This design comes from an exercise in tuning for small area on the open sky130 flow, not from production work.
In this exercise RTL edits were held to simulation tests only and were not proved equivalent to the original.
The series may have gaps, and a smaller design here may also do less where the tests do not look.

**flow/design.v**
```verilog
module mult_x8_h10_p18_dis3 (
    input  wire               CLK,
    input  wire signed [15:0] A,
    input  wire signed [9:0]  B,
    output wire signed [25:0] P
);
    assign P = A * B;
endmodule
module fir_ctrl
#(
    parameter   FIR_IN  = 16,
    parameter   FIR_OUT = 16
)
(
    input   wire                             sys_clk     ,
    input   wire                             sys_rst_n   ,
    input   signed  [FIR_IN  - 1:0]          data_in     ,
    input   wire                             data_valid  ,
    output  signed  [FIR_OUT - 1:0]          fir_out     ,
    output  wire                             fir_out_valid
);
    reg [15:0] x0;
    reg [15:0] x1;
    reg [15:0] x2;
    reg [15:0] x3;
    reg [15:0] x4;
    reg [15:0] x5;
    reg [15:0] x6;
    reg [15:0] x7;
    reg [15:0] x8;
    reg [15:0] x9;
    reg [15:0] x10;
    reg [15:0] x11;
    reg [15:0] x12;
    reg [15:0] x13;
    reg [15:0] x14;
    reg [15:0] x15;
    reg [15:0] x16;
    reg [15:0] x17;
    reg [15:0] x18;
    reg [15:0] x19;
    reg [15:0] x20;
    reg [15:0] x21;
    reg [15:0] x22;
    reg [15:0] x23;
    reg [15:0] x24;
    reg [15:0] x25;
    reg [15:0] x26;
    reg [15:0] x27;
    reg [15:0] x28;
    reg [15:0] x29;
    reg [15:0] x30;
    always @(posedge sys_clk) begin
        x0 <= data_in;
        x1 <= x0;
        x2 <= x1;
        x3 <= x2;
        x4 <= x3;
        x5 <= x4;
        x6 <= x5;
        x7 <= x6;
        x8 <= x7;
        x9 <= x8;
        x10 <= x9;
        x11 <= x10;
        x12 <= x11;
        x13 <= x12;
        x14 <= x13;
        x15 <= x14;
        x16 <= x15;
        x17 <= x16;
        x18 <= x17;
        x19 <= x18;
        x20 <= x19;
        x21 <= x20;
        x22 <= x21;
        x23 <= x22;
        x24 <= x23;
        x25 <= x24;
        x26 <= x25;
        x27 <= x26;
        x28 <= x27;
        x29 <= x28;
        x30 <= x29;
    end
    reg [4:0] fill;
    always @(posedge sys_clk or negedge sys_rst_n)
        if (!sys_rst_n)
            fill <= 5'd0;
        else if (fill != 5'd31)
            fill <= fill + 5'd1;
    wire v0 = fill > 5'd0;
    wire v1 = fill > 5'd1;
    wire v3 = fill > 5'd3;
    wire v4 = fill > 5'd4;
    wire v6 = fill > 5'd6;
    wire v7 = fill > 5'd7;
    wire v11 = fill > 5'd11;
    wire v13 = fill > 5'd13;
    wire v14 = fill > 5'd14;
    wire v16 = fill > 5'd16;
    wire v17 = fill > 5'd17;
    wire v18 = fill > 5'd18;
    wire v23 = fill > 5'd23;
    wire v24 = fill > 5'd24;
    wire v25 = fill > 5'd25;
    wire v26 = fill > 5'd26;
    wire v28 = fill > 5'd28;
    wire v30 = fill > 5'd30;
    wire [15:0] xn0;
    fir_nand2 uxn0_0 (.a(x0[0]), .b(v0), .y(xn0[0]));
    fir_nand2 uxn0_1 (.a(x0[1]), .b(v0), .y(xn0[1]));
    fir_nand2 uxn0_2 (.a(x0[2]), .b(v0), .y(xn0[2]));
    fir_nand2 uxn0_3 (.a(x0[3]), .b(v0), .y(xn0[3]));
    fir_nand2 uxn0_4 (.a(x0[4]), .b(v0), .y(xn0[4]));
    fir_nand2 uxn0_5 (.a(x0[5]), .b(v0), .y(xn0[5]));
    fir_nand2 uxn0_6 (.a(x0[6]), .b(v0), .y(xn0[6]));
    fir_nand2 uxn0_7 (.a(x0[7]), .b(v0), .y(xn0[7]));
    fir_nand2 uxn0_8 (.a(x0[8]), .b(v0), .y(xn0[8]));
    fir_nand2 uxn0_9 (.a(x0[9]), .b(v0), .y(xn0[9]));
    fir_nand2 uxn0_10 (.a(x0[10]), .b(v0), .y(xn0[10]));
    fir_nand2 uxn0_11 (.a(x0[11]), .b(v0), .y(xn0[11]));
    fir_nand2 uxn0_12 (.a(x0[12]), .b(v0), .y(xn0[12]));
    fir_nand2 uxn0_13 (.a(x0[13]), .b(v0), .y(xn0[13]));
    fir_nand2 uxn0_14 (.a(x0[14]), .b(v0), .y(xn0[14]));
    fir_nand2 uxn0_15 (.a(x0[15]), .b(v0), .y(xn0[15]));
    wire [15:0] xn1;
    fir_nand2 uxn1_0 (.a(x1[0]), .b(v1), .y(xn1[0]));
    fir_nand2 uxn1_1 (.a(x1[1]), .b(v1), .y(xn1[1]));
    fir_nand2 uxn1_2 (.a(x1[2]), .b(v1), .y(xn1[2]));
    fir_nand2 uxn1_3 (.a(x1[3]), .b(v1), .y(xn1[3]));
    fir_nand2 uxn1_4 (.a(x1[4]), .b(v1), .y(xn1[4]));
    fir_nand2 uxn1_5 (.a(x1[5]), .b(v1), .y(xn1[5]));
    fir_nand2 uxn1_6 (.a(x1[6]), .b(v1), .y(xn1[6]));
    fir_nand2 uxn1_7 (.a(x1[7]), .b(v1), .y(xn1[7]));
    fir_nand2 uxn1_8 (.a(x1[8]), .b(v1), .y(xn1[8]));
    fir_nand2 uxn1_9 (.a(x1[9]), .b(v1), .y(xn1[9]));
    fir_nand2 uxn1_10 (.a(x1[10]), .b(v1), .y(xn1[10]));
    fir_nand2 uxn1_11 (.a(x1[11]), .b(v1), .y(xn1[11]));
    fir_nand2 uxn1_12 (.a(x1[12]), .b(v1), .y(xn1[12]));
    fir_nand2 uxn1_13 (.a(x1[13]), .b(v1), .y(xn1[13]));
    fir_nand2 uxn1_14 (.a(x1[14]), .b(v1), .y(xn1[14]));
    fir_nand2 uxn1_15 (.a(x1[15]), .b(v1), .y(xn1[15]));
    wire [15:0] xn3;
    fir_nand2 uxn3_0 (.a(x3[0]), .b(v3), .y(xn3[0]));
    fir_nand2 uxn3_1 (.a(x3[1]), .b(v3), .y(xn3[1]));
    fir_nand2 uxn3_2 (.a(x3[2]), .b(v3), .y(xn3[2]));
    fir_nand2 uxn3_3 (.a(x3[3]), .b(v3), .y(xn3[3]));
    fir_nand2 uxn3_4 (.a(x3[4]), .b(v3), .y(xn3[4]));
    fir_nand2 uxn3_5 (.a(x3[5]), .b(v3), .y(xn3[5]));
    fir_nand2 uxn3_6 (.a(x3[6]), .b(v3), .y(xn3[6]));
    fir_nand2 uxn3_7 (.a(x3[7]), .b(v3), .y(xn3[7]));
    fir_nand2 uxn3_8 (.a(x3[8]), .b(v3), .y(xn3[8]));
    fir_nand2 uxn3_9 (.a(x3[9]), .b(v3), .y(xn3[9]));
    fir_nand2 uxn3_10 (.a(x3[10]), .b(v3), .y(xn3[10]));
    fir_nand2 uxn3_11 (.a(x3[11]), .b(v3), .y(xn3[11]));
    fir_nand2 uxn3_12 (.a(x3[12]), .b(v3), .y(xn3[12]));
    fir_nand2 uxn3_13 (.a(x3[13]), .b(v3), .y(xn3[13]));
    fir_nand2 uxn3_14 (.a(x3[14]), .b(v3), .y(xn3[14]));
    fir_nand2 uxn3_15 (.a(x3[15]), .b(v3), .y(xn3[15]));
    wire [15:0] xn4;
    fir_nand2 uxn4_0 (.a(x4[0]), .b(v4), .y(xn4[0]));
    fir_nand2 uxn4_1 (.a(x4[1]), .b(v4), .y(xn4[1]));
    fir_nand2 uxn4_2 (.a(x4[2]), .b(v4), .y(xn4[2]));
    fir_nand2 uxn4_3 (.a(x4[3]), .b(v4), .y(xn4[3]));
    fir_nand2 uxn4_4 (.a(x4[4]), .b(v4), .y(xn4[4]));
    fir_nand2 uxn4_5 (.a(x4[5]), .b(v4), .y(xn4[5]));
    fir_nand2 uxn4_6 (.a(x4[6]), .b(v4), .y(xn4[6]));
    fir_nand2 uxn4_7 (.a(x4[7]), .b(v4), .y(xn4[7]));
    fir_nand2 uxn4_8 (.a(x4[8]), .b(v4), .y(xn4[8]));
    fir_nand2 uxn4_9 (.a(x4[9]), .b(v4), .y(xn4[9]));
    fir_nand2 uxn4_10 (.a(x4[10]), .b(v4), .y(xn4[10]));
    fir_nand2 uxn4_11 (.a(x4[11]), .b(v4), .y(xn4[11]));
    fir_nand2 uxn4_12 (.a(x4[12]), .b(v4), .y(xn4[12]));
    fir_nand2 uxn4_13 (.a(x4[13]), .b(v4), .y(xn4[13]));
    fir_nand2 uxn4_14 (.a(x4[14]), .b(v4), .y(xn4[14]));
    fir_nand2 uxn4_15 (.a(x4[15]), .b(v4), .y(xn4[15]));
    wire [15:0] xn6;
    fir_nand2 uxn6_0 (.a(x6[0]), .b(v6), .y(xn6[0]));
    fir_nand2 uxn6_1 (.a(x6[1]), .b(v6), .y(xn6[1]));
    fir_nand2 uxn6_2 (.a(x6[2]), .b(v6), .y(xn6[2]));
    fir_nand2 uxn6_3 (.a(x6[3]), .b(v6), .y(xn6[3]));
    fir_nand2 uxn6_4 (.a(x6[4]), .b(v6), .y(xn6[4]));
    fir_nand2 uxn6_5 (.a(x6[5]), .b(v6), .y(xn6[5]));
    fir_nand2 uxn6_6 (.a(x6[6]), .b(v6), .y(xn6[6]));
    fir_nand2 uxn6_7 (.a(x6[7]), .b(v6), .y(xn6[7]));
    fir_nand2 uxn6_8 (.a(x6[8]), .b(v6), .y(xn6[8]));
    fir_nand2 uxn6_9 (.a(x6[9]), .b(v6), .y(xn6[9]));
    fir_nand2 uxn6_10 (.a(x6[10]), .b(v6), .y(xn6[10]));
    fir_nand2 uxn6_11 (.a(x6[11]), .b(v6), .y(xn6[11]));
    fir_nand2 uxn6_12 (.a(x6[12]), .b(v6), .y(xn6[12]));
    fir_nand2 uxn6_13 (.a(x6[13]), .b(v6), .y(xn6[13]));
    fir_nand2 uxn6_14 (.a(x6[14]), .b(v6), .y(xn6[14]));
    fir_nand2 uxn6_15 (.a(x6[15]), .b(v6), .y(xn6[15]));
    wire [15:0] xn7;
    fir_nand2 uxn7_0 (.a(x7[0]), .b(v7), .y(xn7[0]));
    fir_nand2 uxn7_1 (.a(x7[1]), .b(v7), .y(xn7[1]));
    fir_nand2 uxn7_2 (.a(x7[2]), .b(v7), .y(xn7[2]));
    fir_nand2 uxn7_3 (.a(x7[3]), .b(v7), .y(xn7[3]));
    fir_nand2 uxn7_4 (.a(x7[4]), .b(v7), .y(xn7[4]));
    fir_nand2 uxn7_5 (.a(x7[5]), .b(v7), .y(xn7[5]));
    fir_nand2 uxn7_6 (.a(x7[6]), .b(v7), .y(xn7[6]));
    fir_nand2 uxn7_7 (.a(x7[7]), .b(v7), .y(xn7[7]));
    fir_nand2 uxn7_8 (.a(x7[8]), .b(v7), .y(xn7[8]));
    fir_nand2 uxn7_9 (.a(x7[9]), .b(v7), .y(xn7[9]));
    fir_nand2 uxn7_10 (.a(x7[10]), .b(v7), .y(xn7[10]));
    fir_nand2 uxn7_11 (.a(x7[11]), .b(v7), .y(xn7[11]));
    fir_nand2 uxn7_12 (.a(x7[12]), .b(v7), .y(xn7[12]));
    fir_nand2 uxn7_13 (.a(x7[13]), .b(v7), .y(xn7[13]));
    fir_nand2 uxn7_14 (.a(x7[14]), .b(v7), .y(xn7[14]));
    fir_nand2 uxn7_15 (.a(x7[15]), .b(v7), .y(xn7[15]));
    wire [15:0] xn11;
    fir_nand2 uxn11_0 (.a(x11[0]), .b(v11), .y(xn11[0]));
    fir_nand2 uxn11_1 (.a(x11[1]), .b(v11), .y(xn11[1]));
    fir_nand2 uxn11_2 (.a(x11[2]), .b(v11), .y(xn11[2]));
    fir_nand2 uxn11_3 (.a(x11[3]), .b(v11), .y(xn11[3]));
    fir_nand2 uxn11_4 (.a(x11[4]), .b(v11), .y(xn11[4]));
    fir_nand2 uxn11_5 (.a(x11[5]), .b(v11), .y(xn11[5]));
    fir_nand2 uxn11_6 (.a(x11[6]), .b(v11), .y(xn11[6]));
    fir_nand2 uxn11_7 (.a(x11[7]), .b(v11), .y(xn11[7]));
    fir_nand2 uxn11_8 (.a(x11[8]), .b(v11), .y(xn11[8]));
    fir_nand2 uxn11_9 (.a(x11[9]), .b(v11), .y(xn11[9]));
    fir_nand2 uxn11_10 (.a(x11[10]), .b(v11), .y(xn11[10]));
    fir_nand2 uxn11_11 (.a(x11[11]), .b(v11), .y(xn11[11]));
    fir_nand2 uxn11_12 (.a(x11[12]), .b(v11), .y(xn11[12]));
    fir_nand2 uxn11_13 (.a(x11[13]), .b(v11), .y(xn11[13]));
    fir_nand2 uxn11_14 (.a(x11[14]), .b(v11), .y(xn11[14]));
    fir_nand2 uxn11_15 (.a(x11[15]), .b(v11), .y(xn11[15]));
    wire [15:0] xn13;
    fir_nand2 uxn13_0 (.a(x13[0]), .b(v13), .y(xn13[0]));
    fir_nand2 uxn13_1 (.a(x13[1]), .b(v13), .y(xn13[1]));
    fir_nand2 uxn13_2 (.a(x13[2]), .b(v13), .y(xn13[2]));
    fir_nand2 uxn13_3 (.a(x13[3]), .b(v13), .y(xn13[3]));
    fir_nand2 uxn13_4 (.a(x13[4]), .b(v13), .y(xn13[4]));
    fir_nand2 uxn13_5 (.a(x13[5]), .b(v13), .y(xn13[5]));
    fir_nand2 uxn13_6 (.a(x13[6]), .b(v13), .y(xn13[6]));
    fir_nand2 uxn13_7 (.a(x13[7]), .b(v13), .y(xn13[7]));
    fir_nand2 uxn13_8 (.a(x13[8]), .b(v13), .y(xn13[8]));
    fir_nand2 uxn13_9 (.a(x13[9]), .b(v13), .y(xn13[9]));
    fir_nand2 uxn13_10 (.a(x13[10]), .b(v13), .y(xn13[10]));
    fir_nand2 uxn13_11 (.a(x13[11]), .b(v13), .y(xn13[11]));
    fir_nand2 uxn13_12 (.a(x13[12]), .b(v13), .y(xn13[12]));
    fir_nand2 uxn13_13 (.a(x13[13]), .b(v13), .y(xn13[13]));
    fir_nand2 uxn13_14 (.a(x13[14]), .b(v13), .y(xn13[14]));
    fir_nand2 uxn13_15 (.a(x13[15]), .b(v13), .y(xn13[15]));
    wire [15:0] xn14;
    fir_nand2 uxn14_0 (.a(x14[0]), .b(v14), .y(xn14[0]));
    fir_nand2 uxn14_1 (.a(x14[1]), .b(v14), .y(xn14[1]));
    fir_nand2 uxn14_2 (.a(x14[2]), .b(v14), .y(xn14[2]));
    fir_nand2 uxn14_3 (.a(x14[3]), .b(v14), .y(xn14[3]));
    fir_nand2 uxn14_4 (.a(x14[4]), .b(v14), .y(xn14[4]));
    fir_nand2 uxn14_5 (.a(x14[5]), .b(v14), .y(xn14[5]));
    fir_nand2 uxn14_6 (.a(x14[6]), .b(v14), .y(xn14[6]));
    fir_nand2 uxn14_7 (.a(x14[7]), .b(v14), .y(xn14[7]));
    fir_nand2 uxn14_8 (.a(x14[8]), .b(v14), .y(xn14[8]));
    fir_nand2 uxn14_9 (.a(x14[9]), .b(v14), .y(xn14[9]));
    fir_nand2 uxn14_10 (.a(x14[10]), .b(v14), .y(xn14[10]));
    fir_nand2 uxn14_11 (.a(x14[11]), .b(v14), .y(xn14[11]));
    fir_nand2 uxn14_12 (.a(x14[12]), .b(v14), .y(xn14[12]));
    fir_nand2 uxn14_13 (.a(x14[13]), .b(v14), .y(xn14[13]));
    fir_nand2 uxn14_14 (.a(x14[14]), .b(v14), .y(xn14[14]));
    fir_nand2 uxn14_15 (.a(x14[15]), .b(v14), .y(xn14[15]));
    wire [15:0] xn16;
    fir_nand2 uxn16_0 (.a(x16[0]), .b(v16), .y(xn16[0]));
    fir_nand2 uxn16_1 (.a(x16[1]), .b(v16), .y(xn16[1]));
    fir_nand2 uxn16_2 (.a(x16[2]), .b(v16), .y(xn16[2]));
    fir_nand2 uxn16_3 (.a(x16[3]), .b(v16), .y(xn16[3]));
    fir_nand2 uxn16_4 (.a(x16[4]), .b(v16), .y(xn16[4]));
    fir_nand2 uxn16_5 (.a(x16[5]), .b(v16), .y(xn16[5]));
    fir_nand2 uxn16_6 (.a(x16[6]), .b(v16), .y(xn16[6]));
    fir_nand2 uxn16_7 (.a(x16[7]), .b(v16), .y(xn16[7]));
    fir_nand2 uxn16_8 (.a(x16[8]), .b(v16), .y(xn16[8]));
    fir_nand2 uxn16_9 (.a(x16[9]), .b(v16), .y(xn16[9]));
    fir_nand2 uxn16_10 (.a(x16[10]), .b(v16), .y(xn16[10]));
    fir_nand2 uxn16_11 (.a(x16[11]), .b(v16), .y(xn16[11]));
    fir_nand2 uxn16_12 (.a(x16[12]), .b(v16), .y(xn16[12]));
    fir_nand2 uxn16_13 (.a(x16[13]), .b(v16), .y(xn16[13]));
    fir_nand2 uxn16_14 (.a(x16[14]), .b(v16), .y(xn16[14]));
    fir_nand2 uxn16_15 (.a(x16[15]), .b(v16), .y(xn16[15]));
    wire [15:0] xn17;
    fir_nand2 uxn17_0 (.a(x17[0]), .b(v17), .y(xn17[0]));
    fir_nand2 uxn17_1 (.a(x17[1]), .b(v17), .y(xn17[1]));
    fir_nand2 uxn17_2 (.a(x17[2]), .b(v17), .y(xn17[2]));
    fir_nand2 uxn17_3 (.a(x17[3]), .b(v17), .y(xn17[3]));
    fir_nand2 uxn17_4 (.a(x17[4]), .b(v17), .y(xn17[4]));
    fir_nand2 uxn17_5 (.a(x17[5]), .b(v17), .y(xn17[5]));
    fir_nand2 uxn17_6 (.a(x17[6]), .b(v17), .y(xn17[6]));
    fir_nand2 uxn17_7 (.a(x17[7]), .b(v17), .y(xn17[7]));
    fir_nand2 uxn17_8 (.a(x17[8]), .b(v17), .y(xn17[8]));
    fir_nand2 uxn17_9 (.a(x17[9]), .b(v17), .y(xn17[9]));
    fir_nand2 uxn17_10 (.a(x17[10]), .b(v17), .y(xn17[10]));
    fir_nand2 uxn17_11 (.a(x17[11]), .b(v17), .y(xn17[11]));
    fir_nand2 uxn17_12 (.a(x17[12]), .b(v17), .y(xn17[12]));
    fir_nand2 uxn17_13 (.a(x17[13]), .b(v17), .y(xn17[13]));
    fir_nand2 uxn17_14 (.a(x17[14]), .b(v17), .y(xn17[14]));
    fir_nand2 uxn17_15 (.a(x17[15]), .b(v17), .y(xn17[15]));
    wire [15:0] xn18;
    fir_nand2 uxn18_0 (.a(x18[0]), .b(v18), .y(xn18[0]));
    fir_nand2 uxn18_1 (.a(x18[1]), .b(v18), .y(xn18[1]));
    fir_nand2 uxn18_2 (.a(x18[2]), .b(v18), .y(xn18[2]));
    fir_nand2 uxn18_3 (.a(x18[3]), .b(v18), .y(xn18[3]));
    fir_nand2 uxn18_4 (.a(x18[4]), .b(v18), .y(xn18[4]));
    fir_nand2 uxn18_5 (.a(x18[5]), .b(v18), .y(xn18[5]));
    fir_nand2 uxn18_6 (.a(x18[6]), .b(v18), .y(xn18[6]));
    fir_nand2 uxn18_7 (.a(x18[7]), .b(v18), .y(xn18[7]));
    fir_nand2 uxn18_8 (.a(x18[8]), .b(v18), .y(xn18[8]));
    fir_nand2 uxn18_9 (.a(x18[9]), .b(v18), .y(xn18[9]));
    fir_nand2 uxn18_10 (.a(x18[10]), .b(v18), .y(xn18[10]));
    fir_nand2 uxn18_11 (.a(x18[11]), .b(v18), .y(xn18[11]));
    fir_nand2 uxn18_12 (.a(x18[12]), .b(v18), .y(xn18[12]));
    fir_nand2 uxn18_13 (.a(x18[13]), .b(v18), .y(xn18[13]));
    fir_nand2 uxn18_14 (.a(x18[14]), .b(v18), .y(xn18[14]));
    fir_nand2 uxn18_15 (.a(x18[15]), .b(v18), .y(xn18[15]));
    wire [15:0] xn23;
    fir_nand2 uxn23_0 (.a(x23[0]), .b(v23), .y(xn23[0]));
    fir_nand2 uxn23_1 (.a(x23[1]), .b(v23), .y(xn23[1]));
    fir_nand2 uxn23_2 (.a(x23[2]), .b(v23), .y(xn23[2]));
    fir_nand2 uxn23_3 (.a(x23[3]), .b(v23), .y(xn23[3]));
    fir_nand2 uxn23_4 (.a(x23[4]), .b(v23), .y(xn23[4]));
    fir_nand2 uxn23_5 (.a(x23[5]), .b(v23), .y(xn23[5]));
    fir_nand2 uxn23_6 (.a(x23[6]), .b(v23), .y(xn23[6]));
    fir_nand2 uxn23_7 (.a(x23[7]), .b(v23), .y(xn23[7]));
    fir_nand2 uxn23_8 (.a(x23[8]), .b(v23), .y(xn23[8]));
    fir_nand2 uxn23_9 (.a(x23[9]), .b(v23), .y(xn23[9]));
    fir_nand2 uxn23_10 (.a(x23[10]), .b(v23), .y(xn23[10]));
    fir_nand2 uxn23_11 (.a(x23[11]), .b(v23), .y(xn23[11]));
    fir_nand2 uxn23_12 (.a(x23[12]), .b(v23), .y(xn23[12]));
    fir_nand2 uxn23_13 (.a(x23[13]), .b(v23), .y(xn23[13]));
    fir_nand2 uxn23_14 (.a(x23[14]), .b(v23), .y(xn23[14]));
    fir_nand2 uxn23_15 (.a(x23[15]), .b(v23), .y(xn23[15]));
    wire [15:0] xn24;
    fir_nand2 uxn24_0 (.a(x24[0]), .b(v24), .y(xn24[0]));
    fir_nand2 uxn24_1 (.a(x24[1]), .b(v24), .y(xn24[1]));
    fir_nand2 uxn24_2 (.a(x24[2]), .b(v24), .y(xn24[2]));
    fir_nand2 uxn24_3 (.a(x24[3]), .b(v24), .y(xn24[3]));
    fir_nand2 uxn24_4 (.a(x24[4]), .b(v24), .y(xn24[4]));
    fir_nand2 uxn24_5 (.a(x24[5]), .b(v24), .y(xn24[5]));
    fir_nand2 uxn24_6 (.a(x24[6]), .b(v24), .y(xn24[6]));
    fir_nand2 uxn24_7 (.a(x24[7]), .b(v24), .y(xn24[7]));
    fir_nand2 uxn24_8 (.a(x24[8]), .b(v24), .y(xn24[8]));
    fir_nand2 uxn24_9 (.a(x24[9]), .b(v24), .y(xn24[9]));
    fir_nand2 uxn24_10 (.a(x24[10]), .b(v24), .y(xn24[10]));
    fir_nand2 uxn24_11 (.a(x24[11]), .b(v24), .y(xn24[11]));
    fir_nand2 uxn24_12 (.a(x24[12]), .b(v24), .y(xn24[12]));
    fir_nand2 uxn24_13 (.a(x24[13]), .b(v24), .y(xn24[13]));
    fir_nand2 uxn24_14 (.a(x24[14]), .b(v24), .y(xn24[14]));
    fir_nand2 uxn24_15 (.a(x24[15]), .b(v24), .y(xn24[15]));
    wire [15:0] xn25;
    fir_nand2 uxn25_0 (.a(x25[0]), .b(v25), .y(xn25[0]));
    fir_nand2 uxn25_1 (.a(x25[1]), .b(v25), .y(xn25[1]));
    fir_nand2 uxn25_2 (.a(x25[2]), .b(v25), .y(xn25[2]));
    fir_nand2 uxn25_3 (.a(x25[3]), .b(v25), .y(xn25[3]));
    fir_nand2 uxn25_4 (.a(x25[4]), .b(v25), .y(xn25[4]));
    fir_nand2 uxn25_5 (.a(x25[5]), .b(v25), .y(xn25[5]));
    fir_nand2 uxn25_6 (.a(x25[6]), .b(v25), .y(xn25[6]));
    fir_nand2 uxn25_7 (.a(x25[7]), .b(v25), .y(xn25[7]));
    fir_nand2 uxn25_8 (.a(x25[8]), .b(v25), .y(xn25[8]));
    fir_nand2 uxn25_9 (.a(x25[9]), .b(v25), .y(xn25[9]));
    fir_nand2 uxn25_10 (.a(x25[10]), .b(v25), .y(xn25[10]));
    fir_nand2 uxn25_11 (.a(x25[11]), .b(v25), .y(xn25[11]));
    fir_nand2 uxn25_12 (.a(x25[12]), .b(v25), .y(xn25[12]));
    fir_nand2 uxn25_13 (.a(x25[13]), .b(v25), .y(xn25[13]));
    fir_nand2 uxn25_14 (.a(x25[14]), .b(v25), .y(xn25[14]));
    fir_nand2 uxn25_15 (.a(x25[15]), .b(v25), .y(xn25[15]));
    wire [15:0] xn26;
    fir_nand2 uxn26_0 (.a(x26[0]), .b(v26), .y(xn26[0]));
    fir_nand2 uxn26_1 (.a(x26[1]), .b(v26), .y(xn26[1]));
    fir_nand2 uxn26_2 (.a(x26[2]), .b(v26), .y(xn26[2]));
    fir_nand2 uxn26_3 (.a(x26[3]), .b(v26), .y(xn26[3]));
    fir_nand2 uxn26_4 (.a(x26[4]), .b(v26), .y(xn26[4]));
    fir_nand2 uxn26_5 (.a(x26[5]), .b(v26), .y(xn26[5]));
    fir_nand2 uxn26_6 (.a(x26[6]), .b(v26), .y(xn26[6]));
    fir_nand2 uxn26_7 (.a(x26[7]), .b(v26), .y(xn26[7]));
    fir_nand2 uxn26_8 (.a(x26[8]), .b(v26), .y(xn26[8]));
    fir_nand2 uxn26_9 (.a(x26[9]), .b(v26), .y(xn26[9]));
    fir_nand2 uxn26_10 (.a(x26[10]), .b(v26), .y(xn26[10]));
    fir_nand2 uxn26_11 (.a(x26[11]), .b(v26), .y(xn26[11]));
    fir_nand2 uxn26_12 (.a(x26[12]), .b(v26), .y(xn26[12]));
    fir_nand2 uxn26_13 (.a(x26[13]), .b(v26), .y(xn26[13]));
    fir_nand2 uxn26_14 (.a(x26[14]), .b(v26), .y(xn26[14]));
    fir_nand2 uxn26_15 (.a(x26[15]), .b(v26), .y(xn26[15]));
    wire [15:0] xn28;
    fir_nand2 uxn28_0 (.a(x28[0]), .b(v28), .y(xn28[0]));
    fir_nand2 uxn28_1 (.a(x28[1]), .b(v28), .y(xn28[1]));
    fir_nand2 uxn28_2 (.a(x28[2]), .b(v28), .y(xn28[2]));
    fir_nand2 uxn28_3 (.a(x28[3]), .b(v28), .y(xn28[3]));
    fir_nand2 uxn28_4 (.a(x28[4]), .b(v28), .y(xn28[4]));
    fir_nand2 uxn28_5 (.a(x28[5]), .b(v28), .y(xn28[5]));
    fir_nand2 uxn28_6 (.a(x28[6]), .b(v28), .y(xn28[6]));
    fir_nand2 uxn28_7 (.a(x28[7]), .b(v28), .y(xn28[7]));
    fir_nand2 uxn28_8 (.a(x28[8]), .b(v28), .y(xn28[8]));
    fir_nand2 uxn28_9 (.a(x28[9]), .b(v28), .y(xn28[9]));
    fir_nand2 uxn28_10 (.a(x28[10]), .b(v28), .y(xn28[10]));
    fir_nand2 uxn28_11 (.a(x28[11]), .b(v28), .y(xn28[11]));
    fir_nand2 uxn28_12 (.a(x28[12]), .b(v28), .y(xn28[12]));
    fir_nand2 uxn28_13 (.a(x28[13]), .b(v28), .y(xn28[13]));
    fir_nand2 uxn28_14 (.a(x28[14]), .b(v28), .y(xn28[14]));
    fir_nand2 uxn28_15 (.a(x28[15]), .b(v28), .y(xn28[15]));
    wire [15:0] xn30;
    fir_nand2 uxn30_0 (.a(x30[0]), .b(v30), .y(xn30[0]));
    fir_nand2 uxn30_1 (.a(x30[1]), .b(v30), .y(xn30[1]));
    fir_nand2 uxn30_2 (.a(x30[2]), .b(v30), .y(xn30[2]));
    fir_nand2 uxn30_3 (.a(x30[3]), .b(v30), .y(xn30[3]));
    fir_nand2 uxn30_4 (.a(x30[4]), .b(v30), .y(xn30[4]));
    fir_nand2 uxn30_5 (.a(x30[5]), .b(v30), .y(xn30[5]));
    fir_nand2 uxn30_6 (.a(x30[6]), .b(v30), .y(xn30[6]));
    fir_nand2 uxn30_7 (.a(x30[7]), .b(v30), .y(xn30[7]));
    fir_nand2 uxn30_8 (.a(x30[8]), .b(v30), .y(xn30[8]));
    fir_nand2 uxn30_9 (.a(x30[9]), .b(v30), .y(xn30[9]));
    fir_nand2 uxn30_10 (.a(x30[10]), .b(v30), .y(xn30[10]));
    fir_nand2 uxn30_11 (.a(x30[11]), .b(v30), .y(xn30[11]));
    fir_nand2 uxn30_12 (.a(x30[12]), .b(v30), .y(xn30[12]));
    fir_nand2 uxn30_13 (.a(x30[13]), .b(v30), .y(xn30[13]));
    fir_nand2 uxn30_14 (.a(x30[14]), .b(v30), .y(xn30[14]));
    fir_nand2 uxn30_15 (.a(x30[15]), .b(v30), .y(xn30[15]));
    wire [15:0] xp0;
    fir_and2 uxp0_0 (.a(x0[0]), .b(v0), .y(xp0[0]));
    fir_and2 uxp0_1 (.a(x0[1]), .b(v0), .y(xp0[1]));
    fir_and2 uxp0_2 (.a(x0[2]), .b(v0), .y(xp0[2]));
    fir_and2 uxp0_3 (.a(x0[3]), .b(v0), .y(xp0[3]));
    fir_and2 uxp0_4 (.a(x0[4]), .b(v0), .y(xp0[4]));
    fir_and2 uxp0_5 (.a(x0[5]), .b(v0), .y(xp0[5]));
    fir_and2 uxp0_6 (.a(x0[6]), .b(v0), .y(xp0[6]));
    fir_and2 uxp0_7 (.a(x0[7]), .b(v0), .y(xp0[7]));
    fir_and2 uxp0_8 (.a(x0[8]), .b(v0), .y(xp0[8]));
    fir_and2 uxp0_9 (.a(x0[9]), .b(v0), .y(xp0[9]));
    fir_and2 uxp0_10 (.a(x0[10]), .b(v0), .y(xp0[10]));
    fir_and2 uxp0_11 (.a(x0[11]), .b(v0), .y(xp0[11]));
    fir_and2 uxp0_12 (.a(x0[12]), .b(v0), .y(xp0[12]));
    fir_and2 uxp0_13 (.a(x0[13]), .b(v0), .y(xp0[13]));
    fir_and2 uxp0_14 (.a(x0[14]), .b(v0), .y(xp0[14]));
    fir_and2 uxp0_15 (.a(x0[15]), .b(v0), .y(xp0[15]));
    wire [15:0] xp1;
    fir_and2 uxp1_0 (.a(x1[0]), .b(v1), .y(xp1[0]));
    fir_and2 uxp1_1 (.a(x1[1]), .b(v1), .y(xp1[1]));
    fir_and2 uxp1_2 (.a(x1[2]), .b(v1), .y(xp1[2]));
    fir_and2 uxp1_3 (.a(x1[3]), .b(v1), .y(xp1[3]));
    fir_and2 uxp1_4 (.a(x1[4]), .b(v1), .y(xp1[4]));
    fir_and2 uxp1_5 (.a(x1[5]), .b(v1), .y(xp1[5]));
    fir_and2 uxp1_6 (.a(x1[6]), .b(v1), .y(xp1[6]));
    fir_and2 uxp1_7 (.a(x1[7]), .b(v1), .y(xp1[7]));
    fir_and2 uxp1_8 (.a(x1[8]), .b(v1), .y(xp1[8]));
    fir_and2 uxp1_9 (.a(x1[9]), .b(v1), .y(xp1[9]));
    fir_and2 uxp1_10 (.a(x1[10]), .b(v1), .y(xp1[10]));
    fir_and2 uxp1_11 (.a(x1[11]), .b(v1), .y(xp1[11]));
    fir_and2 uxp1_12 (.a(x1[12]), .b(v1), .y(xp1[12]));
    fir_and2 uxp1_13 (.a(x1[13]), .b(v1), .y(xp1[13]));
    fir_and2 uxp1_14 (.a(x1[14]), .b(v1), .y(xp1[14]));
    fir_and2 uxp1_15 (.a(x1[15]), .b(v1), .y(xp1[15]));
    wire [15:0] xp3;
    fir_and2 uxp3_0 (.a(x3[0]), .b(v3), .y(xp3[0]));
    fir_and2 uxp3_1 (.a(x3[1]), .b(v3), .y(xp3[1]));
    fir_and2 uxp3_2 (.a(x3[2]), .b(v3), .y(xp3[2]));
    fir_and2 uxp3_3 (.a(x3[3]), .b(v3), .y(xp3[3]));
    fir_and2 uxp3_4 (.a(x3[4]), .b(v3), .y(xp3[4]));
    fir_and2 uxp3_5 (.a(x3[5]), .b(v3), .y(xp3[5]));
    fir_and2 uxp3_6 (.a(x3[6]), .b(v3), .y(xp3[6]));
    fir_and2 uxp3_7 (.a(x3[7]), .b(v3), .y(xp3[7]));
    fir_and2 uxp3_8 (.a(x3[8]), .b(v3), .y(xp3[8]));
    fir_and2 uxp3_9 (.a(x3[9]), .b(v3), .y(xp3[9]));
    fir_and2 uxp3_10 (.a(x3[10]), .b(v3), .y(xp3[10]));
    fir_and2 uxp3_11 (.a(x3[11]), .b(v3), .y(xp3[11]));
    fir_and2 uxp3_12 (.a(x3[12]), .b(v3), .y(xp3[12]));
    fir_and2 uxp3_13 (.a(x3[13]), .b(v3), .y(xp3[13]));
    fir_and2 uxp3_14 (.a(x3[14]), .b(v3), .y(xp3[14]));
    fir_and2 uxp3_15 (.a(x3[15]), .b(v3), .y(xp3[15]));
    wire [15:0] xp4;
    fir_and2 uxp4_0 (.a(x4[0]), .b(v4), .y(xp4[0]));
    fir_and2 uxp4_1 (.a(x4[1]), .b(v4), .y(xp4[1]));
    fir_and2 uxp4_2 (.a(x4[2]), .b(v4), .y(xp4[2]));
    fir_and2 uxp4_3 (.a(x4[3]), .b(v4), .y(xp4[3]));
    fir_and2 uxp4_4 (.a(x4[4]), .b(v4), .y(xp4[4]));
    fir_and2 uxp4_5 (.a(x4[5]), .b(v4), .y(xp4[5]));
    fir_and2 uxp4_6 (.a(x4[6]), .b(v4), .y(xp4[6]));
    fir_and2 uxp4_7 (.a(x4[7]), .b(v4), .y(xp4[7]));
    fir_and2 uxp4_8 (.a(x4[8]), .b(v4), .y(xp4[8]));
    fir_and2 uxp4_9 (.a(x4[9]), .b(v4), .y(xp4[9]));
    fir_and2 uxp4_10 (.a(x4[10]), .b(v4), .y(xp4[10]));
    fir_and2 uxp4_11 (.a(x4[11]), .b(v4), .y(xp4[11]));
    fir_and2 uxp4_12 (.a(x4[12]), .b(v4), .y(xp4[12]));
    fir_and2 uxp4_13 (.a(x4[13]), .b(v4), .y(xp4[13]));
    fir_and2 uxp4_14 (.a(x4[14]), .b(v4), .y(xp4[14]));
    fir_and2 uxp4_15 (.a(x4[15]), .b(v4), .y(xp4[15]));
    wire [15:0] xp6;
    fir_and2 uxp6_0 (.a(x6[0]), .b(v6), .y(xp6[0]));
    fir_and2 uxp6_1 (.a(x6[1]), .b(v6), .y(xp6[1]));
    fir_and2 uxp6_2 (.a(x6[2]), .b(v6), .y(xp6[2]));
    fir_and2 uxp6_3 (.a(x6[3]), .b(v6), .y(xp6[3]));
    fir_and2 uxp6_4 (.a(x6[4]), .b(v6), .y(xp6[4]));
    fir_and2 uxp6_5 (.a(x6[5]), .b(v6), .y(xp6[5]));
    fir_and2 uxp6_6 (.a(x6[6]), .b(v6), .y(xp6[6]));
    fir_and2 uxp6_7 (.a(x6[7]), .b(v6), .y(xp6[7]));
    fir_and2 uxp6_8 (.a(x6[8]), .b(v6), .y(xp6[8]));
    fir_and2 uxp6_9 (.a(x6[9]), .b(v6), .y(xp6[9]));
    fir_and2 uxp6_10 (.a(x6[10]), .b(v6), .y(xp6[10]));
    fir_and2 uxp6_11 (.a(x6[11]), .b(v6), .y(xp6[11]));
    fir_and2 uxp6_12 (.a(x6[12]), .b(v6), .y(xp6[12]));
    fir_and2 uxp6_13 (.a(x6[13]), .b(v6), .y(xp6[13]));
    fir_and2 uxp6_14 (.a(x6[14]), .b(v6), .y(xp6[14]));
    fir_and2 uxp6_15 (.a(x6[15]), .b(v6), .y(xp6[15]));
    wire [15:0] xp7;
    fir_and2 uxp7_0 (.a(x7[0]), .b(v7), .y(xp7[0]));
    fir_and2 uxp7_1 (.a(x7[1]), .b(v7), .y(xp7[1]));
    fir_and2 uxp7_2 (.a(x7[2]), .b(v7), .y(xp7[2]));
    fir_and2 uxp7_3 (.a(x7[3]), .b(v7), .y(xp7[3]));
    fir_and2 uxp7_4 (.a(x7[4]), .b(v7), .y(xp7[4]));
    fir_and2 uxp7_5 (.a(x7[5]), .b(v7), .y(xp7[5]));
    fir_and2 uxp7_6 (.a(x7[6]), .b(v7), .y(xp7[6]));
    fir_and2 uxp7_7 (.a(x7[7]), .b(v7), .y(xp7[7]));
    fir_and2 uxp7_8 (.a(x7[8]), .b(v7), .y(xp7[8]));
    fir_and2 uxp7_9 (.a(x7[9]), .b(v7), .y(xp7[9]));
    fir_and2 uxp7_10 (.a(x7[10]), .b(v7), .y(xp7[10]));
    fir_and2 uxp7_11 (.a(x7[11]), .b(v7), .y(xp7[11]));
    fir_and2 uxp7_12 (.a(x7[12]), .b(v7), .y(xp7[12]));
    fir_and2 uxp7_13 (.a(x7[13]), .b(v7), .y(xp7[13]));
    fir_and2 uxp7_14 (.a(x7[14]), .b(v7), .y(xp7[14]));
    fir_and2 uxp7_15 (.a(x7[15]), .b(v7), .y(xp7[15]));
    wire [15:0] xp11;
    fir_and2 uxp11_0 (.a(x11[0]), .b(v11), .y(xp11[0]));
    fir_and2 uxp11_1 (.a(x11[1]), .b(v11), .y(xp11[1]));
    fir_and2 uxp11_2 (.a(x11[2]), .b(v11), .y(xp11[2]));
    fir_and2 uxp11_3 (.a(x11[3]), .b(v11), .y(xp11[3]));
    fir_and2 uxp11_4 (.a(x11[4]), .b(v11), .y(xp11[4]));
    fir_and2 uxp11_5 (.a(x11[5]), .b(v11), .y(xp11[5]));
    fir_and2 uxp11_6 (.a(x11[6]), .b(v11), .y(xp11[6]));
    fir_and2 uxp11_7 (.a(x11[7]), .b(v11), .y(xp11[7]));
    fir_and2 uxp11_8 (.a(x11[8]), .b(v11), .y(xp11[8]));
    fir_and2 uxp11_9 (.a(x11[9]), .b(v11), .y(xp11[9]));
    fir_and2 uxp11_10 (.a(x11[10]), .b(v11), .y(xp11[10]));
    fir_and2 uxp11_11 (.a(x11[11]), .b(v11), .y(xp11[11]));
    fir_and2 uxp11_12 (.a(x11[12]), .b(v11), .y(xp11[12]));
    fir_and2 uxp11_13 (.a(x11[13]), .b(v11), .y(xp11[13]));
    fir_and2 uxp11_14 (.a(x11[14]), .b(v11), .y(xp11[14]));
    fir_and2 uxp11_15 (.a(x11[15]), .b(v11), .y(xp11[15]));
    wire [15:0] xp13;
    fir_and2 uxp13_0 (.a(x13[0]), .b(v13), .y(xp13[0]));
    fir_and2 uxp13_1 (.a(x13[1]), .b(v13), .y(xp13[1]));
    fir_and2 uxp13_2 (.a(x13[2]), .b(v13), .y(xp13[2]));
    fir_and2 uxp13_3 (.a(x13[3]), .b(v13), .y(xp13[3]));
    fir_and2 uxp13_4 (.a(x13[4]), .b(v13), .y(xp13[4]));
    fir_and2 uxp13_5 (.a(x13[5]), .b(v13), .y(xp13[5]));
    fir_and2 uxp13_6 (.a(x13[6]), .b(v13), .y(xp13[6]));
    fir_and2 uxp13_7 (.a(x13[7]), .b(v13), .y(xp13[7]));
    fir_and2 uxp13_8 (.a(x13[8]), .b(v13), .y(xp13[8]));
    fir_and2 uxp13_9 (.a(x13[9]), .b(v13), .y(xp13[9]));
    fir_and2 uxp13_10 (.a(x13[10]), .b(v13), .y(xp13[10]));
    fir_and2 uxp13_11 (.a(x13[11]), .b(v13), .y(xp13[11]));
    fir_and2 uxp13_12 (.a(x13[12]), .b(v13), .y(xp13[12]));
    fir_and2 uxp13_13 (.a(x13[13]), .b(v13), .y(xp13[13]));
    fir_and2 uxp13_14 (.a(x13[14]), .b(v13), .y(xp13[14]));
    fir_and2 uxp13_15 (.a(x13[15]), .b(v13), .y(xp13[15]));
    wire [15:0] xp14;
    fir_and2 uxp14_0 (.a(x14[0]), .b(v14), .y(xp14[0]));
    fir_and2 uxp14_1 (.a(x14[1]), .b(v14), .y(xp14[1]));
    fir_and2 uxp14_2 (.a(x14[2]), .b(v14), .y(xp14[2]));
    fir_and2 uxp14_3 (.a(x14[3]), .b(v14), .y(xp14[3]));
    fir_and2 uxp14_4 (.a(x14[4]), .b(v14), .y(xp14[4]));
    fir_and2 uxp14_5 (.a(x14[5]), .b(v14), .y(xp14[5]));
    fir_and2 uxp14_6 (.a(x14[6]), .b(v14), .y(xp14[6]));
    fir_and2 uxp14_7 (.a(x14[7]), .b(v14), .y(xp14[7]));
    fir_and2 uxp14_8 (.a(x14[8]), .b(v14), .y(xp14[8]));
    fir_and2 uxp14_9 (.a(x14[9]), .b(v14), .y(xp14[9]));
    fir_and2 uxp14_10 (.a(x14[10]), .b(v14), .y(xp14[10]));
    fir_and2 uxp14_11 (.a(x14[11]), .b(v14), .y(xp14[11]));
    fir_and2 uxp14_12 (.a(x14[12]), .b(v14), .y(xp14[12]));
    fir_and2 uxp14_13 (.a(x14[13]), .b(v14), .y(xp14[13]));
    fir_and2 uxp14_14 (.a(x14[14]), .b(v14), .y(xp14[14]));
    fir_and2 uxp14_15 (.a(x14[15]), .b(v14), .y(xp14[15]));
    wire [15:0] xp16;
    fir_and2 uxp16_0 (.a(x16[0]), .b(v16), .y(xp16[0]));
    fir_and2 uxp16_1 (.a(x16[1]), .b(v16), .y(xp16[1]));
    fir_and2 uxp16_2 (.a(x16[2]), .b(v16), .y(xp16[2]));
    fir_and2 uxp16_3 (.a(x16[3]), .b(v16), .y(xp16[3]));
    fir_and2 uxp16_4 (.a(x16[4]), .b(v16), .y(xp16[4]));
    fir_and2 uxp16_5 (.a(x16[5]), .b(v16), .y(xp16[5]));
    fir_and2 uxp16_6 (.a(x16[6]), .b(v16), .y(xp16[6]));
    fir_and2 uxp16_7 (.a(x16[7]), .b(v16), .y(xp16[7]));
    fir_and2 uxp16_8 (.a(x16[8]), .b(v16), .y(xp16[8]));
    fir_and2 uxp16_9 (.a(x16[9]), .b(v16), .y(xp16[9]));
    fir_and2 uxp16_10 (.a(x16[10]), .b(v16), .y(xp16[10]));
    fir_and2 uxp16_11 (.a(x16[11]), .b(v16), .y(xp16[11]));
    fir_and2 uxp16_12 (.a(x16[12]), .b(v16), .y(xp16[12]));
    fir_and2 uxp16_13 (.a(x16[13]), .b(v16), .y(xp16[13]));
    fir_and2 uxp16_14 (.a(x16[14]), .b(v16), .y(xp16[14]));
    fir_and2 uxp16_15 (.a(x16[15]), .b(v16), .y(xp16[15]));
    wire [15:0] xp17;
    fir_and2 uxp17_0 (.a(x17[0]), .b(v17), .y(xp17[0]));
    fir_and2 uxp17_1 (.a(x17[1]), .b(v17), .y(xp17[1]));
    fir_and2 uxp17_2 (.a(x17[2]), .b(v17), .y(xp17[2]));
    fir_and2 uxp17_3 (.a(x17[3]), .b(v17), .y(xp17[3]));
    fir_and2 uxp17_4 (.a(x17[4]), .b(v17), .y(xp17[4]));
    fir_and2 uxp17_5 (.a(x17[5]), .b(v17), .y(xp17[5]));
    fir_and2 uxp17_6 (.a(x17[6]), .b(v17), .y(xp17[6]));
    fir_and2 uxp17_7 (.a(x17[7]), .b(v17), .y(xp17[7]));
    fir_and2 uxp17_8 (.a(x17[8]), .b(v17), .y(xp17[8]));
    fir_and2 uxp17_9 (.a(x17[9]), .b(v17), .y(xp17[9]));
    fir_and2 uxp17_10 (.a(x17[10]), .b(v17), .y(xp17[10]));
    fir_and2 uxp17_11 (.a(x17[11]), .b(v17), .y(xp17[11]));
    fir_and2 uxp17_12 (.a(x17[12]), .b(v17), .y(xp17[12]));
    fir_and2 uxp17_13 (.a(x17[13]), .b(v17), .y(xp17[13]));
    fir_and2 uxp17_14 (.a(x17[14]), .b(v17), .y(xp17[14]));
    fir_and2 uxp17_15 (.a(x17[15]), .b(v17), .y(xp17[15]));
    wire [15:0] xp18;
    fir_and2 uxp18_0 (.a(x18[0]), .b(v18), .y(xp18[0]));
    fir_and2 uxp18_1 (.a(x18[1]), .b(v18), .y(xp18[1]));
    fir_and2 uxp18_2 (.a(x18[2]), .b(v18), .y(xp18[2]));
    fir_and2 uxp18_3 (.a(x18[3]), .b(v18), .y(xp18[3]));
    fir_and2 uxp18_4 (.a(x18[4]), .b(v18), .y(xp18[4]));
    fir_and2 uxp18_5 (.a(x18[5]), .b(v18), .y(xp18[5]));
    fir_and2 uxp18_6 (.a(x18[6]), .b(v18), .y(xp18[6]));
    fir_and2 uxp18_7 (.a(x18[7]), .b(v18), .y(xp18[7]));
    fir_and2 uxp18_8 (.a(x18[8]), .b(v18), .y(xp18[8]));
    fir_and2 uxp18_9 (.a(x18[9]), .b(v18), .y(xp18[9]));
    fir_and2 uxp18_10 (.a(x18[10]), .b(v18), .y(xp18[10]));
    fir_and2 uxp18_11 (.a(x18[11]), .b(v18), .y(xp18[11]));
    fir_and2 uxp18_12 (.a(x18[12]), .b(v18), .y(xp18[12]));
    fir_and2 uxp18_13 (.a(x18[13]), .b(v18), .y(xp18[13]));
    fir_and2 uxp18_14 (.a(x18[14]), .b(v18), .y(xp18[14]));
    fir_and2 uxp18_15 (.a(x18[15]), .b(v18), .y(xp18[15]));
    wire [15:0] xp23;
    fir_and2 uxp23_0 (.a(x23[0]), .b(v23), .y(xp23[0]));
    fir_and2 uxp23_1 (.a(x23[1]), .b(v23), .y(xp23[1]));
    fir_and2 uxp23_2 (.a(x23[2]), .b(v23), .y(xp23[2]));
    fir_and2 uxp23_3 (.a(x23[3]), .b(v23), .y(xp23[3]));
    fir_and2 uxp23_4 (.a(x23[4]), .b(v23), .y(xp23[4]));
    fir_and2 uxp23_5 (.a(x23[5]), .b(v23), .y(xp23[5]));
    fir_and2 uxp23_6 (.a(x23[6]), .b(v23), .y(xp23[6]));
    fir_and2 uxp23_7 (.a(x23[7]), .b(v23), .y(xp23[7]));
    fir_and2 uxp23_8 (.a(x23[8]), .b(v23), .y(xp23[8]));
    fir_and2 uxp23_9 (.a(x23[9]), .b(v23), .y(xp23[9]));
    fir_and2 uxp23_10 (.a(x23[10]), .b(v23), .y(xp23[10]));
    fir_and2 uxp23_11 (.a(x23[11]), .b(v23), .y(xp23[11]));
    fir_and2 uxp23_12 (.a(x23[12]), .b(v23), .y(xp23[12]));
    fir_and2 uxp23_13 (.a(x23[13]), .b(v23), .y(xp23[13]));
    fir_and2 uxp23_14 (.a(x23[14]), .b(v23), .y(xp23[14]));
    fir_and2 uxp23_15 (.a(x23[15]), .b(v23), .y(xp23[15]));
    wire [15:0] xp24;
    fir_and2 uxp24_0 (.a(x24[0]), .b(v24), .y(xp24[0]));
    fir_and2 uxp24_1 (.a(x24[1]), .b(v24), .y(xp24[1]));
    fir_and2 uxp24_2 (.a(x24[2]), .b(v24), .y(xp24[2]));
    fir_and2 uxp24_3 (.a(x24[3]), .b(v24), .y(xp24[3]));
    fir_and2 uxp24_4 (.a(x24[4]), .b(v24), .y(xp24[4]));
    fir_and2 uxp24_5 (.a(x24[5]), .b(v24), .y(xp24[5]));
    fir_and2 uxp24_6 (.a(x24[6]), .b(v24), .y(xp24[6]));
    fir_and2 uxp24_7 (.a(x24[7]), .b(v24), .y(xp24[7]));
    fir_and2 uxp24_8 (.a(x24[8]), .b(v24), .y(xp24[8]));
    fir_and2 uxp24_9 (.a(x24[9]), .b(v24), .y(xp24[9]));
    fir_and2 uxp24_10 (.a(x24[10]), .b(v24), .y(xp24[10]));
    fir_and2 uxp24_11 (.a(x24[11]), .b(v24), .y(xp24[11]));
    fir_and2 uxp24_12 (.a(x24[12]), .b(v24), .y(xp24[12]));
    fir_and2 uxp24_13 (.a(x24[13]), .b(v24), .y(xp24[13]));
    fir_and2 uxp24_14 (.a(x24[14]), .b(v24), .y(xp24[14]));
    fir_and2 uxp24_15 (.a(x24[15]), .b(v24), .y(xp24[15]));
    wire [15:0] xp25;
    fir_and2 uxp25_0 (.a(x25[0]), .b(v25), .y(xp25[0]));
    fir_and2 uxp25_1 (.a(x25[1]), .b(v25), .y(xp25[1]));
    fir_and2 uxp25_2 (.a(x25[2]), .b(v25), .y(xp25[2]));
    fir_and2 uxp25_3 (.a(x25[3]), .b(v25), .y(xp25[3]));
    fir_and2 uxp25_4 (.a(x25[4]), .b(v25), .y(xp25[4]));
    fir_and2 uxp25_5 (.a(x25[5]), .b(v25), .y(xp25[5]));
    fir_and2 uxp25_6 (.a(x25[6]), .b(v25), .y(xp25[6]));
    fir_and2 uxp25_7 (.a(x25[7]), .b(v25), .y(xp25[7]));
    fir_and2 uxp25_8 (.a(x25[8]), .b(v25), .y(xp25[8]));
    fir_and2 uxp25_9 (.a(x25[9]), .b(v25), .y(xp25[9]));
    fir_and2 uxp25_10 (.a(x25[10]), .b(v25), .y(xp25[10]));
    fir_and2 uxp25_11 (.a(x25[11]), .b(v25), .y(xp25[11]));
    fir_and2 uxp25_12 (.a(x25[12]), .b(v25), .y(xp25[12]));
    fir_and2 uxp25_13 (.a(x25[13]), .b(v25), .y(xp25[13]));
    fir_and2 uxp25_14 (.a(x25[14]), .b(v25), .y(xp25[14]));
    fir_and2 uxp25_15 (.a(x25[15]), .b(v25), .y(xp25[15]));
    wire [15:0] xp26;
    fir_and2 uxp26_0 (.a(x26[0]), .b(v26), .y(xp26[0]));
    fir_and2 uxp26_1 (.a(x26[1]), .b(v26), .y(xp26[1]));
    fir_and2 uxp26_2 (.a(x26[2]), .b(v26), .y(xp26[2]));
    fir_and2 uxp26_3 (.a(x26[3]), .b(v26), .y(xp26[3]));
    fir_and2 uxp26_4 (.a(x26[4]), .b(v26), .y(xp26[4]));
    fir_and2 uxp26_5 (.a(x26[5]), .b(v26), .y(xp26[5]));
    fir_and2 uxp26_6 (.a(x26[6]), .b(v26), .y(xp26[6]));
    fir_and2 uxp26_7 (.a(x26[7]), .b(v26), .y(xp26[7]));
    fir_and2 uxp26_8 (.a(x26[8]), .b(v26), .y(xp26[8]));
    fir_and2 uxp26_9 (.a(x26[9]), .b(v26), .y(xp26[9]));
    fir_and2 uxp26_10 (.a(x26[10]), .b(v26), .y(xp26[10]));
    fir_and2 uxp26_11 (.a(x26[11]), .b(v26), .y(xp26[11]));
    fir_and2 uxp26_12 (.a(x26[12]), .b(v26), .y(xp26[12]));
    fir_and2 uxp26_13 (.a(x26[13]), .b(v26), .y(xp26[13]));
    fir_and2 uxp26_14 (.a(x26[14]), .b(v26), .y(xp26[14]));
    fir_and2 uxp26_15 (.a(x26[15]), .b(v26), .y(xp26[15]));
    wire [15:0] xp28;
    fir_and2 uxp28_0 (.a(x28[0]), .b(v28), .y(xp28[0]));
    fir_and2 uxp28_1 (.a(x28[1]), .b(v28), .y(xp28[1]));
    fir_and2 uxp28_2 (.a(x28[2]), .b(v28), .y(xp28[2]));
    fir_and2 uxp28_3 (.a(x28[3]), .b(v28), .y(xp28[3]));
    fir_and2 uxp28_4 (.a(x28[4]), .b(v28), .y(xp28[4]));
    fir_and2 uxp28_5 (.a(x28[5]), .b(v28), .y(xp28[5]));
    fir_and2 uxp28_6 (.a(x28[6]), .b(v28), .y(xp28[6]));
    fir_and2 uxp28_7 (.a(x28[7]), .b(v28), .y(xp28[7]));
    fir_and2 uxp28_8 (.a(x28[8]), .b(v28), .y(xp28[8]));
    fir_and2 uxp28_9 (.a(x28[9]), .b(v28), .y(xp28[9]));
    fir_and2 uxp28_10 (.a(x28[10]), .b(v28), .y(xp28[10]));
    fir_and2 uxp28_11 (.a(x28[11]), .b(v28), .y(xp28[11]));
    fir_and2 uxp28_12 (.a(x28[12]), .b(v28), .y(xp28[12]));
    fir_and2 uxp28_13 (.a(x28[13]), .b(v28), .y(xp28[13]));
    fir_and2 uxp28_14 (.a(x28[14]), .b(v28), .y(xp28[14]));
    fir_and2 uxp28_15 (.a(x28[15]), .b(v28), .y(xp28[15]));
    wire [15:0] xp30;
    fir_and2 uxp30_0 (.a(x30[0]), .b(v30), .y(xp30[0]));
    fir_and2 uxp30_1 (.a(x30[1]), .b(v30), .y(xp30[1]));
    fir_and2 uxp30_2 (.a(x30[2]), .b(v30), .y(xp30[2]));
    fir_and2 uxp30_3 (.a(x30[3]), .b(v30), .y(xp30[3]));
    fir_and2 uxp30_4 (.a(x30[4]), .b(v30), .y(xp30[4]));
    fir_and2 uxp30_5 (.a(x30[5]), .b(v30), .y(xp30[5]));
    fir_and2 uxp30_6 (.a(x30[6]), .b(v30), .y(xp30[6]));
    fir_and2 uxp30_7 (.a(x30[7]), .b(v30), .y(xp30[7]));
    fir_and2 uxp30_8 (.a(x30[8]), .b(v30), .y(xp30[8]));
    fir_and2 uxp30_9 (.a(x30[9]), .b(v30), .y(xp30[9]));
    fir_and2 uxp30_10 (.a(x30[10]), .b(v30), .y(xp30[10]));
    fir_and2 uxp30_11 (.a(x30[11]), .b(v30), .y(xp30[11]));
    fir_and2 uxp30_12 (.a(x30[12]), .b(v30), .y(xp30[12]));
    fir_and2 uxp30_13 (.a(x30[13]), .b(v30), .y(xp30[13]));
    fir_and2 uxp30_14 (.a(x30[14]), .b(v30), .y(xp30[14]));
    fir_and2 uxp30_15 (.a(x30[15]), .b(v30), .y(xp30[15]));
    reg [23:0] W;    
    reg [25:0] Y;    
    reg        cy;
    reg [14:0] pa, pb, ps, pr, ph;
    reg        pa_c;
    wire s1, c2;
    fir_fa us1 (.a(W[0]), .b(xp4[0]), .c(xn11[0]), .s(s1), .co(c2));
    wire s3, c4;
    fir_fa us3 (.a(xn18[0]), .b(xp25[0]), .c(s1), .s(s3), .co(c4));
    wire s5, c6;
    fir_xnor2 us5 (.a(W[1]), .b(xp1[0]), .y(s5));
    fir_or2 uc6 (.a(W[1]), .b(xp1[0]), .y(c6));
    wire s7, c8;
    fir_fa us7 (.a(xp3[0]), .b(xp4[1]), .c(xn11[1]), .s(s7), .co(c8));
    wire s9, c10;
    fir_fa us9 (.a(xn18[1]), .b(xp25[1]), .c(xp26[0]), .s(s9), .co(c10));
    wire s11, c12;
    fir_fa us11 (.a(xp28[0]), .b(s5), .c(c2), .s(s11), .co(c12));
    wire s13, c14;
    fir_fa us13 (.a(s7), .b(s9), .c(c4), .s(s13), .co(c14));
    wire s15, c16;
    fir_fa us15 (.a(W[2]), .b(xp1[1]), .c(xp3[1]), .s(s15), .co(c16));
    wire s17, c18;
    fir_fa us17 (.a(xp4[2]), .b(xp6[0]), .c(xn11[2]), .s(s17), .co(c18));
    wire s19, c20;
    fir_fa us19 (.a(xn18[2]), .b(xp23[0]), .c(xp25[2]), .s(s19), .co(c20));
    wire s21, c22;
    fir_fa us21 (.a(xp26[1]), .b(xp28[1]), .c(c6), .s(s21), .co(c22));
    wire s23, c24;
    fir_fa us23 (.a(c8), .b(c10), .c(s15), .s(s23), .co(c24));
    wire s25, c26;
    fir_fa us25 (.a(s17), .b(s19), .c(s21), .s(s25), .co(c26));
    wire s27, c28;
    fir_fa us27 (.a(c12), .b(s23), .c(s25), .s(s27), .co(c28));
    wire s29, c30;
    fir_fa us29 (.a(W[3]), .b(xp1[2]), .c(xp3[2]), .s(s29), .co(c30));
    wire s31, c32;
    fir_fa us31 (.a(xp4[3]), .b(xp6[1]), .c(xn11[3]), .s(s31), .co(c32));
    wire s33, c34;
    fir_fa us33 (.a(xn13[0]), .b(xn16[0]), .c(xn18[3]), .s(s33), .co(c34));
    wire s35, c36;
    fir_fa us35 (.a(xp23[1]), .b(xp25[3]), .c(xp26[2]), .s(s35), .co(c36));
    wire s37, c38;
    fir_fa us37 (.a(xp28[2]), .b(c16), .c(c18), .s(s37), .co(c38));
    wire s39, c40;
    fir_fa us39 (.a(c20), .b(s29), .c(s31), .s(s39), .co(c40));
    wire s41, c42;
    fir_fa us41 (.a(s33), .b(s35), .c(c22), .s(s41), .co(c42));
    wire s43, c44;
    fir_fa us43 (.a(c24), .b(s37), .c(s39), .s(s43), .co(c44));
    wire s45, c46;
    fir_fa us45 (.a(c26), .b(s41), .c(s43), .s(s45), .co(c46));
    wire s47, c48;
    fir_xnor2 us47 (.a(W[4]), .b(xp1[3]), .y(s47));
    fir_or2 uc48 (.a(W[4]), .b(xp1[3]), .y(c48));
    wire s49, c50;
    fir_fa us49 (.a(xp3[3]), .b(xp4[4]), .c(xp6[2]), .s(s49), .co(c50));
    wire s51, c52;
    fir_fa us51 (.a(xn11[4]), .b(xn13[1]), .c(xn16[1]), .s(s51), .co(c52));
    wire s53, c54;
    fir_fa us53 (.a(xn18[4]), .b(xp23[2]), .c(xp25[4]), .s(s53), .co(c54));
    wire s55, c56;
    fir_fa us55 (.a(xp26[3]), .b(xp28[3]), .c(s47), .s(s55), .co(c56));
    wire s57, c58;
    fir_fa us57 (.a(c30), .b(c32), .c(c34), .s(s57), .co(c58));
    wire s59, c60;
    fir_fa us59 (.a(c36), .b(s49), .c(s51), .s(s59), .co(c60));
    wire s61, c62;
    fir_fa us61 (.a(s53), .b(s55), .c(c38), .s(s61), .co(c62));
    wire s63, c64;
    fir_fa us63 (.a(c40), .b(s57), .c(s59), .s(s63), .co(c64));
    wire s65, c66;
    fir_fa us65 (.a(c42), .b(s61), .c(c44), .s(s65), .co(c66));
    wire s67, c68;
    fir_fa us67 (.a(s63), .b(c46), .c(s65), .s(s67), .co(c68));
    wire s69, c70;
    fir_fa us69 (.a(W[5]), .b(xp1[4]), .c(xp3[4]), .s(s69), .co(c70));
    wire s71, c72;
    fir_fa us71 (.a(xp4[5]), .b(xp6[3]), .c(xn11[5]), .s(s71), .co(c72));
    wire s73, c74;
    fir_fa us73 (.a(xn13[2]), .b(xn16[2]), .c(xn18[5]), .s(s73), .co(c74));
    wire s75, c76;
    fir_fa us75 (.a(xp23[3]), .b(xp25[5]), .c(xp26[4]), .s(s75), .co(c76));
    wire s77, c78;
    fir_fa us77 (.a(xp28[4]), .b(c48), .c(c50), .s(s77), .co(c78));
    wire s79, c80;
    fir_fa us79 (.a(c52), .b(c54), .c(s69), .s(s79), .co(c80));
    wire s81, c82;
    fir_fa us81 (.a(s71), .b(s73), .c(s75), .s(s81), .co(c82));
    wire s83, c84;
    fir_fa us83 (.a(c56), .b(c58), .c(c60), .s(s83), .co(c84));
    wire s85, c86;
    fir_fa us85 (.a(s77), .b(s79), .c(s81), .s(s85), .co(c86));
    wire s87, c88;
    fir_fa us87 (.a(c62), .b(c64), .c(s83), .s(s87), .co(c88));
    wire s89, c90;
    fir_fa us89 (.a(s85), .b(c66), .c(s87), .s(s89), .co(c90));
    wire s91, c92;
    fir_fa us91 (.a(W[6]), .b(xp1[5]), .c(xp3[5]), .s(s91), .co(c92));
    wire s93, c94;
    fir_fa us93 (.a(xp4[6]), .b(xp6[4]), .c(xn11[6]), .s(s93), .co(c94));
    wire s95, c96;
    fir_fa us95 (.a(xn13[3]), .b(xn16[3]), .c(xn18[6]), .s(s95), .co(c96));
    wire s97, c98;
    fir_fa us97 (.a(xp23[4]), .b(xp25[6]), .c(xp26[5]), .s(s97), .co(c98));
    wire s99, c100;
    fir_fa us99 (.a(xp28[5]), .b(c70), .c(c72), .s(s99), .co(c100));
    wire s101, c102;
    fir_fa us101 (.a(c74), .b(c76), .c(s91), .s(s101), .co(c102));
    wire s103, c104;
    fir_fa us103 (.a(s93), .b(s95), .c(s97), .s(s103), .co(c104));
    wire s105, c106;
    fir_fa us105 (.a(c78), .b(c80), .c(c82), .s(s105), .co(c106));
    wire s107, c108;
    fir_fa us107 (.a(s99), .b(s101), .c(s103), .s(s107), .co(c108));
    wire s109, c110;
    fir_fa us109 (.a(c84), .b(c86), .c(s105), .s(s109), .co(c110));
    wire s111, c112;
    fir_fa us111 (.a(s107), .b(c88), .c(s109), .s(s111), .co(c112));
    wire s113, c114;
    fir_fa us113 (.a(W[7]), .b(xp1[6]), .c(xp3[6]), .s(s113), .co(c114));
    wire s115, c116;
    fir_fa us115 (.a(xp4[7]), .b(xp6[5]), .c(xn11[7]), .s(s115), .co(c116));
    wire s117, c118;
    fir_fa us117 (.a(xn13[4]), .b(xn16[4]), .c(xn18[7]), .s(s117), .co(c118));
    wire s119, c120;
    fir_fa us119 (.a(xp23[5]), .b(xp25[7]), .c(xp26[6]), .s(s119), .co(c120));
    wire s121, c122;
    fir_fa us121 (.a(xp28[6]), .b(c92), .c(c94), .s(s121), .co(c122));
    wire s123, c124;
    fir_fa us123 (.a(c96), .b(c98), .c(s113), .s(s123), .co(c124));
    wire s125, c126;
    fir_fa us125 (.a(s115), .b(s117), .c(s119), .s(s125), .co(c126));
    wire s127, c128;
    fir_fa us127 (.a(c100), .b(c102), .c(c104), .s(s127), .co(c128));
    wire s129, c130;
    fir_fa us129 (.a(s121), .b(s123), .c(s125), .s(s129), .co(c130));
    wire s131, c132;
    fir_fa us131 (.a(c106), .b(c108), .c(s127), .s(s131), .co(c132));
    wire s133, c134;
    fir_fa us133 (.a(s129), .b(c110), .c(s131), .s(s133), .co(c134));
    wire s135, c136;
    fir_fa us135 (.a(W[8]), .b(xp1[7]), .c(xp3[7]), .s(s135), .co(c136));
    wire s137, c138;
    fir_fa us137 (.a(xp4[8]), .b(xp6[6]), .c(xn11[8]), .s(s137), .co(c138));
    wire s139, c140;
    fir_fa us139 (.a(xn13[5]), .b(xn16[5]), .c(xn18[8]), .s(s139), .co(c140));
    wire s141, c142;
    fir_fa us141 (.a(xp23[6]), .b(xp25[8]), .c(xp26[7]), .s(s141), .co(c142));
    wire s143, c144;
    fir_fa us143 (.a(xp28[7]), .b(c114), .c(c116), .s(s143), .co(c144));
    wire s145, c146;
    fir_fa us145 (.a(c118), .b(c120), .c(s135), .s(s145), .co(c146));
    wire s147, c148;
    fir_fa us147 (.a(s137), .b(s139), .c(s141), .s(s147), .co(c148));
    wire s149, c150;
    fir_fa us149 (.a(c122), .b(c124), .c(c126), .s(s149), .co(c150));
    wire s151, c152;
    fir_fa us151 (.a(s143), .b(s145), .c(s147), .s(s151), .co(c152));
    wire s153, c154;
    fir_fa us153 (.a(c128), .b(c130), .c(s149), .s(s153), .co(c154));
    wire s155, c156;
    fir_fa us155 (.a(s151), .b(c132), .c(s153), .s(s155), .co(c156));
    wire s157, c158;
    fir_fa us157 (.a(W[9]), .b(xp1[8]), .c(xp3[8]), .s(s157), .co(c158));
    wire s159, c160;
    fir_fa us159 (.a(xp4[9]), .b(xp6[7]), .c(xn11[9]), .s(s159), .co(c160));
    wire s161, c162;
    fir_fa us161 (.a(xn13[6]), .b(xn16[6]), .c(xn18[9]), .s(s161), .co(c162));
    wire s163, c164;
    fir_fa us163 (.a(xp23[7]), .b(xp25[9]), .c(xp26[8]), .s(s163), .co(c164));
    wire s165, c166;
    fir_fa us165 (.a(xp28[8]), .b(c136), .c(c138), .s(s165), .co(c166));
    wire s167, c168;
    fir_fa us167 (.a(c140), .b(c142), .c(s157), .s(s167), .co(c168));
    wire s169, c170;
    fir_fa us169 (.a(s159), .b(s161), .c(s163), .s(s169), .co(c170));
    wire s171, c172;
    fir_fa us171 (.a(c144), .b(c146), .c(c148), .s(s171), .co(c172));
    wire s173, c174;
    fir_fa us173 (.a(s165), .b(s167), .c(s169), .s(s173), .co(c174));
    wire s175, c176;
    fir_fa us175 (.a(c150), .b(c152), .c(s171), .s(s175), .co(c176));
    wire s177, c178;
    fir_fa us177 (.a(s173), .b(c154), .c(s175), .s(s177), .co(c178));
    wire s179, c180;
    fir_fa us179 (.a(W[10]), .b(xp1[9]), .c(xp3[9]), .s(s179), .co(c180));
    wire s181, c182;
    fir_fa us181 (.a(xp4[10]), .b(xp6[8]), .c(xn11[10]), .s(s181), .co(c182));
    wire s183, c184;
    fir_fa us183 (.a(xn13[7]), .b(xn16[7]), .c(xn18[10]), .s(s183), .co(c184));
    wire s185, c186;
    fir_fa us185 (.a(xp23[8]), .b(xp25[10]), .c(xp26[9]), .s(s185), .co(c186));
    wire s187, c188;
    fir_fa us187 (.a(xp28[9]), .b(c158), .c(c160), .s(s187), .co(c188));
    wire s189, c190;
    fir_fa us189 (.a(c162), .b(c164), .c(s179), .s(s189), .co(c190));
    wire s191, c192;
    fir_fa us191 (.a(s181), .b(s183), .c(s185), .s(s191), .co(c192));
    wire s193, c194;
    fir_fa us193 (.a(c166), .b(c168), .c(c170), .s(s193), .co(c194));
    wire s195, c196;
    fir_fa us195 (.a(s187), .b(s189), .c(s191), .s(s195), .co(c196));
    wire s197, c198;
    fir_fa us197 (.a(c172), .b(c174), .c(s193), .s(s197), .co(c198));
    wire s199, c200;
    fir_fa us199 (.a(s195), .b(c176), .c(s197), .s(s199), .co(c200));
    wire s201, c202;
    fir_fa us201 (.a(W[11]), .b(xp1[10]), .c(xp3[10]), .s(s201), .co(c202));
    wire s203, c204;
    fir_fa us203 (.a(xp4[11]), .b(xp6[9]), .c(xn11[11]), .s(s203), .co(c204));
    wire s205, c206;
    fir_fa us205 (.a(xn13[8]), .b(xn16[8]), .c(xn18[11]), .s(s205), .co(c206));
    wire s207, c208;
    fir_fa us207 (.a(xp23[9]), .b(xp25[11]), .c(xp26[10]), .s(s207), .co(c208));
    wire s209, c210;
    fir_fa us209 (.a(xp28[10]), .b(c180), .c(c182), .s(s209), .co(c210));
    wire s211, c212;
    fir_fa us211 (.a(c184), .b(c186), .c(s201), .s(s211), .co(c212));
    wire s213, c214;
    fir_fa us213 (.a(s203), .b(s205), .c(s207), .s(s213), .co(c214));
    wire s215, c216;
    fir_fa us215 (.a(c188), .b(c190), .c(c192), .s(s215), .co(c216));
    wire s217, c218;
    fir_fa us217 (.a(s209), .b(s211), .c(s213), .s(s217), .co(c218));
    wire s219, c220;
    fir_fa us219 (.a(c194), .b(c196), .c(s215), .s(s219), .co(c220));
    wire s221, c222;
    fir_fa us221 (.a(s217), .b(c198), .c(s219), .s(s221), .co(c222));
    wire s223, c224;
    fir_fa us223 (.a(W[12]), .b(xp1[11]), .c(xp3[11]), .s(s223), .co(c224));
    wire s225, c226;
    fir_fa us225 (.a(xp4[12]), .b(xp6[10]), .c(xn11[12]), .s(s225), .co(c226));
    wire s227, c228;
    fir_fa us227 (.a(xn13[9]), .b(xn16[9]), .c(xn18[12]), .s(s227), .co(c228));
    wire s229, c230;
    fir_fa us229 (.a(xp23[10]), .b(xp25[12]), .c(xp26[11]), .s(s229), .co(c230));
    wire s231, c232;
    fir_fa us231 (.a(xp28[11]), .b(c202), .c(c204), .s(s231), .co(c232));
    wire s233, c234;
    fir_fa us233 (.a(c206), .b(c208), .c(s223), .s(s233), .co(c234));
    wire s235, c236;
    fir_fa us235 (.a(s225), .b(s227), .c(s229), .s(s235), .co(c236));
    wire s237, c238;
    fir_fa us237 (.a(c210), .b(c212), .c(c214), .s(s237), .co(c238));
    wire s239, c240;
    fir_fa us239 (.a(s231), .b(s233), .c(s235), .s(s239), .co(c240));
    wire s241, c242;
    fir_fa us241 (.a(c216), .b(c218), .c(s237), .s(s241), .co(c242));
    wire s243, c244;
    fir_fa us243 (.a(s239), .b(c220), .c(s241), .s(s243), .co(c244));
    wire s245, c246;
    fir_fa us245 (.a(W[13]), .b(xp1[12]), .c(xp3[12]), .s(s245), .co(c246));
    wire s247, c248;
    fir_fa us247 (.a(xp4[13]), .b(xp6[11]), .c(xn11[13]), .s(s247), .co(c248));
    wire s249, c250;
    fir_fa us249 (.a(xn13[10]), .b(xn16[10]), .c(xn18[13]), .s(s249), .co(c250));
    wire s251, c252;
    fir_fa us251 (.a(xp23[11]), .b(xp25[13]), .c(xp26[12]), .s(s251), .co(c252));
    wire s253, c254;
    fir_fa us253 (.a(xp28[12]), .b(c224), .c(c226), .s(s253), .co(c254));
    wire s255, c256;
    fir_fa us255 (.a(c228), .b(c230), .c(s245), .s(s255), .co(c256));
    wire s257, c258;
    fir_fa us257 (.a(s247), .b(s249), .c(s251), .s(s257), .co(c258));
    wire s259, c260;
    fir_fa us259 (.a(c232), .b(c234), .c(c236), .s(s259), .co(c260));
    wire s261, c262;
    fir_fa us261 (.a(s253), .b(s255), .c(s257), .s(s261), .co(c262));
    wire s263, c264;
    fir_fa us263 (.a(c238), .b(c240), .c(s259), .s(s263), .co(c264));
    wire s265, c266;
    fir_fa us265 (.a(s261), .b(c242), .c(s263), .s(s265), .co(c266));
    wire s267, c268;
    fir_fa us267 (.a(W[14]), .b(xp1[13]), .c(xp3[13]), .s(s267), .co(c268));
    wire s269, c270;
    fir_fa us269 (.a(xp4[14]), .b(xp6[12]), .c(xn11[14]), .s(s269), .co(c270));
    wire s271, c272;
    fir_fa us271 (.a(xn13[11]), .b(xn16[11]), .c(xn18[14]), .s(s271), .co(c272));
    wire s273, c274;
    fir_fa us273 (.a(xp23[12]), .b(xp25[14]), .c(xp26[13]), .s(s273), .co(c274));
    wire s275, c276;
    fir_fa us275 (.a(xp28[13]), .b(c246), .c(c248), .s(s275), .co(c276));
    wire s277, c278;
    fir_fa us277 (.a(c250), .b(c252), .c(s267), .s(s277), .co(c278));
    wire s279, c280;
    fir_fa us279 (.a(s269), .b(s271), .c(s273), .s(s279), .co(c280));
    wire s281, c282;
    fir_fa us281 (.a(c254), .b(c256), .c(c258), .s(s281), .co(c282));
    wire s283, c284;
    fir_fa us283 (.a(s275), .b(s277), .c(s279), .s(s283), .co(c284));
    wire s285, c286;
    fir_fa us285 (.a(c260), .b(c262), .c(s281), .s(s285), .co(c286));
    wire s287, c288;
    fir_fa us287 (.a(s283), .b(c264), .c(s285), .s(s287), .co(c288));
    wire s289, c290;
    fir_fa us289 (.a(W[15]), .b(xp1[14]), .c(xp3[14]), .s(s289), .co(c290));
    wire s291, c292;
    fir_fa us291 (.a(xn4[15]), .b(xp6[13]), .c(xp11[15]), .s(s291), .co(c292));
    wire s293, c294;
    fir_fa us293 (.a(xn13[12]), .b(xn16[12]), .c(xp18[15]), .s(s293), .co(c294));
    wire s295, c296;
    fir_fa us295 (.a(xp23[13]), .b(xn25[15]), .c(xp26[14]), .s(s295), .co(c296));
    wire s297, c298;
    fir_fa us297 (.a(xp28[14]), .b(c268), .c(c270), .s(s297), .co(c298));
    wire s299, c300;
    fir_fa us299 (.a(c272), .b(c274), .c(s289), .s(s299), .co(c300));
    wire s301, c302;
    fir_fa us301 (.a(s291), .b(s293), .c(s295), .s(s301), .co(c302));
    wire s303, c304;
    fir_fa us303 (.a(c276), .b(c278), .c(c280), .s(s303), .co(c304));
    wire s305, c306;
    fir_fa us305 (.a(s297), .b(s299), .c(s301), .s(s305), .co(c306));
    wire s307, c308;
    fir_fa us307 (.a(c282), .b(c284), .c(s303), .s(s307), .co(c308));
    wire s309, c310;
    fir_fa us309 (.a(s305), .b(c286), .c(s307), .s(s309), .co(c310));
    wire s311, c312;
    fir_fa us311 (.a(W[16]), .b(xn1[15]), .c(xn3[15]), .s(s311), .co(c312));
    wire s313, c314;
    fir_fa us313 (.a(xp6[14]), .b(xn13[13]), .c(xn16[13]), .s(s313), .co(c314));
    wire s315, c316;
    fir_fa us315 (.a(xp23[14]), .b(xn26[15]), .c(xn28[15]), .s(s315), .co(c316));
    wire s317, c318;
    fir_fa us317 (.a(c290), .b(c292), .c(c294), .s(s317), .co(c318));
    wire s319, c320;
    fir_fa us319 (.a(c296), .b(s311), .c(s313), .s(s319), .co(c320));
    wire s321, c322;
    fir_fa us321 (.a(s315), .b(c298), .c(c300), .s(s321), .co(c322));
    wire s323, c324;
    fir_fa us323 (.a(c302), .b(s317), .c(s319), .s(s323), .co(c324));
    wire s325, c326;
    fir_fa us325 (.a(c304), .b(c306), .c(s321), .s(s325), .co(c326));
    wire s327, c328;
    fir_fa us327 (.a(s323), .b(c308), .c(s325), .s(s327), .co(c328));
    wire s329, c330;
    fir_xnor2 us329 (.a(W[17]), .b(xn6[15]), .y(s329));
    fir_or2 uc330 (.a(W[17]), .b(xn6[15]), .y(c330));
    wire s331, c332;
    fir_fa us331 (.a(xn13[14]), .b(xn16[14]), .c(xn23[15]), .s(s331), .co(c332));
    wire s333, c334;
    fir_fa us333 (.a(s329), .b(c312), .c(c314), .s(s333), .co(c334));
    wire s335, c336;
    fir_fa us335 (.a(c316), .b(s331), .c(c318), .s(s335), .co(c336));
    wire s337, c338;
    fir_fa us337 (.a(c320), .b(s333), .c(c322), .s(s337), .co(c338));
    wire s339, c340;
    fir_fa us339 (.a(s335), .b(c324), .c(c326), .s(s339), .co(c340));
    wire s341, c342;
    fir_fa us341 (.a(s337), .b(c328), .c(s339), .s(s341), .co(c342));
    wire s343, c344;
    fir_xnor2 us343 (.a(W[18]), .b(xp13[15]), .y(s343));
    fir_or2 uc344 (.a(W[18]), .b(xp13[15]), .y(c344));
    wire s345, c346;
    fir_fa us345 (.a(xp16[15]), .b(c330), .c(s343), .s(s345), .co(c346));
    wire s347, c348;
    fir_fa us347 (.a(c332), .b(s345), .c(c334), .s(s347), .co(c348));
    wire s349, c350;
    fir_fa us349 (.a(c336), .b(s347), .c(c338), .s(s349), .co(c350));
    wire s351, c352;
    fir_fa us351 (.a(c340), .b(s349), .c(c342), .s(s351), .co(c352));
    wire s353, c354;
    fir_xnor2 us353 (.a(W[19]), .b(c344), .y(s353));
    fir_or2 uc354 (.a(W[19]), .b(c344), .y(c354));
    wire s355, c356;
    fir_fa us355 (.a(s353), .b(c346), .c(c348), .s(s355), .co(c356));
    wire s357, c358;
    fir_fa us357 (.a(s355), .b(c350), .c(c352), .s(s357), .co(c358));
    wire s359, c360;
    fir_fa us359 (.a(W[20]), .b(c354), .c(c356), .s(s359), .co(c360));
    wire s361, c362;
    fir_xnor2 us361 (.a(W[21]), .b(c360), .y(s361));
    fir_or2 uc362 (.a(W[21]), .b(c360), .y(c362));
    wire s363, c364;
    fir_xnor2 us363 (.a(W[22]), .b(c362), .y(s363));
    fir_or2 uc364 (.a(W[22]), .b(c362), .y(c364));
    wire s365, c366;
    fir_xnor2 us365 (.a(W[23]), .b(c364), .y(s365));
    fir_or2 uc366 (.a(W[23]), .b(c364), .y(c366));
    wire s367, c368;
    fir_ha us367 (.a(s11), .b(s13), .s(s367), .co(c368));
    wire s369, c370;
    fir_fa us369 (.a(c14), .b(s27), .c(c368), .s(s369), .co(c370));
    wire s371, c372;
    fir_fa us371 (.a(c28), .b(s45), .c(c370), .s(s371), .co(c372));
    wire s373, c374;
    fir_ha us373 (.a(s67), .b(c372), .s(s373), .co(c374));
    wire s375, c376;
    fir_fa us375 (.a(c68), .b(s89), .c(c374), .s(s375), .co(c376));
    wire s377, c378;
    fir_fa us377 (.a(c90), .b(s111), .c(c376), .s(s377), .co(c378));
    wire s379, c380;
    fir_fa us379 (.a(c112), .b(s133), .c(c378), .s(s379), .co(c380));
    wire s381, c382;
    fir_fa us381 (.a(c134), .b(s155), .c(c380), .s(s381), .co(c382));
    wire s383, c384;
    fir_fa us383 (.a(c156), .b(s177), .c(c382), .s(s383), .co(c384));
    wire s385, c386;
    fir_fa us385 (.a(c178), .b(s199), .c(c384), .s(s385), .co(c386));
    wire s387, c388;
    fir_fa us387 (.a(c200), .b(s221), .c(c386), .s(s387), .co(c388));
    wire s389, c390;
    fir_fa us389 (.a(c222), .b(s243), .c(c388), .s(s389), .co(c390));
    wire s391, c392;
    fir_fa us391 (.a(c244), .b(s265), .c(c390), .s(s391), .co(c392));
    wire s393, c394;
    fir_ha us393 (.a(c266), .b(s287), .s(s393), .co(c394));
    wire s395, c396;
    fir_fa us395 (.a(c288), .b(s309), .c(c394), .s(s395), .co(c396));
    wire s397, c398;
    fir_fa us397 (.a(c310), .b(s327), .c(c396), .s(s397), .co(c398));
    wire s399, c400;
    fir_ha us399 (.a(s341), .b(c398), .s(s399), .co(c400));
    wire s401, c402;
    fir_ha us401 (.a(s351), .b(c400), .s(s401), .co(c402));
    wire s403, c404;
    fir_ha us403 (.a(s357), .b(c402), .s(s403), .co(c404));
    wire s405, c406;
    fir_fa us405 (.a(s359), .b(c358), .c(c404), .s(s405), .co(c406));
    wire s407, c408;
    fir_ha us407 (.a(s361), .b(c406), .s(s407), .co(c408));
    wire s409, c410;
    fir_ha us409 (.a(s363), .b(c408), .s(s409), .co(c410));
    wire s411, c412;
    fir_ha us411 (.a(s365), .b(c410), .s(s411), .co(c412));
    wire s413, c414;
    fir_xnor2 us413 (.a(c266), .b(s287), .y(s413));
    fir_or2 uc414 (.a(c266), .b(s287), .y(c414));
    wire s415, c416;
    fir_fa us415 (.a(c288), .b(s309), .c(c414), .s(s415), .co(c416));
    wire s417, c418;
    fir_fa us417 (.a(c310), .b(s327), .c(c416), .s(s417), .co(c418));
    wire s419, c420;
    fir_ha us419 (.a(s341), .b(c418), .s(s419), .co(c420));
    wire s421, c422;
    fir_ha us421 (.a(s351), .b(c420), .s(s421), .co(c422));
    wire s423, c424;
    fir_ha us423 (.a(s357), .b(c422), .s(s423), .co(c424));
    wire s425, c426;
    fir_fa us425 (.a(s359), .b(c358), .c(c424), .s(s425), .co(c426));
    wire s427, c428;
    fir_ha us427 (.a(s361), .b(c426), .s(s427), .co(c428));
    wire s429, c430;
    fir_ha us429 (.a(s363), .b(c428), .s(s429), .co(c430));
    wire s431, c432;
    fir_ha us431 (.a(s365), .b(c430), .s(s431), .co(c432));
    wire i434;
    fir_inv ui434 (.a(c392), .y(i434));
    wire m433;
    fir_ao22 um433 (.a(s413), .b(c392), .c(s393), .d(i434), .y(m433));
    wire m435;
    fir_ao22 um435 (.a(s415), .b(c392), .c(s395), .d(i434), .y(m435));
    wire m436;
    fir_ao22 um436 (.a(s417), .b(c392), .c(s397), .d(i434), .y(m436));
    wire m437;
    fir_ao22 um437 (.a(s419), .b(c392), .c(s399), .d(i434), .y(m437));
    wire m438;
    fir_ao22 um438 (.a(s421), .b(c392), .c(s401), .d(i434), .y(m438));
    wire m439;
    fir_ao22 um439 (.a(s423), .b(c392), .c(s403), .d(i434), .y(m439));
    wire m440;
    fir_ao22 um440 (.a(s425), .b(c392), .c(s405), .d(i434), .y(m440));
    wire m441;
    fir_ao22 um441 (.a(s427), .b(c392), .c(s407), .d(i434), .y(m441));
    wire m442;
    fir_ao22 um442 (.a(s429), .b(c392), .c(s409), .d(i434), .y(m442));
    wire m443;
    fir_ao22 um443 (.a(s431), .b(c392), .c(s411), .d(i434), .y(m443));
    wire [23:0] W_next;
    assign W_next[0] = s3;
    assign W_next[1] = s367;
    assign W_next[2] = s369;
    assign W_next[3] = s371;
    assign W_next[4] = s373;
    assign W_next[5] = s375;
    assign W_next[6] = s377;
    assign W_next[7] = s379;
    assign W_next[8] = s381;
    assign W_next[9] = s383;
    assign W_next[10] = s385;
    assign W_next[11] = s387;
    assign W_next[12] = s389;
    assign W_next[13] = s391;
    assign W_next[14] = m433;
    assign W_next[15] = m435;
    assign W_next[16] = m436;
    assign W_next[17] = m437;
    assign W_next[18] = m438;
    assign W_next[19] = m439;
    assign W_next[20] = m440;
    assign W_next[21] = m441;
    assign W_next[22] = m442;
    assign W_next[23] = m443;
    wire s444, c445;
    fir_xnor2 us444 (.a(Y[0]), .b(W[0]), .y(s444));
    fir_or2 uc445 (.a(Y[0]), .b(W[0]), .y(c445));
    wire s446, c447;
    fir_fa us446 (.a(s444), .b(xp0[0]), .c(xn30[0]), .s(s446), .co(c447));
    wire s448, c449;
    fir_fa us448 (.a(Y[1]), .b(W[1]), .c(c445), .s(s448), .co(c449));
    wire s450, c451;
    fir_fa us450 (.a(xp0[1]), .b(xn30[1]), .c(c447), .s(s450), .co(c451));
    wire s452, c453;
    fir_fa us452 (.a(Y[2]), .b(W[2]), .c(xp0[2]), .s(s452), .co(c453));
    wire s454, c455;
    fir_fa us454 (.a(xn30[2]), .b(c449), .c(s452), .s(s454), .co(c455));
    wire s456, c457;
    fir_fa us456 (.a(Y[3]), .b(W[3]), .c(xp0[3]), .s(s456), .co(c457));
    wire s458, c459;
    fir_fa us458 (.a(xn30[3]), .b(c453), .c(s456), .s(s458), .co(c459));
    wire s460, c461;
    fir_fa us460 (.a(Y[4]), .b(W[4]), .c(xp0[4]), .s(s460), .co(c461));
    wire s462, c463;
    fir_fa us462 (.a(xn30[4]), .b(c457), .c(s460), .s(s462), .co(c463));
    wire s464, c465;
    fir_fa us464 (.a(Y[5]), .b(W[5]), .c(xp0[5]), .s(s464), .co(c465));
    wire s466, c467;
    fir_fa us466 (.a(xn30[5]), .b(c461), .c(s464), .s(s466), .co(c467));
    wire s468, c469;
    fir_fa us468 (.a(Y[6]), .b(W[6]), .c(xp0[6]), .s(s468), .co(c469));
    wire s470, c471;
    fir_fa us470 (.a(xn30[6]), .b(c465), .c(s468), .s(s470), .co(c471));
    wire s472, c473;
    fir_fa us472 (.a(Y[7]), .b(W[7]), .c(xp0[7]), .s(s472), .co(c473));
    wire s474, c475;
    fir_fa us474 (.a(xn30[7]), .b(c469), .c(s472), .s(s474), .co(c475));
    wire s476, c477;
    fir_fa us476 (.a(Y[8]), .b(W[8]), .c(xp0[8]), .s(s476), .co(c477));
    wire s478, c479;
    fir_fa us478 (.a(xn30[8]), .b(c473), .c(s476), .s(s478), .co(c479));
    wire s480, c481;
    fir_fa us480 (.a(Y[9]), .b(W[9]), .c(xp0[9]), .s(s480), .co(c481));
    wire s482, c483;
    fir_fa us482 (.a(xn30[9]), .b(c477), .c(s480), .s(s482), .co(c483));
    wire s484, c485;
    fir_fa us484 (.a(Y[10]), .b(W[10]), .c(xp0[10]), .s(s484), .co(c485));
    wire s486, c487;
    fir_fa us486 (.a(xn30[10]), .b(c481), .c(s484), .s(s486), .co(c487));
    wire s488, c489;
    fir_fa us488 (.a(Y[11]), .b(W[11]), .c(xp0[11]), .s(s488), .co(c489));
    wire s490, c491;
    fir_fa us490 (.a(xn30[11]), .b(c485), .c(s488), .s(s490), .co(c491));
    wire s492, c493;
    fir_fa us492 (.a(Y[12]), .b(W[12]), .c(xp0[12]), .s(s492), .co(c493));
    wire s494, c495;
    fir_fa us494 (.a(xn30[12]), .b(c489), .c(s492), .s(s494), .co(c495));
    wire s496, c497;
    fir_fa us496 (.a(Y[13]), .b(W[13]), .c(xp0[13]), .s(s496), .co(c497));
    wire s498, c499;
    fir_fa us498 (.a(xn30[13]), .b(c493), .c(s496), .s(s498), .co(c499));
    wire s500, c501;
    fir_fa us500 (.a(Y[14]), .b(W[14]), .c(xp0[14]), .s(s500), .co(c501));
    wire s502, c503;
    fir_fa us502 (.a(xn30[14]), .b(c497), .c(s500), .s(s502), .co(c503));
    wire s504, c505;
    fir_fa us504 (.a(Y[15]), .b(W[15]), .c(xn0[15]), .s(s504), .co(c505));
    wire s506, c507;
    fir_fa us506 (.a(xp30[15]), .b(c501), .c(s504), .s(s506), .co(c507));
    wire s508, c509;
    fir_xnor2 us508 (.a(Y[16]), .b(W[16]), .y(s508));
    fir_or2 uc509 (.a(Y[16]), .b(W[16]), .y(c509));
    wire s510, c511;
    fir_fa us510 (.a(s508), .b(c505), .c(c507), .s(s510), .co(c511));
    wire s512, c513;
    fir_xnor2 us512 (.a(Y[17]), .b(cy), .y(s512));
    fir_or2 uc513 (.a(Y[17]), .b(cy), .y(c513));
    wire s514, c515;
    fir_fa us514 (.a(W[17]), .b(c509), .c(s512), .s(s514), .co(c515));
    wire s516, c517;
    fir_xnor2 us516 (.a(Y[18]), .b(W[18]), .y(s516));
    fir_or2 uc517 (.a(Y[18]), .b(W[18]), .y(c517));
    wire s518, c519;
    fir_fa us518 (.a(c513), .b(s516), .c(c515), .s(s518), .co(c519));
    wire s520, c521;
    fir_xnor2 us520 (.a(Y[19]), .b(W[19]), .y(s520));
    fir_or2 uc521 (.a(Y[19]), .b(W[19]), .y(c521));
    wire s522, c523;
    fir_fa us522 (.a(c517), .b(s520), .c(c519), .s(s522), .co(c523));
    wire s524, c525;
    fir_xnor2 us524 (.a(Y[20]), .b(W[20]), .y(s524));
    fir_or2 uc525 (.a(Y[20]), .b(W[20]), .y(c525));
    wire s526, c527;
    fir_fa us526 (.a(c521), .b(s524), .c(c523), .s(s526), .co(c527));
    wire s528, c529;
    fir_xnor2 us528 (.a(Y[21]), .b(W[21]), .y(s528));
    fir_or2 uc529 (.a(Y[21]), .b(W[21]), .y(c529));
    wire s530, c531;
    fir_fa us530 (.a(c525), .b(s528), .c(c527), .s(s530), .co(c531));
    wire s532, c533;
    fir_xnor2 us532 (.a(Y[22]), .b(W[22]), .y(s532));
    fir_or2 uc533 (.a(Y[22]), .b(W[22]), .y(c533));
    wire s534, c535;
    fir_fa us534 (.a(c529), .b(s532), .c(c531), .s(s534), .co(c535));
    wire s536, c537;
    fir_fa us536 (.a(Y[23]), .b(W[23]), .c(c533), .s(s536), .co(c537));
    wire s538, c539;
    fir_xnor2 us538 (.a(Y[24]), .b(c537), .y(s538));
    fir_or2 uc539 (.a(Y[24]), .b(c537), .y(c539));
    wire s540, c541;
    fir_xnor2 us540 (.a(Y[25]), .b(c539), .y(s540));
    fir_or2 uc541 (.a(Y[25]), .b(c539), .y(c541));
    wire s542, c543;
    fir_ha us542 (.a(s448), .b(s450), .s(s542), .co(c543));
    wire s544, c545;
    fir_fa us544 (.a(c451), .b(s454), .c(c543), .s(s544), .co(c545));
    wire s546, c547;
    fir_fa us546 (.a(c455), .b(s458), .c(c545), .s(s546), .co(c547));
    wire s548, c549;
    fir_fa us548 (.a(c459), .b(s462), .c(c547), .s(s548), .co(c549));
    wire s550, c551;
    fir_fa us550 (.a(c463), .b(s466), .c(c549), .s(s550), .co(c551));
    wire s552, c553;
    fir_fa us552 (.a(c467), .b(s470), .c(c551), .s(s552), .co(c553));
    wire s554, c555;
    fir_fa us554 (.a(c471), .b(s474), .c(c553), .s(s554), .co(c555));
    wire s556, c557;
    fir_fa us556 (.a(c475), .b(s478), .c(c555), .s(s556), .co(c557));
    wire s558, c559;
    fir_fa us558 (.a(c479), .b(s482), .c(c557), .s(s558), .co(c559));
    wire s560, c561;
    fir_fa us560 (.a(c483), .b(s486), .c(c559), .s(s560), .co(c561));
    wire s562, c563;
    fir_fa us562 (.a(c487), .b(s490), .c(c561), .s(s562), .co(c563));
    wire s564, c565;
    fir_fa us564 (.a(c491), .b(s494), .c(c563), .s(s564), .co(c565));
    wire s566, c567;
    fir_fa us566 (.a(c495), .b(s498), .c(c565), .s(s566), .co(c567));
    wire s568, c569;
    fir_fa us568 (.a(c499), .b(s502), .c(c567), .s(s568), .co(c569));
    wire s570, c571;
    fir_fa us570 (.a(c503), .b(s506), .c(c569), .s(s570), .co(c571));
    wire s572, c573;
    fir_ha us572 (.a(s510), .b(c571), .s(s572), .co(c573));
    wire s574, c575;
    fir_ha us574 (.a(s514), .b(c511), .s(s574), .co(c575));
    wire s576, c577;
    fir_ha us576 (.a(s518), .b(c575), .s(s576), .co(c577));
    wire s578, c579;
    fir_ha us578 (.a(s522), .b(c577), .s(s578), .co(c579));
    wire s580, c581;
    fir_ha us580 (.a(s526), .b(c579), .s(s580), .co(c581));
    wire s582, c583;
    fir_ha us582 (.a(s530), .b(c581), .s(s582), .co(c583));
    wire s584, c585;
    fir_ha us584 (.a(s534), .b(c583), .s(s584), .co(c585));
    wire s586, c587;
    fir_fa us586 (.a(s536), .b(c535), .c(c585), .s(s586), .co(c587));
    wire s588, c589;
    fir_ha us588 (.a(s538), .b(c587), .s(s588), .co(c589));
    wire s590, c591;
    fir_ha us590 (.a(s540), .b(c589), .s(s590), .co(c591));
    wire [25:0] Y_next;
    assign Y_next[0] = s446;
    assign Y_next[1] = s542;
    assign Y_next[2] = s544;
    assign Y_next[3] = s546;
    assign Y_next[4] = s548;
    assign Y_next[5] = s550;
    assign Y_next[6] = s552;
    assign Y_next[7] = s554;
    assign Y_next[8] = s556;
    assign Y_next[9] = s558;
    assign Y_next[10] = s560;
    assign Y_next[11] = s562;
    assign Y_next[12] = s564;
    assign Y_next[13] = s566;
    assign Y_next[14] = s568;
    assign Y_next[15] = s570;
    assign Y_next[16] = s572;
    assign Y_next[17] = s574;
    assign Y_next[18] = s576;
    assign Y_next[19] = s578;
    assign Y_next[20] = s580;
    assign Y_next[21] = s582;
    assign Y_next[22] = s584;
    assign Y_next[23] = s586;
    assign Y_next[24] = s588;
    assign Y_next[25] = s590;
    wire cy_next = c573;
    wire s592, c593;
    fir_fa us592 (.a(Y[0]), .b(xp7[0]), .c(xp14[0]), .s(s592), .co(c593));
    wire s594, c595;
    fir_fa us594 (.a(xp17[0]), .b(xp24[0]), .c(s592), .s(s594), .co(c595));
    wire s596, c597;
    fir_fa us596 (.a(Y[1]), .b(xp7[1]), .c(xp14[1]), .s(s596), .co(c597));
    wire s598, c599;
    fir_fa us598 (.a(xp17[1]), .b(xp24[1]), .c(c593), .s(s598), .co(c599));
    wire s600, c601;
    fir_fa us600 (.a(s596), .b(c595), .c(s598), .s(s600), .co(c601));
    wire s602, c603;
    fir_fa us602 (.a(Y[2]), .b(xp7[2]), .c(xp14[2]), .s(s602), .co(c603));
    wire s604, c605;
    fir_fa us604 (.a(xn14[0]), .b(xp17[2]), .c(xn17[0]), .s(s604), .co(c605));
    wire s606, c607;
    fir_fa us606 (.a(xp24[2]), .b(c597), .c(s602), .s(s606), .co(c607));
    wire s608, c609;
    fir_fa us608 (.a(s604), .b(c599), .c(s606), .s(s608), .co(c609));
    wire s610, c611;
    fir_xnor2 us610 (.a(Y[3]), .b(xp7[3]), .y(s610));
    fir_or2 uc611 (.a(Y[3]), .b(xp7[3]), .y(c611));
    wire s612, c613;
    fir_fa us612 (.a(xp14[3]), .b(xn14[1]), .c(xp17[3]), .s(s612), .co(c613));
    wire s614, c615;
    fir_fa us614 (.a(xn17[1]), .b(xp24[3]), .c(s610), .s(s614), .co(c615));
    wire s616, c617;
    fir_fa us616 (.a(c603), .b(c605), .c(s612), .s(s616), .co(c617));
    wire s618, c619;
    fir_fa us618 (.a(s614), .b(c607), .c(s616), .s(s618), .co(c619));
    wire s620, c621;
    fir_fa us620 (.a(Y[4]), .b(xp7[4]), .c(xp14[4]), .s(s620), .co(c621));
    wire s622, c623;
    fir_fa us622 (.a(xn14[2]), .b(xp17[4]), .c(xn17[2]), .s(s622), .co(c623));
    wire s624, c625;
    fir_fa us624 (.a(xp24[4]), .b(c611), .c(c613), .s(s624), .co(c625));
    wire s626, c627;
    fir_fa us626 (.a(s620), .b(s622), .c(c615), .s(s626), .co(c627));
    wire s628, c629;
    fir_fa us628 (.a(c617), .b(s624), .c(s626), .s(s628), .co(c629));
    wire s630, c631;
    fir_fa us630 (.a(Y[5]), .b(xp7[5]), .c(xp14[5]), .s(s630), .co(c631));
    wire s632, c633;
    fir_fa us632 (.a(xn14[3]), .b(xp17[5]), .c(xn17[3]), .s(s632), .co(c633));
    wire s634, c635;
    fir_fa us634 (.a(xp24[5]), .b(c621), .c(c623), .s(s634), .co(c635));
    wire s636, c637;
    fir_fa us636 (.a(s630), .b(s632), .c(c625), .s(s636), .co(c637));
    wire s638, c639;
    fir_fa us638 (.a(s634), .b(c627), .c(s636), .s(s638), .co(c639));
    wire s640, c641;
    fir_fa us640 (.a(Y[6]), .b(xp7[6]), .c(xp14[6]), .s(s640), .co(c641));
    wire s642, c643;
    fir_fa us642 (.a(xn14[4]), .b(xp17[6]), .c(xn17[4]), .s(s642), .co(c643));
    wire s644, c645;
    fir_fa us644 (.a(xp24[6]), .b(c631), .c(c633), .s(s644), .co(c645));
    wire s646, c647;
    fir_fa us646 (.a(s640), .b(s642), .c(c635), .s(s646), .co(c647));
    wire s648, c649;
    fir_fa us648 (.a(s644), .b(c637), .c(s646), .s(s648), .co(c649));
    wire s650, c651;
    fir_fa us650 (.a(Y[7]), .b(xp7[7]), .c(xp14[7]), .s(s650), .co(c651));
    wire s652, c653;
    fir_fa us652 (.a(xn14[5]), .b(xp17[7]), .c(xn17[5]), .s(s652), .co(c653));
    wire s654, c655;
    fir_fa us654 (.a(xp24[7]), .b(c641), .c(c643), .s(s654), .co(c655));
    wire s656, c657;
    fir_fa us656 (.a(s650), .b(s652), .c(c645), .s(s656), .co(c657));
    wire s658, c659;
    fir_fa us658 (.a(s654), .b(c647), .c(s656), .s(s658), .co(c659));
    wire s660, c661;
    fir_fa us660 (.a(Y[8]), .b(xp7[8]), .c(xp14[8]), .s(s660), .co(c661));
    wire s662, c663;
    fir_fa us662 (.a(xn14[6]), .b(xp17[8]), .c(xn17[6]), .s(s662), .co(c663));
    wire s664, c665;
    fir_fa us664 (.a(xp24[8]), .b(c651), .c(c653), .s(s664), .co(c665));
    wire s666, c667;
    fir_fa us666 (.a(s660), .b(s662), .c(c655), .s(s666), .co(c667));
    wire s668, c669;
    fir_fa us668 (.a(s664), .b(c657), .c(s666), .s(s668), .co(c669));
    wire s670, c671;
    fir_fa us670 (.a(Y[9]), .b(xp7[9]), .c(xp14[9]), .s(s670), .co(c671));
    wire s672, c673;
    fir_fa us672 (.a(xn14[7]), .b(xp17[9]), .c(xn17[7]), .s(s672), .co(c673));
    wire s674, c675;
    fir_fa us674 (.a(xp24[9]), .b(c661), .c(c663), .s(s674), .co(c675));
    wire s676, c677;
    fir_fa us676 (.a(s670), .b(s672), .c(c665), .s(s676), .co(c677));
    wire s678, c679;
    fir_fa us678 (.a(s674), .b(c667), .c(s676), .s(s678), .co(c679));
    wire s680, c681;
    fir_fa us680 (.a(Y[10]), .b(xp7[10]), .c(xp14[10]), .s(s680), .co(c681));
    wire s682, c683;
    fir_fa us682 (.a(xn14[8]), .b(xp17[10]), .c(xn17[8]), .s(s682), .co(c683));
    wire s684, c685;
    fir_fa us684 (.a(xp24[10]), .b(c671), .c(c673), .s(s684), .co(c685));
    wire s686, c687;
    fir_fa us686 (.a(s680), .b(s682), .c(c675), .s(s686), .co(c687));
    wire s688, c689;
    fir_fa us688 (.a(s684), .b(c677), .c(s686), .s(s688), .co(c689));
    wire s690, c691;
    fir_fa us690 (.a(Y[11]), .b(xp7[11]), .c(xp14[11]), .s(s690), .co(c691));
    wire s692, c693;
    fir_fa us692 (.a(xn14[9]), .b(xp17[11]), .c(xn17[9]), .s(s692), .co(c693));
    wire s694, c695;
    fir_fa us694 (.a(xp24[11]), .b(c681), .c(c683), .s(s694), .co(c695));
    wire s696, c697;
    fir_fa us696 (.a(s690), .b(s692), .c(c685), .s(s696), .co(c697));
    wire s698, c699;
    fir_fa us698 (.a(s694), .b(c687), .c(s696), .s(s698), .co(c699));
    wire s700, c701;
    fir_fa us700 (.a(Y[12]), .b(xp7[12]), .c(xp14[12]), .s(s700), .co(c701));
    wire s702, c703;
    fir_fa us702 (.a(xn14[10]), .b(xp17[12]), .c(xn17[10]), .s(s702), .co(c703));
    wire s704, c705;
    fir_fa us704 (.a(xp24[12]), .b(c691), .c(c693), .s(s704), .co(c705));
    wire s706, c707;
    fir_fa us706 (.a(s700), .b(s702), .c(c695), .s(s706), .co(c707));
    wire s708, c709;
    fir_fa us708 (.a(s704), .b(c697), .c(s706), .s(s708), .co(c709));
    wire s710, c711;
    fir_fa us710 (.a(Y[13]), .b(xp7[13]), .c(xp14[13]), .s(s710), .co(c711));
    wire s712, c713;
    fir_fa us712 (.a(xn14[11]), .b(xp17[13]), .c(xn17[11]), .s(s712), .co(c713));
    wire s714, c715;
    fir_fa us714 (.a(xp24[13]), .b(c701), .c(c703), .s(s714), .co(c715));
    wire s716, c717;
    fir_fa us716 (.a(s710), .b(s712), .c(c705), .s(s716), .co(c717));
    wire s718, c719;
    fir_fa us718 (.a(s714), .b(c707), .c(s716), .s(s718), .co(c719));
    wire s720, c721;
    fir_fa us720 (.a(Y[14]), .b(xp7[14]), .c(xp14[14]), .s(s720), .co(c721));
    wire s722, c723;
    fir_fa us722 (.a(xn14[12]), .b(xp17[14]), .c(xn17[12]), .s(s722), .co(c723));
    wire s724, c725;
    fir_fa us724 (.a(xp24[14]), .b(c711), .c(c713), .s(s724), .co(c725));
    wire s726, c727;
    fir_fa us726 (.a(s720), .b(s722), .c(c715), .s(s726), .co(c727));
    wire s728, c729;
    fir_fa us728 (.a(s724), .b(c717), .c(s726), .s(s728), .co(c729));
    wire s730, c731;
    fir_fa us730 (.a(Y[15]), .b(xn7[15]), .c(xn14[15]), .s(s730), .co(c731));
    wire s732, c733;
    fir_fa us732 (.a(xn14[13]), .b(xn17[15]), .c(xn17[13]), .s(s732), .co(c733));
    wire s734, c735;
    fir_fa us734 (.a(xn24[15]), .b(c721), .c(c723), .s(s734), .co(c735));
    wire s736, c737;
    fir_fa us736 (.a(s730), .b(s732), .c(c725), .s(s736), .co(c737));
    wire s738, c739;
    fir_fa us738 (.a(s734), .b(c727), .c(s736), .s(s738), .co(c739));
    wire s740, c741;
    fir_fa us740 (.a(Y[16]), .b(xn14[14]), .c(xn17[14]), .s(s740), .co(c741));
    wire s742, c743;
    fir_fa us742 (.a(c731), .b(c733), .c(s740), .s(s742), .co(c743));
    wire s744, c745;
    fir_fa us744 (.a(c735), .b(s742), .c(c737), .s(s744), .co(c745));
    wire s746, c747;
    fir_xnor2 us746 (.a(Y[17]), .b(cy), .y(s746));
    fir_or2 uc747 (.a(Y[17]), .b(cy), .y(c747));
    wire s748, c749;
    fir_fa us748 (.a(s746), .b(xp14[15]), .c(xp17[15]), .s(s748), .co(c749));
    wire s750, c751;
    fir_fa us750 (.a(c741), .b(s748), .c(c743), .s(s750), .co(c751));
    wire s752, c753;
    fir_fa us752 (.a(Y[18]), .b(c747), .c(c749), .s(s752), .co(c753));
    wire s754, c755;
    fir_xnor2 us754 (.a(Y[19]), .b(c753), .y(s754));
    fir_or2 uc755 (.a(Y[19]), .b(c753), .y(c755));
    wire s756, c757;
    fir_xnor2 us756 (.a(Y[20]), .b(c755), .y(s756));
    fir_or2 uc757 (.a(Y[20]), .b(c755), .y(c757));
    wire s758, c759;
    fir_xnor2 us758 (.a(Y[21]), .b(c757), .y(s758));
    fir_or2 uc759 (.a(Y[21]), .b(c757), .y(c759));
    wire s760, c761;
    fir_xnor2 us760 (.a(Y[22]), .b(c759), .y(s760));
    fir_or2 uc761 (.a(Y[22]), .b(c759), .y(c761));
    wire s762, c763;
    fir_xnor2 us762 (.a(Y[23]), .b(c761), .y(s762));
    fir_or2 uc763 (.a(Y[23]), .b(c761), .y(c763));
    wire s764, c765;
    fir_xnor2 us764 (.a(Y[24]), .b(c763), .y(s764));
    fir_or2 uc765 (.a(Y[24]), .b(c763), .y(c765));
    wire s766, c767;
    fir_xnor2 us766 (.a(Y[25]), .b(c765), .y(s766));
    fir_or2 uc767 (.a(Y[25]), .b(c765), .y(c767));
    wire c768;
    fir_and2 uc768 (.a(c601), .b(s608), .y(c768));
    wire c769;
    fir_maj uc769 (.a(c609), .b(s618), .c(c768), .y(c769));
    wire c770;
    fir_maj uc770 (.a(c619), .b(s628), .c(c769), .y(c770));
    wire c771;
    fir_maj uc771 (.a(c629), .b(s638), .c(c770), .y(c771));
    wire c772;
    fir_maj uc772 (.a(c639), .b(s648), .c(c771), .y(c772));
    wire c773;
    fir_maj uc773 (.a(c649), .b(s658), .c(c772), .y(c773));
    wire c774;
    fir_maj uc774 (.a(c659), .b(s668), .c(c773), .y(c774));
    wire c775;
    fir_maj uc775 (.a(c669), .b(s678), .c(c774), .y(c775));
    wire c776;
    fir_maj uc776 (.a(c679), .b(s688), .c(c775), .y(c776));
    wire s777, c778;
    fir_fa us777 (.a(c689), .b(s698), .c(c776), .s(s777), .co(c778));
    wire s779, c780;
    fir_fa us779 (.a(c699), .b(s708), .c(c778), .s(s779), .co(c780));
    wire s781, c782;
    fir_fa us781 (.a(c709), .b(s718), .c(c780), .s(s781), .co(c782));
    wire s783, c784;
    fir_ha us783 (.a(c719), .b(s728), .s(s783), .co(c784));
    wire s785, c786;
    fir_fa us785 (.a(c729), .b(s738), .c(c784), .s(s785), .co(c786));
    wire s787, c788;
    fir_fa us787 (.a(c739), .b(s744), .c(c786), .s(s787), .co(c788));
    wire s789, c790;
    fir_fa us789 (.a(s750), .b(c745), .c(c788), .s(s789), .co(c790));
    wire s791, c792;
    fir_fa us791 (.a(s752), .b(c751), .c(c790), .s(s791), .co(c792));
    wire s793, c794;
    fir_ha us793 (.a(s754), .b(c792), .s(s793), .co(c794));
    wire s795, c796;
    fir_ha us795 (.a(s756), .b(c794), .s(s795), .co(c796));
    wire s797, c798;
    fir_ha us797 (.a(s758), .b(c796), .s(s797), .co(c798));
    wire s799, c800;
    fir_ha us799 (.a(s760), .b(c798), .s(s799), .co(c800));
    wire s801, c802;
    fir_ha us801 (.a(s762), .b(c800), .s(s801), .co(c802));
    wire s803, c804;
    fir_ha us803 (.a(s764), .b(c802), .s(s803), .co(c804));
    wire s805, c806;
    fir_ha us805 (.a(s766), .b(c804), .s(s805), .co(c806));
    wire [14:0] a_in;
    assign a_in[0] = s777;
    assign a_in[1] = s779;
    assign a_in[2] = s781;
    assign a_in[3] = s783;
    assign a_in[4] = s785;
    assign a_in[5] = s787;
    assign a_in[6] = s789;
    assign a_in[7] = s791;
    assign a_in[8] = s793;
    assign a_in[9] = s795;
    assign a_in[10] = s797;
    assign a_in[11] = s799;
    assign a_in[12] = s801;
    assign a_in[13] = s803;
    assign a_in[14] = s805;
    wire a_c = c782;
    wire s807, c808;
    fir_ha us807 (.a(pa[3]), .b(pa_c), .s(s807), .co(c808));
    wire s809, c810;
    fir_ha us809 (.a(pa[4]), .b(c808), .s(s809), .co(c810));
    wire s811, c812;
    fir_ha us811 (.a(pa[5]), .b(c810), .s(s811), .co(c812));
    wire s813, c814;
    fir_ha us813 (.a(pa[6]), .b(c812), .s(s813), .co(c814));
    wire s815, c816;
    fir_ha us815 (.a(pa[7]), .b(c814), .s(s815), .co(c816));
    wire s817, c818;
    fir_ha us817 (.a(pa[8]), .b(c816), .s(s817), .co(c818));
    wire s819, c820;
    fir_ha us819 (.a(pa[9]), .b(c818), .s(s819), .co(c820));
    wire s821, c822;
    fir_ha us821 (.a(pa[10]), .b(c820), .s(s821), .co(c822));
    wire s823, c824;
    fir_ha us823 (.a(pa[11]), .b(c822), .s(s823), .co(c824));
    wire s825, c826;
    fir_ha us825 (.a(pa[12]), .b(c824), .s(s825), .co(c826));
    wire s827, c828;
    fir_ha us827 (.a(pa[13]), .b(c826), .s(s827), .co(c828));
    wire s829, c830;
    fir_ha us829 (.a(pa[14]), .b(c828), .s(s829), .co(c830));
    wire [14:0] b_in;
    assign b_in[0] = pa[0];
    assign b_in[1] = pa[1];
    assign b_in[2] = pa[2];
    assign b_in[3] = s807;
    assign b_in[4] = s809;
    assign b_in[5] = s811;
    assign b_in[6] = s813;
    assign b_in[7] = s815;
    assign b_in[8] = s817;
    assign b_in[9] = s819;
    assign b_in[10] = s821;
    assign b_in[11] = s823;
    assign b_in[12] = s825;
    assign b_in[13] = s827;
    assign b_in[14] = s829;
    always @(posedge sys_clk or negedge sys_rst_n)
        if (!sys_rst_n) begin
            W  <= 24'h800000;
            Y  <= 0;
            cy <= 1'b0;
        end else begin
            W  <= W_next;
            Y  <= Y_next;
            cy <= cy_next;
        end
    wire dvn;
    fir_inv udvn (.a(data_valid), .y(dvn));
    wire [15:0] pa_d;
    wire [14:0] pb_d, ps_d, pr_d, ph_d, o;
    genvar i;
    generate
        for (i = 0; i < 15; i = i + 1) begin : g_pipe
            fir_ao22 ua (.a(a_in[i]), .b(data_valid), .c(pa[i]), .d(dvn), .y(pa_d[i]));
            fir_ao22 ub (.a(b_in[i]), .b(data_valid), .c(pb[i]), .d(dvn), .y(pb_d[i]));
            fir_ao22 us (.a(pb[i]),   .b(data_valid), .c(ps[i]), .d(dvn), .y(ps_d[i]));
            fir_ao22 ur (.a(ps[i]),   .b(data_valid), .c(pr[i]), .d(dvn), .y(pr_d[i]));
            fir_ao22 uh (.a(pr[i]),   .b(data_valid), .c(ph[i]), .d(dvn), .y(ph_d[i]));
            fir_ao22 uo (.a(pr[i]),   .b(data_valid), .c(ph[i]), .d(dvn), .y(o[i]));
        end
    endgenerate
    fir_ao22 uac (.a(a_c), .b(data_valid), .c(pa_c), .d(dvn), .y(pa_d[15]));
    always @(posedge sys_clk or negedge sys_rst_n)
        if (!sys_rst_n) begin
            pa <= 0; pa_c <= 1'b0; pb <= 0; ps <= 0; pr <= 0; ph <= 0;
        end else begin
            pa <= pa_d[14:0];
            pa_c <= pa_d[15];
            pb <= pb_d;
            ps <= ps_d;
            pr <= pr_d;
            ph <= ph_d;
        end
    reg out_valid_r1, out_valid_r2;
    always @(posedge sys_clk or negedge sys_rst_n)
        if (!sys_rst_n) begin
            out_valid_r1 <= 1'b0;
            out_valid_r2 <= 1'b0;
        end else begin
            out_valid_r1 <= data_valid;
            out_valid_r2 <= out_valid_r1;
        end
    assign fir_out = {o[14], o};
    assign fir_out_valid = out_valid_r2;
endmodule
module fir_fa (input wire a, input wire b, input wire c, output wire s, output wire co);
    assign s  = a ^ b ^ c;
    assign co = (a & b) | (a & c) | (b & c);
endmodule
module fir_ha (input wire a, input wire b, output wire s, output wire co);
    assign s  = a ^ b;
    assign co = a & b;
endmodule
module fir_xnor2 (input wire a, input wire b, output wire y);
    assign y = ~(a ^ b);
endmodule
module fir_maj (input wire a, input wire b, input wire c, output wire y);
    assign y = (a & b) | (a & c) | (b & c);
endmodule
module fir_and2 (input wire a, input wire b, output wire y);
    assign y = a & b;
endmodule
module fir_nand2 (input wire a, input wire b, output wire y);
    assign y = ~(a & b);
endmodule
module fir_or2 (input wire a, input wire b, output wire y);
    assign y = a | b;
endmodule
module fir_inv (input wire a, output wire y);
    assign y = ~a;
endmodule
module fir_ao22 (input wire a, input wire b, input wire c, input wire d, output wire y);
    assign y = (a & b) | (c & d);
endmodule
```
**flow/run.sh**
```bash
#!/bin/bash
# synth_recipe.tcl (not shown) runs the flow's synth.tcl, then flattens the netlist and writes it again
# the make line also repeats each setting of config.mk as NAME=value (left out here)
make -C /OpenROAD-flow-scripts/flow DESIGN_CONFIG=/design/flow/config.mk WORK_HOME=/design/flow/orfs CLKGATE_MAP_FILE= SYNTH_SCRIPT=/design/flow/synth_recipe.tcl finish
```
**flow/config.mk**
```make
export PLATFORM = sky130hd
export DESIGN_NAME = fir_ctrl
export DESIGN_NICKNAME = fir_ctrl
export VERILOG_FILES = /design/flow/design.v
export SDC_FILE = /design/flow/constraint.sdc
export NUM_CORES = 4
export LEC_CHECK = 0
export CAP_MARGIN = 20
export CORE_MARGIN = 2
export CORE_UTILIZATION = 40
export CTS_BUF_LIST = sky130_fd_sc_hd__clkbuf_8
export CTS_CLUSTER_DIAMETER = 60
export CTS_CLUSTER_SIZE = 16
export SLEW_MARGIN = 20
export SYNTH_HIERARCHICAL = 1
```
**flow/constraint.sdc**
```tcl
create_clock -name core_clock -period 10.0 [get_ports {sys_clk}]
set_input_delay 2.0000 -clock core_clock [delete_from_list [all_inputs] [get_ports {sys_clk}]]
set_output_delay 2.0000 -clock core_clock [all_outputs]
set_load 0.01 [all_outputs]
```
==> flow_summary.ini, run 1 <==
[clock_network]
numClockSinks = 630
clk_pin_slew_ps = 100
clock-root-buffer = clkbuf_8
postCtsSetupBuffers = 0
cts_resized = 0

[finish]
regArea_mm2 = 0.01328
stdcell_count = 2453
multi_input_area_mm2 = 0.01061
fill_cells = 5208
postLayoutCoreUtil_pct = 44.56
drive_gt1_share_pct = 6.317
syn2layout_area_growth_pct = 10.09
design_area_mm2 = 0.02635
reg.largest.list = Y (26), W (24)

[worst_setup_path]
rr_worst_depth = 24
cpMaxStageDelayCell = fa_1
slowest_delay_ps = 600
critPathKind = flip-flop to flip-flop
end_kind = flip-flop
worst_ep_arrival_time_ps = 9470
cp.required_ps = 10590
crit_fanout = 11
crit_start = fill[1]
worstReg2RegStart = fill[1]
crit_family = adder cells
r2r_setup_slack_ps = 1120

[die]
core_mm2 = 0.05913
start_util_pct = 40.48

[synth]
synthAdderAreaFrac_pct = 30.71
synth_edf_count = 0
yosysMostFrequentCell = dfxtp_1
synth_flop_cell = dfxtp_1
synth.top_cell.area_share_pct = 41.49
seq_area_frac_synth_pct = 55.50
synth_simple_gate_area_share_pct = 8.223
async_reset_ff_share_pct = 21.27
yosysTopAreaCell = dfxtp_1
syn_area_per_cell_um2 = 15.51
synth-warning-count = 7
synth_compound_area_share_pct = 4.083

[route]
vias = 11540
drt-initial-drc-count = 745
wl_per_cell_um = 20.66
wl_um = 50680
dr.pass1.iters = 7

[global_routing]
grt_pass1_wl_um = 78990
use_met1_pct = 24.06
grt_util_met2_pct = 27.38
overflow = 0

[sta]
fin_tns_setup_ps = 0
slew_headroom_pct = 37.01
hold_violations = 0
rsz0062_at_grt = false

[worst_hold_path]
hp-class = flip-flop to flip-flop

[placement]
dp_slack_ps = 1081
gp_congestion = 0.8500
detailed_place.area_mm2 = 0.02537
dp.cells = 2367

[status]
status = finished clean
==> run 1: layout by cell type, fill, tap and decap left out, drive strengths merged <==
cell type,count
nor2,5
ha,49
maj3,8
clkbuf,56
dfrtp,133
clkinv,3
mux2,2
nand4b,1
dfxtp,496
nand2,124
fa,332
diode,2
bufinv,1
a21boi,3
dfstp,1
nand2b,1
nand3,2
buf,23
and3,1
and4b,1
xnor2,31
o21bai,3
clkdlybuf4s50,33
inv,27
a22o,101
and2,203
or2,25
nor3,1
o21a,1
a21oi,4
nor2b,1
clkinvlp,2
o21ai,4
==> run 1: Yosys stat by module (local to each module, per instance) <==
module     cells  flops+latches  times used
fir_fa         1              0         332
fir_nand2      1              0         118
fir_and2       1              0         203
fir_ao22       1              0         101
fir_inv        1              0           2
fir_ctrl     681            630           1
fir_maj        1              0           8
fir_ha         1              0          45
fir_or2        1              0          25
fir_xnor2      1              0          28
==> run 1: layout make-up <==
type                    count  share of cell area [%]
flip-flops and latches    630                   50.42
multi-input cells         903                   40.26
well taps                 773                   3.671
clock buffers              56                   2.925
repair buffers             56                   1.914
clock inverters            28                  0.7265
inverters                   5                 0.07123
diodes                      2                 0.01899
Figure 1. Routed clock nets over the placement (run 1).
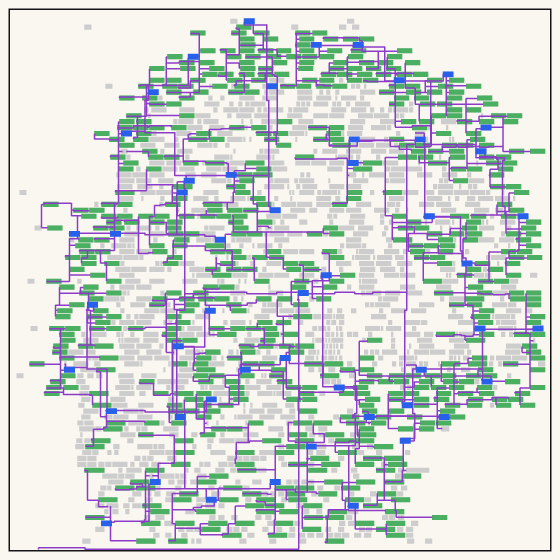
[blue] clock-net drivers | count: 50
[green] flip-flops | count: 630
[purple] clock wires | length: 6990 um
routed clock nets	51
flops lie	all over the die
Clk Latency, worst-skew pair: 670 ps
clk_skew: 37.46 ps

Figure 2. I/O pins on the die edge (run 1).
Pins as bars across the die edge, other pins in grey.
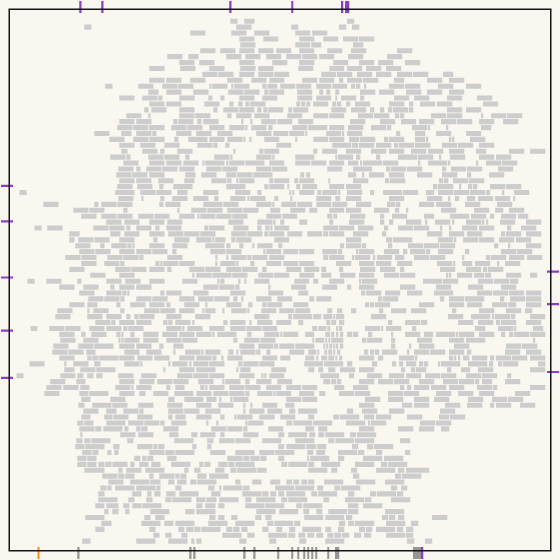
colour	port	pins	direction	edge
purple	data_in	16	input	7 top, 5 left, 3 right, 1 bottom
orange	sys_clk	1	input	bottom
die span in x: 248.6 um
die span in y: 248.6 um

Figure 3. Met3 routing (run 1).
Cells faint in the background.
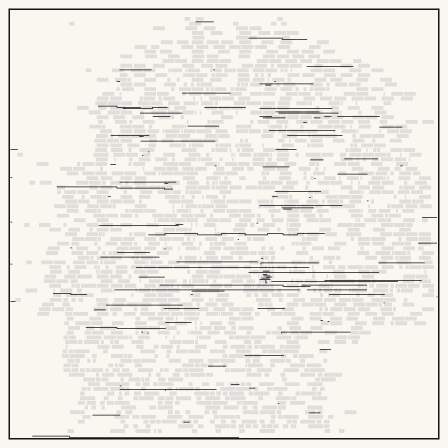
share of all routed wire	4.6%
longest straight run	107 um
nets with wire on the layer	64

Figure 4. Congestion heat map (run 1).
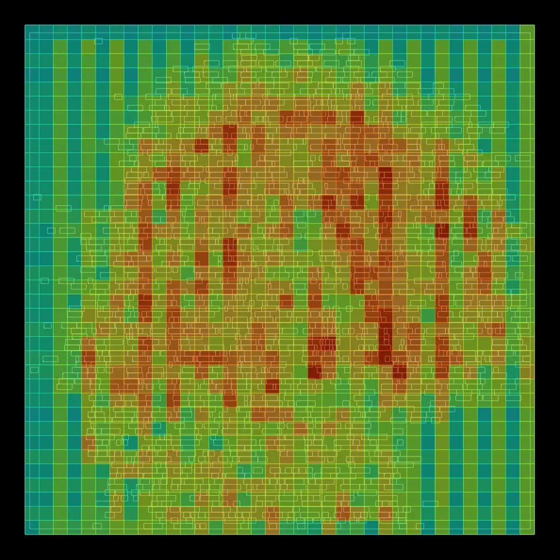

## Run 2: large edit since run 1, in outline
flow/design.v: 1768 -> 1745 lines; modules unchanged: 10
  fir_ctrl: edited, 1731 -> 1708 lines
==> flow/flow/run.sh (new file) <==
#!/bin/bash
# The standard layout (standard.sh, unchanged synthesis) with two changes:
# a clock tree of fewer, larger clusters without dummy loads, and the smallest
# buffer for the port buffers. The full make output goes to standard.log here.
set -euo pipefail
bash standard.sh \
  "CTS_ARGS=-sink_clustering_enable -repair_clock_nets -dont_use_dummy_load -buf_list sky130_fd_sc_hd__clkbuf_16 -sink_clustering_size 26 -sink_clustering_max_diameter 90" \
  "BUFFER_PORTS_ARGS=-buffer_cell sky130_fd_sc_hd__buf_1" \
  finish > standard.log 2>&1
==> flow/standard.sh (new file) <==
#!/bin/bash
# synth_recipe.tcl (not shown) runs the flow's synth.tcl, then flattens the netlist and writes it again
# the make line also repeats each setting of config.mk as NAME=value (left out here)
make -C /OpenROAD-flow-scripts/flow DESIGN_CONFIG=/design/flow/config.mk WORK_HOME=/design/flow/orfs CLKGATE_MAP_FILE= SYNTH_SCRIPT=/design/flow/synth_recipe.tcl "${@:-finish}"
--- a/flow/config.mk
+++ b/flow/config.mk
@@ -9,7 +9,4 @@
 export CORE_MARGIN = 2
 export CORE_UTILIZATION = 40
-export CTS_BUF_LIST = sky130_fd_sc_hd__clkbuf_8
-export CTS_CLUSTER_DIAMETER = 60
-export CTS_CLUSTER_SIZE = 16
 export SLEW_MARGIN = 20
 export SYNTH_HIERARCHICAL = 1
removed: flow/run.sh
Figure 5. Congestion heat map (run 2).
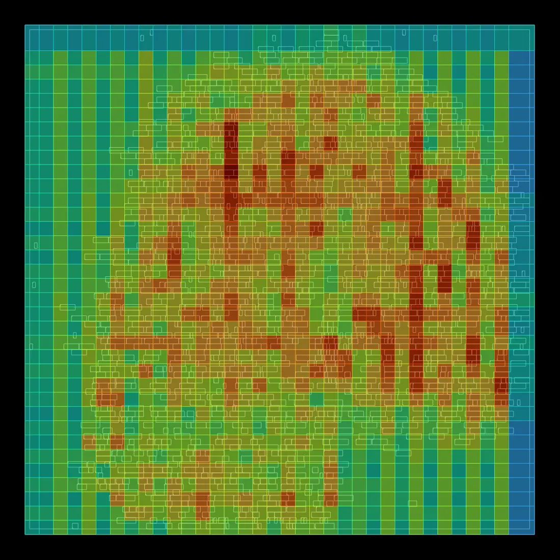
total global-route track usage: 16.80%
routing usage on met3: 2.203%
Top Usage Layer GRT: met2

Figure 6. I/O pins on the die edge (run 2).
Pins as bars across the die edge, other pins in grey.
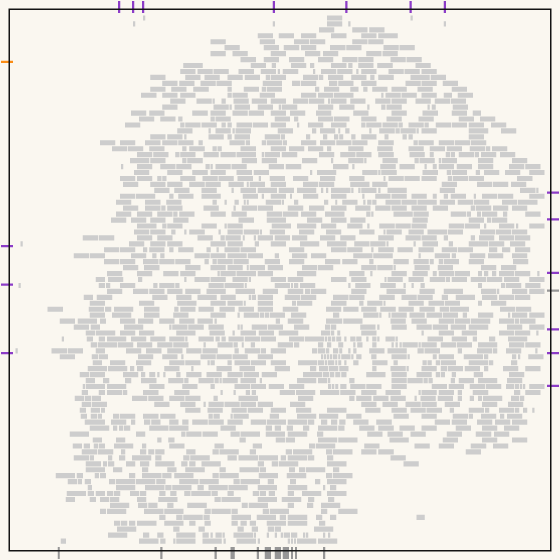
colour	port	pins	direction	edge
orange	sys_clk	1	input	left
purple	data_in	16	input	7 top, 6 right, 3 left
all pins by edge	18 bottom, 7 right, 7 top, 4 left
die span in y: 247.1 um
port bufs: 35
die span in x: 247.1 um

Figure 7. Met3 routing (run 2).
Cells faint in the background.
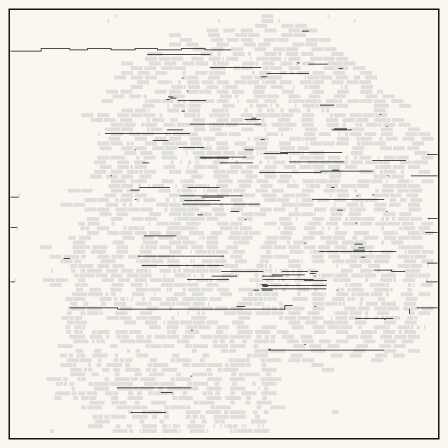
main direction	horizontal
nets with wire on the layer	66
share of all routed wire	3.5%
wire length on this layer	1690 um

==> run 2 against run 1 <==
Against the previous run:
- still clean on timing, DRC and antenna
- non-clock buffer count is the same
- register-to-register slack worse by 260 ps
- global-route usage shrank 0.29 points
- clock skew is 25 ps higher
- routed wire length shrank 4.3%
- area after synthesis shrank 1.2%
- sequential cell count is the same
- fmax decreased by 2.8%
- worst setup slack got worse by 260 ps
- critical path type unchanged
==> flow_summary.ini, run 2 <==
[status]
status = finished clean

[synth]
syn_area_per_cell_um2 = 15.78
synth.top_cell.area_share_pct = 42.01
yosysTopAreaCell = dfxtp_1
synth_edf_count = 0
synth_compound_area_share_pct = 4.113
netlist_area_mm2 = 0.02364
synth-warning-count = 7
synthTopCellsByCount = 496 x dfxtp_1, 331 x fa_1, 159 x and2_1
yosysMostFrequentCell = dfxtp_1
synth_flop_cell = dfxtp_1
seq_area_frac_synth_pct = 56.20
async_reset_ff_share_pct = 21.27
synth_simple_gate_area_share_pct = 7.035

[worst_setup_path]
crit_family = adder cells
cp.required_ps = 10490
cpMaxStageDelayCell = fa_1
slowest_delay_ps = 560
critPathKind = flip-flop to flip-flop

[sta]
rsz0062_at_grt = false
fin_worst_skew_ps = 62.25
fin_tns_setup_ps = 0
hold_violations = 0
holdWs_ps = 254.6
slew_headroom_pct = 35.48

[finish]
regArea_mm2 = 0.01328
drive_gt1_share_pct = 4.488
n_clock_buffer = 31
buf_share_pct = 1.169
seq_cells = 630
seq_area_share_pct = 51.72
area_dominant_class = registers
buffers = 56
inverters = 9
layout_commonest_cell = dfxtp_1
postLayoutCoreUtil_pct = 43.77
reg.largest.list = Y (26), W (24)
final-clk-cell-share_pct = 3.020
multi_input_cells = 856
multi_input_area_share_pct = 40.19
stdcell_count = 2356

[die]
tapCellCount = 773
start_util_pct = 40.27

[route]
vias = 11040
via_per_inst = 4.684
ant_nets = 0
wl_per_cell_um = 20.58
wl_um = 48490
drt-initial-drc-count = 664
dr.pass1.iters = 5

[global_routing]
overflow = 0
grt_pass1_wl_um = 76250
grt_util_met2_pct = 27.39

[worst_hold_path]
hp-class = flip-flop to flip-flop

[clock_network]
postCtsSetupBuffers = 0
numClockSinks = 630
clk_latency_ps = 610
cts_resized = 0
clock-root-buffer = clkbuf_16

[placement]
detailed_place.area_mm2 = 0.02490
gp_congestion = 0.8436
dp_slack_ps = 837.4
dp.cells = 2324
[run 2: cell types whose count changed after synthesis, moves of 3 or more]
cell     before  now
and2_1      203  159
nand2_1     124  120
inv_1         5    8
o21ai_0       2    5
[run 2: worst paths after layout]
path	slack, ps	cells past startpoint	to	start
worst max-delay path	860	23	Y[16]	fill[0]
worst min-delay path	250	0	x1[14]	x0[14]
worst max register to register	860	23	Y[16]	fill[0]
worst min register to register	250	0	x1[14]	x0[14]
max in group asynchronous	7180	2	W[3]	sys_rst_n
min in group asynchronous	1540	1	Y[25]	sys_rst_n
[run 2: Yosys stat by module (local to each module, per instance)]
module,times used,flip-flops and latches
fir_xnor2,30,0
fir_nand2,115,0
fir_ha,46,0
fir_ao22,101,0
fir_and2,159,0
fir_maj,9,0
fir_or2,27,0
fir_inv,3,0
fir_ctrl,1,630
fir_fa,331,0
Figure 8. Routed clock nets over the placement (run 2).
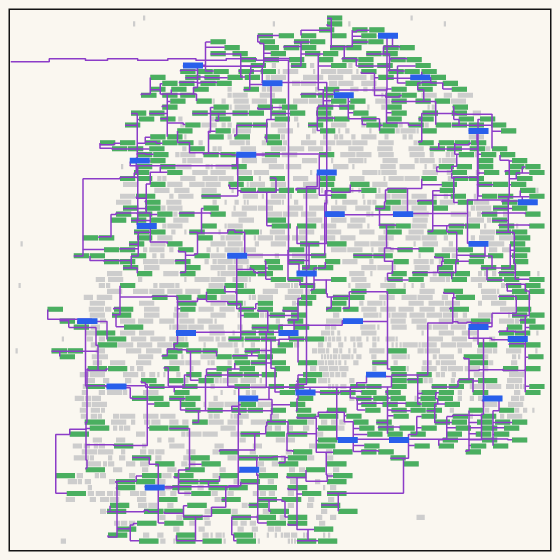

--- run 3 (diff from run 2) ---
--- a/flow/design.v
+++ b/flow/design.v
@@ -1678,4 +1678,5 @@
     wire dvn;
     fir_inv udvn (.a(data_valid), .y(dvn));
+    wire selr, selh;    
     wire [15:0] pa_d;
     wire [14:0] pb_d, ps_d, pr_d, ph_d, o;
@@ -1688,19 +1689,24 @@
             fir_ao22 ur (.a(ps[i]),   .b(data_valid), .c(pr[i]), .d(dvn), .y(pr_d[i]));
             fir_ao22 uh (.a(pr[i]),   .b(data_valid), .c(ph[i]), .d(dvn), .y(ph_d[i]));
-            fir_ao22 uo (.a(pr[i]),   .b(data_valid), .c(ph[i]), .d(dvn), .y(o[i]));
+            fir_ao22 uo (.a(pr[i]),   .b(selr), .c(ph[i]), .d(selh), .y(o[i]));
         end
     endgenerate
     fir_ao22 uac (.a(a_c), .b(data_valid), .c(pa_c), .d(dvn), .y(pa_d[15]));
+    always @(posedge sys_clk) begin
+        pa <= pa_d[14:0];
+        pa_c <= pa_d[15];
+        pb <= pb_d;
+        ps <= ps_d;
+        pr <= pr_d;
+        ph <= ph_d;
+    end
+    reg [2:0] nv;
     always @(posedge sys_clk or negedge sys_rst_n)
-        if (!sys_rst_n) begin
-            pa <= 0; pa_c <= 1'b0; pb <= 0; ps <= 0; pr <= 0; ph <= 0;
-        end else begin
-            pa <= pa_d[14:0];
-            pa_c <= pa_d[15];
-            pb <= pb_d;
-            ps <= ps_d;
-            pr <= pr_d;
-            ph <= ph_d;
-        end
+        if (!sys_rst_n)
+            nv <= 3'd0;
+        else if (data_valid && nv != 3'd5)
+            nv <= nv + 3'd1;
+    assign selr = data_valid & nv[2];
+    assign selh = dvn & nv[2] & nv[0];
     reg out_valid_r1, out_valid_r2;
     always @(posedge sys_clk or negedge sys_rst_n)
Figure 9. Routed clock nets over the placement (run 3).
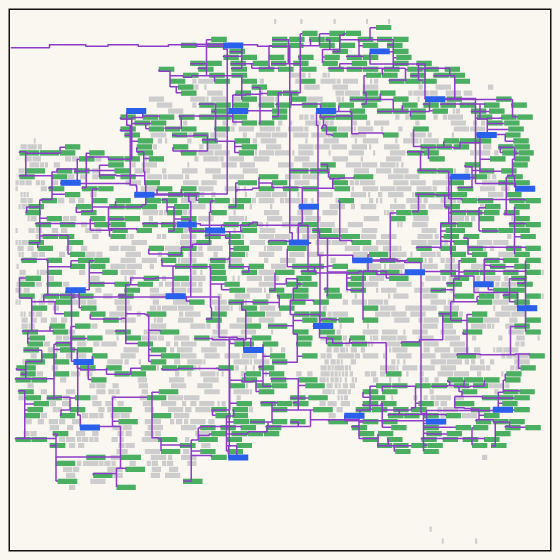
[purple] clock wires | length: 6260 um
[green] flip-flops | count: 633
[blue] clock-net drivers | count: 29
routed clock nets	30
clk_skew: 48.86 ps
Clk Latency, worst-skew pair: 610 ps

Figure 10. I/O pins on the die edge (run 3).
Pins as bars across the die edge, other pins in grey.
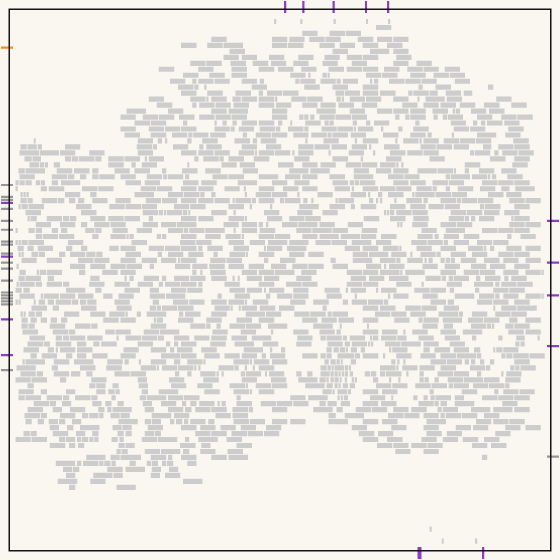
colour	port	pins	direction	edge
orange	sys_clk	1	input	left
purple	data_in	16	input	5 top, 4 left, 4 right, 3 bottom
all pins by edge	23 left, 5 top, 5 right, 3 bottom

==> run 3 against run 2 <==
Against the previous run:
- synthesized cell count is 0.93% higher
- final cell count rose by 0.17%
- global-route usage is 0.071 points higher
- cell area down 1.1%
- fmax decreased by 2.0%
- die area is 0.90% lower
- sequential cell count rose by 3
- worst hold slack better by 48 ps
- critical path depth rose by 1
- first-iteration DRC count down 3.6%
- highest routed layer unchanged
==> flow_summary.ini, run 3 <==
[finish]
postLayoutCoreUtil_pct = 43.95
inverters = 10
area_dominant_class = registers
layout_commonest_cell = dfxtp_1
reg.largest.list = Y (26), W (24)
n_clock_buffer = 29
final-clk-cell-share_pct = 2.856
buf_share_pct = 1.187
regArea_mm2 = 0.01298
multi_input_cells = 866
stdcell_count = 2360
seq_area_share_pct = 51.08
multi_input_area_share_pct = 40.96
drive_gt1_share_pct = 4.451

[worst_setup_path]
critPathKind = flip-flop to flip-flop
slowest_delay_ps = 520
cpMaxStageDelayCell = fa_1
crit_family = adder cells
cp.required_ps = 10480

[die]
rows = 88
tapCellCount = 765
fp.dieH_um = 246.0
die_w_um = 246.0

[synth]
synth_edf_count = 0
netlist_area_mm2 = 0.02342
synth_simple_gate_area_share_pct = 7.181
seq_area_frac_synth_pct = 55.42
yosysTopAreaCell = dfxtp_1
synth_cells = 1512
synth-warning-count = 7
yosysMostFrequentCell = dfxtp_1
synth.top_cell.area_share_pct = 48.90
synthTopCellsByCount = 572 x dfxtp_1, 331 x fa_1, 160 x and2_1
synth_compound_area_share_pct = 4.247
async_reset_ff_share_pct = 9.637
synth_flop_cell = dfxtp_1
syn_area_per_cell_um2 = 15.49

[worst_hold_path]
hp-class = flip-flop to flip-flop

[placement]
post-dp-hpwl_um = 35750
dp.cells = 2331
io_buffer_count = 35
dp_slack_ps = 661.0
gp_congestion = 0.8598

[route]
wl_met2_um = 23030
via_per_inst = 4.697
wl_um = 47720
drt-initial-drc-count = 640
ant_nets = 0
wl_per_cell_um = 20.22
dr.pass1.iters = 5
vias = 11090

[global_routing]
grt_util_met2_pct = 27.94
grt_pass1_wl_um = 76760
overflow = 0
grt.total_usage_pct = 16.87

[sta]
fin_tns_setup_ps = 0
hold_violations = 0
rsz0062_at_grt = false
holdWs_ps = 302.5

[status]
status = finished clean

[clock_network]
cts_resized = 0
postCtsSetupBuffers = 0
Figure 11. CTS result over the die (run 3).
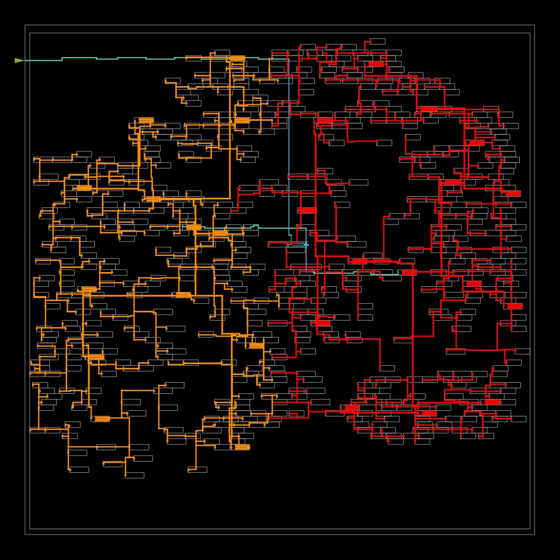
H-Tree Depth: 1
clock sink count: 633
num sequential: 633
CTS Root Cell: clkbuf_16
CTS Buf Count: 29

==> run 3: final timing paths <==
check                      cells after the start  startpoint  slack (ps)  endpoint
hold / removal                                 0       x9[9]         300    x10[9]
min in group asynchronous                      1   sys_rst_n        1540      W[0]
setup reg to reg                              24     fill[0]         670     Y[16]
max in group asynchronous                      1   sys_rst_n        7790     W[21]
hold reg to reg                                0       x9[9]         300    x10[9]
setup / recovery                              24     fill[0]         670     Y[16]
==> run 3: modules after synthesis, one instance, submodules excluded <==
module     cell area, um2  flops+latches  cells  copies in the design
fir_ao22            8.758              0      1                   101
fir_ha              12.51              0      1                    46
fir_inv             3.754              0      1                     3
fir_nand2           3.754              0      1                   115
fir_and2            6.256              0      1                   159
fir_fa              20.02              0      1                   331
fir_ctrl            13360            633    691                     1
fir_xnor2           8.758              0      1                    30
fir_or2             6.256              0      1                    27
fir_maj             11.26              0      1                     9
Figure 12. Congestion heat map (run 3).
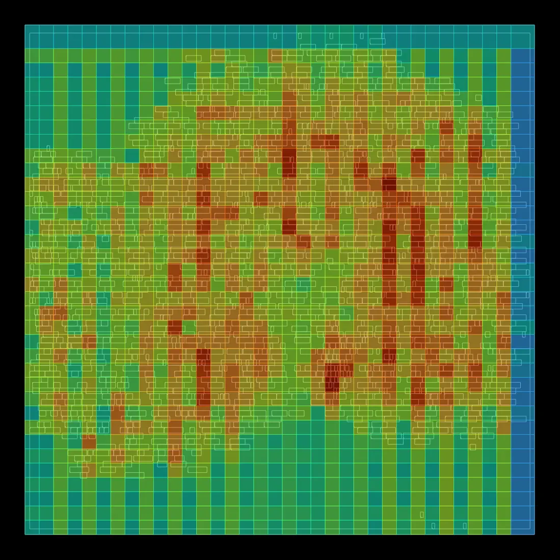

--- run 4 (diff from run 3) ---
--- a/flow/flow/run.sh
+++ b/flow/flow/run.sh
@@ -5,5 +5,5 @@
 set -euo pipefail
 bash standard.sh \
-  "CTS_ARGS=-sink_clustering_enable -repair_clock_nets -dont_use_dummy_load -buf_list sky130_fd_sc_hd__clkbuf_16 -sink_clustering_size 26 -sink_clustering_max_diameter 90" \
+  "CTS_ARGS=-sink_clustering_enable -repair_clock_nets -dont_use_dummy_load -buf_list sky130_fd_sc_hd__clkbuf_16 -sink_clustering_size 30 -sink_clustering_max_diameter 80" \
   "BUFFER_PORTS_ARGS=-buffer_cell sky130_fd_sc_hd__buf_1" \
   finish > standard.log 2>&1
--- a/flow/config.mk
+++ b/flow/config.mk
@@ -8,5 +8,5 @@
 export CAP_MARGIN = 20
 export CORE_MARGIN = 2
-export CORE_UTILIZATION = 40
+export CORE_UTILIZATION = 60
 export SLEW_MARGIN = 20
 export SYNTH_HIERARCHICAL = 1
Figure 13. Congestion heat map (run 4).
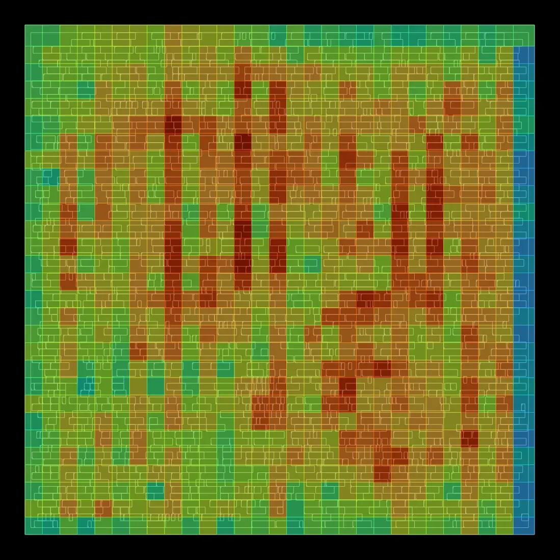
final core area utilization: 65.12%
met1 Track Usage GR: 36.22%

Figure 14. I/O pins on the die edge (run 4).
Pins as bars across the die edge, other pins in grey.
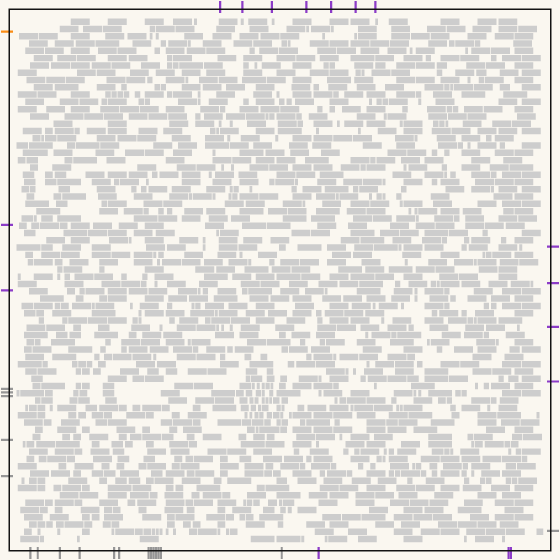
colour	port	pins	direction	edge
orange	sys_clk	1	input	left
purple	data_in	16	input	7 top, 4 right, 3 bottom, 2 left

Figure 15. Placement density heat map (run 4).
Scale bar: 50 um. The die is cut into 20 by 20 equal tiles; dark blue is low, red is high, 0 to 100% covered.
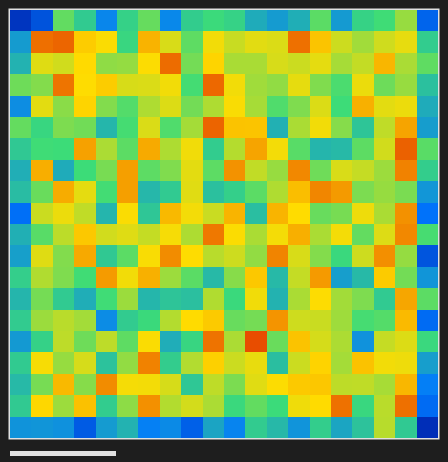
fullest tile	91%
tiles over 75% full	19%
mean over tiles	60%

==> run 4 against run 3 <==
Against the previous run:
- clock skew is 2.7 ps higher
- cell area down 1.2%
- via count fell by 0.20%
- critical path depth unchanged
- still clean on timing, DRC and antenna
- final cell count shrank 11%
==> flow_summary.ini, run 4 <==
[synth]
synth_flop_cell = dfxtp_1
synth_edf_count = 0
async_reset_ff_share_pct = 9.637
synth_top_family_by_area = adder cells
syn_area_per_cell_um2 = 15.49
synth_compound_area_share_pct = 4.247
synth_simple_gate_area_share_pct = 7.181
synth.top_cell.area_share_pct = 48.90
synth_cells = 1512
netlist_area_mm2 = 0.02342
seq_area_frac_synth_pct = 55.42
yosysMostFrequentCell = dfxtp_1
yosysTopAreaCell = dfxtp_1
synthTopCellsByCount = 572 x dfxtp_1, 331 x fa_1, 160 x and2_1
synth-warning-count = 7

[worst_setup_path]
worstReg2RegStart = fill[0]
cp_common_cell = fa_1
crit_family = adder cells
cp_num_cells = 24
cpMaxStageDelayCell = fa_1
r2r-end = Y[16]
r2r_setup_slack_ps = 840
slowest_delay_ps = 540
critPathKind = flip-flop to flip-flop
crit_end = Y[16]
cp.required_ps = 10490
crit_start = fill[0]
rr_worst_depth = 24

[global_routing]
overflow = 0
grt_pass1_wl_um = 74850
grt_max_degree = 77
grt.total_usage_pct = 25.13

[finish]
layout_commonest_cell = dfxtp_1
reg.largest.list = Y (26), W (24)
inverters = 10
stdcell_count = 2112
area_dominant_class = registers
multi_input_area_share_pct = 41.47
multi_input_cells = 866
seq_area_share_pct = 51.69
final-clk-cell-share_pct = 2.990
regArea_mm2 = 0.01298
n_clock_buffer = 30
seq_cells = 633
buf_share_pct = 1.111
drive_gt1_share_pct = 4.394
layout_common_cells = 572 x dfxtp_1, 331 x fa_1, 160 x and2_1

[sta]
hold_violations = 0
finalWorstSetupSlack_ps = 836.2
fin_crit_ps = 9164
holdWs_ps = 288.7
rsz0062_at_grt = false
fin_worst_skew_ps = 51.54
worstMarginPinSlew_ps = 999.6
fin_tns_setup_ps = 0

[clock_network]
clk_pin_slew_ps = 110
clk_latency_ps = 610
cts_resized = 0
cts_max_level = 1
clock-root-buffer = clkbuf_16
numCtsBuffers = 30
postCtsSetupBuffers = 0
numClockSinks = 633

[worst_hold_path]
hold_end = x28[8]
min_delay_path_depth = 0
hp-class = flip-flop to flip-flop
min_from = x27[8]

[die]
fp.dieH_um = 201.6
die_w_um = 201.6
rows = 72
tapCellCount = 518

[route]
wl_um = 48100
drt-initial-drc-count = 683
ant_nets = 0
wl_per_cell_um = 22.78
vias = 11060
via_per_inst = 5.239
dr.pass1.iters = 5

[status]
status = finished clean

[placement]
post-dp-hpwl_um = 36470
io_buffer_count = 35
dp.cells = 2081
gp_congestion = 0.8662
dp_slack_ps = 811.2
run 4: per-layer routing:
metal / GRT usage, % / vias up / wire (um)
li1: - / 5025 / -
met4: 5.488 / 0 / 940
met3: 4.065 / 51 / 2175
met2: 40.83 / 218 / 23170
met5: 0 / - / 0
met1: 36.22 / 5770 / 21820
run 4: Yosys stat by module (local to each module, per instance):
| module | flip-flops and latches | cells inside |
|---|---|---|
| fir_and2 | 0 | 1 |
| fir_ao22 | 0 | 1 |
| fir_ctrl | 633 | 691 |
| fir_fa | 0 | 1 |
| fir_ha | 0 | 1 |
| fir_inv | 0 | 1 |
| fir_maj | 0 | 1 |
| fir_nand2 | 0 | 1 |
| fir_or2 | 0 | 1 |
| fir_xnor2 | 0 | 1 |
Figure 16. CTS result over the die (run 4).
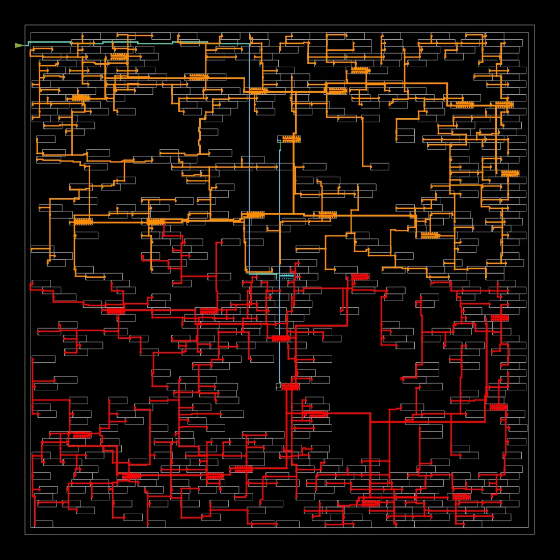

--- run 5 (diff from run 4) ---
--- a/flow/config.mk
+++ b/flow/config.mk
@@ -8,5 +8,6 @@
 export CAP_MARGIN = 20
 export CORE_MARGIN = 2
-export CORE_UTILIZATION = 60
+export CORE_UTILIZATION = 70
+export PLACE_DENSITY = 0.8
 export SLEW_MARGIN = 20
 export SYNTH_HIERARCHICAL = 1
Figure 17. CTS result over the die (run 5).
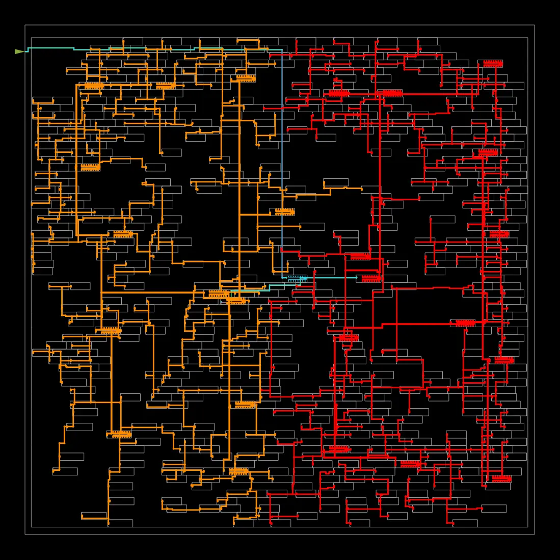
CTS Buf Count: 26

Figure 18. Congestion heat map (run 5).
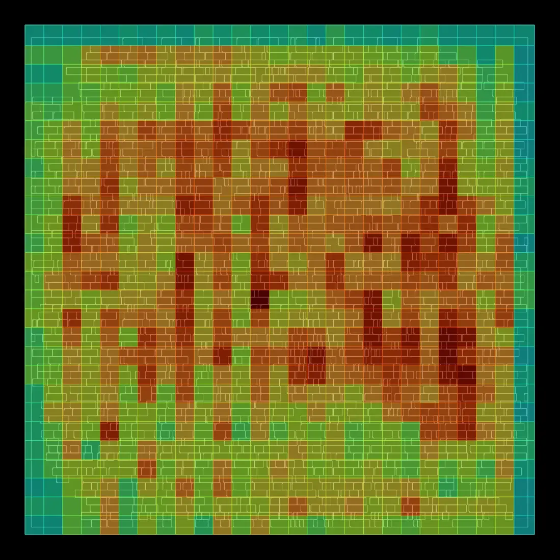
total global-route track usage: 28.19%
final core area utilization: 76.19%
average wire per standard cell: 22.99 um
routing usage on met3: 4.897%

==> run 5 against run 4 <==
Against the previous run:
- utilization increased by 11 points
- largest cell class unchanged
- sequential cell count stayed put
- clock-buffer cell count down 4
- fmax is 0.27% higher
==> flow_summary.ini, run 5 <==
[status]
status = finished clean

[clock_network]
numClockSinks = 633
clk_latency_ps = 580
postCtsSetupBuffers = 0
cts_max_level = 1
ctsHoldBuffers = 0
clk_pin_slew_ps = 100
cts_tree = yes
cts_resized = 0
clock-root-buffer = clkbuf_16

[finish]
fill_cells = 1997
diodes = 0
seq_cells = 633
multi_input_cells = 866
largest_reg_flops = 26
drive_gt1_share_pct = 4.211
design_area_mm2 = 0.02492
layout_commonest_cell = dfxtp_1
inverters = 10
multi_input_area_mm2 = 0.01040
regArea_mm2 = 0.01298
buf_share_pct = 1.180
stdcell_count = 2033
reg.largest.list = Y (26), W (24)
layout_common_cells = 572 x dfxtp_1, 331 x fa_1, 160 x and2_1
area_dominant_class = registers
seq_area_share_pct = 52.09
final-clk-cell-share_pct = 2.611
multi_input_area_share_pct = 41.75
n_clock_buffer = 26

[sta]
rsz0062_at_grt = false
period_share_pct = 91.39
fin_crit_ps = 9139
fin_tns_setup_ps = 0
holdWs_ps = 294.7
finalSetupViolCount = 0
slew_headroom_pct = 30.54
slew_violations = 0
fin_worst_skew_ps = 34.93
worstMarginPinSlew_ps = 1035
finalWorstSetupSlack_ps = 861.0
hold_violations = 0

[route]
post-route-drc-count = 0
ant_nets = 0
wl_um = 46730
dr.pass1.iters = 5
drt-initial-drc-count = 775
vias = 11470
via_per_inst = 5.639

[placement]
gp_congestion = 0.9232
io_buffer_count = 35
detailed_place.area_mm2 = 0.02426
dp_slack_ps = 865.6
post-dp-hpwl_um = 34870
dp.cells = 2007

[synth]
async_reset_ff_share_pct = 9.637
synth-xor-area-share_pct = 1.272
synthMuxAreaShare_pct = 0.08548
synth-warning-count = 7
yosysUniqueCellTypes = 31
netlist_area_mm2 = 0.02342
seq_area_frac_synth_pct = 55.42
syn_area_per_cell_um2 = 15.49
yosys-top-cells-area = dfxtp_1 49%, fa_1 28%, dfrtp_1 6.4%
synth.top_cell.area_share_pct = 48.90
yosysMostFrequentCell = dfxtp_1
synth_cells = 1512
yosysTopAreaCell = dfxtp_1
synthTopCellsByCount = 572 x dfxtp_1, 331 x fa_1, 160 x and2_1
synth_edf_count = 0
synth_simple_gate_area_share_pct = 7.181
synth_compound_area_share_pct = 4.247
synth_top_family_by_area = adder cells
synthAdderAreaFrac_pct = 31.56
synth_flop_cell = dfxtp_1

[die]
start_util_pct = 71.61
fp.dieH_um = 186.9
pin_count = 36
die_w_um = 186.9
tapCellCount = 442
core_mm2 = 0.03270
rows = 66

[worst_setup_path]
r2r-end = W[22]
end_kind = flip-flop
cp_common_cell = fa_1
r2r_setup_slack_ps = 860
slowest_delay_ps = 640
worst_ep_arrival_time_ps = 9630
worstReg2RegStart = fill[1]
rr_worst_depth = 22
cp.required_ps = 10490
critPathKind = flip-flop to flip-flop
cpMaxStageDelayCell = a21oi_2

[worst_hold_path]
min_delay_path_depth = 0
hold_end = x30[3]
min_from = x29[3]
hp-class = flip-flop to flip-flop

[global_routing]
overflow = 0
grt_pass1_wl_um = 73650
grt_antenna_before_repair = 2
grt_max_degree = 83
Figure 19. Placement density heat map (run 5).
Scale bar: 50 um. The die is cut into 19 by 19 equal tiles; dark blue is low, red is high, 0 to 100% covered.
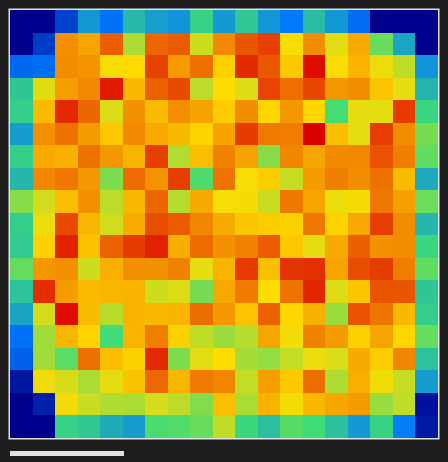
mean over tiles	70%
nearly empty tiles	2.8%
fullest tile	100%
tiles over 75% full	56%

## run 5: cell counts after synthesis
No cell type changed its count.
## run 5: cells by family after synthesis
family,Yosys count
simple gates,318
flops,633
mux,2
buf+inv,13
xor+xnor,34
compound gates,119
fa+ha+maj,393
## run 5: routing by layer
layer / global-route usage, % / part of all wire (%)
met1: 39.57 / 42
met2: 45.62 / 48
met3: 4.897 / 5.8
met4: 9.219 / 3.6
met5: 0 / 0.028
## run 5: worst max-delay path by stage
stage / endpoint / depth (start not counted) / slack, ps / from
final: W[22] / 22 / 860 / fill[1]
after global placement: Y[16] / 23 / 1060 / fill[0]
after CTS: Y[16] / 23 / 880 / fill[0]
after detailed placement: Y[16] / 23 / 870 / fill[0]
after floorplan: Y[16] / 23 / 850 / fill[1]
after global routing: Y[16] / 23 / 570 / fill[0]
## run 5: worst max-delay path, delay by kind of cell (launching register included)
family	cells	cell delay [ps]
compound gates	3	1060
fa+ha+maj	16	6760
buf+inv	2	530
flops	1	540
simple gates	1	160
Figure 20. I/O pins on the die edge (run 5).
Pins as bars across the die edge, other pins in grey.
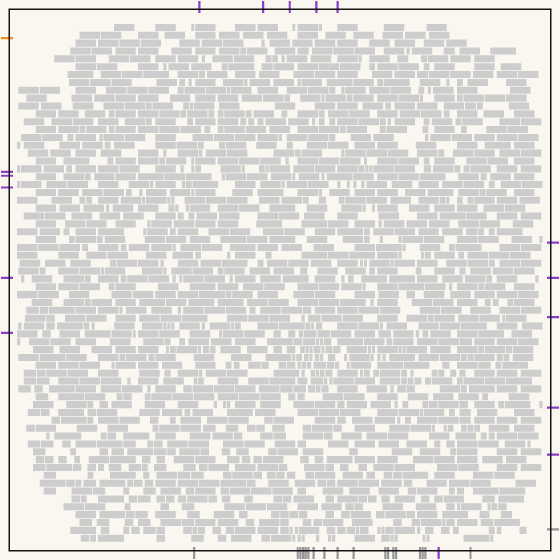

--- run 6 (diff from run 5) ---
--- a/flow/flow/run.sh
+++ b/flow/flow/run.sh
@@ -5,5 +5,5 @@
 set -euo pipefail
 bash standard.sh \
-  "CTS_ARGS=-sink_clustering_enable -repair_clock_nets -dont_use_dummy_load -buf_list sky130_fd_sc_hd__clkbuf_16 -sink_clustering_size 30 -sink_clustering_max_diameter 80" \
+  "CTS_ARGS=-sink_clustering_enable -repair_clock_nets -dont_use_dummy_load -buf_list sky130_fd_sc_hd__clkbuf_4 -sink_clustering_size 9 -sink_clustering_max_diameter 40" \
   "BUFFER_PORTS_ARGS=-buffer_cell sky130_fd_sc_hd__buf_1" \
   finish > standard.log 2>&1
Figure 21. I/O pins on the die edge (run 6).
Pins as bars across the die edge, other pins in grey.
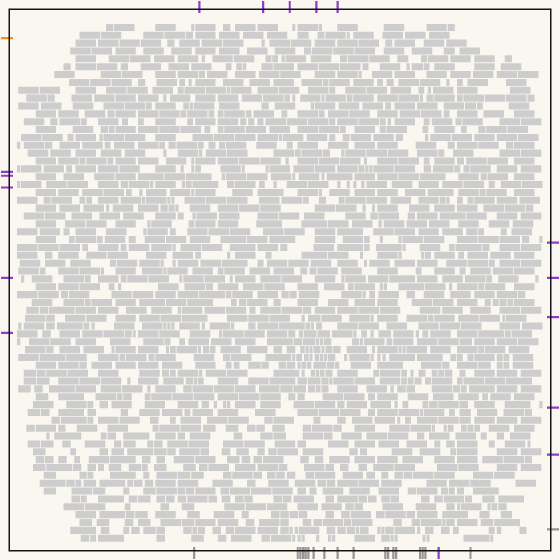
colour	port	pins	direction	edge
orange	sys_clk	1	input	left
purple	data_in	16	input	5 right, 5 top, 5 left, 1 bottom

Figure 22. Routed clock nets over the placement (run 6).
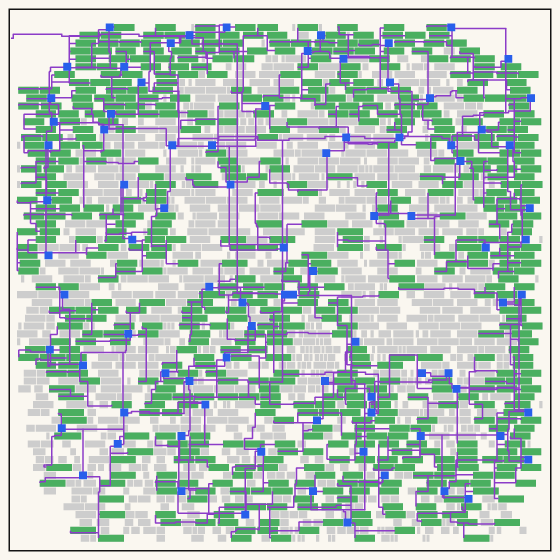
[green] flip-flops | count: 633
[purple] clock wires | length: 6370 um
[blue] clock-net drivers | count: 85
routed clock nets	86
flops lie	all over the die
clk_skew: 100.6 ps
Clk Latency, worst-skew pair: 780 ps

Figure 23. Congestion heat map (run 6).
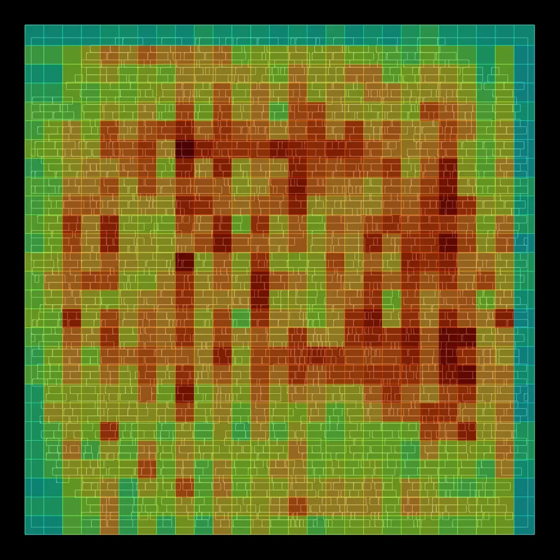
routing usage on met3: 7.298%
total global-route track usage: 28.54%
average wire per standard cell: 22.28 um
met2 GRT Util: 44.28%
final core area utilization: 76.16%

==> run 6 against run 5 <==
Against the previous run:
- fmax fell by 0.40%
- sequential share of layout area barely moved
- synthesized cell count did not move
- register-to-register slack got worse by 40 ps
- worst setup slack got worse by 37 ps
- non-clock buffer count did not move
- worst hold slack improved by 7.4 ps
- via count rose by 2.7%
- utilization barely moved
- largest cell class unchanged
==> flow_summary.ini, run 6 <==
[clock_network]
clock-root-buffer = clkbuf_4
cts_max_path_buffers = 3
numCtsBuffers = 85
cts_resized = 0
clk_pin_slew_ps = 100
ctsHoldBuffers = 0
postCtsSetupBuffers = 0
numClockSinks = 633

[finish]
drive_gt1_share_pct = 7.636
regArea_mm2 = 0.01298
reg.largest.list = Y (26), W (24)
layout_common_cells = 572 x dfxtp_1, 331 x fa_1, 160 x and2_1
largest_reg_flops = 26
design_area_mm2 = 0.02491
fill_cells = 2013
layout_commonest_cell = dfxtp_1

[placement]
gp_congestion = 0.9232
dp_slack_ps = 865.6
dp.cells = 2007
detailed_place.area_mm2 = 0.02426
io_buffer_count = 35
post-dp-hpwl_um = 34870

[route]
via_per_inst = 5.628
dr.pass1.iters = 5
ant_nets = 0
wl_um = 46630
drt-initial-drc-count = 808

[status]
status = finished clean

[worst_setup_path]
end_kind = flip-flop
slowest_delay_ps = 630
critPathKind = flip-flop to flip-flop
worst_ep_arrival_time_ps = 9790
cpMaxStageDelayCell = a21oi_2
cp.required_ps = 10610
cp_common_cell = fa_1

[synth]
synth_cells = 1512
synth_simple_gate_area_share_pct = 7.181
netlist_area_mm2 = 0.02342
yosysMostFrequentCell = dfxtp_1
synthAdderAreaFrac_pct = 31.56
yosysUniqueCellTypes = 31
synth_edf_count = 0
async_reset_ff_share_pct = 9.637
synth_top_family_by_area = adder cells
synthMuxAreaShare_pct = 0.08548
synth-warning-count = 7
synth_flop_cell = dfxtp_1
syn_area_per_cell_um2 = 15.49
synth-xor-area-share_pct = 1.272
seq_area_frac_synth_pct = 55.42
synth_compound_area_share_pct = 4.247
yosys-top-cells-area = dfxtp_1 49%, fa_1 28%, dfrtp_1 6.4%
synth.top_cell.area_share_pct = 48.90

[sta]
slew_violations = 0
finalWorstSetupSlack_ps = 824.4
period_share_pct = 91.76
slew_headroom_pct = 28.21
holdWs_ps = 302.0
fin_tns_setup_ps = 0
hold_violations = 0
rsz0062_at_grt = false
worstMarginPinSlew_ps = 1070
finalSetupViolCount = 0
fin_crit_ps = 9176

[die]
die-area_mm2 = 0.03493
rows = 66
core_mm2 = 0.03270
die_w_um = 186.9
start_util_pct = 71.61
pin_count = 36
fp.dieH_um = 186.9

[worst_hold_path]
hp-class = flip-flop to flip-flop

[global_routing]
grt_max_degree = 83
overflow = 0
[run 6: cell counts after synthesis]
No cell type changed its count.
[run 6: path summary, 6_finish.rpt]
path	from	endpoint	slack (ps)	cells after the start
max in group asynchronous	sys_rst_n	W[22]	7880	1
min in group asynchronous	sys_rst_n	out_valid_r2	1360	1
worst max-delay path	fill[1]	W[22]	820	22
worst max register to register	fill[1]	W[22]	820	22
worst min-delay path	x0[8]	x1[8]	300	0
worst min register to register	x0[8]	x1[8]	300	0
[run 6: layout make-up]
class,instances,area share (%)
multi-input cells,866,41.76
diodes,1,0.01005
well taps,442,2.221
clock buffers,85,2.562
inverters,10,0.1507
repair buffers,56,1.181
flip-flops and latches,633,52.11
[run 6: metal layers]
metal  vias up  share of wire, %  GRT usage [%]
met5         -             0.024              0
met4         2               3.6          11.69
met3       124               6.6          7.298
met2       401                48          44.28
met1      6085                42          39.15
li1       5168                 -              -
[run 6: logic make-up after synthesis]
family | count (synthesis)
and+or+nand+nor | 318
adders and majority gates | 393
buffers and inverters | 13
DFF | 633
muxes | 2
AOI/OAI and AO/OA | 119
xor gates and xnor gates | 34
Figure 24. CTS result over the die (run 6).
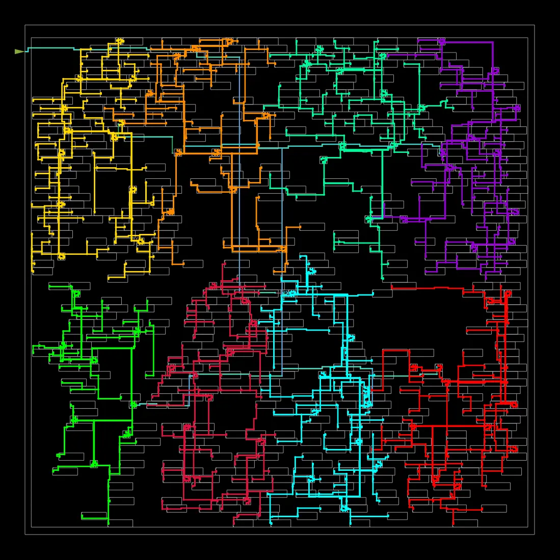

--- run 7 (diff from run 6) ---
--- a/flow/flow/run.sh
+++ b/flow/flow/run.sh
@@ -5,5 +5,5 @@
 set -euo pipefail
 bash standard.sh \
-  "CTS_ARGS=-sink_clustering_enable -repair_clock_nets -dont_use_dummy_load -buf_list sky130_fd_sc_hd__clkbuf_4 -sink_clustering_size 9 -sink_clustering_max_diameter 40" \
+  "CTS_ARGS=-sink_clustering_enable -repair_clock_nets -dont_use_dummy_load -buf_list sky130_fd_sc_hd__clkbuf_8 -sink_clustering_size 20 -sink_clustering_max_diameter 55" \
   "BUFFER_PORTS_ARGS=-buffer_cell sky130_fd_sc_hd__buf_1" \
   finish > standard.log 2>&1
Figure 25. CTS result over the die (run 7).
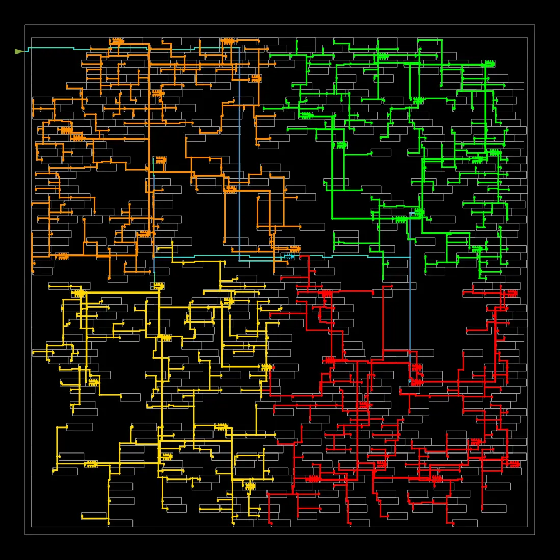
CTS Root Cell: clkbuf_8
H-Tree Depth: 2
CTS Buf Count: 43

Figure 26. Congestion heat map (run 7).
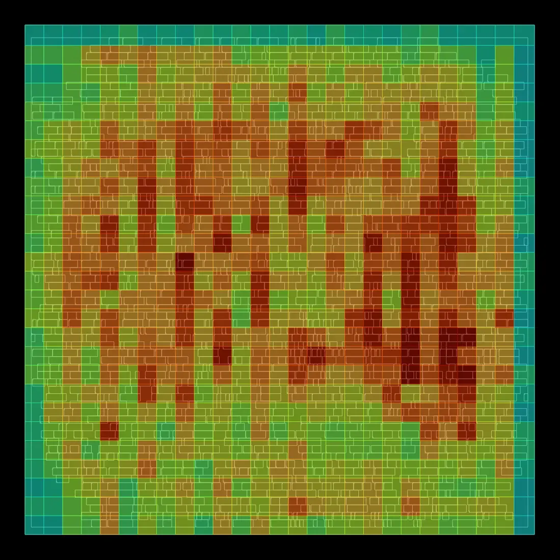
average wire per standard cell: 22.44 um
final core area utilization: 76.01%
total global-route track usage: 27.93%
met1 Track Usage GR: 39.51%

Figure 27. Routed clock nets over the placement (run 7).
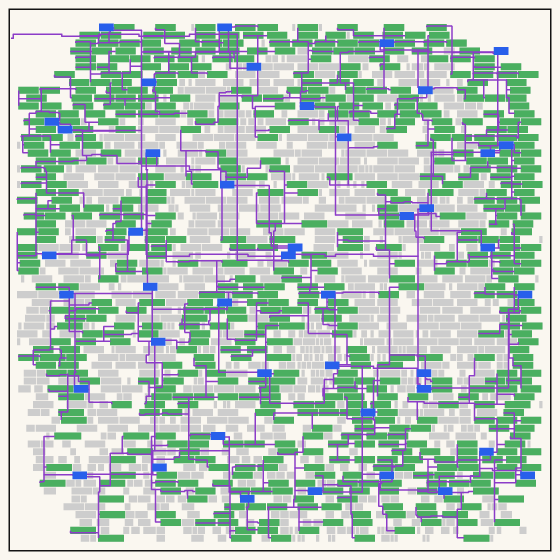
[purple] clock wires | length: 5830 um
[green] flip-flops | count: 633
[blue] clock-net drivers | count: 43
routed clock nets	44
clk_skew: 55.67 ps

==> run 7 against run 6 <==
Against the previous run:
- worst setup slack better by 20 ps
- die area is the same
- fmax increased by 0.22%
- critical path type unchanged
- cell area fell by 0.20%
==> flow_summary.ini, run 7 <==
[status]
status = finished clean

[route]
ant_nets = 0
drt-initial-drc-count = 860
via_per_inst = 5.657
wl_um = 46000
post-route-drc-count = 0
dr.pass1.iters = 7
vias = 11600

[worst_hold_path]
min_delay_path_depth = 0
hold_end = x15[7]
hp-class = flip-flop to flip-flop
min_from = x14[7]

[finish]
regMostFlops = Y
diodes = 0
syn2layout_area_growth_pct = 6.139
layout.nets = 2013
stdcell_count = 2050
layout_common_cells = 572 x dfxtp_1, 331 x fa_1, 160 x and2_1
reg.largest.list = Y (26), W (24)
drive_gt1_share_pct = 5.224
largest_reg_flops = 26
layout_commonest_cell = dfxtp_1

[sta]
holdWs_ps = 286.6
slew_headroom_pct = 29.79
fin_crit_ps = 9155
fin_tns_setup_ps = 0
finalSetupViolCount = 0
rsz0062_at_grt = false
period_share_pct = 91.55
fmax_ghz = 0.1092
worstMarginPinSlew_ps = 1046
slew_violations = 0
hold_violations = 0

[synth]
netlist_area_mm2 = 0.02342
synth-warning-count = 7
ys_ff_latch = 633
yosys-top-cells-area = dfxtp_1 49%, fa_1 28%, dfrtp_1 6.4%
yosysTopAreaCell = dfxtp_1
synth_edf_count = 0
yosysUniqueCellTypes = 31
synth.top_cell.area_share_pct = 48.90
synthTopCellsByCount = 572 x dfxtp_1, 331 x fa_1, 160 x and2_1
syn_area_per_cell_um2 = 15.49
yosysMostFrequentCell = dfxtp_1
seq_area_frac_synth_pct = 55.42
synth_nets = 1915
async_reset_ff_share_pct = 9.637
synth_cells = 1512
synth_flop_cell = dfxtp_1

[worst_setup_path]
cp.required_ps = 10490
startpoint_type = flip-flop
critPathKind = flip-flop to flip-flop
crit_family = adder cells
cp_common_cell = fa_1
end_kind = flip-flop
rr_worst_depth = 23
worst_ep_arrival_time_ps = 9640
worstReg2RegStart = fill[0]
cp_cell_sequence = ha_1 -> and3_2 -> ha_1 -> a21oi_1 -> nand2_1 -> fa_1 -> fa_1 -> fa_1 -> fa_1 -> fa_1 -> fa_1 -> fa_1 -> fa_1 -> fa_1 -> fa_1 -> fa_1 -> fa_1 -> fa_1 -> fa_1 -> fa_1 -> fa_1 -> fa_1 -> fa_1
r2r-end = Y[16]
crit_end = Y[16]
cp_num_cells = 23
crit_fanout = 10
crit_start = fill[0]
cpMaxStageDelayCell = dfrtp_1
path_buf_inv = 0
r2r_setup_slack_ps = 840
slowest_delay_ps = 520

[clock_network]
postCtsSetupBuffers = 0
clk_pin_slew_ps = 110
clk_latency_ps = 620
cts_resized = 0
cts_max_path_buffers = 3
numClockSinks = 633
ctsHoldBuffers = 0
cts_tree = yes

[global_routing]
use_met3_pct = 5.572
grt_util_met2_pct = 43.92
grt_antenna_before_repair = 1
grt_pass1_vias = 12840
grt_max_degree = 83
grt_pass1_wl_um = 72820
grt-busiest-layer = met2
overflow = 0

[placement]
gp_congestion = 0.9232
post-dp-hpwl_um = 34870
io_buffer_count = 35
dp.cells = 2007

[die]
core_mm2 = 0.03270
die_w_um = 186.9
die-area_mm2 = 0.03493
rows = 66
pin_count = 36
start_util_pct = 71.61
fp.dieH_um = 186.9

[run]
drv_cap = 0
-- run 7: cell families after synthesis --
kind of cell / count (synthesis) / synth area share, %
buffers and inverters: 13 / 0.2351
adders and majority gates: 393 / 31.56
DFF: 633 / 55.42
AOI/OAI and AO/OA: 119 / 4.247
xor gates and xnor gates: 34 / 1.272
and+or+nand+nor: 318 / 7.181
muxes: 2 / 0.08549
-- run 7: final cells by class --
type / instances / area, um2
tap: 442 / 553.0
inverter: 10 / 37.54
fill: 2022 / 7845
sequential: 633 / 12980
multi-input combinational: 866 / 10400
timing repair buffer: 56 / 294.0
clock buffer: 43 / 591.8
-- run 7: layer usage --
layer	up-vias	wire, um	share of wire [%]
met2	430	21820	47
li1	5041	-	-
met3	123	3306	7.2
met4	2	1642	3.6
met5	-	13	0.028
met1	6000	19220	42
-- run 7: per-stage QoR --
step                setup WS (ps)  area [um2]
finish                      844.8       24860
global route                539.4       24860
CTS                         861.7       24860
detailed placement          865.6       24260
global placement             1063       24260
floorplan                   852.1       23420
Figure 28. Placement density heat map (run 7).
Scale bar: 50 um. The die is cut into 19 by 19 equal tiles; dark blue is low, red is high, 0 to 100% covered.
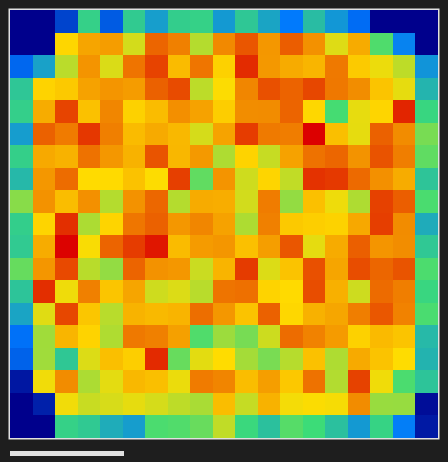

--- run 8 (diff from run 7) ---
--- a/flow/flow/run.sh
+++ b/flow/flow/run.sh
@@ -5,5 +5,5 @@
 set -euo pipefail
 bash standard.sh \
-  "CTS_ARGS=-sink_clustering_enable -repair_clock_nets -dont_use_dummy_load -buf_list sky130_fd_sc_hd__clkbuf_8 -sink_clustering_size 20 -sink_clustering_max_diameter 55" \
+  "CTS_ARGS=-sink_clustering_enable -repair_clock_nets -dont_use_dummy_load -buf_list sky130_fd_sc_hd__clkbuf_8 -sink_clustering_size 18 -sink_clustering_max_diameter 60" \
   "BUFFER_PORTS_ARGS=-buffer_cell sky130_fd_sc_hd__buf_1" \
   finish > standard.log 2>&1
Figure 29. Placement density heat map (run 8).
Scale bar: 50 um. The die is cut into 19 by 19 equal tiles; dark blue is low, red is high, 0 to 100% covered.
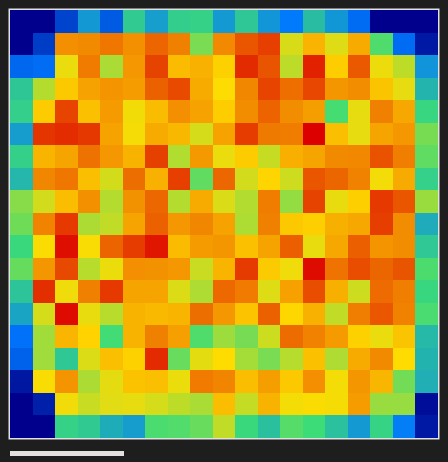
fullest tile	100%
tiles over 75% full	54%
mean over tiles	70%
nearly empty tiles	2.5%

Figure 30. Met3 routing (run 8).
Cells faint in the background.
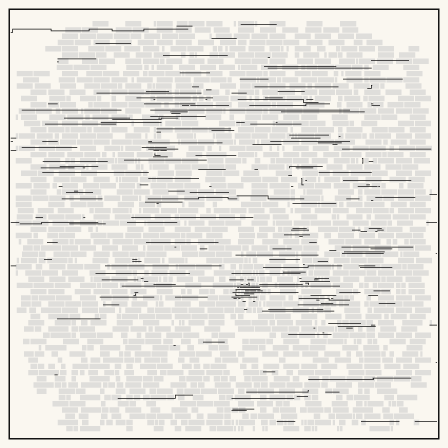
main direction	horizontal
longest straight run	95.0 um
nets with wire on the layer	139

==> run 8 against run 7 <==
Against the previous run:
- global-route usage fell by 0.073 points
- highest routed layer is now met4
- worst hold slack gained 4.7 ps
- worst setup slack gained 27 ps
- non-clock buffer count unchanged
- clock-buffer cell count stayed put
==> flow_summary.ini, run 8 <==
[synth]
yosysTopAreaCell = dfxtp_1
synthTopCellsByCount = 572 x dfxtp_1, 331 x fa_1, 160 x and2_1
syn_area_per_cell_um2 = 15.49
seq_area_frac_synth_pct = 55.42
synth.top_cell.area_share_pct = 48.90
yosysMostFrequentCell = dfxtp_1
netlist_area_mm2 = 0.02342
synth-warning-count = 7
yosysUniqueCellTypes = 31
async_reset_ff_share_pct = 9.637
synth_nets = 1915
synth_flop_cell = dfxtp_1
synth_edf_count = 0

[global_routing]
grt_max_degree = 83
grt_antenna_before_repair = 0
grt.total_usage_pct = 27.86
overflow = 0

[clock_network]
cts_tree = yes
numClockSinks = 633
cts_max_path_buffers = 3
cts_resized = 0
clock-root-buffer = clkbuf_8
ctsHoldBuffers = 0
cts_max_level = 2
postCtsSetupBuffers = 0

[worst_setup_path]
crit_fanout = 10
cpMaxStageDelayCell = fa_1
crit_end = Y[16]
rr_worst_depth = 23
cp_cell_sequence = ha_1 -> and3_2 -> ha_1 -> a21oi_1 -> nand2_1 -> fa_1 -> fa_1 -> fa_1 -> fa_1 -> fa_1 -> fa_1 -> fa_1 -> fa_1 -> fa_1 -> fa_1 -> fa_1 -> fa_1 -> fa_1 -> fa_1 -> fa_1 -> fa_1 -> fa_1 -> fa_1
startpoint_type = flip-flop
worst_ep_arrival_time_ps = 9590
cp_num_cells = 23
slowest_delay_ps = 530
critPathKind = flip-flop to flip-flop
crit_start = fill[0]
end_kind = flip-flop
r2r-end = Y[16]

[sta]
fin_tns_setup_ps = 0
slew_headroom_pct = 29.23
fin_crit_ps = 9128
worstMarginPinSlew_ps = 1054
holdWs_ps = 291.2
rsz0062_at_grt = false
fmax_ghz = 0.1096

[route]
drt-met1-wl_um = 19470
ant_nets = 0
drt-initial-drc-count = 759
met3_wirelength_um = 2991
vias = 11480
wl_met2_um = 21860

[finish]
seq_area_share_pct = 52.21
regMostFlops = Y
inverters = 10
layout.nets = 2013
reg.largest.list = Y (26), W (24)
diodes = 0
postLayoutCoreUtil_pct = 76.01
drive_gt1_share_pct = 5.224
layout_common_cells = 572 x dfxtp_1, 331 x fa_1, 160 x and2_1
buffers = 56
syn2layout_area_growth_pct = 6.139
largest_reg_flops = 26
n_clock_buffer = 43
stdcell_count = 2050
fill_cells = 2019
buf_share_pct = 1.183

[die]
core_mm2 = 0.03270
rows = 66
start_util_pct = 71.61

[placement]
detailed_place.area_mm2 = 0.02426
gp_congestion = 0.9232
post-dp-hpwl_um = 34870

[worst_hold_path]
hp-class = flip-flop to flip-flop

[status]
status = finished clean
Figure 31. Congestion heat map (run 8).
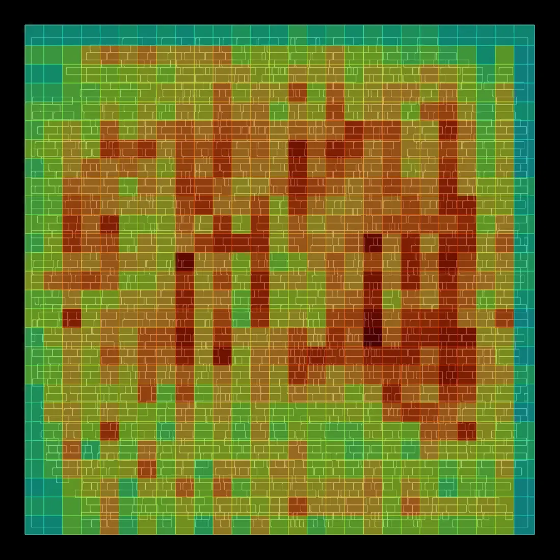
met2 GRT Util: 44.51%
average wire per standard cell: 22.32 um
met1 Track Usage GR: 39.74%

-- run 8: logic make-up (layout without fill, tap and decap cells) --
| family | Yosys count | in the layout | share of synthesized area [%] |
|---|---|---|---|
| AOI/OAI and AO/OA | 119 | 119 | 4.247 |
| xor gates and xnor gates | 34 | 34 | 1.272 |
| adders and majority gates | 393 | 393 | 31.56 |
| buffers and inverters | 13 | 109 | 0.2351 |
| DFF | 633 | 633 | 55.42 |
| muxes | 2 | 2 | 0.08549 |
| and+or+nand+nor | 318 | 318 | 7.181 |
-- run 8: worst min-delay path by stage --
stage             from  endpoint  slack [ps]  cells past startpoint
6_report       x19[14]   x20[14]         290                      0
5_1_grt        x19[14]   x20[14]         290                      0
4_1_cts        x19[14]   x20[14]         290                      0
3_5_place_dp   x14[13]   x15[13]         310                      0
3_3_place_gp    x9[10]   x10[10]         310                      0
2_1_floorplan    x9[0]    x10[0]         310                      0
Figure 32. CTS result over the die (run 8).
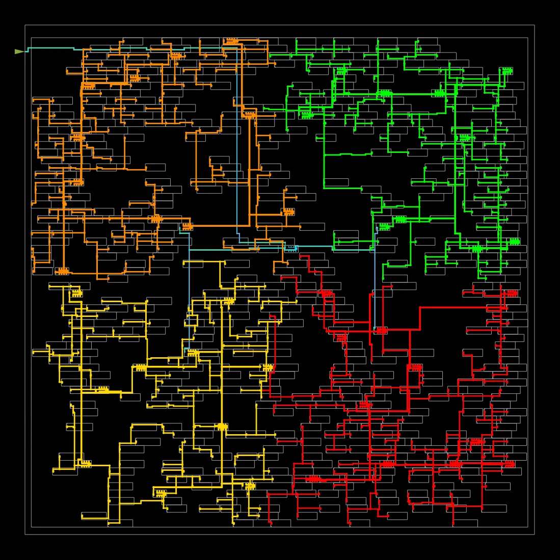

--- run 9 (diff from run 8) ---
--- a/flow/config.mk
+++ b/flow/config.mk
@@ -8,6 +8,6 @@
 export CAP_MARGIN = 20
 export CORE_MARGIN = 2
-export CORE_UTILIZATION = 70
-export PLACE_DENSITY = 0.8
+export CORE_UTILIZATION = 80
+export PLACE_DENSITY = 0.9
 export SLEW_MARGIN = 20
 export SYNTH_HIERARCHICAL = 1
Figure 33. CTS result over the die (run 9).
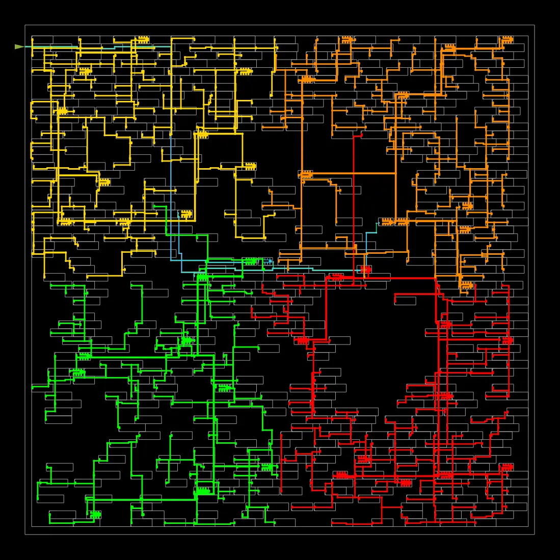
CTS Buf Count: 42

Figure 34. Met3 routing (run 9).
Cells faint in the background.
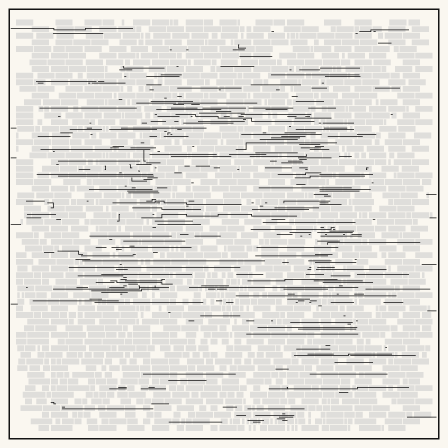
wire length on this layer	3930 um
share of all routed wire	7.7%
main direction	horizontal
via count: 12000
final wirelength: 51170 um

Figure 35. Congestion heat map (run 9).
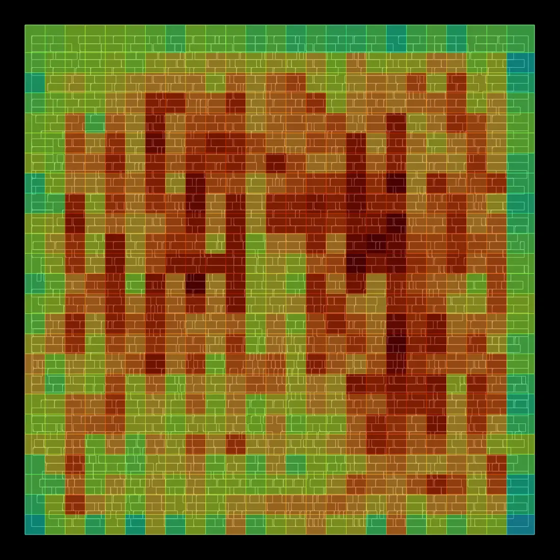
met1 Track Usage GR: 46.53%
routing usage on met3: 6.897%
met2 GRT Util: 59.45%
final core area utilization: 86.01%
average wire per standard cell: 25.73 um

==> run 9 against run 8 <==
Against the previous run:
- still clean on timing, DRC and antenna
- fmax is 1.4% lower
- final cell count down 3.0%
- utilization rose by 10 points
- global-route usage grew 7.8 points
==> flow_summary.ini, run 9 <==
[status]
status = finished clean

[synth]
synthTopCellsByCount = 572 x dfxtp_1, 331 x fa_1, 160 x and2_1
netlist_area_mm2 = 0.02342
synth_nets = 1915
synth_edf_count = 0
synth-warning-count = 7
synth_flop_cell = dfxtp_1
seq_area_frac_synth_pct = 55.42
synth.top_cell.area_share_pct = 48.90
yosysUniqueCellTypes = 31
yosys-top-cells-area = dfxtp_1 49%, fa_1 28%, dfrtp_1 6.4%
yosysMostFrequentCell = dfxtp_1
ys_ff_latch = 633
async_reset_ff_share_pct = 9.637
yosysTopAreaCell = dfxtp_1
syn_area_per_cell_um2 = 15.49
synth_cells = 1512

[placement]
io_buffer_count = 35
dp.cells = 1947
dp_slack_ps = 760.8
post-dp-hpwl_um = 37600
detailed_place.area_mm2 = 0.02418
gp_congestion = 0.9113

[route]
via_per_inst = 6.031
dr.pass1.iters = 5
post-route-drc-count = 0
ant_nets = 0
drt-initial-drc-count = 861

[finish]
largest_reg_flops = 26
layout_common_cells = 572 x dfxtp_1, 331 x fa_1, 160 x and2_1
regMostFlops = Y
syn2layout_area_growth_pct = 5.706
layout.nets = 2010
stdcell_count = 1989
drive_gt1_share_pct = 4.984
layout_commonest_cell = dfxtp_1
reg.largest.list = Y (26), W (24)
diodes = 0
design_area_mm2 = 0.02476

[sta]
slew_headroom_pct = 30.29
fin_tns_setup_ps = 0
fin_crit_ps = 9261
slew_violations = 0
finalSetupViolCount = 0
finalWorstSetupSlack_ps = 739.4
fin_worst_skew_ps = 34.01
rsz0062_at_grt = false
worstMarginPinSlew_ps = 1039
hold_violations = 0
period_share_pct = 92.61
fmax_ghz = 0.1080
holdWs_ps = 314.0

[worst_setup_path]
worst_ep_arrival_time_ps = 9700
critPathKind = flip-flop to flip-flop
crit_start = fill[0]
startpoint_type = flip-flop
r2r_setup_slack_ps = 740
cpMaxStageDelayCell = fa_1
crit_fanout = 10
cp.required_ps = 10440
crit_family = adder cells
worstReg2RegStart = fill[0]
end_kind = flip-flop
cp_common_cell = fa_1
slowest_delay_ps = 520
path_buf_inv = 1
cp_cell_sequence = ha_1 -> and3_2 -> ha_1 -> a21oi_1 -> buf_4 -> nand2_1 -> fa_1 -> fa_1 -> fa_1 -> fa_1 -> fa_1 -> fa_1 -> fa_1 -> fa_1 -> fa_1 -> fa_1 -> fa_1 -> fa_1 -> fa_1 -> fa_1 -> fa_1 -> fa_1 -> fa_1 -> fa_1

[clock_network]
ctsHoldBuffers = 0
cts_max_level = 2
numClockSinks = 633
clk_latency_ps = 580
clock-root-buffer = clkbuf_8
postCtsSetupBuffers = 0
cts_max_path_buffers = 3
cts_resized = 0
cts_tree = yes
clk_pin_slew_ps = 110

[global_routing]
grt.total_usage_pct = 35.65
grt_pass1_wl_um = 79090
grt-busiest-layer = met2
overflow = 0
grt_antenna_before_repair = 1
grt_max_degree = 83
grt_pass1_vias = 13690

[worst_hold_path]
hp-class = flip-flop to flip-flop
min_from = x22[13]

[die]
core_mm2 = 0.02878
die_w_um = 175.1
rows = 62
die-area_mm2 = 0.03066
pin_count = 36
start_util_pct = 81.37
fp.dieH_um = 175.1

[run]
drv_cap = 0

[power]
run 9: cell counts after synthesis:
Identical to the previous run, type by type.
run 9: cells by family after synthesis:
family                     Yosys count  synth area share (%)
AOI/OAI and AO/OA                  119                 4.247
xor gates and xnor gates            34                 1.272
adders and majority gates          393                 31.56
buffers and inverters               13                0.2351
DFF                                633                 55.42
muxes                                2               0.08549
and+or+nand+nor                    318                 7.181
run 9: worst paths after layout:
check                      cells past startpoint            to
max in group asynchronous                      1         Y[24]
hold reg to reg                                0       x23[13]
setup / recovery                              24         Y[16]
hold / removal                                 0       x23[13]
setup reg to reg                              24         Y[16]
min in group asynchronous                      1  out_valid_r2
run 9: final cells by class:
class,count,area (um2)
fillers,1263,4025
inverters,10,37.54
repair buffers,54,282.8
multi-input cells,866,10400
flip-flops and latches,633,12980
clock buffers,42,578.1
well taps,384,480.5
run 9: metal layers:
layer	wire length (um)	vias to the layer above
met3	3933	184
met5	0	-
met2	25600	547
met1	18940	6231
li1	-	5033
met4	2692	0

[what the ideal ports hide]
In the flow no input, the clock included, has a driving cell. The finished layouts below were timed again as built, in two steps. Step 1 assumes that a clkbuf_16 drives the clock port and a buf_2 every other input. Step 2 also shifts input and output timing later by t, the mid clock arrival at the registers, as if the neighbouring blocks saw the same clock. Slacks: ideal ports / drivers / drivers and shift; pairs: ideal ports / drivers.
run	t (ns)	slack for setup (ns)	worst hold slack (ns)
run 1	0.703	1.119 / 1.119 / 1.119	0.320 / 0.320 / 0.320
run 2	0.634	0.862 / 0.862 / 0.862	0.255 / 0.255 / 0.255
run 3	0.643	0.674 / 0.674 / 0.674	0.302 / 0.302 / 0.302
run 4	0.636	0.836 / 0.836 / 0.836	0.289 / 0.289 / 0.289
run 5	0.617	0.861 / 0.861 / 0.861	0.295 / 0.295 / 0.295
run 6	0.781	0.824 / 0.824 / 0.824	0.302 / 0.302 / 0.302
run 7	0.639	0.845 / 0.845 / 0.845	0.287 / 0.287 / 0.287
run 8	0.612	0.872 / 0.872 / 0.872	0.291 / 0.291 / 0.291
run 9	0.607	0.739 / 0.739 / 0.739	0.314 / 0.314 / 0.314
After both steps every run listed still meets setup and hold.
